From an optimization exercise on the open Yosys and OpenROAD flow, aimed at small area; shortcuts taken in it are not production practice.
Function was checked by simulation only, so behaviour that the tests miss may differ from the original.
No activity file was given, so power comes from the tool's default toggle rates.

--- flow/config.mk ---
export PLATFORM = sky130hd
export DESIGN_NAME = proc
export DESIGN_NICKNAME = proc
export VERILOG_FILES = /design/flow/design.v
export SDC_FILE = /design/flow/constraint.sdc
export NUM_CORES = 4
export LEC_CHECK = 0
export CAP_MARGIN = 20
export CORE_MARGIN = 2
export CORE_UTILIZATION = 40
export SLEW_MARGIN = 20
--- flow/constraint.sdc ---
create_clock -name core_clock -period 11.0 [get_ports {clk}]
set_input_delay 2.2000 -clock core_clock [delete_from_list [all_inputs] [get_ports {clk}]]
set_output_delay 2.2000 -clock core_clock [all_outputs]
set_load 0.01 [all_outputs]
--- flow/run.sh ---
#!/bin/bash
# synth_recipe.tcl (not shown) runs the flow's synth.tcl, then flattens the netlist and writes it again
# the make line also repeats each setting of config.mk as NAME=value (left out here)
make -C /OpenROAD-flow-scripts/flow DESIGN_CONFIG=/design/flow/config.mk WORK_HOME=/design/flow/orfs CLKGATE_MAP_FILE= SYNTH_SCRIPT=/design/flow/synth_recipe.tcl finish
--- flow/design.v ---
module alu (InA, InB, Cin, Op, invA, invB, sign, Out, Zero, Ofl, negative, Cout);
   input [15:0] InA;
   input [15:0] InB;
   input         Cin;
   input [2:0] Op;
   input         invA;
   input         invB;
   input         sign;
   output [15:0] Out;
   output         Ofl;
   output         Zero, negative, Cout;
   wire [1:0] Op_Code;
   wire [15:0] A, B;
   wire [15:0] out0, out1;
   wire ofl_arith;
   wire [3:0] Cnt;
   assign Op_Code = Op[1:0];
   inverter invert(.InA(InA), .InB(InB), .invA(invA), .invB(invB), .OutA(A), .OutB(B));
   arithmetics arith(.InA(A), .InB(B), .Cin(Cin), .Op_Code(Op_Code), .sign(sign), .Out(out1), .Ofl(Ofl_arith), .C_out(Cout));
   shifter shift(.In(A), .Cnt(B[3:0]), .Op(Op_Code), .Out(out0));
   assign Out = (Op[2] == 1) ? out1 : out0;
   assign Zero = (Out == 0) ? 1 : 0;
   assign Ofl = (Op[2] == 1) ? Ofl_arith : 0;
   assign negative = (Ofl) ? ((A[15] == 1'b1) ? 1 : 0) : (((sign == 1) && (Out[15] == 1)) ? 1 : 0);
endmodule
module arithmetics(InA, InB, Cin, Op_Code, sign, Out, Ofl, C_out);
	input [15:0] InA, InB;
	input [1:0] Op_Code;
	input Cin, sign;
	output [15:0] Out;
	output Ofl;
	output C_out;
	wire [15:0] out0, out1, out2, out3;
	wire Ofl_adder;
	assign out1 = InA & InB;
	assign out2 = InA | InB;
	assign out3 = InA ^ InB;
	cla_16b adder(.A(InA), .B(InB), .C_in(Cin), .S(out0), .sign(sign), .Ofl(Ofl_adder), .C_out(C_out));
	assign Out = (Op_Code == 0) ? out0 : ((Op_Code == 1) ? out1 : ((Op_Code == 2) ? out2 : ((Op_Code == 3) ? out3 : 16'hffff)));
	assign Ofl = (Op_Code == 0) ? Ofl_adder : 0;
endmodule
module branch (out, imm, rs, en, op, pred_wrong);
	output [15:0] out;
	output pred_wrong;
	input [15:0] imm, rs;
	input [1:0] op;
	input en;
	wire [15:0] out0, out1, out2, out3, function_out;
	assign out0 = ~|rs ? imm : 0;  
	assign out1 = |rs  ? imm : 0;  
	assign out2 = rs[15] ? imm : 0;  
	assign out3 = ~rs[15] ? imm : 0;  
	assign function_out = (op == 0) ? out0 : ((op == 1) ? out1 : ((op == 2) ? out2 : out3));
	assign out = (en == 1) ? function_out : 0;
	assign pred_wrong = (op == 0) ? ((~|rs) ? 1'b1 : 1'b0) : ((op == 1) ? ((|rs) ? 1'b1 : 1'b0) : ((op == 2) ? ((rs[15]) ? 1'b1 : 1'b0) : ((~rs[15]) ? 1'b1 : 1'b0)));
endmodule
module cache (
              input enable,
              input clk,
              input rst,
              input [9:0] tag_in,
              input [2:0] index,
              input [2:0] offset,
              input [15:0] data_in,
              input comp,
              input write,
              input valid_in,
              output [9:0] tag_out,
              output [15:0] data_out,
              output hit,
              output dirty,
              output valid,
              output err
              );
   wire [15:0]       w0, w1, w2, w3;
   assign            go = enable & ~rst;
   assign            match = (tag_in == tag_out);
   assign            err = offset[0];  
   assign            wr_word0 = go & write & ~offset[2] & ~offset[1] & (match | ~comp);
   assign            wr_word1 = go & write & ~offset[2] &  offset[1] & (match | ~comp);
   assign            wr_word2 = go & write &  offset[2] & ~offset[1] & (match | ~comp);
   assign            wr_word3 = go & write &  offset[2] &  offset[1] & (match | ~comp);
   assign            wr_dirty = go & write & (match | ~comp);
   assign            wr_tag   = go & write & ~comp;
   assign            wr_valid = go & write & ~comp;
   assign            dirty_in = comp;   
   memc #(16) mem_w0 (w0,      index, data_in,  wr_word0, clk, rst);
   memc #(16) mem_w1 (w1,      index, data_in,  wr_word1, clk, rst);
   memc #(16) mem_w2 (w2,      index, data_in,  wr_word2, clk, rst);
   memc #(16) mem_w3 (w3,      index, data_in,  wr_word3, clk, rst);
   memc #(10) mem_tg (tag_out, index, tag_in,   wr_tag,   clk, rst);
   memc #( 1) mem_dr (dirtybit,index, dirty_in, wr_dirty, clk, rst);
   memv       mem_vl (validbit,index, valid_in, wr_valid, clk, rst);
   assign            hit = go & match;
   assign            dirty = go & (~write | (comp & ~match)) & dirtybit;
   assign            data_out = (write | ~go)? 16'h0000 :
                     offset[2] ? (offset[1] ? w3 : w2) : (offset[1] ? w1 : w0) ;
   assign            valid = go & validbit & (~write | comp);
endmodule
module cache_ctrl(DataIn, addr_i, hit0, hit1, dirty0, dirty1, valid0, valid1, c_err0, c_err1, m_err, stall, c_data0, c_data1, m_data, busy, tag_i0, tag_i1, clk, rst, Rd, way_sel,
					Wr, enable0, enable1, offset, comp, wr, tag_o, c_data_in, c_valid_in, index, addr_o, m_data_in, m_wr, m_rd, done, err, req, is_hit, new_req, cache_data, state);
	input [15:0] DataIn, addr_i, c_data0, c_data1, m_data;
	input [9:0] tag_i0, tag_i1;
	input [3:0] busy;
	input hit0, hit1, dirty0, dirty1, valid0, valid1, c_err0, c_err1, m_err, stall, clk, rst, Rd, Wr, way_sel;
	output err;
	output reg done, req, new_req;
	output reg enable0, enable1, comp, wr, c_valid_in, m_wr, m_rd, is_hit;
	output reg [9:0] tag_o;
	output reg [2:0] offset;
	output reg [2:0] index;
	output reg [15:0] c_data_in, addr_o, m_data_in, cache_data;
	reg from_idle, cache_sel;
	reg [1:0] optype, next_AR, next_AW, next_WD;
	wire [1:0] ARcount, AWcount, WDcount;
	output [2:0] state;
	reg [15:0] data, address;
	parameter 	IDLE = 3'b000, 
				COMP_WRITE = 3'b001,
				COMP_READ = 3'b010,
				ACCESS_READ = 3'b011,
				ACCESS_WRITE = 3'b100,
				WAIT_DATA = 3'b101;
	wire [3:0] sm_err;
	reg [2:0] next_state;
	assign err = m_err|c_err0|c_err1|(|sm_err);
	register_3b state_machine(.clk(clk), .rst(rst), .chosen(1'b1), .w_en(1'b1), .w_data(next_state), .r_data(state), .err(sm_err[0]));
	register_2b wd_counter(.clk(clk), .rst(rst), .chosen(1'b1), .w_en(1'b1), .w_data(next_WD), .r_data(WDcount), .err(sm_err[1]));
	register_2b ar_counter(.clk(clk), .rst(rst), .chosen(1'b1), .w_en(1'b1), .w_data(next_AR), .r_data(ARcount), .err(sm_err[2]));
	register_2b aw_counter(.clk(clk), .rst(rst), .chosen(1'b1), .w_en(1'b1), .w_data(next_AW), .r_data(AWcount), .err(sm_err[3]));
	reg done_q;
	reg req_q;
	reg new_req_q;
	reg enable0_q;
	reg enable1_q;
	reg comp_q;
	reg wr_q;
	reg c_valid_in_q;
	reg m_wr_q;
	reg m_rd_q;
	reg is_hit_q;
	reg from_idle_q;
	reg cache_sel_q;
	reg [1:0] optype_q;
	reg [1:0] next_AR_q;
	reg [1:0] next_AW_q;
	reg [1:0] next_WD_q;
	reg [9:0] tag_o_q;
	reg [2:0] offset_q;
	reg [2:0] index_q;
	reg [2:0] next_state_q;
	reg [15:0] c_data_in_q;
	reg [15:0] addr_o_q;
	reg [15:0] m_data_in_q;
	reg [15:0] cache_data_q;
	reg [15:0] data_q;
	reg [15:0] address_q;
	always @(posedge clk) begin
		if (rst) begin
			done_q <= 1'b0;
			req_q <= 1'b0;
			new_req_q <= 1'b0;
			enable0_q <= 1'b0;
			enable1_q <= 1'b0;
			comp_q <= 1'b0;
			wr_q <= 1'b0;
			c_valid_in_q <= 1'b0;
			m_wr_q <= 1'b0;
			m_rd_q <= 1'b0;
			is_hit_q <= 1'b0;
			from_idle_q <= 1'b0;
			cache_sel_q <= 1'b0;
			optype_q <= 2'b0;
			next_AR_q <= 2'b0;
			next_AW_q <= 2'b0;
			next_WD_q <= 2'b0;
			tag_o_q <= 10'b0;
			offset_q <= 3'b0;
			index_q <= 3'b0;
			next_state_q <= 3'b0;
			c_data_in_q <= 16'b0;
			addr_o_q <= 16'b0;
			m_data_in_q <= 16'b0;
			cache_data_q <= 16'b0;
			data_q <= 16'b0;
			address_q <= 16'b0;
		end else begin
			done_q <= done;
			req_q <= req;
			new_req_q <= new_req;
			enable0_q <= enable0;
			enable1_q <= enable1;
			comp_q <= comp;
			wr_q <= wr;
			c_valid_in_q <= c_valid_in;
			m_wr_q <= m_wr;
			m_rd_q <= m_rd;
			is_hit_q <= is_hit;
			from_idle_q <= from_idle;
			cache_sel_q <= cache_sel;
			optype_q <= optype;
			next_AR_q <= next_AR;
			next_AW_q <= next_AW;
			next_WD_q <= next_WD;
			tag_o_q <= tag_o;
			offset_q <= offset;
			index_q <= index;
			next_state_q <= next_state;
			c_data_in_q <= c_data_in;
			addr_o_q <= addr_o;
			m_data_in_q <= m_data_in;
			cache_data_q <= cache_data;
			data_q <= data;
			address_q <= address;
		end
	end
	always @(*) begin
		done = done_q;
		req = req_q;
		new_req = new_req_q;
		enable0 = enable0_q;
		enable1 = enable1_q;
		comp = comp_q;
		wr = wr_q;
		c_valid_in = c_valid_in_q;
		m_wr = m_wr_q;
		m_rd = m_rd_q;
		is_hit = is_hit_q;
		from_idle = from_idle_q;
		cache_sel = cache_sel_q;
		optype = optype_q;
		next_AR = next_AR_q;
		next_AW = next_AW_q;
		next_WD = next_WD_q;
		tag_o = tag_o_q;
		offset = offset_q;
		index = index_q;
		next_state = next_state_q;
		c_data_in = c_data_in_q;
		addr_o = addr_o_q;
		m_data_in = m_data_in_q;
		cache_data = cache_data_q;
		data = data_q;
		address = address_q;
		case(state)
			IDLE: begin
				enable0 = 1'b0;
				enable1 = 1'b0;
				m_wr = 1'b0;
				m_rd = 1'b0;
				optype = {Wr, Rd};
				data = DataIn;
				address = addr_i;
				done = 1'b0;
				next_AR = 2'b00;
				next_AW = 2'b00;
				next_WD = 2'b00;
				req = ((optype == 2'b01) || (optype == 2'b10)) ? 1'b1: 1'b0;
				new_req = ((optype == 2'b01) || (optype == 2'b10)) ? 1'b1: 1'b0;
				is_hit = 1'b0;
				from_idle = 1'b1;
				next_state = (optype == 2'b01) ? COMP_READ: ((optype == 2'b10) ? COMP_WRITE : IDLE);
			end
			COMP_READ: begin
				new_req = 1'b0;
				enable0 = 1'b1;
				enable1 = 1'b1;
				comp = 1'b1;
				wr = 1'b0;
				m_wr = 1'b0;
				m_rd = 1'b0;
				tag_o = address[15:6];
				index = address[5:3];
				offset = address[2:0];
				is_hit = ((from_idle&&(hit0&valid0))||(from_idle&&(hit1&valid1))) ? 1'b1 : 1'b0;
				cache_data = (hit0&valid0) ? c_data0 : ((hit1&valid1) ? c_data1 : 0);
				cache_sel = ((~valid0)&&(~valid1)) ? 1'b0 : ((~valid0) ? 1'b0 : ((~valid1) ? 1'b1 : way_sel));
				next_state = ((hit0&valid0)||(hit1&valid1)) ? IDLE : ((((~cache_sel)&(~hit0)&valid0&dirty0) || (cache_sel&(~hit1)&valid1&dirty1)) ? ACCESS_READ : WAIT_DATA);
				done = ((hit0&valid0)||(hit1&valid1)) ? 1'b1 : 1'b0;
				req = ((hit0&valid0)||(hit1&valid1)) ? 1'b0 : req;	
			end
			ACCESS_READ: begin
				enable0 = (cache_sel == 1'b0) ? 1'b1 : 1'b0;
				enable1 = (cache_sel == 1'b1) ? 1'b1 : 1'b0;
				comp = 1'b0;
				wr = 1'b0;
				index = address[5:3];
				offset = {{ARcount[1:0]}, {1'b0}};
				addr_o = (cache_sel) ? {tag_i1, index, offset} : {tag_i0, index, offset};
				m_data_in = (cache_sel) ? c_data1 : c_data0;
				m_wr = 1'b1;
				m_rd = 1'b0;
				done = 1'b0;
				from_idle = 1'b0;
				next_state = (&ARcount) ? WAIT_DATA : ACCESS_READ;
				next_AR = (&ARcount) ? 2'b00 : (ARcount + 1);
			end
			WAIT_DATA: begin
				enable0 = 1'b0;
				enable1 = 1'b0;
				comp = 1'b0;
				wr = 1'b0;
				addr_o = {{address[15:3]}, {WDcount[1:0]}, {1'b0}};
				m_wr = 1'b0;
				m_rd = 1'b1;
				done = 1'b0;
				from_idle = 1'b0;
				next_state = (WDcount >= 1) ? ACCESS_WRITE : WAIT_DATA;
				next_WD = WDcount + 1;
			end
			ACCESS_WRITE: begin
				enable0 = (cache_sel == 1'b0) ? 1'b1 : 1'b0;
				enable1 = (cache_sel == 1'b1) ? 1'b1 : 1'b0;
				addr_o = {{address[15:3]}, {WDcount[1:0]}, {1'b0}};
				m_wr = 1'b0;
				m_rd = ((WDcount<=3)&&(WDcount>=2)) ? 1'b1 : 1'b0;
				comp = 1'b0;
				wr = 1'b1;
				tag_o = address[15:6];
				index = address[5:3];
				offset = {{AWcount[1:0]}, {1'b0}};
				c_data_in = m_data;
				c_valid_in = 1'b1;
				done = 1'b0;
				from_idle = 1'b0;
				next_state = (&AWcount) ? ((optype==1) ? COMP_READ : COMP_WRITE) : ACCESS_WRITE;
				next_WD = (&WDcount) ? 2'b0 : (WDcount+1);
				next_AW = (&AWcount) ? 2'b0 : (AWcount+1);
			end
			COMP_WRITE: begin
				new_req = 1'b0;
				enable0 = 1'b1;
				enable1 = 1'b1;
				comp = 1'b1;
				wr = 1'b1;
				m_wr = 1'b0;
				m_rd = 1'b0;
				index = address[5:3];
				offset = address[2:0];
				tag_o = address[15:6];
				c_data_in = data;
				is_hit = ((from_idle&&(hit0&valid0))||(from_idle&&(hit1&valid1)))? 1'b1 : 1'b0;
				cache_sel = ((~valid0)&&(~valid1)) ? 1'b0 : ((~valid0) ? 1'b0 : ((~valid1) ? 1'b1 : way_sel));
				next_state = ((hit0&valid0)||(hit1&valid1)) ? IDLE : ((((~cache_sel)&(~hit0)&valid0&dirty0) || (cache_sel&(~hit1)&valid1&dirty1)) ? ACCESS_READ : WAIT_DATA);
				done = ((hit0&valid0)||(hit1&valid1)) ? 1'b1 : 1'b0;
				req = ((hit0&valid0)||(hit1&valid1)) ? 1'b0 : req;	
			end
			default: begin
				next_state = IDLE;
				new_req = 1'b0;
				req = 1'b0;
				enable0 = 1'b0;
				enable1 = 1'b0;
				m_wr = 1'b0;
				m_rd = 1'b0;
				done = 1'b0;
				from_idle = 1'b0;
				is_hit = 1'b0;
				from_idle = 1'b0;
			end
		endcase
	end
endmodule
module cla_16b(A, B, C_in, S, sign, Ofl, C_out);
    input [15: 0] A, B;
    input          C_in, sign;
    output [15:0] S;
	output         C_out, Ofl;
	wire C1, C1_1, C1_2, C2, C2_1, C2_2, C3,C3_1, C3_2, C_out_1, C_out_2, G0, P0, G1, P1, G2, P2, G3, P3;
	nand2 NAND1(.in1(P0), .in2(C_in), .out(C1_1));
	not1 NOTC1(.in1(G0), .out(C1_2));
	nand2 NAND2(.in1(C1_2), .in2(C1_1), .out(C1)); 
	nand2 NAND3(.in1(P1), .in2(C1), .out(C2_1));
	not1 NOTC2(.in1(G1), .out(C2_2));
	nand2 NAND4(.in1(C2_2), .in2(C2_1), .out(C2)); 
	nand2 NAND5(.in1(P2), .in2(C2), .out(C3_1));
	not1 NOTC3(.in1(G2), .out(C3_2));
	nand2 NAND6(.in1(C3_2), .in2(C3_1), .out(C3));
	nand2 NAND7(.in1(P3), .in2(C3), .out(C_out_1));
	not1 NOTC4(.in1(G3), .out(C_out_2));
	nand2 NAND8(.in1(C_out_2), .in2(C_out_1), .out(C_out));
	wire Ofl_sign, Ofl_unsign;
	assign Ofl_sign = ((A[15] == B[15]) && (A[15] == 0)) ? ((S[15] == 1) ? 1 : 0) : 
					(((A[15] == B[15]) && (A[15] == 1)) ? ((S[15] == 0) ? 1 : 0) : 0);
	assign Ofl_unsign = (C_out == 1) ? 1 : 0;
	assign Ofl = (sign == 1) ? Ofl_sign : Ofl_unsign;
	cla_4b block1(.A(A[3:0]), .B(B[3:0]), .C_in(C_in), .S(S[3:0]), .P(P0), .G(G0));
	cla_4b block2(.A(A[7:4]), .B(B[7:4]), .C_in(C1), .S(S[7:4]), .P(P1), .G(G1));
	cla_4b block3(.A(A[11:8]), .B(B[11:8]), .C_in(C2), .S(S[11:8]), .P(P2), .G(G2));
	cla_4b block4(.A(A[15:12]), .B(B[15:12]), .C_in(C3), .S(S[15:12]), .P(P3), .G(G3));
endmodule
module cla_4b(A, B, C_in, S, P, G);
    parameter   N = 4;
    input [N-1: 0] A, B;
    input          C_in;
    output [N-1:0] S;
	output P, G;
	wire c1, c1_1, c1_2, c2, c2_1, c2_2, c3, c3_1, c3_2, g0, p0, g1, p1, g2, p2, g3, p3,
		P_r, P_l, G_B, G_B_r, G_C, G_C_r, G_D, G_D_R, G_D_L, G_r, G_l;
	nand2 NAND1(.in1(p0), .in2(C_in), .out(c1_1));
	not1 NOTC1(.in1(g0), .out(c1_2));
	nand2 NAND2(.in1(c1_2), .in2(c1_1), .out(c1)); 
	nand2 NAND3(.in1(p1), .in2(c1), .out(c2_1));
	not1 NOTC2(.in1(g1), .out(c2_2));
	nand2 NAND4(.in1(c2_2), .in2(c2_1), .out(c2)); 
	nand2 NAND5(.in1(p2), .in2(c2), .out(c3_1));
	not1 NOTC3(.in1(g2), .out(c3_2));
	nand2 NAND6(.in1(c3_2), .in2(c3_1), .out(c3)); 
	nand2 NAND7(.in1(p3), .in2(p2), .out(P_l));
	nand2 NAND8(.in1(p1), .in2(p0), .out(P_r));
	nor2 NOR1(.in1(P_l), .in2(P_r), .out(P));
	nand2 NAND9(.in1(p3), .in2(g2), .out(G_B_r));
	not1 NOT1(.in1(G_B_r), .out(G_B));
	nand3 NAND10(.in1(p3), .in2(p2), .in3(g1), .out(G_C_r));
	not1 NOT2(.in1(G_C_r), .out(G_C));
	nand2 NAND11(.in1(p3), .in2(p2), .out(G_D_L));
	nand2 NAND12(.in1(p1), .in2(g0), .out(G_D_R));
	nor2 NOR2(.in1(G_D_L), .in2(G_D_R), .out(G_D));
	nor2 NOR3(.in1(g3), .in2(G_B), .out(G_l));
	nor2 NOR4(.in1(G_C), .in2(G_D), .out(G_r));
	nand2 NAND13(.in1(G_l), .in2(G_r), .out(G));
	fullAdder_1b adder1(.A(A[0]), .B(B[0]), .C_in(C_in), .S(S[0]), .p(p0), .g(g0));
	fullAdder_1b adder2(.A(A[1]), .B(B[1]), .C_in(c1), .S(S[1]), .p(p1), .g(g1));
	fullAdder_1b adder3(.A(A[2]), .B(B[2]), .C_in(c2), .S(S[2]), .p(p2), .g(g2));
	fullAdder_1b adder4(.A(A[3]), .B(B[3]), .C_in(c3), .S(S[3]), .p(p3), .g(g3));
endmodule
module decode (clk, rst, reg_write, reg2_rd_sel, Im_sel, wb_sel, sign_extend, rd_sel, brj_sel, instr, write_back_data, branch_op_sel,
		BranchEn, fetch_addr, br_data_decoded, OutData1, OutData2, reg_file_err, immed, STU_sel, W_reg, R_reg1, R_reg2, writein_reg, branch_rs, pred_wrong);
    parameter W = 16;  
    input    clk, rst;
    input    reg_write, reg2_rd_sel, Im_sel, wb_sel, sign_extend, brj_sel, BranchEn, STU_sel; 
	input[1:0]		branch_op_sel, rd_sel;   
    input[W-1:0]    instr;      
    input[W-1:0]  write_back_data;      
	input[W-1:0]  fetch_addr;
	input[W-1:0] branch_rs;
	input [2:0] writein_reg;
    output reg_file_err, pred_wrong;
    output[W-1:0] br_data_decoded;
    output[W-1:0] OutData1, OutData2, immed;
	output [2:0] W_reg, R_reg1, R_reg2;
    wire addr1_ofl, addr1_c_out; 
	wire[2:0] rd_addr, WrR, readReg1, readReg2;  
	wire[4:0] opcode;
	wire[W-1:0]  j_dest, immed_i1, immed_i2, branch_out, brj;  
	assign j_dest = {{8{instr[10]}}, instr[10:0]};  
	assign readReg1 = instr[10:8];
	assign opcode = instr[15:11];
	assign WrR = (STU_sel) ? instr[10:8] : rd_addr;
	regFile_bypass register_file(.read1Data(OutData1), .read2Data(OutData2),. err(reg_file_err),
									.clk(clk), .rst(rst), .read1RegSel(readReg1), .read2RegSel(readReg2),
									.writeRegSel(writein_reg), .writeData(write_back_data), .writeEn(reg_write));
	extender5to16 i1_extend(.in(instr[4:0]), .sign_extend(sign_extend), .out(immed_i1));
	extender8to16 i2_extend(.in(instr[7:0]), .sign_extend(sign_extend), .out(immed_i2));
	branch br_cntr(.op(branch_op_sel), .en(BranchEn), .out(branch_out), .rs(branch_rs), .imm(immed), .pred_wrong(pred_wrong));
	cla_16b       addr1(.A(fetch_addr), .B(brj), .C_in(1'b0), .S(br_data_decoded), .sign(1'b1), .Ofl(addr1_ofl), .C_out(addr1_c_out));
	assign readReg2 = reg2_rd_sel? rd_addr : instr[7:5];
	assign rd_addr = rd_sel[1] ?  rd_sel[0] ? 3'b111 : instr[10:8] : rd_sel[0] ? instr[7:5] : instr[4:2];
	assign brj = brj_sel ? j_dest : branch_out;
	assign immed = Im_sel ? immed_i2 :immed_i1;
	assign W_reg = WrR;
	assign R_reg1 = readReg1;
	assign R_reg2 = readReg2;
endmodule
module decoder3_8(sel, out0, out1, out2, out3, out4, out5, out6, out7, err);
	input [2:0] sel;
	output out0, out1, out2, out3, out4, out5, out6, out7, err;
	assign out0 = (sel == 0) ? 1 : 0;
	assign out1 = (sel == 1) ? 1 : 0;
	assign out2 = (sel == 2) ? 1 : 0;
	assign out3 = (sel == 3) ? 1 : 0;
	assign out4 = (sel == 4) ? 1 : 0;
	assign out5 = (sel == 5) ? 1 : 0;
	assign out6 = (sel == 6) ? 1 : 0;
	assign out7 = (sel == 7) ? 1 : 0;
	assign err = 1'b0;
endmodule
module dff (q, d, clk, rst);
    output         q;
    input          d;
    input          clk;
    input          rst;
    reg            state;
    assign q = state;
    always @(posedge clk) begin
      state <= rst? 1'b0 : d;
    end
endmodule
module ex_mem (wb_sel1_in, wb_sel_in, LBI_sel_in, BTR_sel_in, ex_result_in, PC_addr_in, immed_in, readData1_in,
      MemWrite_in, memen_in, createdump_in, WriteData_in,
      wb_sel1_o, wb_sel_o, LBI_sel_o, BTR_sel_o, ex_result_out, PC_addr_o, immed_o, readData1_o,
      MemWrite_o, memen_o, createdump_o, WriteData_o, JumpReg_in, JumpReg_out,
      clk, rst, w_en, err, write_from_mem_in, wreg_flag_in, reg_to_write_in, write_from_mem_o, wreg_flag_o, reg_to_write_o,
	  HaltRaw_in, HaltRaw_out, MemRead_in, MemRead_out, isBranch_in, isBranch_out);
      parameter W = 16;
	  input JumpReg_in;
	  output JumpReg_out;
      input clk, rst, w_en;
      output err;
      input MemWrite_in, memen_in, createdump_in, MemRead_in, isBranch_in;
      input [W-1:0] WriteData_in;
      input wb_sel1_in, wb_sel_in, LBI_sel_in, BTR_sel_in, HaltRaw_in;
      input [W-1:0]  ex_result_in, PC_addr_in, immed_in, readData1_in;
      input write_from_mem_in, wreg_flag_in;
      input [2:0] reg_to_write_in;
      output MemWrite_o, memen_o, createdump_o, HaltRaw_out, MemRead_out, isBranch_out;
      output [W-1:0] WriteData_o;
      output wb_sel1_o, wb_sel_o, LBI_sel_o, BTR_sel_o;
      output [W-1:0]  ex_result_out, PC_addr_o, immed_o, readData1_o;
      output write_from_mem_o, wreg_flag_o;
      output [2:0] reg_to_write_o;
      wire [18:0] error;
      register_1b MemWrite(.clk(clk), .rst(rst), .chosen(1'b1), .w_en(w_en), .w_data(MemWrite_in), .r_data(MemWrite_o), .err(error[0]));
      register_1b memen(.clk(clk), .rst(rst), .chosen(1'b1), .w_en(w_en), .w_data(memen_in), .r_data(memen_o), .err(error[1]));
      register_1b createdump(.clk(clk), .rst(rst), .chosen(1'b1), .w_en(w_en), .w_data(createdump_in), .r_data(createdump_o), .err(error[2]));
      register_1b wb_sel1(.clk(clk), .rst(rst), .chosen(1'b1), .w_en(w_en), .w_data(wb_sel1_in), .r_data(wb_sel1_o), .err(error[3]));
      register_1b wb_sel(.clk(clk), .rst(rst), .chosen(1'b1), .w_en(w_en), .w_data(wb_sel_in), .r_data(wb_sel_o), .err(error[4]));
      register_1b LBI_sel(.clk(clk), .rst(rst), .chosen(1'b1), .w_en(w_en), .w_data(LBI_sel_in), .r_data(LBI_sel_o), .err(error[5]));
      register_1b BTR_sel(.clk(clk), .rst(rst), .chosen(1'b1), .w_en(w_en), .w_data(BTR_sel_in), .r_data(BTR_sel_o), .err(error[6]));
	  register_1b HaltRaw(.clk(clk), .rst(rst), .chosen(1'b1), .w_en(w_en), .w_data(HaltRaw_in), .r_data(HaltRaw_out), .err(error[7]));
      register_16b ex_result(.clk(clk), .rst(rst), .chosen(1'b1), .w_en(w_en), .w_data(ex_result_in), .r_data(ex_result_out), .err(error[8]));
      register_16b PC_addr(.clk(clk), .rst(rst), .chosen(1'b1), .w_en(w_en), .w_data(PC_addr_in), .r_data(PC_addr_o), .err(error[9]));
      register_16b immed(.clk(clk), .rst(rst), .chosen(1'b1), .w_en(w_en), .w_data(immed_in), .r_data(immed_o), .err(error[10]));
      register_16b readData1(.clk(clk), .rst(rst), .chosen(1'b1), .w_en(w_en), .w_data(readData1_in), .r_data(readData1_o), .err(error[11]));
	  register_16b WriteData(.clk(clk), .rst(rst), .chosen(1'b1), .w_en(w_en), .w_data(WriteData_in), .r_data(WriteData_o), .err(error[12]));
      register_3b reg_to_write(.clk(clk), .rst(rst), .chosen(1'b1), .w_en(w_en), .w_data(reg_to_write_in), .r_data(reg_to_write_o), .err(error[13]));
      register_1b write_from_mem(.clk(clk), .rst(rst), .chosen(1'b1), .w_en(w_en), .w_data(write_from_mem_in), .r_data(write_from_mem_o), .err(error[14]));
      register_1b wreg_flag(.clk(clk), .rst(rst), .chosen(1'b1), .w_en(w_en), .w_data(wreg_flag_in), .r_data(wreg_flag_o), .err(error[15]));
	  register_1b JumpReg(.clk(clk), .rst(rst), .chosen(1'b1), .w_en(w_en), .w_data(JumpReg_in), .r_data(JumpReg_out), .err(error[16]));
	  register_1b MemRead(.clk(clk), .rst(rst), .chosen(1'b1), .w_en(w_en), .w_data(MemRead_in), .r_data(MemRead_out), .err(error[17]));
	  register_1b isBranch(.clk(clk), .rst(rst), .chosen(1'b1), .w_en(w_en), .w_data(isBranch_in), .r_data(isBranch_out), .err(error[18]));
      assign err = | error;
endmodule
module execute (ReadData1, ReadData2, immediate, ALUSrc, ALUOp, sign, invRs, invIn, Cin, wb_sel0, SLBI_sel, ex_result_sel, ex_result);
   input [15:0] ReadData1, ReadData2;
   input [15:0] immediate;
   input [2:0] ALUOp;
   input ALUSrc, sign, invRs, invIn, Cin, SLBI_sel, ex_result_sel;
   input [1:0] wb_sel0;
   output [15:0] ex_result;
   wire [15:0] In, A_final, A_out;
   wire [15:0] result, WriteDataConditional;
   wire zero, negative, Cout;
   wire le;  
   wire Ofl;
   assign In = (ALUSrc == 0) ? immediate : ReadData2;
   shift3 shifter(.In(ReadData1), .Op(2'b01), .shift(1'b1), .Out(A_out));
   assign A_final = (SLBI_sel == 1) ? A_out : ReadData1;
   alu ALU(.InA(A_final), .InB(In), .Cin(Cin), .Op(ALUOp), .invA(invRs), .invB(invIn), .sign(sign), .Out(result), .Zero(zero), .Ofl(Ofl), .negative(negative), .Cout(Cout));
   assign le = zero | negative;
   assign WriteDataConditional = (wb_sel0 == 3) ? {15'b0, Cout} :
                                  ((wb_sel0 == 2) ? {15'b0, zero} :
								  ((wb_sel0 == 1) ? {15'b0, le} : {15'b0, negative}));
   assign ex_result = ex_result_sel ? result : WriteDataConditional;								  
endmodule
module extender5to16 (in, sign_extend, out);
  input [4:0] in;
  input sign_extend;
  output [15:0] out;
  assign out = (sign_extend) ? {{11{in[4]}}, in[4:0]} : {11'b0, in[4:0]};
endmodule
module extender8to16 (in, sign_extend, out);
  input [7:0] in;
  input sign_extend;
  output [15:0] out;
  assign out = (sign_extend) ? {{8{in[7]}}, in[7:0]} : {8'b0, in[7:0]};
endmodule
module fetch(fetch_addr, inst, addr, JumpReg, Halt, clk, rst, err, ex_result, PC_addr, stall, state,
             m_addr, m_rd, m_data, m_stall, m_busy, m_err);
	output [15:0] fetch_addr, inst, PC_addr;
	output err, stall;
	output [2:0] state;
	input [15:0] addr;
	input [15:0] ex_result;
	input JumpReg, Halt;
	input clk, rst;
	output [15:0] m_addr;
	output m_rd;
	input [15:0] m_data;
	input m_stall, m_err;
	input [3:0] m_busy;
	wire [15:0] m_data_in_unused;
	wire m_wr_unused;
	wire [15:0] curr_PC, next_PC, next_addr;
	wire Ofl, C_out;
	wire pc_err, inst_err;
	wire cache_hit, done;
	wire [15:0] inst_inter;
	cla_16b adder(.A(curr_PC), .B(16'h0002), .C_in(1'b0), .S(PC_addr), .sign(1'b0), .Ofl(Ofl), .C_out(C_out));
	assign fetch_addr = (JumpReg) ? ex_result : PC_addr;
	assign next_addr = (JumpReg) ? fetch_addr : addr;
	assign next_PC = (Halt | stall) ? curr_PC : next_addr;
	register_16b PC(.clk(clk), .rst(rst), .chosen(1'b1), .w_en(1'b1), .w_data(next_PC), .r_data(curr_PC), .err(pc_err));
	inst_mem instruction_mem(.DataOut(inst_inter), .DataIn(16'h0000), .Addr(curr_PC), .Rd(1'b1), .Wr(1'b0), .createdump(1'b0), .clk(clk), .rst(rst),
						.err(inst_err), .CacheHit(cache_hit), .Stall(stall), .Done(done), .state(state),
						.m_addr(m_addr), .m_data_in(m_data_in_unused), .m_wr(m_wr_unused), .m_rd(m_rd), .m_data(m_data), .m_stall(m_stall), .busy(m_busy), .m_err(m_err));
	assign err = pc_err | inst_err;
	assign inst = stall ? 16'h0800 : inst_inter;
endmodule
module fullAdder_1b(A, B, C_in, S, p, g);
    input  A, B;
    input  C_in;
    output S;
	output p, g;
	wire gRaw, pRaw;
	xor3 ADD1(.in1(A), .in2(B), .in3(C_in), .out(S));
	nand2 NAND1(.in1(A), .in2(B), .out(gRaw));
	not1 NOT1(.in1(gRaw), .out(g));
	nor2 NOR1(.in1(A), .in2(B), .out(pRaw));
	not1 NOT2(.in1(pRaw), .out(p));
endmodule
module id_ex(ALU_src_in, ALU_src_out, wb_sel_in, wb_sel_out, wb_sel0_in, wb_sel0_out, wb_sel1_in, wb_sel1_out, ex_result_sel_in, ex_result_sel_out, invRs_in, invRs_out, invIn_in, invIn_out, Cin_in, Cin_out, ALUOP_in, ALUOP_out,
			alu_sign_in, alu_sign_out, MemWrite_in, MemWrite_out, mem_en_in, mem_en_out, JumpReg_in, JumpReg_out, s_extend_in, s_extend_out, LBI_sel_in, LBI_sel_out,
			SLBI_sel_in, SLBI_sel_out, BTR_sel_in, BTR_sel_out, clk, rst, w_en, err, rs_in, rtrd_in, immed_in, rs_out, rtrd_out, immed_out, isBranch_in, isBranch_out,Read1_in, Read1_out, Read2_in, Read2_out, R_reg1_in, R_reg1_out,
			R_reg2_in, R_reg2_out, write_from_memory_in, write_from_memory_out, wreg_flag_in, wreg_flag_out, reg_to_write_in, reg_to_write_out, isJR_in, isJR_out, PC_addr_in, PC_addr_out, HaltRaw_in, HaltRaw_out,
			MemRead_in, MemRead_out, br_addr_in, br_addr_out, flush_in, flush_out);
    input  ALU_src_in, wb_sel_in, wb_sel1_in, ex_result_sel_in, invRs_in, invIn_in, Cin_in, alu_sign_in, MemWrite_in, mem_en_in, JumpReg_in, s_extend_in, LBI_sel_in, SLBI_sel_in, BTR_sel_in,
			HaltRaw_in, isBranch_in, Read1_in, Read2_in, write_from_memory_in, wreg_flag_in, isJR_in, MemRead_in, flush_in;
	input clk, rst, w_en;
	input [1:0] wb_sel0_in;
	input [2:0] ALUOP_in;
	input [2:0] R_reg1_in, R_reg2_in, reg_to_write_in;
	input [15:0] rs_in, rtrd_in, immed_in, PC_addr_in, br_addr_in;
	output ALU_src_out, wb_sel_out, wb_sel1_out, ex_result_sel_out, invRs_out, invIn_out, Cin_out, alu_sign_out, MemWrite_out, mem_en_out, JumpReg_out, s_extend_out, LBI_sel_out, SLBI_sel_out, BTR_sel_out, HaltRaw_out,
			isBranch_out, Read1_out, Read2_out, write_from_memory_out, wreg_flag_out, isJR_out, MemRead_out, flush_out;
	output err;
	output [1:0] wb_sel0_out;
	output [2:0] ALUOP_out;
	output [2:0] R_reg1_out, R_reg2_out, reg_to_write_out;
	output [15:0] rs_out, rtrd_out, immed_out, PC_addr_out, br_addr_out;
	wire[33:0] error;
	register_1b ALU_src(.clk(clk), .rst(rst), .chosen(1'b1), .w_en(w_en), .w_data(ALU_src_in), .r_data(ALU_src_out), .err(error[0]));
	register_1b wb_sel(.clk(clk), .rst(rst), .chosen(1'b1), .w_en(w_en), .w_data(wb_sel_in), .r_data(wb_sel_out), .err(error[1]));
	register_1b wb_sel1(.clk(clk), .rst(rst), .chosen(1'b1), .w_en(w_en), .w_data(wb_sel1_in), .r_data(wb_sel1_out), .err(error[2]));
	register_1b ex_result_sel(.clk(clk), .rst(rst), .chosen(1'b1), .w_en(w_en), .w_data(ex_result_sel_in), .r_data(ex_result_sel_out), .err(error[3]));
	register_1b invRs(.clk(clk), .rst(rst), .chosen(1'b1), .w_en(w_en), .w_data(invRs_in), .r_data(invRs_out), .err(error[4]));
	register_1b invIn(.clk(clk), .rst(rst), .chosen(1'b1), .w_en(w_en), .w_data(invIn_in), .r_data(invIn_out), .err(error[5]));
	register_1b Cin(.clk(clk), .rst(rst), .chosen(1'b1), .w_en(w_en), .w_data(Cin_in), .r_data(Cin_out), .err(error[6]));
	register_1b alu_sign(.clk(clk), .rst(rst), .chosen(1'b1), .w_en(w_en), .w_data(alu_sign_in), .r_data(alu_sign_out), .err(error[7]));
	register_1b MemWrite(.clk(clk), .rst(rst), .chosen(1'b1), .w_en(w_en), .w_data(MemWrite_in), .r_data(MemWrite_out), .err(error[8]));
	register_1b mem_en(.clk(clk), .rst(rst), .chosen(1'b1), .w_en(w_en), .w_data(mem_en_in), .r_data(mem_en_out), .err(error[9]));
	register_1b JumpReg(.clk(clk), .rst(rst), .chosen(1'b1), .w_en(w_en), .w_data(JumpReg_in), .r_data(JumpReg_out), .err(error[10]));
	register_1b s_extend(.clk(clk), .rst(rst), .chosen(1'b1), .w_en(w_en), .w_data(s_extend_in), .r_data(s_extend_out), .err(error[11]));
	register_1b LBI_sel(.clk(clk), .rst(rst), .chosen(1'b1), .w_en(w_en), .w_data(LBI_sel_in), .r_data(LBI_sel_out), .err(error[12]));
	register_1b SLBI_sel(.clk(clk), .rst(rst), .chosen(1'b1), .w_en(w_en), .w_data(SLBI_sel_in), .r_data(SLBI_sel_out), .err(error[13]));
	register_1b BTR_sel(.clk(clk), .rst(rst), .chosen(1'b1), .w_en(w_en), .w_data(BTR_sel_in), .r_data(BTR_sel_out), .err(error[14]));
	register_1b isBranch(.clk(clk), .rst(rst), .chosen(1'b1), .w_en(w_en), .w_data(isBranch_in), .r_data(isBranch_out), .err(error[15]));
	register_1b Read1(.clk(clk), .rst(rst), .chosen(1'b1), .w_en(w_en), .w_data(Read1_in), .r_data(Read1_out), .err(error[16]));
	register_1b Read2(.clk(clk), .rst(rst), .chosen(1'b1), .w_en(w_en), .w_data(Read2_in), .r_data(Read2_out), .err(error[17]));
	register_1b write_from_memory(.clk(clk), .rst(rst), .chosen(1'b1), .w_en(w_en), .w_data(write_from_memory_in), .r_data(write_from_memory_out), .err(error[18]));
	register_1b wreg_flag(.clk(clk), .rst(rst), .chosen(1'b1), .w_en(w_en), .w_data(wreg_flag_in), .r_data(wreg_flag_out), .err(error[19]));
	register_1b isJR(.clk(clk), .rst(rst), .chosen(1'b1), .w_en(w_en), .w_data(isJR_in), .r_data(isJR_out), .err(error[20]));
	register_1b HaltRaw(.clk(clk), .rst(rst), .chosen(1'b1), .w_en(w_en), .w_data(HaltRaw_in), .r_data(HaltRaw_out), .err(error[21]));
	register_1b MemRead(.clk(clk), .rst(rst), .chosen(1'b1), .w_en(w_en), .w_data(MemRead_in), .r_data(MemRead_out), .err(error[22]));
	register_2b wb_sel0(.clk(clk), .rst(rst), .chosen(1'b1), .w_en(w_en), .w_data(wb_sel0_in), .r_data(wb_sel0_out), .err(error[23]));
	register_3b ALUOP(.clk(clk), .rst(rst), .chosen(1'b1), .w_en(w_en), .w_data(ALUOP_in), .r_data(ALUOP_out), .err(error[24]));
	register_3b R_reg1(.clk(clk), .rst(rst), .chosen(1'b1), .w_en(w_en), .w_data(R_reg1_in), .r_data(R_reg1_out), .err(error[25]));
	register_3b R_reg2(.clk(clk), .rst(rst), .chosen(1'b1), .w_en(w_en), .w_data(R_reg2_in), .r_data(R_reg2_out), .err(error[26]));
	register_3b reg_to_write(.clk(clk), .rst(rst), .chosen(1'b1), .w_en(w_en), .w_data(reg_to_write_in), .r_data(reg_to_write_out), .err(error[27]));
	register_16b rs(.clk(clk), .rst(rst), .chosen(1'b1), .w_en(w_en), .w_data(rs_in), .r_data(rs_out), .err(error[28]));
	register_16b rtrd(.clk(clk), .rst(rst), .chosen(1'b1), .w_en(w_en), .w_data(rtrd_in), .r_data(rtrd_out), .err(error[29]));
	register_16b immed(.clk(clk), .rst(rst), .chosen(1'b1), .w_en(w_en), .w_data(immed_in), .r_data(immed_out), .err(error[30]));
	register_16b PC_addr(.clk(clk), .rst(rst), .chosen(1'b1), .w_en(w_en), .w_data(PC_addr_in), .r_data(PC_addr_out), .err(error[31]));
	register_16b br_addr(.clk(clk), .rst(rst), .chosen(1'b1), .w_en(w_en), .w_data(br_addr_in), .r_data(br_addr_out), .err(error[32]));
	register_1b flush(.clk(clk), .rst(rst), .chosen(1'b1), .w_en(w_en), .w_data(flush_in), .r_data(flush_out), .err(error[33]));
	assign err = |error;
endmodule
module if_id(reg2_rd_sel_in, reg2_rd_sel_out, jump_in, jump_out, im_sel_in, im_sel_out, ALU_src_in, ALU_src_out, wb_sel_in, wb_sel_out, wb_sel0_in, wb_sel0_out, wb_sel1_in, wb_sel1_out, ex_result_sel_in, ex_result_sel_out, invRs_in, invRs_out, invIn_in, invIn_out, Cin_in, Cin_out, ALUOP_in, ALUOP_out,
			alu_sign_in, alu_sign_out, MemWrite_in, MemWrite_out, reg_write_in, reg_write_out, Branch_op_in, Branch_op_out, rd_sel_in, rd_sel_out, mem_en_in, mem_en_out, BranchEn_in, BranchEn_out, JumpReg_in, JumpReg_out, s_extend_in, s_extend_out, LBI_sel_in, LBI_sel_out,
			SLBI_sel_in, SLBI_sel_out, BTR_sel_in, BTR_sel_out, STU_sel_in, STU_sel_out, instruction_in, instruction_out, clk, rst, w_en, err,fetch_addr_out,fetch_addr_in, isBranch_in, isBranch_out, isJR_in, isJR_out, Read1_in, Read1_out, Read2_in, Read2_out, wreg_flag_in, wreg_flag_out,
			write_from_memory_in, write_from_memory_out, PC_addr_in, PC_addr_out, HaltRaw_in, HaltRaw_out, MemRead_in, MemRead_out, wait_in, wait_out);
    input reg2_rd_sel_in, jump_in, im_sel_in, ALU_src_in, wb_sel_in, wb_sel1_in, ex_result_sel_in, invRs_in, invIn_in, Cin_in, alu_sign_in, MemWrite_in, reg_write_in, mem_en_in, BranchEn_in, JumpReg_in, s_extend_in, LBI_sel_in, SLBI_sel_in, BTR_sel_in, STU_sel_in, HaltRaw_in, isBranch_in, isJR_in,
			Read1_in, Read2_in, wreg_flag_in, write_from_memory_in, MemRead_in, wait_in;
	input clk, rst, w_en;
	input [1:0] Branch_op_in, rd_sel_in, wb_sel0_in;
	input [2:0] ALUOP_in;
	input [15:0] instruction_in, fetch_addr_in, PC_addr_in;
	output reg2_rd_sel_out, jump_out, im_sel_out, ALU_src_out, wb_sel_out, wb_sel1_out, ex_result_sel_out, invRs_out, invIn_out, Cin_out, alu_sign_out, MemWrite_out, reg_write_out, mem_en_out, BranchEn_out, JumpReg_out, s_extend_out, LBI_sel_out, SLBI_sel_out, BTR_sel_out,
			STU_sel_out, HaltRaw_out, isBranch_out, isJR_out, Read1_out, Read2_out, wreg_flag_out, write_from_memory_out, MemRead_out, wait_out;
	output err;
	output [1:0] Branch_op_out, rd_sel_out, wb_sel0_out;
	output [2:0] ALUOP_out;
	output [15:0] instruction_out, fetch_addr_out, PC_addr_out;
	wire [36:0] error;
	register_1b reg2_rd_sel(.clk(clk), .rst(rst), .chosen(1'b1), .w_en(w_en), .w_data(reg2_rd_sel_in), .r_data(reg2_rd_sel_out), .err(error[0]));
	register_1b jump(.clk(clk), .rst(rst), .chosen(1'b1), .w_en(w_en), .w_data(jump_in), .r_data(jump_out), .err(error[1]));
	register_1b im_sel(.clk(clk), .rst(rst), .chosen(1'b1), .w_en(w_en), .w_data(im_sel_in), .r_data(im_sel_out), .err(error[2]));
	register_1b ALU_src(.clk(clk), .rst(rst), .chosen(1'b1), .w_en(w_en), .w_data(ALU_src_in), .r_data(ALU_src_out), .err(error[3]));
	register_1b wb_sel(.clk(clk), .rst(rst), .chosen(1'b1), .w_en(w_en), .w_data(wb_sel_in), .r_data(wb_sel_out), .err(error[4]));
	register_1b wb_sel1(.clk(clk), .rst(rst), .chosen(1'b1), .w_en(w_en), .w_data(wb_sel1_in), .r_data(wb_sel1_out), .err(error[5]));
	register_1b ex_result_sel(.clk(clk), .rst(rst), .chosen(1'b1), .w_en(w_en), .w_data(ex_result_sel_in), .r_data(ex_result_sel_out), .err(error[6]));
	register_1b invRs(.clk(clk), .rst(rst), .chosen(1'b1), .w_en(w_en), .w_data(invRs_in), .r_data(invRs_out), .err(error[7]));
	register_1b invIn(.clk(clk), .rst(rst), .chosen(1'b1), .w_en(w_en), .w_data(invIn_in), .r_data(invIn_out), .err(error[8]));
	register_1b Cin(.clk(clk), .rst(rst), .chosen(1'b1), .w_en(w_en), .w_data(Cin_in), .r_data(Cin_out), .err(error[9]));
	register_1b alu_sign(.clk(clk), .rst(rst), .chosen(1'b1), .w_en(w_en), .w_data(alu_sign_in), .r_data(alu_sign_out), .err(error[10]));
	register_1b MemWrite(.clk(clk), .rst(rst), .chosen(1'b1), .w_en(w_en), .w_data(MemWrite_in), .r_data(MemWrite_out), .err(error[11]));
	register_1b reg_write(.clk(clk), .rst(rst), .chosen(1'b1), .w_en(w_en), .w_data(reg_write_in), .r_data(reg_write_out), .err(error[12]));
	register_1b mem_en(.clk(clk), .rst(rst), .chosen(1'b1), .w_en(w_en), .w_data(mem_en_in), .r_data(mem_en_out), .err(error[13]));
	register_1b BranchEn(.clk(clk), .rst(rst), .chosen(1'b1), .w_en(w_en), .w_data(BranchEn_in), .r_data(BranchEn_out), .err(error[14]));
	register_1b JumpReg(.clk(clk), .rst(rst), .chosen(1'b1), .w_en(w_en), .w_data(JumpReg_in), .r_data(JumpReg_out), .err(error[15]));
	register_1b s_extend(.clk(clk), .rst(rst), .chosen(1'b1), .w_en(w_en), .w_data(s_extend_in), .r_data(s_extend_out), .err(error[16]));
	register_1b LBI_sel(.clk(clk), .rst(rst), .chosen(1'b1), .w_en(w_en), .w_data(LBI_sel_in), .r_data(LBI_sel_out), .err(error[17]));
	register_1b SLBI_sel(.clk(clk), .rst(rst), .chosen(1'b1), .w_en(w_en), .w_data(SLBI_sel_in), .r_data(SLBI_sel_out), .err(error[18]));
	register_1b BTR_sel(.clk(clk), .rst(rst), .chosen(1'b1), .w_en(w_en), .w_data(BTR_sel_in), .r_data(BTR_sel_out), .err(error[19]));
	register_1b STU_sel(.clk(clk), .rst(rst), .chosen(1'b1), .w_en(w_en), .w_data(STU_sel_in), .r_data(STU_sel_out), .err(error[20]));
	register_1b isBranch(.clk(clk), .rst(rst), .chosen(1'b1), .w_en(w_en), .w_data(isBranch_in), .r_data(isBranch_out), .err(error[21]));
	register_1b isJR(.clk(clk), .rst(rst), .chosen(1'b1), .w_en(w_en), .w_data(isJR_in), .r_data(isJR_out), .err(error[22]));
	register_1b Read1(.clk(clk), .rst(rst), .chosen(1'b1), .w_en(w_en), .w_data(Read1_in), .r_data(Read1_out), .err(error[23]));
	register_1b Read2(.clk(clk), .rst(rst), .chosen(1'b1), .w_en(w_en), .w_data(Read2_in), .r_data(Read2_out), .err(error[24]));
	register_1b wreg_flag(.clk(clk), .rst(rst), .chosen(1'b1), .w_en(w_en), .w_data(wreg_flag_in), .r_data(wreg_flag_out), .err(error[25]));
	register_1b write_from_memory(.clk(clk), .rst(rst), .chosen(1'b1), .w_en(w_en), .w_data(write_from_memory_in), .r_data(write_from_memory_out), .err(error[26]));
	register_1b HaltRaw(.clk(clk), .rst(rst), .chosen(1'b1), .w_en(w_en), .w_data(HaltRaw_in), .r_data(HaltRaw_out), .err(error[27]));
	register_1b MemRead(.clk(clk), .rst(rst), .chosen(1'b1), .w_en(w_en), .w_data(MemRead_in), .r_data(MemRead_out), .err(error[28]));
	register_1b wait_sig(.clk(clk), .rst(rst), .chosen(1'b1), .w_en(w_en), .w_data(wait_in), .r_data(wait_out), .err(error[29]));
	register_2b Branch_op(.clk(clk), .rst(rst), .chosen(1'b1), .w_en(w_en), .w_data(Branch_op_in), .r_data(Branch_op_out), .err(error[30]));
	register_2b rd_sel(.clk(clk), .rst(rst), .chosen(1'b1), .w_en(w_en), .w_data(rd_sel_in), .r_data(rd_sel_out), .err(error[31]));
	register_2b wb_sel0(.clk(clk), .rst(rst), .chosen(1'b1), .w_en(w_en), .w_data(wb_sel0_in), .r_data(wb_sel0_out), .err(error[32]));
	register_3b ALUOP(.clk(clk), .rst(rst), .chosen(1'b1), .w_en(w_en), .w_data(ALUOP_in), .r_data(ALUOP_out), .err(error[33]));
	register_16b instruction(.clk(clk), .rst(rst), .chosen(1'b1), .w_en(w_en), .w_data(instruction_in), .r_data(instruction_out), .err(error[34]));
	register_16b fetch_addr(.clk(clk), .rst(rst), .chosen(1'b1), .w_en(w_en), .w_data(fetch_addr_in), .r_data(fetch_addr_out), .err(error[35]));
	register_16b PC_addr(.clk(clk), .rst(rst), .chosen(1'b1), .w_en(w_en), .w_data(PC_addr_in), .r_data(PC_addr_out), .err(error[36]));
	assign err = |error;
endmodule
module inst_mem( 
   DataOut, Done, Stall, CacheHit, err, state,
   m_addr, m_data_in, m_wr, m_rd,
   Addr, DataIn, Rd, Wr, createdump, clk, rst,
   m_data, m_stall, busy, m_err
   );
   input [15:0] Addr;
   input [15:0] DataIn;
   input        Rd;
   input        Wr;
   input        createdump;
   input        clk;
   input        rst;
   output [15:0] DataOut;
   output Done;
   output Stall;
   output CacheHit;
   output err;
   output [2:0] state;
   output [15:0] m_addr;
   output [15:0] m_data_in;
   output        m_wr;
   output        m_rd;
   input  [15:0] m_data;
   input         m_stall;
   input  [3:0]  busy;
   input         m_err;
   wire hit0, hit1, dirty0, dirty1, valid0, valid1, c_err0, c_err1, cache_en0, cache_en1,
		comp, write, c_valid_in, req, new_req, is_hit, way_sel;
   wire [2:0] index;
   wire [2:0] offset;
   wire [9:0] tag_out0, tag_out1, tag;
   wire [15:0] c_data0, c_data1, c_data_in, cache_data;
   parameter memtype = 0;
   cache c0( 
                          .tag_out              (tag_out0),
                          .data_out             (c_data0),
                          .hit                  (hit0),
                          .dirty                (dirty0),
                          .valid                (valid0),
                          .err                  (c_err0),
                          .enable               (cache_en0),
                          .clk                  (clk),
                          .rst                  (rst),
                          .tag_in               (tag),
                          .index                (index),
                          .offset               (offset),
                          .data_in              (c_data_in),
                          .comp                 (comp),
                          .write                (write),
                          .valid_in             (c_valid_in));
   cache c1( 
                          .tag_out              (tag_out1),
                          .data_out             (c_data1),
                          .hit                  (hit1),
                          .dirty                (dirty1),
                          .valid                (valid1),
                          .err                  (c_err1),
                          .enable               (cache_en1),
                          .clk                  (clk),
                          .rst                  (rst),
                          .tag_in               (tag),
                          .index                (index),
                          .offset               (offset),
                          .data_in              (c_data_in),
                          .comp                 (comp),
                          .write                (write),
                          .valid_in             (c_valid_in));
	wire cc_err, new_way, way_err;
	assign new_way = ~way_sel;
	register_1b way(.clk(clk), .rst(rst), .chosen(1'b1), .w_en(1'b1), .w_data(new_way), .r_data(way_sel), .err(way_err));
	reg [15:0] DataOut_q;
	always @(posedge clk) DataOut_q <= rst ? 16'h0000 : DataOut;
	assign DataOut = (cache_en0 || cache_en1) ? cache_data : DataOut_q;
	assign CacheHit = is_hit;
	assign Stall = req;
	assign err = cc_err|way_err;
	cache_ctrl cache_controller(.DataIn(DataIn), .addr_i(Addr), .hit0(hit0), .hit1(hit1), .dirty0(dirty0), .dirty1(dirty1),
								.valid0(valid0), .valid1(valid1), .c_err0(c_err0), .c_err1(c_err1), .m_err(m_err), .stall(m_stall),
								.c_data0(c_data0), .c_data1(c_data1), .m_data(m_data), .busy(busy), .tag_i0(tag_out0), .tag_i1(tag_out1),
								.clk(clk), .rst(rst), .Rd(Rd), .way_sel(way_sel), .Wr(Wr), .enable0(cache_en0), .enable1(cache_en1),
								.offset(offset), .comp(comp), .wr(write), .tag_o(tag), .c_data_in(c_data_in), .c_valid_in(c_valid_in),
								.index(index), .addr_o(m_addr), .m_data_in(m_data_in), .m_wr(m_wr), .m_rd(m_rd), .done(Done), .err(cc_err),
								.req(req), .is_hit(is_hit), .new_req(new_req), .cache_data(cache_data), .state(state));
endmodule  
module inverter(InA, InB, invA, invB, OutA, OutB);
	input [15:0] InA, InB;
	input invA, invB;
	output [15:0] OutA, OutB;
	assign OutA = (invA == 1) ? ~InA : InA;
	assign OutB = (invB == 1) ? ~InB : InB;
endmodule
module mem_system( 
   DataOut, Done, Stall, CacheHit, err, state,
   m_addr, m_data_in, m_wr, m_rd,
   Addr, DataIn, Rd, Wr, createdump, clk, rst,
   m_data, m_stall, busy, m_err
   );
   input [15:0] Addr;
   input [15:0] DataIn;
   input        Rd;
   input        Wr;
   input        createdump;
   input        clk;
   input        rst;
   output [15:0] DataOut;
   output Done;
   output Stall;
   output CacheHit;
   output err;
   output [2:0] state;
   output [15:0] m_addr;
   output [15:0] m_data_in;
   output        m_wr;
   output        m_rd;
   input  [15:0] m_data;
   input         m_stall;
   input  [3:0]  busy;
   input         m_err;
   wire hit0, hit1, dirty0, dirty1, valid0, valid1, c_err0, c_err1, cache_en0, cache_en1,
		comp, write, c_valid_in, req, new_req, is_hit, way_sel;
   wire [2:0] index;
   wire [2:0] offset;
   wire [9:0] tag_out0, tag_out1, tag;
   wire [15:0] c_data0, c_data1, c_data_in, cache_data;
   parameter memtype = 0;
   cache c0( 
                          .tag_out              (tag_out0),
                          .data_out             (c_data0),
                          .hit                  (hit0),
                          .dirty                (dirty0),
                          .valid                (valid0),
                          .err                  (c_err0),
                          .enable               (cache_en0),
                          .clk                  (clk),
                          .rst                  (rst),
                          .tag_in               (tag),
                          .index                (index),
                          .offset               (offset),
                          .data_in              (c_data_in),
                          .comp                 (comp),
                          .write                (write),
                          .valid_in             (c_valid_in));
   cache c1( 
                          .tag_out              (tag_out1),
                          .data_out             (c_data1),
                          .hit                  (hit1),
                          .dirty                (dirty1),
                          .valid                (valid1),
                          .err                  (c_err1),
                          .enable               (cache_en1),
                          .clk                  (clk),
                          .rst                  (rst),
                          .tag_in               (tag),
                          .index                (index),
                          .offset               (offset),
                          .data_in              (c_data_in),
                          .comp                 (comp),
                          .write                (write),
                          .valid_in             (c_valid_in));
	wire cc_err, new_way, way_err;
	assign new_way = new_req ? ~way_sel : way_sel;
	register_1b way(.clk(clk), .rst(rst), .chosen(1'b1), .w_en(1'b1), .w_data(new_way), .r_data(way_sel), .err(way_err));
	reg [15:0] DataOut_q;
	always @(posedge clk) DataOut_q <= rst ? 16'h0000 : DataOut;
	assign DataOut = (cache_en0 || cache_en1) ? cache_data : DataOut_q;
	assign CacheHit = is_hit;
	assign Stall = req;
	assign err = cc_err|way_err;
	cache_ctrl cache_controller(.DataIn(DataIn), .addr_i(Addr), .hit0(hit0), .hit1(hit1), .dirty0(dirty0), .dirty1(dirty1),
								.valid0(valid0), .valid1(valid1), .c_err0(c_err0), .c_err1(c_err1), .m_err(m_err), .stall(m_stall),
								.c_data0(c_data0), .c_data1(c_data1), .m_data(m_data), .busy(busy), .tag_i0(tag_out0), .tag_i1(tag_out1),
								.clk(clk), .rst(rst), .Rd(Rd), .way_sel(way_sel), .Wr(Wr), .enable0(cache_en0), .enable1(cache_en1),
								.offset(offset), .comp(comp), .wr(write), .tag_o(tag), .c_data_in(c_data_in), .c_valid_in(c_valid_in),
								.index(index), .addr_o(m_addr), .m_data_in(m_data_in), .m_wr(m_wr), .m_rd(m_rd), .done(Done), .err(cc_err),
								.req(req), .is_hit(is_hit), .new_req(new_req), .cache_data(cache_data), .state(state));
endmodule  
module mem_wb(wb_sel1_in, wb_sel_in, LBI_sel_in, BTR_sel_in,
             ex_result_in, PC_addr_in, immed_in, readData1_in, ReadData_in,
             wb_sel1_o, wb_sel_o, LBI_sel_o, BTR_sel_o,
             ex_result_o, PC_addr_o, immed_o, readData1_o, ReadData_o, clk, rst, w_en, err,
             write_from_mem_in, wreg_flag_in, reg_to_write_in, write_from_mem_o, wreg_flag_o, reg_to_write_o, HaltRaw_in, HaltRaw_out, wait_in, wait_out);
  parameter W = 16;
  input clk, rst, w_en;
  output err;
  input wb_sel1_in, wb_sel_in, LBI_sel_in, BTR_sel_in, HaltRaw_in, wait_in;
  input [W-1:0]  ex_result_in, PC_addr_in, immed_in, readData1_in, ReadData_in;
  input write_from_mem_in, wreg_flag_in;
  input [2:0] reg_to_write_in;
  output wb_sel1_o, wb_sel_o, LBI_sel_o, BTR_sel_o, HaltRaw_out, wait_out;
  output [W-1:0]  ex_result_o, PC_addr_o, immed_o, readData1_o, ReadData_o;
  output write_from_mem_o, wreg_flag_o;
  output [2:0] reg_to_write_o;
  wire [13:0] error;
  register_1b write_from_mem(.clk(clk), .rst(rst), .chosen(1'b1), .w_en(w_en), .w_data(write_from_mem_in), .r_data(write_from_mem_o), .err(error[0]));
  register_1b wreg_flag(.clk(clk), .rst(rst), .chosen(1'b1), .w_en(w_en), .w_data(wreg_flag_in), .r_data(wreg_flag_o), .err(error[1]));
  register_1b wb_sel1(.clk(clk), .rst(rst), .chosen(1'b1), .w_en(w_en), .w_data(wb_sel1_in), .r_data(wb_sel1_o), .err(error[2]));
  register_1b wb_sel(.clk(clk), .rst(rst), .chosen(1'b1), .w_en(w_en), .w_data(wb_sel_in), .r_data(wb_sel_o), .err(error[3]));
  register_1b LBI_sel(.clk(clk), .rst(rst), .chosen(1'b1), .w_en(w_en), .w_data(LBI_sel_in), .r_data(LBI_sel_o), .err(error[4]));
  register_1b BTR_sel(.clk(clk), .rst(rst), .chosen(1'b1), .w_en(w_en), .w_data(BTR_sel_in), .r_data(BTR_sel_o), .err(error[5]));
  register_1b HaltRaw(.clk(clk), .rst(rst), .chosen(1'b1), .w_en(w_en), .w_data(HaltRaw_in), .r_data(HaltRaw_out), .err(error[6]));
  register_16b ex_result(.clk(clk), .rst(rst), .chosen(1'b1), .w_en(w_en), .w_data(ex_result_in), .r_data(ex_result_o), .err(error[7]));
  register_16b PC_addr(.clk(clk), .rst(rst), .chosen(1'b1), .w_en(w_en), .w_data(PC_addr_in), .r_data(PC_addr_o), .err(error[8]));
  register_16b immed(.clk(clk), .rst(rst), .chosen(1'b1), .w_en(w_en), .w_data(immed_in), .r_data(immed_o), .err(error[9]));
  register_16b ReadData(.clk(clk), .rst(rst), .chosen(1'b1), .w_en(w_en), .w_data(ReadData_in), .r_data(ReadData_o), .err(error[10]));
  register_16b readData1(.clk(clk), .rst(rst), .chosen(1'b1), .w_en(w_en), .w_data(readData1_in), .r_data(readData1_o), .err(error[11]));
  register_3b reg_to_write(.clk(clk), .rst(rst), .chosen(1'b1), .w_en(w_en), .w_data(reg_to_write_in), .r_data(reg_to_write_o), .err(error[12]));
  register_1b wait_sig(.clk(clk), .rst(rst), .chosen(1'b1), .w_en(w_en), .w_data(wait_in), .r_data(wait_out), .err(error[13]));
  assign err = | error;
endmodule
module memc (data_out, addr, data_in, write, clk, rst);
   parameter Size = 1;
   output [Size-1:0] data_out;
   input [2:0]       addr;
   input [Size-1:0]  data_in;
   input             write;
   input             clk;
   input             rst;
   reg [Size-1:0]    mem [0:7];
   integer           i;
   assign            data_out = (write | rst)? 0 : mem[addr];
   always @(posedge clk) begin
      if (rst) begin
         for (i=0; i<8; i=i+1) begin
            mem[i] <= 0;
         end
      end
      else if (write) mem[addr] <= data_in;
   end
endmodule
module memory (memen, address, WriteData, clk, rst, createdump, ReadData, Done, Stall, CacheHit, err, Rd, Wr, state,
               m_addr, m_data_in, m_wr, m_rd, m_data, m_stall, m_busy, m_err);
   input Rd, Wr, memen, createdump;
   input [15:0] address, WriteData;
   input clk, rst;
   output Done, Stall, CacheHit, err;
   output [15:0] ReadData;
   output [2:0] state;
   output [15:0] m_addr, m_data_in;
   output m_wr, m_rd;
   input [15:0] m_data;
   input m_stall, m_err;
   input [3:0] m_busy;
   mem_system mem_system( 
      .DataOut(ReadData), .Done(Done), .Stall(Stall), .CacheHit(CacheHit), .err(err), .state(state),
      .Addr(address), .DataIn(WriteData), .Rd(Rd), .Wr(Wr), .createdump(createdump), .clk(clk), .rst(rst),
      .m_addr(m_addr), .m_data_in(m_data_in), .m_wr(m_wr), .m_rd(m_rd), .m_data(m_data), .m_stall(m_stall), .busy(m_busy), .m_err(m_err)
      );
endmodule
module memv (data_out, addr, data_in, write, clk, rst);
   output      data_out;
   input [2:0] addr;
   input       data_in;
   input       write;
   input       clk;
   input       rst;
   reg         mem [0:7];
   integer     i;
   assign      data_out = (write | rst)? 1'b0 : mem[addr];
   always @(posedge clk) begin
      if (rst) begin
         for (i=0; i<8; i=i+1) begin
            mem[i] <= 1'b0;
         end
      end
      else if (write) mem[addr] <= data_in;
   end
endmodule
module nand2 (in1,in2,out);
    input in1,in2;
    output out;
    assign out = ~(in1 & in2);
endmodule
module nand3 (in1,in2,in3,out);
    input in1,in2,in3;
    output out;
    assign out = ~(in1 & in2 & in3);
endmodule
module nor2 (in1,in2,out);
    input in1,in2;
    output out;
    assign out = ~(in1 | in2);
endmodule
module not1 (in1,out);
    input in1;
    output out;
    assign out = ~in1;
endmodule
module regFile (
                read1Data, read2Data, err,
                clk, rst, read1RegSel, read2RegSel, writeRegSel, writeData, writeEn
                );
	parameter W = 16;
	input        clk, rst;
	input [2:0]  read1RegSel;
	input [2:0]  read2RegSel;
	input [2:0]  writeRegSel;
	input [W-1:0] writeData;
	input        writeEn;
	output [W-1:0] read1Data;
	output [W-1:0] read2Data;
	output        err;
	wire [7:0] chosen;
	wire [W-1:0] readData0, readData1, readData2, readData3, readData4, readData5, readData6, readData7;
	wire [8:0] error;
	decoder3_8 writedec(.sel(writeRegSel), .out0(chosen[0]), .out1(chosen[1]),
		.out2(chosen[2]), .out3(chosen[3]), .out4(chosen[4]), .out5(chosen[5]), .out6(chosen[6]), .out7(chosen[7]), .err(error[8]));
	register_16b reg0(.clk(clk), .rst(rst), .chosen(chosen[0]), .w_en(writeEn), .w_data(writeData), .r_data(readData0), .err(error[7]));
	register_16b reg1(.clk(clk), .rst(rst), .chosen(chosen[1]), .w_en(writeEn), .w_data(writeData), .r_data(readData1), .err(error[6]));
	register_16b reg2(.clk(clk), .rst(rst), .chosen(chosen[2]), .w_en(writeEn), .w_data(writeData), .r_data(readData2), .err(error[5]));
	register_16b reg3(.clk(clk), .rst(rst), .chosen(chosen[3]), .w_en(writeEn), .w_data(writeData), .r_data(readData3), .err(error[4]));
	register_16b reg4(.clk(clk), .rst(rst), .chosen(chosen[4]), .w_en(writeEn), .w_data(writeData), .r_data(readData4), .err(error[3]));
	register_16b reg5(.clk(clk), .rst(rst), .chosen(chosen[5]), .w_en(writeEn), .w_data(writeData), .r_data(readData5), .err(error[2]));
	register_16b reg6(.clk(clk), .rst(rst), .chosen(chosen[6]), .w_en(writeEn), .w_data(writeData), .r_data(readData6), .err(error[1]));
	register_16b reg7(.clk(clk), .rst(rst), .chosen(chosen[7]), .w_en(writeEn), .w_data(writeData), .r_data(readData7), .err(error[0]));
	assign read1Data = (read1RegSel == 0) ? readData0 : 
						( (read1RegSel == 1) ? readData1 :
						( (read1RegSel == 2) ? readData2 :
						( (read1RegSel == 3) ? readData3 :
						( (read1RegSel == 4) ? readData4 :
						( (read1RegSel == 5) ? readData5 :
						( (read1RegSel == 6) ? readData6 :
						( (read1RegSel == 7) ? readData7 : 0)))))));
	assign read2Data = (read2RegSel == 0) ? readData0 : 
						( (read2RegSel == 1) ? readData1 :
						( (read2RegSel == 2) ? readData2 :
						( (read2RegSel == 3) ? readData3 :
						( (read2RegSel == 4) ? readData4 :
						( (read2RegSel == 5) ? readData5 :
						( (read2RegSel == 6) ? readData6 :
						( (read2RegSel == 7) ? readData7 : 0)))))));
	assign err = |error;
endmodule
module regFile_bypass (
                       read1Data, read2Data, err,
                       clk, rst, read1RegSel, read2RegSel, writeRegSel, writeData, writeEn
                       );
   input        clk, rst;
   input [2:0]  read1RegSel;
   input [2:0]  read2RegSel;
   input [2:0]  writeRegSel;
   input [15:0] writeData;
   input        writeEn;
   output [15:0] read1Data;
   output [15:0] read2Data;
   output        err;
   wire [15:0] r_out1, r_out2;
   regFile registerFile(.read1Data(r_out1), .read2Data(r_out2), .err(err), .clk(clk), .rst(rst),
				.read1RegSel(read1RegSel), .read2RegSel(read2RegSel), .writeRegSel(writeRegSel),
				.writeData(writeData), .writeEn(writeEn));
   assign read1Data = (writeEn && (writeRegSel == read1RegSel)) ? writeData : r_out1;
   assign read2Data = (writeEn && (writeRegSel == read2RegSel)) ? writeData : r_out2;
endmodule
module register_16b(clk, rst, chosen, w_en, w_data, r_data, err);
	parameter W = 16;
	input clk, rst, chosen, w_en;
	input [W-1:0] w_data;
	output [W-1:0]r_data;
	output err;
	wire [W-1:0] in_data;
	assign in_data = (chosen & w_en) ? w_data : r_data;
	dff ff0(.d(in_data[0]), .q(r_data[0]), .clk(clk), .rst(rst));
	dff ff1(.d(in_data[1]), .q(r_data[1]), .clk(clk), .rst(rst));
	dff ff2(.d(in_data[2]), .q(r_data[2]), .clk(clk), .rst(rst));
	dff ff3(.d(in_data[3]), .q(r_data[3]), .clk(clk), .rst(rst));
	dff ff4(.d(in_data[4]), .q(r_data[4]), .clk(clk), .rst(rst));
	dff ff5(.d(in_data[5]), .q(r_data[5]), .clk(clk), .rst(rst));
	dff ff6(.d(in_data[6]), .q(r_data[6]), .clk(clk), .rst(rst));
	dff ff7(.d(in_data[7]), .q(r_data[7]), .clk(clk), .rst(rst));
	dff ff8(.d(in_data[8]), .q(r_data[8]), .clk(clk), .rst(rst));
	dff ff9(.d(in_data[9]), .q(r_data[9]), .clk(clk), .rst(rst));
	dff ff10(.d(in_data[10]), .q(r_data[10]), .clk(clk), .rst(rst));
	dff ff11(.d(in_data[11]), .q(r_data[11]), .clk(clk), .rst(rst));
	dff ff12(.d(in_data[12]), .q(r_data[12]), .clk(clk), .rst(rst));
	dff ff13(.d(in_data[13]), .q(r_data[13]), .clk(clk), .rst(rst));
	dff ff14(.d(in_data[14]), .q(r_data[14]), .clk(clk), .rst(rst));
	dff ff15(.d(in_data[15]), .q(r_data[15]), .clk(clk), .rst(rst));
	assign err = 1'b0;
endmodule
module register_1b(clk, rst, chosen, w_en, w_data, r_data, err);
	input clk, rst, chosen, w_en;
	input w_data;
	output r_data;
	output err;
	wire in_data;
	assign in_data = (chosen & w_en) ? w_data : r_data;
	dff ff0(.d(in_data), .q(r_data), .clk(clk), .rst(rst));
	assign err = 1'b0;
endmodule
module register_2b(clk, rst, chosen, w_en, w_data, r_data, err);
	input clk, rst, chosen, w_en;
	input [1:0] w_data;
	output [1:0]r_data;
	output err;
	wire [1:0] in_data;
	assign in_data = (chosen & w_en) ? w_data : r_data;
	dff ff0(.d(in_data[0]), .q(r_data[0]), .clk(clk), .rst(rst));
	dff ff1(.d(in_data[1]), .q(r_data[1]), .clk(clk), .rst(rst));
	assign err = 1'b0;
endmodule
module register_3b(clk, rst, chosen, w_en, w_data, r_data, err);
	input clk, rst, chosen, w_en;
	input [2:0] w_data;
	output [2:0]r_data;
	output err;
	wire [2:0] in_data;
	assign in_data = (chosen & w_en) ? w_data : r_data;
	dff ff0(.d(in_data[0]), .q(r_data[0]), .clk(clk), .rst(rst));
	dff ff1(.d(in_data[1]), .q(r_data[1]), .clk(clk), .rst(rst));
	dff ff2(.d(in_data[2]), .q(r_data[2]), .clk(clk), .rst(rst));
	assign err = 1'b0;
endmodule
module shift0(In, Op, shift, Out);
input [1:0] Op;
input shift;
input [15:0] In;
output[15:0]Out;
assign Out = shift ? Op[1] ? Op[0] ? {1'b0, In[15:1]}:  
             {In[0], In[15:1]} :  
             Op[0] ? {In[14:0], 1'b0}:  
             {In[14:0], In[15]}:  
             In;  
endmodule
module shift1(In, Op, shift, Out);
input [1:0] Op;
input shift;
input [15:0] In;
output[15:0]Out;
assign Out = shift ? Op[1] ? Op[0] ? {2'b0, In[15:2]}:  
             {In[1:0], In[15:2]} :  
             Op[0] ? {In[13:0], 2'b0}:  
             {In[13:0], In[15:14]}:  
             In;  
endmodule
module shift2(In, Op, shift, Out);
input [1:0] Op;
input shift;
input [15:0] In;
output[15:0]Out;
assign Out = shift ? Op[1] ? Op[0] ? {4'b0, In[15:4]}:  
             {In[3:0], In[15:4]} : 
             Op[0] ? {In[11:0], 4'b0}:  
             {In[11:0], In[15:12]}:  
             In;  
endmodule
module shift3(In, Op, shift, Out);
input [1:0] Op;
input shift;
input [15:0] In;
output[15:0]Out;
assign Out = shift ? Op[1] ? Op[0] ? {8'b0, In[15:8]}:  
             {In[7:0], In[15:8]} : 
             Op[0] ? {In[7:0], 8'b0}:  
             {In[7:0], In[15:8]}:  
             In;  
endmodule
module shifter (In, Cnt, Op, Out);
   input [15:0]   In;
   input [3:0]   Cnt;
   input [1:0]   Op;
   output [15:0]  Out;
   wire [15:0] out1, out2, out3;
   shift3 shift_3(.Out(out3), .In(In), .Op(Op), .shift(Cnt[3]));
   shift2 shift_2(.Out(out2), .In(out3), .Op(Op), .shift(Cnt[2]));
   shift1 shift_1(.Out(out1), .In(out2), .Op(Op), .shift(Cnt[1]));
   shift0 shift_0(.Out(Out), .In(out1), .Op(Op), .shift(Cnt[0]));
endmodule
module sig_cntrl (opcode,opcode_ext,reg2_rd_sel, jump, im_sel, ALU_src, wb_sel, wb_sel0, wb_sel1, ex_result_sel, invRs, invIn, Cin, ALUOP, alu_sign, MemWrite, MemRead, reg_write,Branch_op, rd_sel, mem_en, BranchEn,
		JumpReg, Halt, s_extend, LBI_sel, SLBI_sel, BTR_sel, STU_sel, isBranch, Read1, Read2, write_from_mem, wreg_flag, isJR);
    input [4:0] opcode;
	input [1:0] opcode_ext;
    output reg reg2_rd_sel, jump, im_sel, ALU_src, wb_sel, wb_sel1, ex_result_sel, invRs, invIn, Cin, alu_sign, MemWrite, MemRead, reg_write, mem_en, BranchEn, JumpReg, s_extend, LBI_sel, SLBI_sel, BTR_sel, STU_sel,
				isBranch, Read1, Read2, write_from_mem, wreg_flag, isJR;
    output Halt;
	output reg [1:0] Branch_op, rd_sel, wb_sel0;
	output reg [2:0] ALUOP;
	assign Halt = & (~ opcode[4:0]);
always @ (*) begin
    case(opcode)
		5'b00001:  begin     
			reg_write = 1'b0;
			reg2_rd_sel = 1'b0;
			im_sel = 1'b0;
			rd_sel = 2'b01;
			ALU_src = 1'b0;
			jump = 1'b0;
			MemWrite = 1'b0;
			MemRead = 1'b0;
			wb_sel = 1'b1;
			wb_sel0 = 2'b00;
			wb_sel1 = 1'b0;
			ex_result_sel = 1'b1;
			s_extend = 1;
			invRs = 1'b0;
			invIn = 1'b0;
			Cin = 1'b0;
			ALUOP = 3'b100;
			alu_sign= 1'b1;
			Branch_op = 2'b00;
			mem_en = 1'b0;
			BranchEn = 1'b0;
			JumpReg = 1'b0;
			LBI_sel = 1'b0;
			SLBI_sel = 1'b0;
			BTR_sel = 1'b0;
			STU_sel = 1'b0;
			isBranch = 1'b0;
			Read1 = 1'b0;
			Read2 = 1'b0;
			write_from_mem = 1'b0;
			wreg_flag = 1'b0;
			isJR = 1'b0;
		end
	    5'b01000:  begin     
		        reg_write = 1'b1;
				reg2_rd_sel = 1'b0;
				im_sel = 1'b0;
				rd_sel = 2'b01;
				ALU_src = 1'b0;
				jump = 1'b0;
				MemWrite = 1'b0;
				MemRead = 1'b0;
				wb_sel = 1'b1;
				wb_sel0 = 2'b00;
				wb_sel1 = 1'b0;
				ex_result_sel = 1'b1;
				s_extend = 1;
				invRs = 1'b0;
				invIn = 1'b0;
				Cin = 1'b0;
				ALUOP = 3'b100;
				alu_sign= 1'b1;
				Branch_op = 2'b00;
				mem_en = 1'b0;
				BranchEn = 1'b0;
				JumpReg = 1'b0;
				LBI_sel = 1'b0;
				SLBI_sel = 1'b0;
				BTR_sel = 1'b0;
				STU_sel = 1'b0;
				isBranch = 1'b0;
				Read1 = 1'b1;
				Read2 = 1'b0;
				write_from_mem = 1'b0;
				wreg_flag = 1'b1;
				isJR = 1'b0;
            end
		5'b01001:  begin  
		        reg_write = 1'b1;
				reg2_rd_sel = 1'b0;
				im_sel = 1'b0;
				rd_sel = 2'b01;
				ALU_src = 1'b0;
				jump = 1'b0;
				MemWrite = 1'b0;
				MemRead = 1'b0;
				wb_sel = 1'b1;
				wb_sel0 = 2'b00;
				wb_sel1 = 1'b0;
				ex_result_sel = 1'b1;
				s_extend = 1;
				invRs = 1'b1;
				invIn = 1'b0;
				Cin = 1'b1;
				ALUOP = 3'b100;
				alu_sign= 1'b1;
				Branch_op = 2'b00;
				mem_en = 1'b0;
				BranchEn = 1'b0;
				JumpReg = 1'b0;
				LBI_sel = 1'b0;
				SLBI_sel = 1'b0;
				BTR_sel = 1'b0;
				STU_sel = 1'b0;
				isBranch = 1'b0;
				Read1 = 1'b1;
				Read2 = 1'b0;
				write_from_mem = 1'b0;
				wreg_flag = 1'b1;
				isJR = 1'b0;
            end
		5'b01010:  begin   
		        reg_write = 1'b1;
				reg2_rd_sel = 1'b0;
				im_sel = 1'b0;
				rd_sel = 2'b01;
				ALU_src = 1'b0;
				jump = 1'b0;
				MemWrite = 1'b0;
				MemRead = 1'b0;
				wb_sel = 1'b1;
				wb_sel0 = 2'b00;
				wb_sel1 = 1'b0;
				ex_result_sel = 1'b1;
				s_extend = 0;
				invRs = 1'b0;
				invIn = 1'b0;
				Cin = 1'b0;
				ALUOP = 3'b111;
				alu_sign= 1'b0;
				Branch_op = 2'b00;
				mem_en = 1'b0;
				BranchEn = 1'b0;
				JumpReg = 1'b0;
				LBI_sel = 1'b0;
				SLBI_sel = 1'b0;
				BTR_sel = 1'b0;
				STU_sel = 1'b0;
				isBranch = 1'b0;
				Read1 = 1'b1;
				Read2 = 1'b0;
				write_from_mem = 1'b0;
				wreg_flag = 1'b1;
				isJR = 1'b0;
            end
		5'b01011:  begin  
		        reg_write = 1'b1;
				reg2_rd_sel = 1'b0;
				im_sel = 1'b0;
				rd_sel = 2'b01;
				ALU_src = 1'b0;
				jump = 1'b0;
				MemWrite = 1'b0;
				MemRead = 1'b0;
				wb_sel = 1'b1;
				wb_sel0 = 2'b00;
				wb_sel1 = 1'b0;
				ex_result_sel = 1'b1;
				s_extend = 0;
				invRs = 1'b0;
				invIn = 1'b1;
				Cin = 1'b0;
				ALUOP = 3'b101;
				alu_sign= 1'b0;
				Branch_op = 2'b00;
				mem_en = 1'b0;
				BranchEn = 1'b0;
				JumpReg = 1'b0;
				LBI_sel = 1'b0;
				SLBI_sel = 1'b0;
				BTR_sel = 1'b0;
				STU_sel = 1'b0;
				isBranch = 1'b0;
				Read1 = 1'b1;
				Read2 = 1'b0;
				write_from_mem = 1'b0;
				wreg_flag = 1'b1;
				isJR = 1'b0;
            end
		5'b10100:  begin   
		        reg_write = 1'b1;
				reg2_rd_sel = 1'b0;
				im_sel = 1'b0;
				rd_sel = 2'b01;
				ALU_src = 1'b0;
				jump = 1'b0;
				MemWrite = 1'b0;
				MemRead = 1'b0;
				wb_sel = 1'b1;
				wb_sel0 = 2'b00;
				wb_sel1 = 1'b0;
				ex_result_sel = 1'b1;
				s_extend = 1;
				invRs = 1'b0;
				invIn = 1'b0;
				Cin = 1'b0;
				ALUOP = 3'b000;
				alu_sign= 1'b0;
				Branch_op = 2'b00;
				mem_en = 1'b0;
				BranchEn = 1'b0;
				JumpReg = 1'b0;
				LBI_sel = 1'b0;
				SLBI_sel = 1'b0;
				BTR_sel = 1'b0;
				STU_sel = 1'b0;
				isBranch = 1'b0;
				Read1 = 1'b1;
				Read2 = 1'b0;
				write_from_mem = 1'b0;
				wreg_flag = 1'b1;
				isJR = 1'b0;
            end
		5'b10101:  begin   
		        reg_write = 1'b1;
				reg2_rd_sel = 1'b0;
				im_sel = 1'b0;
				rd_sel = 2'b01;
				ALU_src = 1'b0;
				jump = 1'b0;
				MemWrite = 1'b0;
				MemRead = 1'b0;
				wb_sel = 1'b1;
				wb_sel0 = 2'b00;
				wb_sel1 = 1'b0;
				ex_result_sel = 1'b1;
				s_extend = 1;
				invRs = 1'b0;
				invIn = 1'b0;
				Cin = 1'b0;
				ALUOP = 3'b001;
				alu_sign= 1'b0;
				Branch_op = 2'b00;
				mem_en = 1'b0;
				BranchEn = 1'b0;
				JumpReg = 1'b0;
				LBI_sel = 1'b0;
				SLBI_sel = 1'b0;
				BTR_sel = 1'b0;
				STU_sel = 1'b0;
				isBranch = 1'b0;
				Read1 = 1'b1;
				Read2 = 1'b0;
				write_from_mem = 1'b0;
				wreg_flag = 1'b1;
				isJR = 1'b0;
            end
		5'b10110:  begin   
		        reg_write = 1'b1;
				reg2_rd_sel = 1'b0;
				im_sel = 1'b0;
				rd_sel = 2'b01;
				ALU_src = 1'b0;
				jump = 1'b0;
				MemWrite = 1'b0;
				MemRead = 1'b0;
				wb_sel = 1'b1;
				wb_sel0 = 2'b00;
				wb_sel1 = 1'b0;
				ex_result_sel = 1'b1;
				s_extend = 1;
				invRs = 1'b0;
				invIn = 1'b0;
				Cin = 1'b0;
				ALUOP = 3'b010;
				alu_sign= 1'b0;
				Branch_op = 2'b00;
				mem_en = 1'b0;
				BranchEn = 1'b0;
				JumpReg = 1'b0;
				LBI_sel = 1'b0;
				SLBI_sel = 1'b0;
				BTR_sel = 1'b0;
				STU_sel = 1'b0;
				isBranch = 1'b0;
				Read1 = 1'b1;
				Read2 = 1'b0;
				write_from_mem = 1'b0;
				wreg_flag = 1'b1;
				isJR = 1'b0;
            end
		5'b10111:  begin   
		        reg_write = 1'b1;
				reg2_rd_sel = 1'b0;
				im_sel = 1'b0;
				rd_sel = 2'b01;
				ALU_src = 1'b0;
				jump = 1'b0;
				MemWrite = 1'b0;
				MemRead = 1'b0;
				wb_sel = 1'b1;
				wb_sel0 = 2'b00;
				wb_sel1 = 1'b0;
				ex_result_sel = 1'b1;
				s_extend = 1;
				invRs = 1'b0;
				invIn = 1'b0;
				Cin = 1'b0;
				ALUOP = 3'b011;
				alu_sign= 1'b0;
				Branch_op = 2'b00;
				mem_en = 1'b0;
				BranchEn = 1'b0;
				JumpReg = 1'b0;
				LBI_sel = 1'b0;
				SLBI_sel = 1'b0;
				BTR_sel = 1'b0;
				STU_sel = 1'b0;
				isBranch = 1'b0;
				Read1 = 1'b1;
				Read2 = 1'b0;
				write_from_mem = 1'b0;
				wreg_flag = 1'b1;
				isJR = 1'b0;
            end
		5'b10000:  begin   
		        reg_write = 1'b0;
				reg2_rd_sel = 1'b1;
				im_sel = 1'b0;
				rd_sel = 2'b01;
				ALU_src = 1'b0;
				jump = 1'b0;
				MemWrite = 1'b1;
				MemRead = 1'b0;
				wb_sel = 1'b0;
				wb_sel0 = 2'b00;
				wb_sel1 = 1'b0;
				ex_result_sel = 1'b1;
				s_extend = 1;
				invRs = 1'b0;
				invIn = 1'b0;
				Cin = 1'b0;
				ALUOP = 3'b100;
				alu_sign= 1'b1;
				Branch_op = 2'b00;
				mem_en = 1'b1;
				BranchEn = 1'b0;
				JumpReg = 1'b0;
				LBI_sel = 1'b0;
				SLBI_sel = 1'b0;
				BTR_sel = 1'b0;
				STU_sel = 1'b0;
				isBranch = 1'b0;
				Read1 = 1'b1;
				Read2 = 1'b1;
				write_from_mem = 1'b0;
				wreg_flag = 1'b0;
				isJR = 1'b0;
            end
		5'b10001:  begin   
		        reg_write = 1'b1;
				reg2_rd_sel = 1'b0;
				im_sel = 1'b0;
				rd_sel = 2'b01;
				ALU_src = 1'b0;
				jump = 1'b0;
				MemWrite = 1'b0;
				MemRead = 1'b1;
				wb_sel = 1'b1;
				wb_sel0 = 2'b00;
				wb_sel1 = 1'b1;
				ex_result_sel = 1'b1;
				s_extend = 1;
				invRs = 1'b0;
				invIn = 1'b0;
				Cin = 1'b0;
				ALUOP = 3'b100;
				alu_sign= 1'b1;
				Branch_op = 2'b00;
				mem_en = 1'b1;
				BranchEn = 1'b0;
				JumpReg = 1'b0;
				LBI_sel = 1'b0;
				SLBI_sel = 1'b0;
				BTR_sel = 1'b0;
				STU_sel = 1'b0;
				isBranch = 1'b0;
				Read1 = 1'b1;
				Read2 = 1'b0;
				write_from_mem = 1'b1;
				wreg_flag = 1'b1;
				isJR = 1'b0;
            end
		5'b10011:  begin   
		        reg_write = 1'b1;
				reg2_rd_sel = 1'b1;
				im_sel = 1'b0;
				rd_sel = 2'b01;
				ALU_src = 1'b0;
				jump = 1'b0;
				MemWrite = 1'b1;
				MemRead = 1'b0;
				wb_sel = 1'b1;
				wb_sel0 = 2'b00;
				wb_sel1 = 1'b0;
				ex_result_sel = 1'b1;
				s_extend = 1;
				invRs = 1'b0;
				invIn = 1'b0;
				Cin = 1'b0;
				ALUOP = 3'b100;
				alu_sign= 1'b1;
				Branch_op = 2'b00;
				mem_en = 1'b1;
				BranchEn = 1'b0;
				JumpReg = 1'b0;
				LBI_sel = 1'b0;
				SLBI_sel = 1'b0;
				BTR_sel = 1'b0;
				STU_sel = 1'b1;
				isBranch = 1'b0;
				Read1 = 1'b1;
				Read2 = 1'b1;
				write_from_mem = 1'b0;
				wreg_flag = 1'b1;
				isJR = 1'b0;
            end
		5'b11001:  begin   
		        reg_write = 1'b1;
				reg2_rd_sel = 1'b0;
				im_sel = 1'b0;
				rd_sel = 2'b00;
				ALU_src = 1'b0;
				jump = 1'b0;
				MemWrite = 1'b0;
				MemRead = 1'b0;
				wb_sel = 1'b1;
				wb_sel0 = 2'b00;
				wb_sel1 = 1'b0;
				ex_result_sel = 1'b1;
				s_extend = 1;
				invRs = 1'b0;
				invIn = 1'b0;
				Cin = 1'b0;
				ALUOP = 1'b0;
				alu_sign= 1'b0;
				Branch_op = 2'b00;
				mem_en = 1'b0;
				BranchEn = 1'b0;
				JumpReg = 1'b0;
				LBI_sel = 1'b0;
				SLBI_sel = 1'b0;
				BTR_sel = 1'b1;
				STU_sel = 1'b0;
				isBranch = 1'b0;
				Read1 = 1'b1;
				Read2 = 1'b0;
				write_from_mem = 1'b0;
				wreg_flag = 1'b1;
				isJR = 1'b0;
            end
		5'b11011:  begin
				case (opcode_ext)
				2'b00: begin   
					reg_write = 1'b1;
					reg2_rd_sel = 1'b0;
					im_sel = 1'b0;
					rd_sel = 2'b00;
					ALU_src = 1'b1;
					jump = 1'b0;
					MemWrite = 1'b0;
					MemRead = 1'b0;
					wb_sel = 1'b1;
					wb_sel0 = 2'b00;
					wb_sel1 = 1'b0;
					ex_result_sel = 1'b1;
					s_extend = 1;
					invRs = 1'b0;
					invIn = 1'b0;
					Cin = 1'b0;
					ALUOP = 3'b100;
					alu_sign= 1'b0;
					Branch_op = 2'b00;
					mem_en = 1'b0;
					BranchEn = 1'b0;
					JumpReg = 1'b0;
					LBI_sel = 1'b0;
					SLBI_sel = 1'b0;
					BTR_sel = 1'b0;
					STU_sel = 1'b0;
					isBranch = 1'b0;
					Read1 = 1'b1;
					Read2 = 1'b1;
					write_from_mem = 1'b0;
					wreg_flag = 1'b1;
					isJR = 1'b0;
						end
				2'b01: begin  
					reg_write = 1'b1;
					reg2_rd_sel = 1'b0;
					im_sel = 1'b0;
					rd_sel = 2'b00;
					ALU_src = 1'b1;
					jump = 1'b0;
					MemWrite = 1'b0;
					MemRead = 1'b0;
					wb_sel = 1'b1;
					wb_sel0 = 2'b00;
					wb_sel1 = 1'b0;
					ex_result_sel = 1'b1;
					s_extend = 1;
					invRs = 1'b1;
					invIn = 1'b0;
					Cin = 1'b1;  
					ALUOP = 3'b100;
					alu_sign= 1'b0;
					Branch_op = 2'b00;
					mem_en = 1'b0;
					BranchEn = 1'b0;
					JumpReg = 1'b0;
					LBI_sel = 1'b0;
					SLBI_sel = 1'b0;
					BTR_sel = 1'b0;
					STU_sel = 1'b0;
					isBranch = 1'b0;
					Read1 = 1'b1;
					Read2 = 1'b1;
					write_from_mem = 1'b0;
					wreg_flag = 1'b1;
					isJR = 1'b0;
				        end
				2'b10: begin  
					reg_write = 1'b1;
					reg2_rd_sel = 1'b0;
					im_sel = 1'b0;
					rd_sel = 2'b00;
					ALU_src = 1'b1;
					jump = 1'b0;
					MemWrite = 1'b0;
					MemRead = 1'b0;
					wb_sel = 1'b1;
					wb_sel0 = 2'b00;
					wb_sel1 = 1'b0;
					ex_result_sel = 1'b1;
					s_extend = 1;
					invRs = 1'b0;
					invIn = 1'b0;
					Cin = 1'b0;
					ALUOP = 3'b111;
					alu_sign= 1'b0;
					Branch_op = 2'b00;
					mem_en = 1'b0;
					BranchEn = 1'b0;
					JumpReg = 1'b0;
					LBI_sel = 1'b0;
					SLBI_sel = 1'b0;
					BTR_sel = 1'b0;
					STU_sel = 1'b0;
					isBranch = 1'b0;
					Read1 = 1'b1;
					Read2 = 1'b1;
					write_from_mem = 1'b0;
					wreg_flag = 1'b1;
					isJR = 1'b0;
						end
				2'b11: begin  
					reg_write = 1'b1;
					reg2_rd_sel = 1'b0;
					im_sel = 1'b0;
					rd_sel = 2'b00;
					ALU_src = 1'b1;
					jump = 1'b0;
					MemWrite = 1'b0;
					MemRead = 1'b0;
					wb_sel = 1'b1;
					wb_sel0 = 2'b00;
					wb_sel1 = 1'b0;
					ex_result_sel = 1'b1;
					s_extend = 1;
					invRs = 1'b0;
					invIn = 1'b1;
					Cin = 1'b0;
					ALUOP = 3'b101;
					alu_sign= 1'b0;
					Branch_op = 2'b00;
					mem_en = 1'b0;
					BranchEn = 1'b0;
					JumpReg = 1'b0;
					LBI_sel = 1'b0;
					SLBI_sel = 1'b0;
					BTR_sel = 1'b0;
					STU_sel = 1'b0;
					isBranch = 1'b0;
					Read1 = 1'b1;
					Read2 = 1'b1;
					write_from_mem = 1'b0;
					wreg_flag = 1'b1;
					isJR = 1'b0;
				end
				endcase
            end
	5'b11010:  begin
			case (opcode_ext)
				2'b00: begin   
					reg2_rd_sel = 0;
					jump = 0;
					im_sel = 0;
					ALU_src = 1;
					wb_sel = 1;
					wb_sel0 = 0;
					wb_sel1 = 0;
					ex_result_sel = 1'b1;
					invRs = 0;
					invIn = 0;
					Cin = 0;
					ALUOP = 0;
					alu_sign = 0;
					MemWrite = 0;
					MemRead = 1'b0;
					reg_write = 1;
					Branch_op = 0;
					rd_sel = 0;
					mem_en = 0;
					BranchEn = 0;
					JumpReg = 0;
					s_extend = 1;
					LBI_sel = 0;
					SLBI_sel = 0;
					BTR_sel = 0;
					STU_sel = 1'b0;
					isBranch = 1'b0;
					Read1 = 1'b1;
					Read2 = 1'b1;
					write_from_mem = 1'b0;
					wreg_flag = 1'b1;
					isJR = 1'b0;
					end
				2'b01: begin  
					reg2_rd_sel = 0;
					jump = 0;
					im_sel = 0;
					ALU_src = 1;
					wb_sel = 1;
					wb_sel0 = 0;
					wb_sel1 = 0;
					ex_result_sel = 1'b1;
					invRs = 0;
					invIn = 0;
					Cin = 0;
					ALUOP = 1;
					alu_sign = 0;
					MemWrite = 0;
					MemRead = 1'b0;
					reg_write = 1;
					Branch_op = 0;
					rd_sel = 0;
					mem_en = 0;
					BranchEn = 0;
					JumpReg = 0;
					s_extend = 1;
					LBI_sel = 0;
					SLBI_sel = 0;
					BTR_sel = 0;
					STU_sel = 1'b0;
					isBranch = 1'b0;
					Read1 = 1'b1;
					Read2 = 1'b1;
					write_from_mem = 1'b0;
					wreg_flag = 1'b1;
					isJR = 1'b0;
					end
				2'b10: begin   
					reg2_rd_sel = 0;
					jump = 0;
					im_sel = 0;
					ALU_src = 1;
					wb_sel = 1;
					wb_sel0 = 0;
					wb_sel1 = 0;
					ex_result_sel = 1'b1;
					invRs = 0;
					invIn = 0;
					Cin = 0;
					ALUOP = 2;
					alu_sign = 0;
					MemWrite = 0;
					MemRead = 1'b0;
					reg_write = 1;
					Branch_op = 0;
					rd_sel = 0;
					mem_en = 0;
					BranchEn = 0;
					JumpReg = 0;
					s_extend = 1;
					LBI_sel = 0;
					SLBI_sel = 0;
					BTR_sel = 0;
					STU_sel = 1'b0;
					isBranch = 1'b0;
					Read1 = 1'b1;
					Read2 = 1'b1;
					write_from_mem = 1'b0;
					wreg_flag = 1'b1;
					isJR = 1'b0;
					end
				2'b11: begin  
					reg2_rd_sel = 0;
					jump = 0;
					im_sel = 0;
					ALU_src = 1;
					wb_sel = 1;
					wb_sel0 = 0;
					wb_sel1 = 0;
					ex_result_sel = 1'b1;
					invRs = 0;
					invIn = 0;
					Cin = 0;
					ALUOP = 3;
					alu_sign = 0;
					MemWrite = 0;
					MemRead = 1'b0;
					reg_write = 1;
					Branch_op = 0;
					rd_sel = 0;
					mem_en = 0;
					BranchEn = 0;
					JumpReg = 0;
					s_extend = 1;
					LBI_sel = 0;
					SLBI_sel = 0;
					BTR_sel = 0;
					STU_sel = 1'b0;
					isBranch = 1'b0;
					Read1 = 1'b1;
					Read2 = 1'b1;
					write_from_mem = 1'b0;
					wreg_flag = 1'b1;
					isJR = 1'b0;
					end
				default: begin
					reg2_rd_sel = 0;
					jump = 0;
					im_sel = 0;
					ALU_src = 0;
					wb_sel = 0;
					wb_sel0 = 0;
					wb_sel1 = 0;
					ex_result_sel = 1'b1;
					invRs = 0;
					invIn = 0;
					Cin = 0;
					ALUOP = 0;
					alu_sign = 0;
					MemWrite = 0;
					MemRead = 1'b0;
					reg_write = 0;
					Branch_op = 0;
					rd_sel = 0;
					mem_en = 0;
					BranchEn = 0;
					JumpReg = 0;
					s_extend = 1;
					LBI_sel = 0;
					SLBI_sel = 0;
					BTR_sel = 0;
					STU_sel = 1'b0;
					isJR = 1'b0;
					isBranch = 1'b0;
					Read1 = 1'b0;
					Read2 = 1'b0;
					write_from_mem = 1'b0;
					wreg_flag = 1'b0;
					end
				endcase
            end
		5'b11100:  begin   
				reg2_rd_sel = 0;
				jump = 0;
				im_sel = 0;
				ALU_src = 1;
				wb_sel = 1;
				wb_sel0 = 2;
				wb_sel1 = 0;
				ex_result_sel = 1'b0;
				invRs = 0;
				invIn = 1;
				Cin = 1;
				ALUOP = 4;
				alu_sign = 1;
				MemWrite = 0;
				MemRead = 1'b0;
				reg_write = 1;
				Branch_op = 0;
				rd_sel = 0;
				mem_en = 0;
				BranchEn = 0;
				JumpReg = 0;
				s_extend = 1;
				LBI_sel = 0;
				SLBI_sel = 0;
				BTR_sel = 0;
				STU_sel = 1'b0;
				isBranch = 1'b0;
				Read1 = 1'b1;
				Read2 = 1'b1;
				write_from_mem = 1'b0;
				wreg_flag = 1'b1;
				isJR = 1'b0;
            end
		5'b11101:  begin   
				reg2_rd_sel = 0;
				jump = 0;
				im_sel = 0;
				ALU_src = 1;
				wb_sel = 1;
				wb_sel0 = 0;
				wb_sel1 = 0;
				ex_result_sel = 1'b0;
				invRs = 0;
				invIn = 1;
				Cin = 1;
				ALUOP = 4;
				alu_sign = 1;
				MemWrite = 0;
				MemRead = 1'b0;
				reg_write = 1;
				Branch_op = 0;
				rd_sel = 0;
				mem_en = 0;
				BranchEn = 0;
				JumpReg = 0;
				s_extend = 1;
				LBI_sel = 0;
				SLBI_sel = 0;
				BTR_sel = 0;
				STU_sel = 1'b0;
				isBranch = 1'b0;
				Read1 = 1'b1;
				Read2 = 1'b1;
				write_from_mem = 1'b0;
				wreg_flag = 1'b1;
				isJR = 1'b0;
            end
		5'b11110:  begin   
				reg2_rd_sel = 0;
				jump = 0;
				im_sel = 0;
				ALU_src = 1;
				wb_sel = 1;
				wb_sel0 = 1;
				wb_sel1 = 0;
				ex_result_sel = 1'b0;
				invRs = 0;
				invIn = 1;
				Cin = 1;
				ALUOP = 4;
				alu_sign = 1;
				MemWrite = 0;
				MemRead = 1'b0;
				reg_write = 1;
				Branch_op = 0;
				rd_sel = 0;
				mem_en = 0;
				BranchEn = 0;
				JumpReg = 0;
				s_extend = 1;
				LBI_sel = 0;
				SLBI_sel = 0;
				BTR_sel = 0;
				STU_sel = 1'b0;
				isBranch = 1'b0;
				Read1 = 1'b1;
				Read2 = 1'b1;
				write_from_mem = 1'b0;
				wreg_flag = 1'b1;
				isJR = 1'b0;
            end
		5'b11111:  begin   
				reg2_rd_sel = 0;
				jump = 0;
				im_sel = 0;
				ALU_src = 1;
				wb_sel = 1;
				wb_sel0 = 3;
				wb_sel1 = 0;
				ex_result_sel = 1'b0;
				invRs = 0;
				invIn = 0;
				Cin = 0;
				ALUOP = 4;
				alu_sign = 1;
				MemWrite = 0;
				MemRead = 1'b0;
				reg_write = 1;
				Branch_op = 0;
				rd_sel = 0;
				mem_en = 0;
				BranchEn = 0;
				JumpReg = 0;
				s_extend = 1;
				LBI_sel = 0;
				SLBI_sel = 0;
				BTR_sel = 0;
				STU_sel = 1'b0;
				isBranch = 1'b0;
				Read1 = 1'b1;
				Read2 = 1'b1;
				write_from_mem = 1'b0;
				wreg_flag = 1'b1;
				isJR = 1'b0;
            end
		5'b01100:  begin   
				reg2_rd_sel = 0;
				jump = 0;
				im_sel = 1;
				ALU_src = 0;
				wb_sel = 0;
				wb_sel0 = 0;
				wb_sel1 = 0;
				ex_result_sel = 1'b1;
				invRs = 0;
				invIn = 0;
				Cin = 0;
				ALUOP = 0;
				alu_sign = 0;
				MemWrite = 0;
				MemRead = 1'b0;
				reg_write = 0;
				Branch_op = 0;
				rd_sel = 0;
				mem_en = 0;
				BranchEn = 1;
				JumpReg = 0;
				s_extend = 1;
				LBI_sel = 0;
				SLBI_sel = 0;
				BTR_sel = 0;
				STU_sel = 1'b0;
				isBranch = 1'b1;
				Read1 = 1'b1;
				Read2 = 1'b0;
				write_from_mem = 1'b0;
				wreg_flag = 1'b0;
				isJR = 1'b0;
            end
		5'b01101:  begin   
				reg2_rd_sel = 0;
				jump = 0;
				im_sel = 1;
				ALU_src = 0;
				wb_sel = 0;
				wb_sel0 = 0;
				wb_sel1 = 0;
				ex_result_sel = 1'b1;
				invRs = 0;
				invIn = 0;
				Cin = 0;
				ALUOP = 0;
				alu_sign = 0;
				MemWrite = 0;
				MemRead = 1'b0;
				reg_write = 0;
				Branch_op = 1;
				rd_sel = 0;
				mem_en = 0;
				BranchEn = 1;
				JumpReg = 0;
				s_extend = 1;
				LBI_sel = 0;
				SLBI_sel = 0;
				BTR_sel = 0;
				STU_sel = 1'b0;
				isBranch = 1'b1;
				Read1 = 1'b1;
				Read2 = 1'b0;
				write_from_mem = 1'b0;
				wreg_flag = 1'b0;
				isJR = 1'b0;
            end
		5'b01110:  begin   
				reg2_rd_sel = 0;
				jump = 0;
				im_sel = 1;
				ALU_src = 0;
				wb_sel = 0;
				wb_sel0 = 0;
				wb_sel1 = 0;
				ex_result_sel = 1'b1;
				invRs = 0;
				invIn = 0;
				Cin = 0;
				ALUOP = 0;
				alu_sign = 0;
				MemWrite = 0;
				MemRead = 1'b0;
				reg_write = 0;
				Branch_op = 2;
				rd_sel = 0;
				mem_en = 0;
				BranchEn = 1;
				JumpReg = 0;
				s_extend = 1;
				LBI_sel = 0;
				SLBI_sel = 0;
				BTR_sel = 0;
				STU_sel = 1'b0;
				isBranch = 1'b1;
				Read1 = 1'b1;
				Read2 = 1'b0;
				write_from_mem = 1'b0;
				wreg_flag = 1'b0;
				isJR = 1'b0;
            end
		5'b01111:  begin   
				reg2_rd_sel = 0;
				jump = 0;
				im_sel = 1;
				ALU_src = 0;
				wb_sel = 0;
				wb_sel0 = 0;
				wb_sel1 = 0;
				ex_result_sel = 1'b1;
				invRs = 0;
				invIn = 0;
				Cin = 0;
				ALUOP = 0;
				alu_sign = 0;
				MemWrite = 0;
				MemRead = 1'b0;
				reg_write = 0;
				Branch_op = 3;
				rd_sel = 0;
				mem_en = 0;
				BranchEn = 1;
				JumpReg = 0;
				s_extend = 1;
				LBI_sel = 0;
				SLBI_sel = 0;
				BTR_sel = 0;
				STU_sel = 1'b0;
				isBranch = 1'b1;
				Read1 = 1'b1;
				Read2 = 1'b0;
				write_from_mem = 1'b0;
				wreg_flag = 1'b0;
				isJR = 1'b0;
            end
		5'b11000:  begin   
				reg2_rd_sel = 0;
				jump = 0;
				im_sel = 1;
				ALU_src = 0;
				wb_sel = 0;
				wb_sel0 = 0;
				wb_sel1 = 0;
				ex_result_sel = 1'b1;
				invRs = 0;
				invIn = 0;
				Cin = 0;
				ALUOP = 0;
				alu_sign = 0;
				MemWrite = 0;
				MemRead = 1'b0;
				reg_write = 1;
				Branch_op = 0;
				rd_sel = 2;
				mem_en = 0;
				BranchEn = 0;
				JumpReg = 0;
				s_extend = 1;
				LBI_sel = 1;
				SLBI_sel = 0;
				BTR_sel = 0;
				STU_sel = 1'b0;
				isBranch = 1'b0;
				Read1 = 1'b0;
				Read2 = 1'b0;
				write_from_mem = 1'b0;
				wreg_flag = 1'b1;
				isJR = 1'b0;
            end
		5'b10010:  begin   
				reg2_rd_sel = 0;
				jump = 0;
				im_sel = 1;
				ALU_src = 0;
				wb_sel = 1;
				wb_sel0 = 0;
				wb_sel1 = 0;
				ex_result_sel = 1'b1;
				invRs = 0;
				invIn = 0;
				Cin = 0;
				ALUOP = 6;
				alu_sign = 0;
				MemWrite = 0;
				MemRead = 1'b0;
				reg_write = 1;
				Branch_op = 0;
				rd_sel = 2;
				mem_en = 0;
				BranchEn = 0;
				JumpReg = 0;
				s_extend = 0;
				LBI_sel = 0;
				SLBI_sel = 1;
				BTR_sel = 0;
				STU_sel = 1'b0;
				isBranch = 1'b0;
				Read1 = 1'b1;
				Read2 = 1'b0;
				write_from_mem = 1'b0;
				wreg_flag = 1'b1;
				isJR = 1'b0;
            end
		5'b00100:  begin   
				reg2_rd_sel = 0;
				jump = 1;
				im_sel = 0;
				ALU_src = 0;
				wb_sel = 0;
				wb_sel0 = 0;
				wb_sel1 = 0;
				ex_result_sel = 1'b1;
				invRs = 0;
				invIn = 0;
				Cin = 0;
				ALUOP = 0;
				alu_sign = 0;
				MemWrite = 0;
				MemRead = 1'b0;
				reg_write = 0;
				Branch_op = 0;
				rd_sel = 0;
				mem_en = 0;
				BranchEn = 0;
				JumpReg = 0;
				s_extend = 1;
				LBI_sel = 0;
				SLBI_sel = 0;
				BTR_sel = 0;
				STU_sel = 1'b0;
				isBranch = 1'b1;
				Read1 = 1'b0;
				Read2 = 1'b0;
				write_from_mem = 1'b0;
				wreg_flag = 1'b0;
				isJR = 1'b0;
            end
		5'b00101:  begin    
				reg2_rd_sel = 0;
				jump = 0;
				im_sel = 1;
				ALU_src = 0;
				wb_sel = 0;
				wb_sel0 = 0;
				wb_sel1 = 0;
				ex_result_sel = 1'b1;
				invRs = 0;
				invIn = 0;
				Cin = 0;
				ALUOP = 4;
				alu_sign = 1;
				MemWrite = 0;
				MemRead = 1'b0;
				reg_write = 0;
				Branch_op = 0;
				rd_sel = 0;
				mem_en = 0;
				BranchEn = 0;
				JumpReg = 1;
				s_extend = 1;
				LBI_sel = 0;
				SLBI_sel = 0;
				BTR_sel = 0;
				STU_sel = 1'b0;
				isBranch = 1'b0;
				Read1 = 1'b1;
				Read2 = 1'b0;
				write_from_mem = 1'b0;
				wreg_flag = 1'b0;
				isJR = 1'b1;
            end
		5'b00110:  begin   
				reg2_rd_sel = 0;
				jump = 1;
				im_sel = 0;
				ALU_src = 0;
				wb_sel = 0;
				wb_sel0 = 0;
				wb_sel1 = 0;
				ex_result_sel = 1'b1;
				invRs = 0;
				invIn = 0;
				Cin = 0;
				ALUOP = 0;
				alu_sign = 0;
				MemWrite = 0;
				MemRead = 1'b0;
				reg_write = 1;
				Branch_op = 0;
				rd_sel = 3;
				mem_en = 0;
				BranchEn = 0;
				JumpReg = 0;
				s_extend = 1;
				LBI_sel = 0;
				SLBI_sel = 0;
				BTR_sel = 0;
				STU_sel = 1'b0;
				isBranch = 1'b1;
				Read1 = 1'b0;
				Read2 = 1'b0;
				write_from_mem = 1'b0;
				wreg_flag = 1'b1;
				isJR = 1'b0;
            end
		5'b00111:  begin   
				reg2_rd_sel = 0;
				jump = 0;
				im_sel = 1;
				ALU_src = 0;
				wb_sel = 0;
				wb_sel0 = 0;
				wb_sel1 = 0;
				ex_result_sel = 1'b1;
				invRs = 0;
				invIn = 0;
				Cin = 0;
				ALUOP = 4;
				alu_sign = 1;
				MemWrite = 0;
				MemRead = 1'b0;
				reg_write = 1;
				Branch_op = 0;
				rd_sel = 3;
				mem_en = 0;
				BranchEn = 0;
				JumpReg = 1;
				s_extend = 1;
				LBI_sel = 0;
				SLBI_sel = 0;
				BTR_sel = 0;
				STU_sel = 1'b0;
				isBranch = 1'b0;
				Read1 = 1'b1;
				Read2 = 1'b0;
				write_from_mem = 1'b0;
				wreg_flag = 1'b1;
				isJR = 1'b1;
            end
		default: begin
				reg_write = 1'b0;  
				s_extend = 1'b1;
				reg2_rd_sel = 1'b0;
				im_sel = 1'b0;
				rd_sel = 2'b00;
				ALU_src = 1'b0;
				jump = 1'b0;
				MemWrite = 1'b0;  
				MemRead = 1'b0;
				wb_sel = 1'b0;
				wb_sel0 = 2'b00;
				wb_sel1 = 1'b0;
				ex_result_sel = 1'b1;
				invRs = 1'b0;
				invIn = 1'b0;
				Cin = 1'b0;
				ALUOP = 1'b0;
				alu_sign= 1'b0;
				Branch_op = 2'b00;
				rd_sel = 2'b00;
				mem_en = 1'b0;
				BranchEn = 1'b0;
				JumpReg = 1'b0;
				LBI_sel = 0;
				SLBI_sel = 0;
				BTR_sel = 0;
				STU_sel = 1'b0;
				isBranch = 1'b0;
				Read1 = 1'b0;
				Read2 = 1'b0;
				write_from_mem = 1'b0;
				wreg_flag = 1'b0;
				isJR = 1'b0;
				end
	endcase
end
endmodule
module wb (wb_sel1, wb_sel, ex_result, ReadData, PC_addr, wb_out,LBI_sel,readData1, immed, BTR_sel);
    parameter W = 16;  
	input           wb_sel1, wb_sel, LBI_sel, BTR_sel;
	input[W-1:0]    ex_result, ReadData, PC_addr, immed, readData1;
	output[W-1:0]   wb_out;
	wire[W-1:0]     intermediate;
    assign intermediate = wb_sel ? (wb_sel1 ? ReadData : ex_result) : PC_addr;
	assign wb_out = BTR_sel ? {readData1[0], readData1[1], readData1[2], readData1[3], readData1[4], readData1[5], 
	readData1[6], readData1[7], readData1[8], readData1[9], readData1[10], readData1[11], readData1[12], readData1[13], 
	readData1[14], readData1[15]} : LBI_sel ? immed : intermediate;
endmodule
module xor3 (in1,in2,in3,out);
   input in1,in2,in3;
   output out;
   assign out = in1 ^ in2 ^ in3;
endmodule
module proc ( 
   err,
   clk, rst,
   im_addr, im_rd, im_data, im_stall, im_busy, im_err,
   dm_addr, dm_data_in, dm_wr, dm_rd, dm_data, dm_stall, dm_busy, dm_err,
   wb_en, wb_reg, wb_data, halted
   );
   input clk;
   input rst;
   output err;
   output [15:0] im_addr;
   output        im_rd;
   input  [15:0] im_data;
   input         im_stall;
   input  [3:0]  im_busy;
   input         im_err;
   output [15:0] dm_addr;
   output [15:0] dm_data_in;
   output        dm_wr;
   output        dm_rd;
   input  [15:0] dm_data;
   input         dm_stall;
   input  [3:0]  dm_busy;
   input         dm_err;
   output        wb_en;
   output [2:0]  wb_reg;
   output [15:0] wb_data;
   output        halted;
   parameter W = 16;  
   wire err_f, err_ifid, err_d, err_idex, err_exm, err_mwb;
   wire [W-1:0] alu_result, PC_addr;
   wire [4:0] opcode;
   wire [1:0] opcode_ext;
   wire HaltAndStall;
   wire reg2_rd_sel, jump, im_sel, ALU_src, wb_sel, wb_sel1, ex_result_sel, invRs, invIn, Cin, alu_sign, MemWrite, MemRead;
   wire reg_write, mem_en, BranchEn, JumpReg, s_extend, LBI_sel, SLBI_sel, BTR_sel, STU_sel, isBranch, Read1,
		Read2, write_from_mem, wreg_flag, isJR;
   wire [1:0] Branch_op, rd_sel, wb_sel0;
   wire [2:0] ALUOp;
   wire [15:0] br_data_decoded_final, br_addr_input;
   wire   sign_extend, brj_sel;
   wire[1:0]		branch_op_sel;   
    wire[W-1:0]    instr;      
    wire[W-1:0]  write_back_data;      
    wire[W-1:0]  fetch_addr;
    wire brj, reg_file_err;
    wire[W-1:0] br_data_decoded;
    wire[W-1:0] OutData1, OutData2;
	wire[W-1:0] immed;
	wire[W-1:0] ex_result;
	wire [15:0] rs_input, rs_btr_ex, rs_btr_mem, rs_input_final, rtrd_input, rtrd_input_final, immed_input, PC_addr_in_input;
	wire [2:0] R_reg1_in_input, R_reg2_in_input, reg_to_write_in_input;
   wire[W-1:0] ReadData;
   wire mem_done, mem_stall, mem_CacheHit, mem_err;
   wire [15:0] instr_ifid_final;
   assign opcode = instr_ifid_final[15:11];
   assign opcode_ext = instr_ifid_final[1:0];
   wire RAW_EXM1, RAW_MWB1, RAW_EXM2, RAW_MWB2, RAW_EXM, RAW_MWB;
   wire wreg_flag_out_wb;
	wire reg2_rd_sel_out_id, jump_out_id, im_sel_out_id, ALU_src_out_id, wb_sel_out_id, wb_sel1_out_id, ex_result_sel_out_id, invRs_out_id,
		invIn_out_id, Cin_out_id, alu_sign_out_id, MemWrite_out_id, reg_write_out_id, mem_en_out_id, BranchEn_out_id, JumpReg_out_id,
		s_extend_out_id, LBI_sel_out_id, SLBI_sel_out_id, BTR_sel_out_id, STU_sel_out_id, isBranch_out_id, isJR_out_id,
		Read1_out_id, Read2_out_id, wreg_flag_out_id, write_from_memory_out_id, MemRead_out_id;
	wire [1:0] Branch_op_out_id, rd_sel_out_id, wb_sel0_out_id;
	wire [2:0] ALUOP_out_id;
	wire [15:0] instruction_out_id, fetch_addr_out_id, PC_addr_out_id;
	wire [2:0] W_reg, R_reg1, R_reg2;
	wire ALU_src_out_ex, wb_sel_out_ex, wb_sel1_out_ex, ex_result_sel_out_ex, invRs_out_ex, invIn_out_ex, Cin_out_ex, alu_sign_out_ex, MemWrite_out_ex,
			mem_en_out_ex, JumpReg_out_ex, s_extend_out_ex, LBI_sel_out_ex, SLBI_sel_out_ex, BTR_sel_out_ex, isBranch_out_ex, Read1_out_ex,
			Read2_out_ex, write_from_memory_out_ex, wreg_flag_out_ex, isJR_out_ex, MemRead_out_ex;
	wire [1:0] wb_sel0_out_ex;
	wire [2:0] ALUOP_out_ex;
	wire [2:0] R_reg1_out_ex, R_reg2_out_ex, reg_to_write_out_ex;
	wire [15:0] rs_out_ex, rtrd_out_ex, immed_out_ex, PC_addr_out_ex;
	wire MemWrite_out_mem, memen_out_mem, createdump_out_mem, MemRead_out_mem, isBranch_out_mem;
    wire [W-1:0] WriteData_out_mem;
    wire wb_sel1_out_mem, wb_sel_out_mem, LBI_sel_out_mem, BTR_sel_out_mem, JumpReg_out_mem;
    wire [W-1:0]  ex_result_out_mem, PC_addr_out_mem, immed_out_mem, readData1_out_mem;
    wire write_from_mem_out_mem, wreg_flag_out_mem;
    wire [W-1:0] fetch_addr_out_mem, reg_write_data_out_mem;
	wire [2:0] reg_to_write_out_mem;
	wire [15:0] mem_ReadData;
	wire wb_sel1_out_wb, wb_sel_out_wb, LBI_sel_out_wb, BTR_sel_out_wb;
	wire [W-1:0]  ex_result_out_wb, PC_addr_out_wb, immed_out_wb, readData1_out_wb, ReadData_out_wb;
	wire write_from_mem_out_wb;
	wire [2:0] reg_to_write_out_wb;
	wire a1, a2, b1, b2;
	wire EN1, EN2, EN3;
	wire reg_write_idex_final, reg2_rd_sel_idex_final, im_sel_idex_final, ALU_src_idex_final, jump_idex_final, MemWrite_idex_final,
			wb_sel_idex_final, wb_sel1_idex_final, ex_result_sel_idex_final, s_extend_idex_final, invRs_idex_final, invIn_idex_final,
			Cin_idex_final, alu_sign_idex_final, mem_en_idex_final, BranchEn_idex_final, JumpReg_idex_final, LBI_sel_idex_final,
			SLBI_sel_idex_final, BTR_sel_idex_final, STU_sel_idex_final, isBranch_idex_final, Read1_idex_final, Read2_idex_final,
			write_from_mem_idex_final, wreg_flag_idex_final, isJR_idex_final, Halt_idex_final, MemRead_idex_final;
	wire [1:0] rd_sel_idex_final, wb_sel0_idex_final, Branch_op_idex_final;
	wire [2:0] ALUOP_idex_final;
	wire wb_sel1_exm_final, wb_sel_exm_final, LBI_sel_exm_final, BTR_sel_exm_final, MemWrite_exm_final, memen_exm_final, createdump_exm_final,
			JumpReg_exm_final, write_from_mem_exm_final, wreg_flag_exm_final, HaltRaw_exm_final, MemRead_exm_final;
	wire [15:0] ex_result_exm_final, PC_addr_exm_final, immed_exm_final, readData1_exm_final, WriteData_exm_final;
	wire [2:0] reg_to_write_exm_final;
	wire wb_sel1_mwb_final, wb_sel_mwb_final, LBI_sel_mwb_final, BTR_sel_mwb_final, write_from_mem_mwb_final, wreg_flag_mwb_final, HaltRaw_mwb_final;
	wire [15:0] ex_result_mwb_final, PC_addr_mwb_final, immed_mwb_final, readData1_mwb_final;
	wire [2:0] reg_to_write_mwb_final;
	wire HaltRaw;
	wire HaltRaw_to_id, HaltRaw_to_ex, HaltRaw_to_mem, HaltRaw_to_wb;
	wire Branch_Resolved;
	wire JR_Resolved;
	wire pred_wrong;
	wire branch_ifid_in;
	wire update_addr;
	wire inst_stall;
	wire [15:0] addr_in;
	wire flush_in, flush_out, flush_in_final;
	wire wreg_flag_final, HaltRaw_final;
	wire [2:0] mem_state, inst_state;
	wire wait_in_mwb_final, wait_cycle, wait_out, wait_final;
	wire [15:0] fetch_addr_input;
	wire wait_cycle_inst, wait_final_inst, wait_in_final_inst, wait_out_inst;
	assign Branch_Resolved = RAW_EXM1 ? (LBI_sel_out_ex ? isBranch_out_id : (write_from_memory_out_ex ? 1'b0 : isBranch_out_id)) : (RAW_MWB1 ? ((LBI_sel_out_mem) ? isBranch_out_id : (write_from_mem_out_mem ? ~((write_from_mem_out_wb & (mem_state != 0)) | ((mem_state == 0) & wait_out) | ~EN3) : isBranch_out_id)) : isBranch_out_id);
	assign JR_Resolved = (JumpReg_out_ex) ? 1 : 0;
   sig_cntrl control_blk(.opcode(opcode),.opcode_ext(opcode_ext),.reg2_rd_sel(reg2_rd_sel),
                         .jump(jump), .im_sel(im_sel), .ALU_src(ALU_src),
                         .wb_sel(wb_sel), .wb_sel0(wb_sel0), .wb_sel1(wb_sel1),
						 .ex_result_sel(ex_result_sel), .invRs(invRs), .invIn(invIn), .Cin(Cin),
						 .ALUOP(ALUOp), .alu_sign(alu_sign), .MemWrite(MemWrite), .MemRead(MemRead),
						 .reg_write(reg_write),.Branch_op(Branch_op), .rd_sel(rd_sel),
						 .mem_en(mem_en), .BranchEn(BranchEn), .JumpReg(JumpReg), .Halt(HaltRaw),
						 .s_extend(s_extend), .LBI_sel(LBI_sel),
						 .SLBI_sel(SLBI_sel), .BTR_sel(BTR_sel), .STU_sel(STU_sel), .isBranch(isBranch),
						 .Read1(Read1), .Read2(Read2), .write_from_mem(write_from_mem), .wreg_flag(wreg_flag), .isJR(isJR));
   assign br_data_decoded_final = ((isBranch_out_id & Branch_Resolved & pred_wrong) | (jump_out_id)) ? br_data_decoded : fetch_addr;
   assign br_addr_input = (inst_state == 0) ? br_data_decoded_final : (((isBranch_out_id & Branch_Resolved & pred_wrong) | (jump_out_id)) ? br_data_decoded_final : addr_in);
   assign flush_in = ((isBranch_out_id & Branch_Resolved & pred_wrong) | jump_out_id) ? 1'b1 : 1'b0;
   assign flush_in_final = (inst_state == 0) ? flush_in : flush_out;
   fetch fetch(.fetch_addr(fetch_addr), .inst(instr), .addr(addr_in), .JumpReg(JR_Resolved), .PC_addr(PC_addr),
							.Halt(HaltAndStall), .clk(clk), .rst(rst), .err(err_f), .ex_result(ex_result), .stall(inst_stall), .state(inst_state),
							.m_addr(im_addr), .m_rd(im_rd), .m_data(im_data), .m_stall(im_stall), .m_busy(im_busy), .m_err(im_err));
	assign instr_ifid_final = (!EN1) ? ((!EN2) ? instruction_out_id : 16'h0800) : ((flush_out || JR_Resolved || isBranch_out_id)? 16'h0800 : instr);         
	assign branch_ifid_in = (isBranch_out_id && (~Branch_Resolved || wait_final_inst)) ? isBranch_out_id : isBranch;
	assign fetch_addr_input = (isBranch_out_id) ? fetch_addr_out_id : fetch_addr;
	assign wait_cycle_inst = ((isBranch_out_id & Branch_Resolved & pred_wrong) || (inst_state != 0)) ? 1'b1 : 1'b0;
	assign wait_final_inst = ((wait_out_inst == 1) && (inst_state == 0)) ? 1'b0 : wait_out_inst;
	assign wait_in_final_inst = ((isBranch_out_id & Branch_Resolved & pred_wrong) && (inst_state == 0)) ? wait_final_inst : wait_cycle_inst;
	 if_id if_id(.reg2_rd_sel_in(reg2_rd_sel), .reg2_rd_sel_out(reg2_rd_sel_out_id), .jump_in(jump), .jump_out(jump_out_id),
				.im_sel_in(im_sel), .im_sel_out(im_sel_out_id), .ALU_src_in(ALU_src), .ALU_src_out(ALU_src_out_id), .wb_sel_in(wb_sel),
				.wb_sel_out(wb_sel_out_id), .wb_sel0_in(wb_sel0), .wb_sel0_out(wb_sel0_out_id), .wb_sel1_in(wb_sel1),
				.wb_sel1_out(wb_sel1_out_id), .ex_result_sel_in(ex_result_sel), .ex_result_sel_out(ex_result_sel_out_id), .invRs_in(invRs),
				.invRs_out(invRs_out_id), .invIn_in(invIn), .invIn_out(invIn_out_id), .Cin_in(Cin), .Cin_out(Cin_out_id), .ALUOP_in(ALUOp),
				.ALUOP_out(ALUOP_out_id), .alu_sign_in(alu_sign), .alu_sign_out(alu_sign_out_id), .MemWrite_in(MemWrite), .MemWrite_out(MemWrite_out_id),
				.reg_write_in(reg_write), .reg_write_out(reg_write_out_id), .Branch_op_in(Branch_op), .Branch_op_out(Branch_op_out_id),
				.rd_sel_in(rd_sel), .rd_sel_out(rd_sel_out_id), .mem_en_in(mem_en), .mem_en_out(mem_en_out_id), .BranchEn_in(BranchEn),
				.BranchEn_out(BranchEn_out_id), .JumpReg_in(JumpReg), .JumpReg_out(JumpReg_out_id), .HaltRaw_in(HaltRaw), .HaltRaw_out(HaltRaw_to_id),
				.s_extend_in(s_extend), .s_extend_out(s_extend_out_id), .LBI_sel_in(LBI_sel), .LBI_sel_out(LBI_sel_out_id), .SLBI_sel_in(SLBI_sel),
				.SLBI_sel_out(SLBI_sel_out_id), .BTR_sel_in(BTR_sel), .BTR_sel_out(BTR_sel_out_id), .STU_sel_in(STU_sel), .STU_sel_out(STU_sel_out_id),
				.instruction_in(instr_ifid_final), .instruction_out(instruction_out_id), .clk(clk), .rst(rst), .w_en(1'b1), .err(err_ifid), .fetch_addr_out(fetch_addr_out_id),
				.fetch_addr_in(fetch_addr_input), .isBranch_in(branch_ifid_in), .isBranch_out(isBranch_out_id), .isJR_in(isJR), .isJR_out(isJR_out_id), .Read1_in(Read1),
				.Read1_out(Read1_out_id), .Read2_in(Read2), .Read2_out(Read2_out_id), .wreg_flag_in(wreg_flag), .wreg_flag_out(wreg_flag_out_id),
				.write_from_memory_in(write_from_mem), .write_from_memory_out(write_from_memory_out_id), .PC_addr_in(PC_addr), .PC_addr_out(PC_addr_out_id),
				.MemRead_in(MemRead), .MemRead_out(MemRead_out_id), .wait_in(wait_in_final_inst), .wait_out(wait_out_inst));
   decode decode(.clk(clk), .rst(rst), .reg_write(wreg_flag_final), .reg2_rd_sel(reg2_rd_sel_out_id), .Im_sel(im_sel_out_id), .wb_sel(wb_sel_out_id),
					.sign_extend(s_extend_out_id), .rd_sel(rd_sel_out_id), .brj_sel(jump_out_id), .instr(instruction_out_id), .write_back_data(write_back_data),
					.branch_op_sel(Branch_op_out_id), .BranchEn(BranchEn_out_id), .fetch_addr(fetch_addr_out_id), .br_data_decoded(br_data_decoded), .branch_rs(rs_input_final),
					.OutData1(OutData1), .OutData2(OutData2), .reg_file_err(err_d), .immed(immed), .STU_sel(STU_sel_out_id), .W_reg(W_reg), .R_reg1(R_reg1),
					.R_reg2(R_reg2), .writein_reg(reg_to_write_out_wb), .pred_wrong(pred_wrong));
	assign ALU_src_idex_final = (!EN2) ? 1'b0 : ALU_src_out_id;
	assign MemWrite_idex_final = (!EN2) ? 1'b0 : MemWrite_out_id;
	assign wb_sel_idex_final = (!EN2) ? 1'b0 : wb_sel_out_id;
	assign wb_sel0_idex_final = (!EN2) ? 2'b00 : wb_sel0_out_id;
	assign wb_sel1_idex_final = (!EN2) ? 1'b0 : wb_sel1_out_id;
	assign ex_result_sel_idex_final = (!EN2) ? 1'b1 : ex_result_sel_out_id;
	assign s_extend_idex_final = (!EN2) ? 1 : s_extend_out_id;
	assign invRs_idex_final = (!EN2) ? 1'b0 : invRs_out_id;
	assign invIn_idex_final = (!EN2) ? 1'b0 : invIn_out_id;
	assign Cin_idex_final = (!EN2) ? 1'b0 : Cin_out_id;
	assign ALUOP_idex_final = (!EN2) ? 3'b100 : ALUOP_out_id;
	assign alu_sign_idex_final = (!EN2) ? 1'b1 : alu_sign_out_id;
	assign mem_en_idex_final = (!EN2) ? 1'b0 : mem_en_out_id;
	assign JumpReg_idex_final = (!EN2) ? 1'b0 : JumpReg_out_id;
	assign LBI_sel_idex_final = (!EN2) ? 1'b0 : LBI_sel_out_id;
	assign SLBI_sel_idex_final = (!EN2) ? 1'b0 : SLBI_sel_out_id;
	assign BTR_sel_idex_final = (!EN2) ? 1'b0 : BTR_sel_out_id ;
	assign isBranch_idex_final = (!EN2) ? 1'b0 : isBranch_out_id;
	assign Read1_idex_final = (!EN2) ? 1'b0 : Read1_out_id;
	assign Read2_idex_final = (!EN2) ? 1'b0 : Read2_out_id;
	assign write_from_mem_idex_final = (!EN2) ? 1'b0 : write_from_memory_out_id;
	assign wreg_flag_idex_final = (!EN2) ? 1'b0 : wreg_flag_out_id;
	assign isJR_idex_final = (!EN2) ? 1'b0 : isJR_out_id;
	assign Halt_idex_final = (!EN2) ? 1'b0 : HaltRaw_to_id;
	assign MemRead_idex_final = (!EN2) ? 1'b0 : MemRead_out_id;
	assign rs_input = RAW_MWB1 ? (RAW_EXM1 ? (LBI_sel_out_ex ? immed_out_ex : ((wb_sel_out_ex) ? ((wb_sel1_out_ex) ? mem_ReadData : ex_result) : PC_addr_out_ex)) : (LBI_sel_out_mem ? immed_out_mem : ((wb_sel_out_mem) ? (wb_sel1_out_mem ? mem_ReadData : ex_result_out_mem) : PC_addr_out_mem))) : 
						(RAW_EXM1 ? (LBI_sel_out_ex ? immed_out_ex : ((wb_sel_out_ex) ? ((wb_sel1_out_ex) ? mem_ReadData : ex_result) : PC_addr_out_ex)) : ((!EN2) ? rs_out_ex : OutData1));
	assign rtrd_input = RAW_MWB2 ? (RAW_EXM2 ? (LBI_sel_out_ex ? immed_out_ex : ((wb_sel_out_ex) ? ((wb_sel1_out_ex) ? mem_ReadData : ex_result) : PC_addr_out_ex)) : (LBI_sel_out_mem ? immed_out_mem : ((wb_sel_out_mem) ? (wb_sel1_out_mem ? mem_ReadData : ex_result_out_mem) : PC_addr_out_mem))) : 
						(RAW_EXM2 ? (LBI_sel_out_ex ? immed_out_ex : ((wb_sel_out_ex) ? ((wb_sel1_out_ex) ? mem_ReadData : ex_result) : PC_addr_out_ex)) : ((!EN2) ? rtrd_out_ex : OutData2));
	assign rs_btr_ex = {rs_out_ex[0], rs_out_ex[1], rs_out_ex[2], rs_out_ex[3], rs_out_ex[4], rs_out_ex[5], rs_out_ex[6], rs_out_ex[7], rs_out_ex[8], rs_out_ex[9], rs_out_ex[10], rs_out_ex[11], rs_out_ex[12], rs_out_ex[13], rs_out_ex[14], rs_out_ex[15]};
	assign rs_btr_mem = {readData1_out_mem[0], readData1_out_mem[1], readData1_out_mem[2], readData1_out_mem[3], readData1_out_mem[4], readData1_out_mem[5], readData1_out_mem[6], readData1_out_mem[7], readData1_out_mem[8], readData1_out_mem[9], 
						readData1_out_mem[10], readData1_out_mem[11], readData1_out_mem[12], readData1_out_mem[13], readData1_out_mem[14], readData1_out_mem[15]};
	assign rs_input_final = RAW_MWB1 ? (RAW_EXM1 ? ((BTR_sel_out_ex) ? rs_btr_ex : rs_input) : ((BTR_sel_out_mem) ? rs_btr_mem : rs_input)) : (RAW_EXM1 ? (BTR_sel_out_ex ? rs_btr_ex : rs_input) : rs_input);
	assign rtrd_input_final = RAW_MWB2 ? (RAW_EXM2 ? ((BTR_sel_out_ex) ? rs_btr_ex : rtrd_input) : ((BTR_sel_out_mem) ? rs_btr_mem : rtrd_input)) : (RAW_EXM2 ? (BTR_sel_out_ex ? rs_btr_ex : rtrd_input) : rtrd_input);
	assign immed_input = (!EN2) ? immed_out_ex : immed;
	assign R_reg1_in_input = (!EN2) ? R_reg1_out_ex : R_reg1;
	assign R_reg2_in_input = (!EN2) ? R_reg2_out_ex : R_reg2;
	assign reg_to_write_in_input = (!EN2) ? reg_to_write_out_ex : W_reg;
	assign PC_addr_in_input = (!EN2) ? PC_addr_out_ex : PC_addr_out_id;
  id_ex id_ex(.ALU_src_in(ALU_src_idex_final), .ALU_src_out(ALU_src_out_ex), .wb_sel_in(wb_sel_idex_final), .wb_sel_out(wb_sel_out_ex), .wb_sel0_in(wb_sel0_idex_final),
			.wb_sel0_out(wb_sel0_out_ex), .wb_sel1_in(wb_sel1_idex_final), .wb_sel1_out(wb_sel1_out_ex), .ex_result_sel_in(ex_result_sel_idex_final),
			.ex_result_sel_out(ex_result_sel_out_ex), .invRs_in(invRs_idex_final), .invRs_out(invRs_out_ex), .invIn_in(invIn_idex_final), .invIn_out(invIn_out_ex),
			.Cin_in(Cin_idex_final), .Cin_out(Cin_out_ex), .ALUOP_in(ALUOP_idex_final), .ALUOP_out(ALUOP_out_ex), .alu_sign_in(alu_sign_idex_final), .alu_sign_out(alu_sign_out_ex),
			.MemWrite_in(MemWrite_idex_final), .MemWrite_out(MemWrite_out_ex), .mem_en_in(mem_en_idex_final), .mem_en_out(mem_en_out_ex), .JumpReg_in(JumpReg_idex_final),
			.JumpReg_out(JumpReg_out_ex), .s_extend_in(s_extend_idex_final), .s_extend_out(s_extend_out_ex), .HaltRaw_in(Halt_idex_final), .HaltRaw_out(HaltRaw_to_ex),
			.LBI_sel_in(LBI_sel_idex_final), .LBI_sel_out(LBI_sel_out_ex), .SLBI_sel_in(SLBI_sel_idex_final), .SLBI_sel_out(SLBI_sel_out_ex), .BTR_sel_in(BTR_sel_idex_final),
			.BTR_sel_out(BTR_sel_out_ex), .clk(clk), .rst(rst), .w_en(1'b1), .err(err_idex), .rs_in(rs_input_final), .rtrd_in(rtrd_input_final), .immed_in(immed_input), .rs_out(rs_out_ex),
			.rtrd_out(rtrd_out_ex), .immed_out(immed_out_ex), .isBranch_in(isBranch_idex_final), .isBranch_out(isBranch_out_ex), .Read1_in(Read1_idex_final), .Read1_out(Read1_out_ex),
			.Read2_in(Read2_idex_final), .Read2_out(Read2_out_ex), .R_reg1_in(R_reg1_in_input), .R_reg1_out(R_reg1_out_ex), .R_reg2_in(R_reg2_in_input), .R_reg2_out(R_reg2_out_ex), .write_from_memory_in(write_from_mem_idex_final),
			.write_from_memory_out(write_from_memory_out_ex), .wreg_flag_in(wreg_flag_idex_final), .wreg_flag_out(wreg_flag_out_ex), .reg_to_write_in(reg_to_write_in_input),
			.reg_to_write_out(reg_to_write_out_ex), .isJR_in(isJR_idex_final), .isJR_out(isJR_out_ex), .PC_addr_in(PC_addr_in_input), .PC_addr_out(PC_addr_out_ex), .MemRead_in(MemRead_idex_final), .MemRead_out(MemRead_out_ex),
			.br_addr_in(br_addr_input), .br_addr_out(addr_in), .flush_in(flush_in_final), .flush_out(flush_out));
	execute execute(.ReadData1(rs_out_ex), .ReadData2(rtrd_out_ex), .immediate(immed_out_ex), .ALUSrc(ALU_src_out_ex), .ALUOp(ALUOP_out_ex), .sign(alu_sign_out_ex),
					.invRs(invRs_out_ex), .invIn(invIn_out_ex), .Cin(Cin_out_ex), .wb_sel0(wb_sel0_out_ex), .SLBI_sel(SLBI_sel_out_ex),
					.ex_result_sel(ex_result_sel_out_ex), .ex_result(ex_result));
	assign wb_sel1_exm_final = (!EN3) ? wb_sel1_out_mem : wb_sel1_out_ex;
	assign wb_sel_exm_final = (!EN3) ? wb_sel_out_mem : wb_sel_out_ex;
	assign LBI_sel_exm_final = (!EN3) ? LBI_sel_out_mem : LBI_sel_out_ex;
	assign BTR_sel_exm_final = (!EN3) ? BTR_sel_out_mem : BTR_sel_out_ex;
	assign ex_result_exm_final = (!EN3) ? ex_result_out_mem : ex_result;
	assign PC_addr_exm_final = (!EN3) ? PC_addr_out_mem : PC_addr_out_ex;
	assign immed_exm_final = (!EN3) ? immed_out_mem : immed_out_ex;
	assign readData1_exm_final = (!EN3) ? readData1_out_mem : rs_out_ex;
	assign MemWrite_exm_final = (!EN3) ? MemWrite_out_mem : MemWrite_out_ex;
	assign memen_exm_final = (!EN3) ? memen_out_mem : mem_en_out_ex;
	assign createdump_exm_final = (!EN3) ? createdump_out_mem : HaltRaw_to_ex;
	assign WriteData_exm_final = (!EN3) ? WriteData_out_mem : rtrd_out_ex;
	assign JumpReg_exm_final = (!EN3) ? JumpReg_out_mem : JumpReg_out_ex;
	assign write_from_mem_exm_final = (!EN3) ? write_from_mem_out_mem : write_from_memory_out_ex;
	assign wreg_flag_exm_final = (!EN3) ? wreg_flag_out_mem : wreg_flag_out_ex;
	assign reg_to_write_exm_final = (!EN3) ? reg_to_write_out_mem : reg_to_write_out_ex;
	assign HaltRaw_exm_final = (!EN3) ? HaltRaw_to_mem : HaltRaw_to_ex;
	assign MemRead_exm_final = (!EN3) ? MemRead_out_mem : MemRead_out_ex;
	assign isBranch_exm_final = (!EN3) ? isBranch_out_mem : isBranch_out_ex;
	ex_mem ex_mem (.wb_sel1_in(wb_sel1_exm_final), .wb_sel_in(wb_sel_exm_final), .LBI_sel_in(LBI_sel_exm_final), .BTR_sel_in(BTR_sel_exm_final), .ex_result_in(ex_result_exm_final),
					.PC_addr_in(PC_addr_exm_final), .immed_in(immed_exm_final), .readData1_in(readData1_exm_final), .MemWrite_in(MemWrite_exm_final), .memen_in(memen_exm_final),
					.createdump_in(createdump_exm_final), .WriteData_in(WriteData_exm_final), .wb_sel1_o(wb_sel1_out_mem), .wb_sel_o(wb_sel_out_mem), .JumpReg_in(JumpReg_exm_final), .JumpReg_out(JumpReg_out_mem),
					.LBI_sel_o(LBI_sel_out_mem), .BTR_sel_o(BTR_sel_out_mem), .ex_result_out(ex_result_out_mem), .PC_addr_o(PC_addr_out_mem), .immed_o(immed_out_mem),
					.readData1_o(readData1_out_mem), .MemWrite_o(MemWrite_out_mem), .memen_o(memen_out_mem), .createdump_o(createdump_out_mem),
					.WriteData_o(WriteData_out_mem), .clk(clk), .rst(rst), .w_en(1'b1), .err(err_exm), .write_from_mem_in(write_from_mem_exm_final),
					.wreg_flag_in(wreg_flag_exm_final), .reg_to_write_in(reg_to_write_exm_final), .write_from_mem_o(write_from_mem_out_mem), .wreg_flag_o(wreg_flag_out_mem),
					.reg_to_write_o(reg_to_write_out_mem), .HaltRaw_in(HaltRaw_exm_final), .HaltRaw_out(HaltRaw_to_mem), .MemRead_in(MemRead_exm_final), .MemRead_out(MemRead_out_mem), .isBranch_in(isBranch_exm_final), .isBranch_out(isBranch_out_mem));
	memory memory(.memen(memen_out_mem), .address(ex_result_out_mem), .WriteData(WriteData_out_mem), .clk(clk), .rst(rst), .createdump(createdump_out_mem),
					.ReadData(mem_ReadData), .Done(mem_done), .Stall(mem_stall), .CacheHit(mem_CacheHit), .err(mem_err), .Rd(MemRead_out_mem), .Wr(MemWrite_out_mem), .state(mem_state),
					.m_addr(dm_addr), .m_data_in(dm_data_in), .m_wr(dm_wr), .m_rd(dm_rd), .m_data(dm_data), .m_stall(dm_stall), .m_busy(dm_busy), .m_err(dm_err));
	assign wb_sel1_mwb_final = (write_from_mem_out_wb & (mem_state != 0)) ? wb_sel1_out_wb : wb_sel1_out_mem;
	assign wb_sel_mwb_final = (write_from_mem_out_wb & (mem_state != 0)) ? wb_sel_out_wb : wb_sel_out_mem;
	assign LBI_sel_mwb_final = (write_from_mem_out_wb & (mem_state != 0)) ? LBI_sel_out_wb : LBI_sel_out_mem;
	assign BTR_sel_mwb_final = (write_from_mem_out_wb & (mem_state != 0)) ? BTR_sel_out_wb : BTR_sel_out_mem;
	assign write_from_mem_mwb_final = (write_from_mem_out_wb & (mem_state != 0)) ? write_from_mem_out_wb : write_from_mem_out_mem;
	assign wreg_flag_mwb_final = (write_from_mem_out_wb & (mem_state != 0)) ? wreg_flag_out_wb : wreg_flag_out_mem;
	assign HaltRaw_mwb_final = (write_from_mem_out_wb & (mem_state != 0)) ? HaltRaw_to_wb : HaltRaw_to_mem;
	assign ex_result_mwb_final = (write_from_mem_out_wb & (mem_state != 0)) ? ex_result_out_wb : ex_result_out_mem;
	assign PC_addr_mwb_final = (write_from_mem_out_wb & (mem_state != 0)) ? PC_addr_out_wb : PC_addr_out_mem;
	assign immed_mwb_final = (write_from_mem_out_wb & (mem_state != 0)) ? immed_out_wb : immed_out_mem;
	assign readData1_mwb_final = (write_from_mem_out_wb & (mem_state != 0)) ? readData1_out_wb : readData1_out_mem;
	assign reg_to_write_mwb_final = (write_from_mem_out_wb & (mem_state != 0)) ? reg_to_write_out_wb : reg_to_write_out_mem;
	assign wait_in_mwb_final = (write_from_mem_out_wb & (mem_state != 0)) ? wait_final : wait_cycle;
	assign wait_cycle = ((write_from_mem_out_mem | MemWrite_out_mem) && (mem_state != 0)) ? 1'b1 : 1'b0;
	assign wait_final = ((wait_out == 1'b1) && (mem_state == 0)) ? 1'b0 : wait_out;
	assign wreg_flag_final = ((write_from_mem_out_wb & (mem_state != 0)) | ((mem_state == 0) & wait_out) | ~EN3) ? 1'b0 : wreg_flag_out_wb;
	assign HaltRaw_final = ((write_from_mem_out_wb & (mem_state != 0)) | ((mem_state == 0) & wait_out) | ~EN3) ? 1'b0 : HaltRaw_to_wb;
	mem_wb mem_wb(.wb_sel1_in(wb_sel1_mwb_final), .wb_sel_in(wb_sel_mwb_final), .LBI_sel_in(LBI_sel_mwb_final), .BTR_sel_in(BTR_sel_mwb_final), .ex_result_in(ex_result_mwb_final),
					.PC_addr_in(PC_addr_mwb_final), .immed_in(immed_mwb_final), .readData1_in(readData1_mwb_final), .ReadData_in(mem_ReadData), .wb_sel1_o(wb_sel1_out_wb),
					.wb_sel_o(wb_sel_out_wb), .LBI_sel_o(LBI_sel_out_wb), .BTR_sel_o(BTR_sel_out_wb), .ex_result_o(ex_result_out_wb), .PC_addr_o(PC_addr_out_wb),
					.immed_o(immed_out_wb), .readData1_o(readData1_out_wb), .ReadData_o(ReadData_out_wb), .clk(clk), .rst(rst), .w_en(1'b1), .err(err_mwb),
					.write_from_mem_in(write_from_mem_mwb_final), .wreg_flag_in(wreg_flag_mwb_final), .reg_to_write_in(reg_to_write_mwb_final), .write_from_mem_o(write_from_mem_out_wb),
					.wreg_flag_o(wreg_flag_out_wb), .reg_to_write_o(reg_to_write_out_wb), .HaltRaw_in(HaltRaw_mwb_final), .HaltRaw_out(HaltRaw_to_wb), .wait_in(wait_in_mwb_final), .wait_out(wait_out));
	assign RAW_EXM = RAW_EXM1 | RAW_EXM2;
	assign RAW_MWB = RAW_MWB1 | RAW_MWB2;
	assign EN3 = (write_from_mem_out_wb & (mem_state != 0)) ? 1'b0 : ((mem_state == 0) ? 1'b1 : ((write_from_mem_out_mem | MemWrite_out_mem) ? 1'b0 : 1'b1));   
	assign EN2 = (((RAW_EXM & write_from_memory_out_ex) | (~EN3)) || ((write_from_memory_out_ex | MemWrite_out_ex) & mem_stall) || (write_from_mem_out_mem & mem_stall)) ? 0 : 1;
	assign EN1 = ((~EN2) | (isBranch_out_id & (~Branch_Resolved)) | (JumpReg_out_id & ~JR_Resolved)) ? 0 : 1;
	assign HaltAndStall = HaltRaw_final || (~EN1) || jump || jump_out_id || (JumpReg & ~JR_Resolved) || (JumpReg_out_id & ~JR_Resolved);
	assign a1 = (R_reg1 == reg_to_write_out_ex) ? 1 : 0;
	assign a2 = (R_reg2 == reg_to_write_out_ex) ? 1 : 0;
	assign RAW_EXM1 = Read1_out_id & wreg_flag_out_ex & a1;
	assign RAW_EXM2 = Read2_out_id & wreg_flag_out_ex & a2;
	assign b1 = (R_reg1 == reg_to_write_out_mem) ? 1 : 0;
	assign b2 = (R_reg2 == reg_to_write_out_mem) ? 1 : 0;
	assign RAW_MWB1 = Read1_out_id & wreg_flag_out_mem & b1;
	assign RAW_MWB2 = Read2_out_id & wreg_flag_out_mem & b2;
	assign err = err_f | err_ifid | err_d | err_idex | err_exm | err_mwb | mem_err;
	assign wb_en = wreg_flag_final;
	assign wb_reg = reg_to_write_out_wb;
	assign wb_data = write_back_data;
	assign halted = HaltRaw_final;
		wb wb(.wb_sel1(wb_sel1_out_wb), .wb_sel(wb_sel_out_wb), .ex_result(ex_result_out_wb), .ReadData(ReadData_out_wb), .PC_addr(PC_addr_out_wb),
			.wb_out(write_back_data), .LBI_sel(LBI_sel_out_wb), .readData1(readData1_out_wb), .immed(immed_out_wb), .BTR_sel(BTR_sel_out_wb));
endmodule  
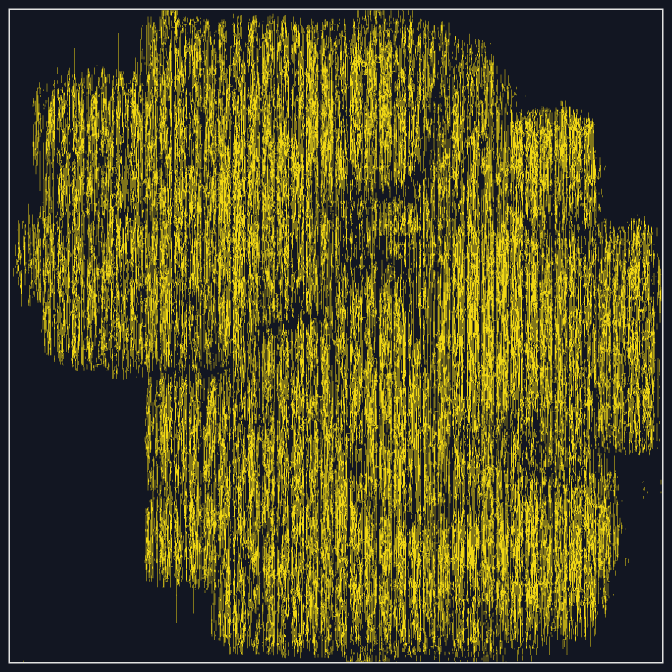
Figure 1: signal wires on met2.
- main direction: vertical
- longest straight run: 167 microns

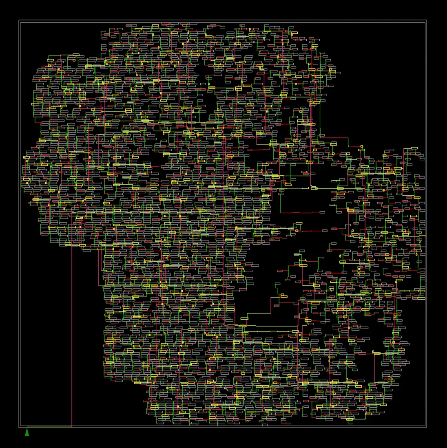
Figure 2: clock wiring as the flow saved it.
number of buffers created by CTS: 349
power dissipated in the clock network: 11700 uW
total of clock buffers placed in the layout: 474
TritonCTS sink count: 3159

==> summary.md <==
| Metric | Value |
|---|---|
| Result of the run | `finished clean` |
| CTS H-tree lvls | `5` |
| Total Die Area | `366000 sq um` |
| Share of cell area taken by multi-input logic gates | `31.6%` |
| Final Core Density | `45.8%` |
| Total count of hold-check failures in the final report | `0` |
| Count of vias placed by the detailed router | `119000` |
| Area fraction of clock buffers and clock inverters | `6.82%` |
| Leading register cell type out of synthesis | `edfxtp_1` |
| Unique cell type count in the Yosys netlist | `124` |
| Maximum clock frequency | `95.2 MHz` |
| Least setup slack across all paths after layout | `0.499 ns` |
| Die Y-Extent | `605 microns` |
| Area fraction in compound gates after synthesis | `14.7%` |
| Layout non-clock buf frac | `4.24%` |
| Leakage Power | `0.0558 uW` |
| Number of buffers inserted by port buffering | `108` |
| Placeable Area | `359000 sq um` |
| Hold buffer count at cts | `0` |
| Largest class | `registers` |
| Number of global-route vias before repair | `109000` |
| Slowest stage cell, crit path | `or4_4` |
| Cell types with the highest counts after synthesis | `nor2_1 (3478), edfxtp_1 (2432), nand2_1 (1427)` |
| CP max FO | `19` |
| Post-placement worst setup slack | `-0.330 ns` |
| Number of warnings printed during yosys synthesis | `23` |
| TNS Setup | `0 ns` |
| Number of tap cells added at floorplan | `4773` |
| Root Buffer | `clkbuf_16` |
| Number of nets in the layout | `14300` |
| Area growth from synthesis to final layout | `14.0%` |
| Floorplan row count | `220` |
| Final cell count without fillers | `19200` |
| Final Cycle Share | `95.5%` |
| Worst vdd rail ir drop | `0.168 mV` |
| Beginning of the critical path | `id_ex.ALU_src.ff0.state$_SDFF_PP0_` |
| Kind of end point of the critical path | `flop` |
| Synthesized netlist cell count | `14200` |
| Maximum buffer depth of the clock tree | `4` |
| Detailed Routing Iterations Pass 1 | `9` |
| Post-Syn Nets | `14300` |
| Final critical delay including setup and external delays | `10.50 ns` |
| Routed via count divided by cell count | `6.19` |
| Footprint of the flip-flops and latches | `87600 sq um` |
| Flip-flop and latch share of the layout cell area | `53.2%` |
| Classification of the worst setup path | `reg2reg` |
| Ranking of synthesized cells by area | `edfxtp_1 (51%), dfxtp_1 (10%), nor2_1 (9.0%)` |
| Clock-pin slew on the worst setup and hold paths | `0.07 ns` |
| Hold Slack | `0.431 ns` |
| RD Place Congestion | `0.996` |
| Post-synthesis adder-cell area fraction | `0.994%` |
| Nonclk buf count | `846` |
| CP most frequent cell | `nor2_1` |
| Initial core utilization | `40.2%` |
| Maximum number of pins on one net before global-route repair | `178` |
| Width of the die | `605 microns` |
| CTS tree | `built` |
| DRC errors left | `0` |
| Min-Delay Startpoint | `fetch.instruction_mem.way.ff0.state$_SDFF_PP0_` |
| Transition time of the tightest slew-check pin | `1.35 ns` |
| Hold Path Class | `reg2reg` |
| Avg Synthesized Cell Area | `10.2 sq um` |
| Max cap viols | `0` |
| Multi-input combinational cell count | `9542` |
| First-pass GRT wire length | `819000 microns` |
| Antenna Nets Post-Route | `0` |
| CP max stage delay | `0.56 ns` |
| Combinational family with the most area after synthesis | `simple AND/OR/NAND/NOR gates` |
| Share of synthesized registers carrying an async set or reset | `0%` |
| Number of DRC markers in iteration 0 | `17800` |
| Overall routing resource usage | `30.6%` |
| Share of post-route cells with drive strength above 1 | `10.9%` |
| Number of antenna cells inserted | `11` |
| Sequential fraction of the synthesis area | `60.6%` |
| Required time at the endpoint of the critical path | `11.83 ns` |
| Number of synthesized flops with an enable pin | `2432` |
| Total number of sequential cells | `3159` |
| Cell with the most instances after synthesis | `nor2_1` |
| Number of inverters outside the clock class in the layout | `208` |
| Mux contribution to synthesized area | `1.94%` |
| Cell accounting for the most synthesized area | `edfxtp_1` |
| Number of fill cells | `33400` |
| Yosys reg bits | `3159` |
| Arrival time of data at the critical path endpoint | `11.33 ns` |
| # setup viols final | `0` |
| Placed instance count | `18500` |
| Detailed-route wire length | `577000 microns` |
| I/O pin count | `119` |
| Post-synth top area share | `50.5%` |
| Max Slew Vio Count | `0` |
| Placed wire-length estimate | `377000 microns` |
| Simple logic cell fraction of the synthesized area | `17.2%` |
| Critical register-to-register path startpoint | `id_ex.ALU_src.ff0.state$_SDFF_PP0_` |
| Startpoint types | `flop` |
| Number of antenna violations at the first check in global routing | `28` |
| Xor and xnor fraction of the mapped netlist area | `0.626%` |
| Pwr per Cell Area | `195 nW/um^2` |
| Remaining global-route overflow | `0` |
| Average routed wire per standard cell | `30.1 microns` |
| Post-synth design cell area | `145000 sq um` |
| Area used by multi-input combinational logic | `52100 sq um` |
| Slew HR | `9.25%` |
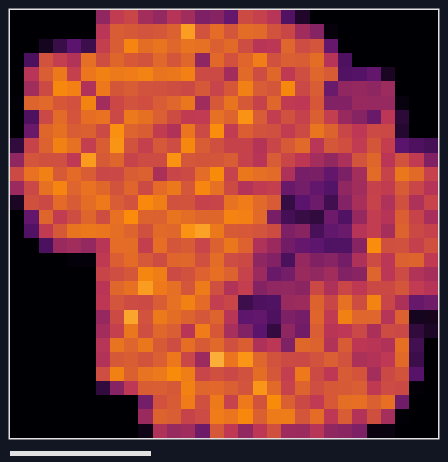
Figure 3: local utilization.
Scale bar: 200 microns. The die is cut into 30 by 30 equal tiles; black is low, pale yellow is high, 0 to 100% covered.
- nearly empty tiles: 18%
- emptiest ninth of the die: lower left
- tiles over 75% full: 1.7%
- fullest tile: 83%

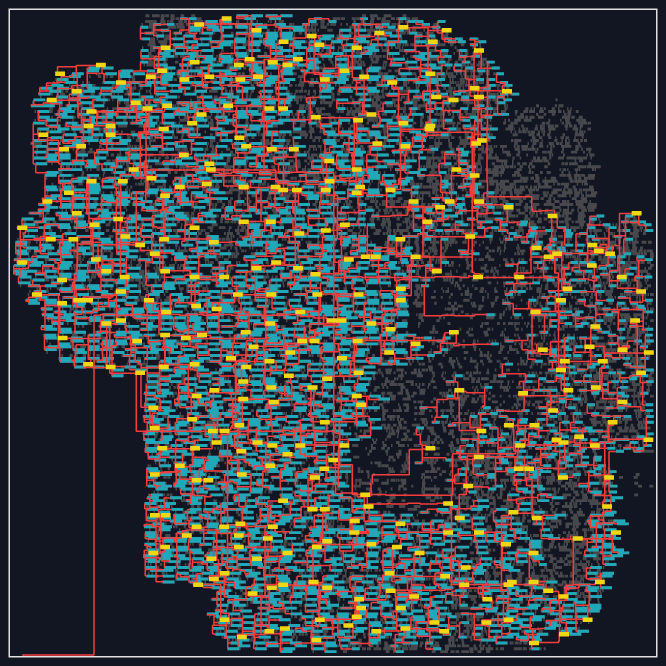
Figure 4: routed clock nets over the placement.
- red: clock wires (length 40.7 mm)
- cyan: flip-flops (count 3159)
- yellow: cells driving clock nets (count 349)
- routed clock nets: 350
clock latency reported for the late side of the worst-skew pair: 1.01 ns
power share of the clock group: 36.4%
skew final: 0.0878 ns

-- report_power, final --
part	internal, uW	total (uW)	switching, uW
registers	13400	13700	334
clock network	6620	11700	5070
logic	1800	6690	4880
total	21800	32100	10300
-- cell families after synthesis --
group | Yosys count
compound gates | 3172
xor+xnor | 100
fa+ha+maj | 101
buf+inv | 1458
flops | 3159
mux | 217
simple gates | 5952
-- critical path: cells and delay by family (launching register included) --
family	cells	cell delay [ns]
multiplexers	2	0.77
flip-flops	1	0.39
AND/OR/NAND/NOR	18	2.23
buffers and inverters	8	1.02
adder cells (fa/ha/maj)	8	2.49
AO/OA/AOI/OAI	17	2.99
XOR/XNOR	2	0.45
-- final timing paths --
| kind | endpoint | slack (ns) | cells past startpoint |
|---|---|---|---|
| setup reg to reg | id_ex.br_addr.ff15.state$_SDFFE_PP0P_ | 0.50 | 55 |
| setup / recovery | id_ex.br_addr.ff15.state$_SDFFE_PP0P_ | 0.50 | 55 |
| hold reg to reg | fetch.instruction_mem.way.ff0.state$_SDFF_PP0_ | 0.43 | 1 |
| hold / removal | fetch.instruction_mem.way.ff0.state$_SDFF_PP0_ | 0.43 | 1 |
-- placed cells by master (no fill, tap or decap), types with 157 or more instances in the layout --
| cell | Yosys | layout |
|---|---|---|
| buf_4 | 19 | 709 |
| nand2_1 | 1427 | 1415 |
| edfxtp_1 | 2432 | 2432 |
| nor2_1 | 3478 | 3463 |
| o22ai_1 | 663 | 662 |
| clkbuf_16 | 0 | 357 |
| dfxtp_1 | 727 | 718 |
| inv_1 | 199 | 198 |
| o221ai_1 | 200 | 200 |
| nor3_1 | 160 | 157 |
| nand3_1 | 205 | 201 |
| a21oi_1 | 746 | 743 |
| o21ai_0 | 360 | 335 |
-- per-layer routing --
layer / vias up / track usage (%) / routed length, microns
met3: 1298 / 6.32 / 64400
met2: 7308 / 45.7 / 251000
li1: 51100 / - / -
met1: 58900 / 42.4 / 228000
met5: - / 0 / 184
met4: 30 / 14.9 / 32800
-- through the flow --
stage	power (uW)	instance area [sq um]
global placement	20400	153000
floorplan	17500	145000
detailed placement	20400	153000
CTS	32000	165000
finish	32100	165000
global route	32900	165000
-- repair_timing --
| action | 4_1_cts | 5_1_grt |
|---|---|---|
| endpoints found under the hold margin | 0 | 0 |
| setup buffers | 0 | 2 |
| pin swaps | 2 | 9 |
| resized for setup | 2 | 28 |
| setup endpoints to repair | 1 | 2 |

-- afterwards: timing with drivers on the ports --
The flow's constraints put no driver on any port. The routed layout listed below was extracted and timed again, unchanged, in two steps.
Step 1: set_driving_cell puts a clkbuf_16 on clk and a buf_2 on each other input, an assumption about the parent block.
Step 2 times the ports against the registers' clock, not the clock port: input delays grow and output delays shrink by t, the midpoint of the rising clock arrivals with the driver on.
Three values: ideal ports, drivers, drivers and shift; two values: the first two.
shift t [ns]: 1.075
setup WS [ns]: 0.499 / 0.499 / -0.231
worst setup path after step 2: input to register
worst register clock-pin slew, ns: 0.08 / 0.08
pins driven straight from the clock port: 1
With both steps, setup timing fails in this run, where it was met with ideal ports. For this run, drivers alone change the setup slack by 0.000 ns; drivers and shift together by -0.730 ns.
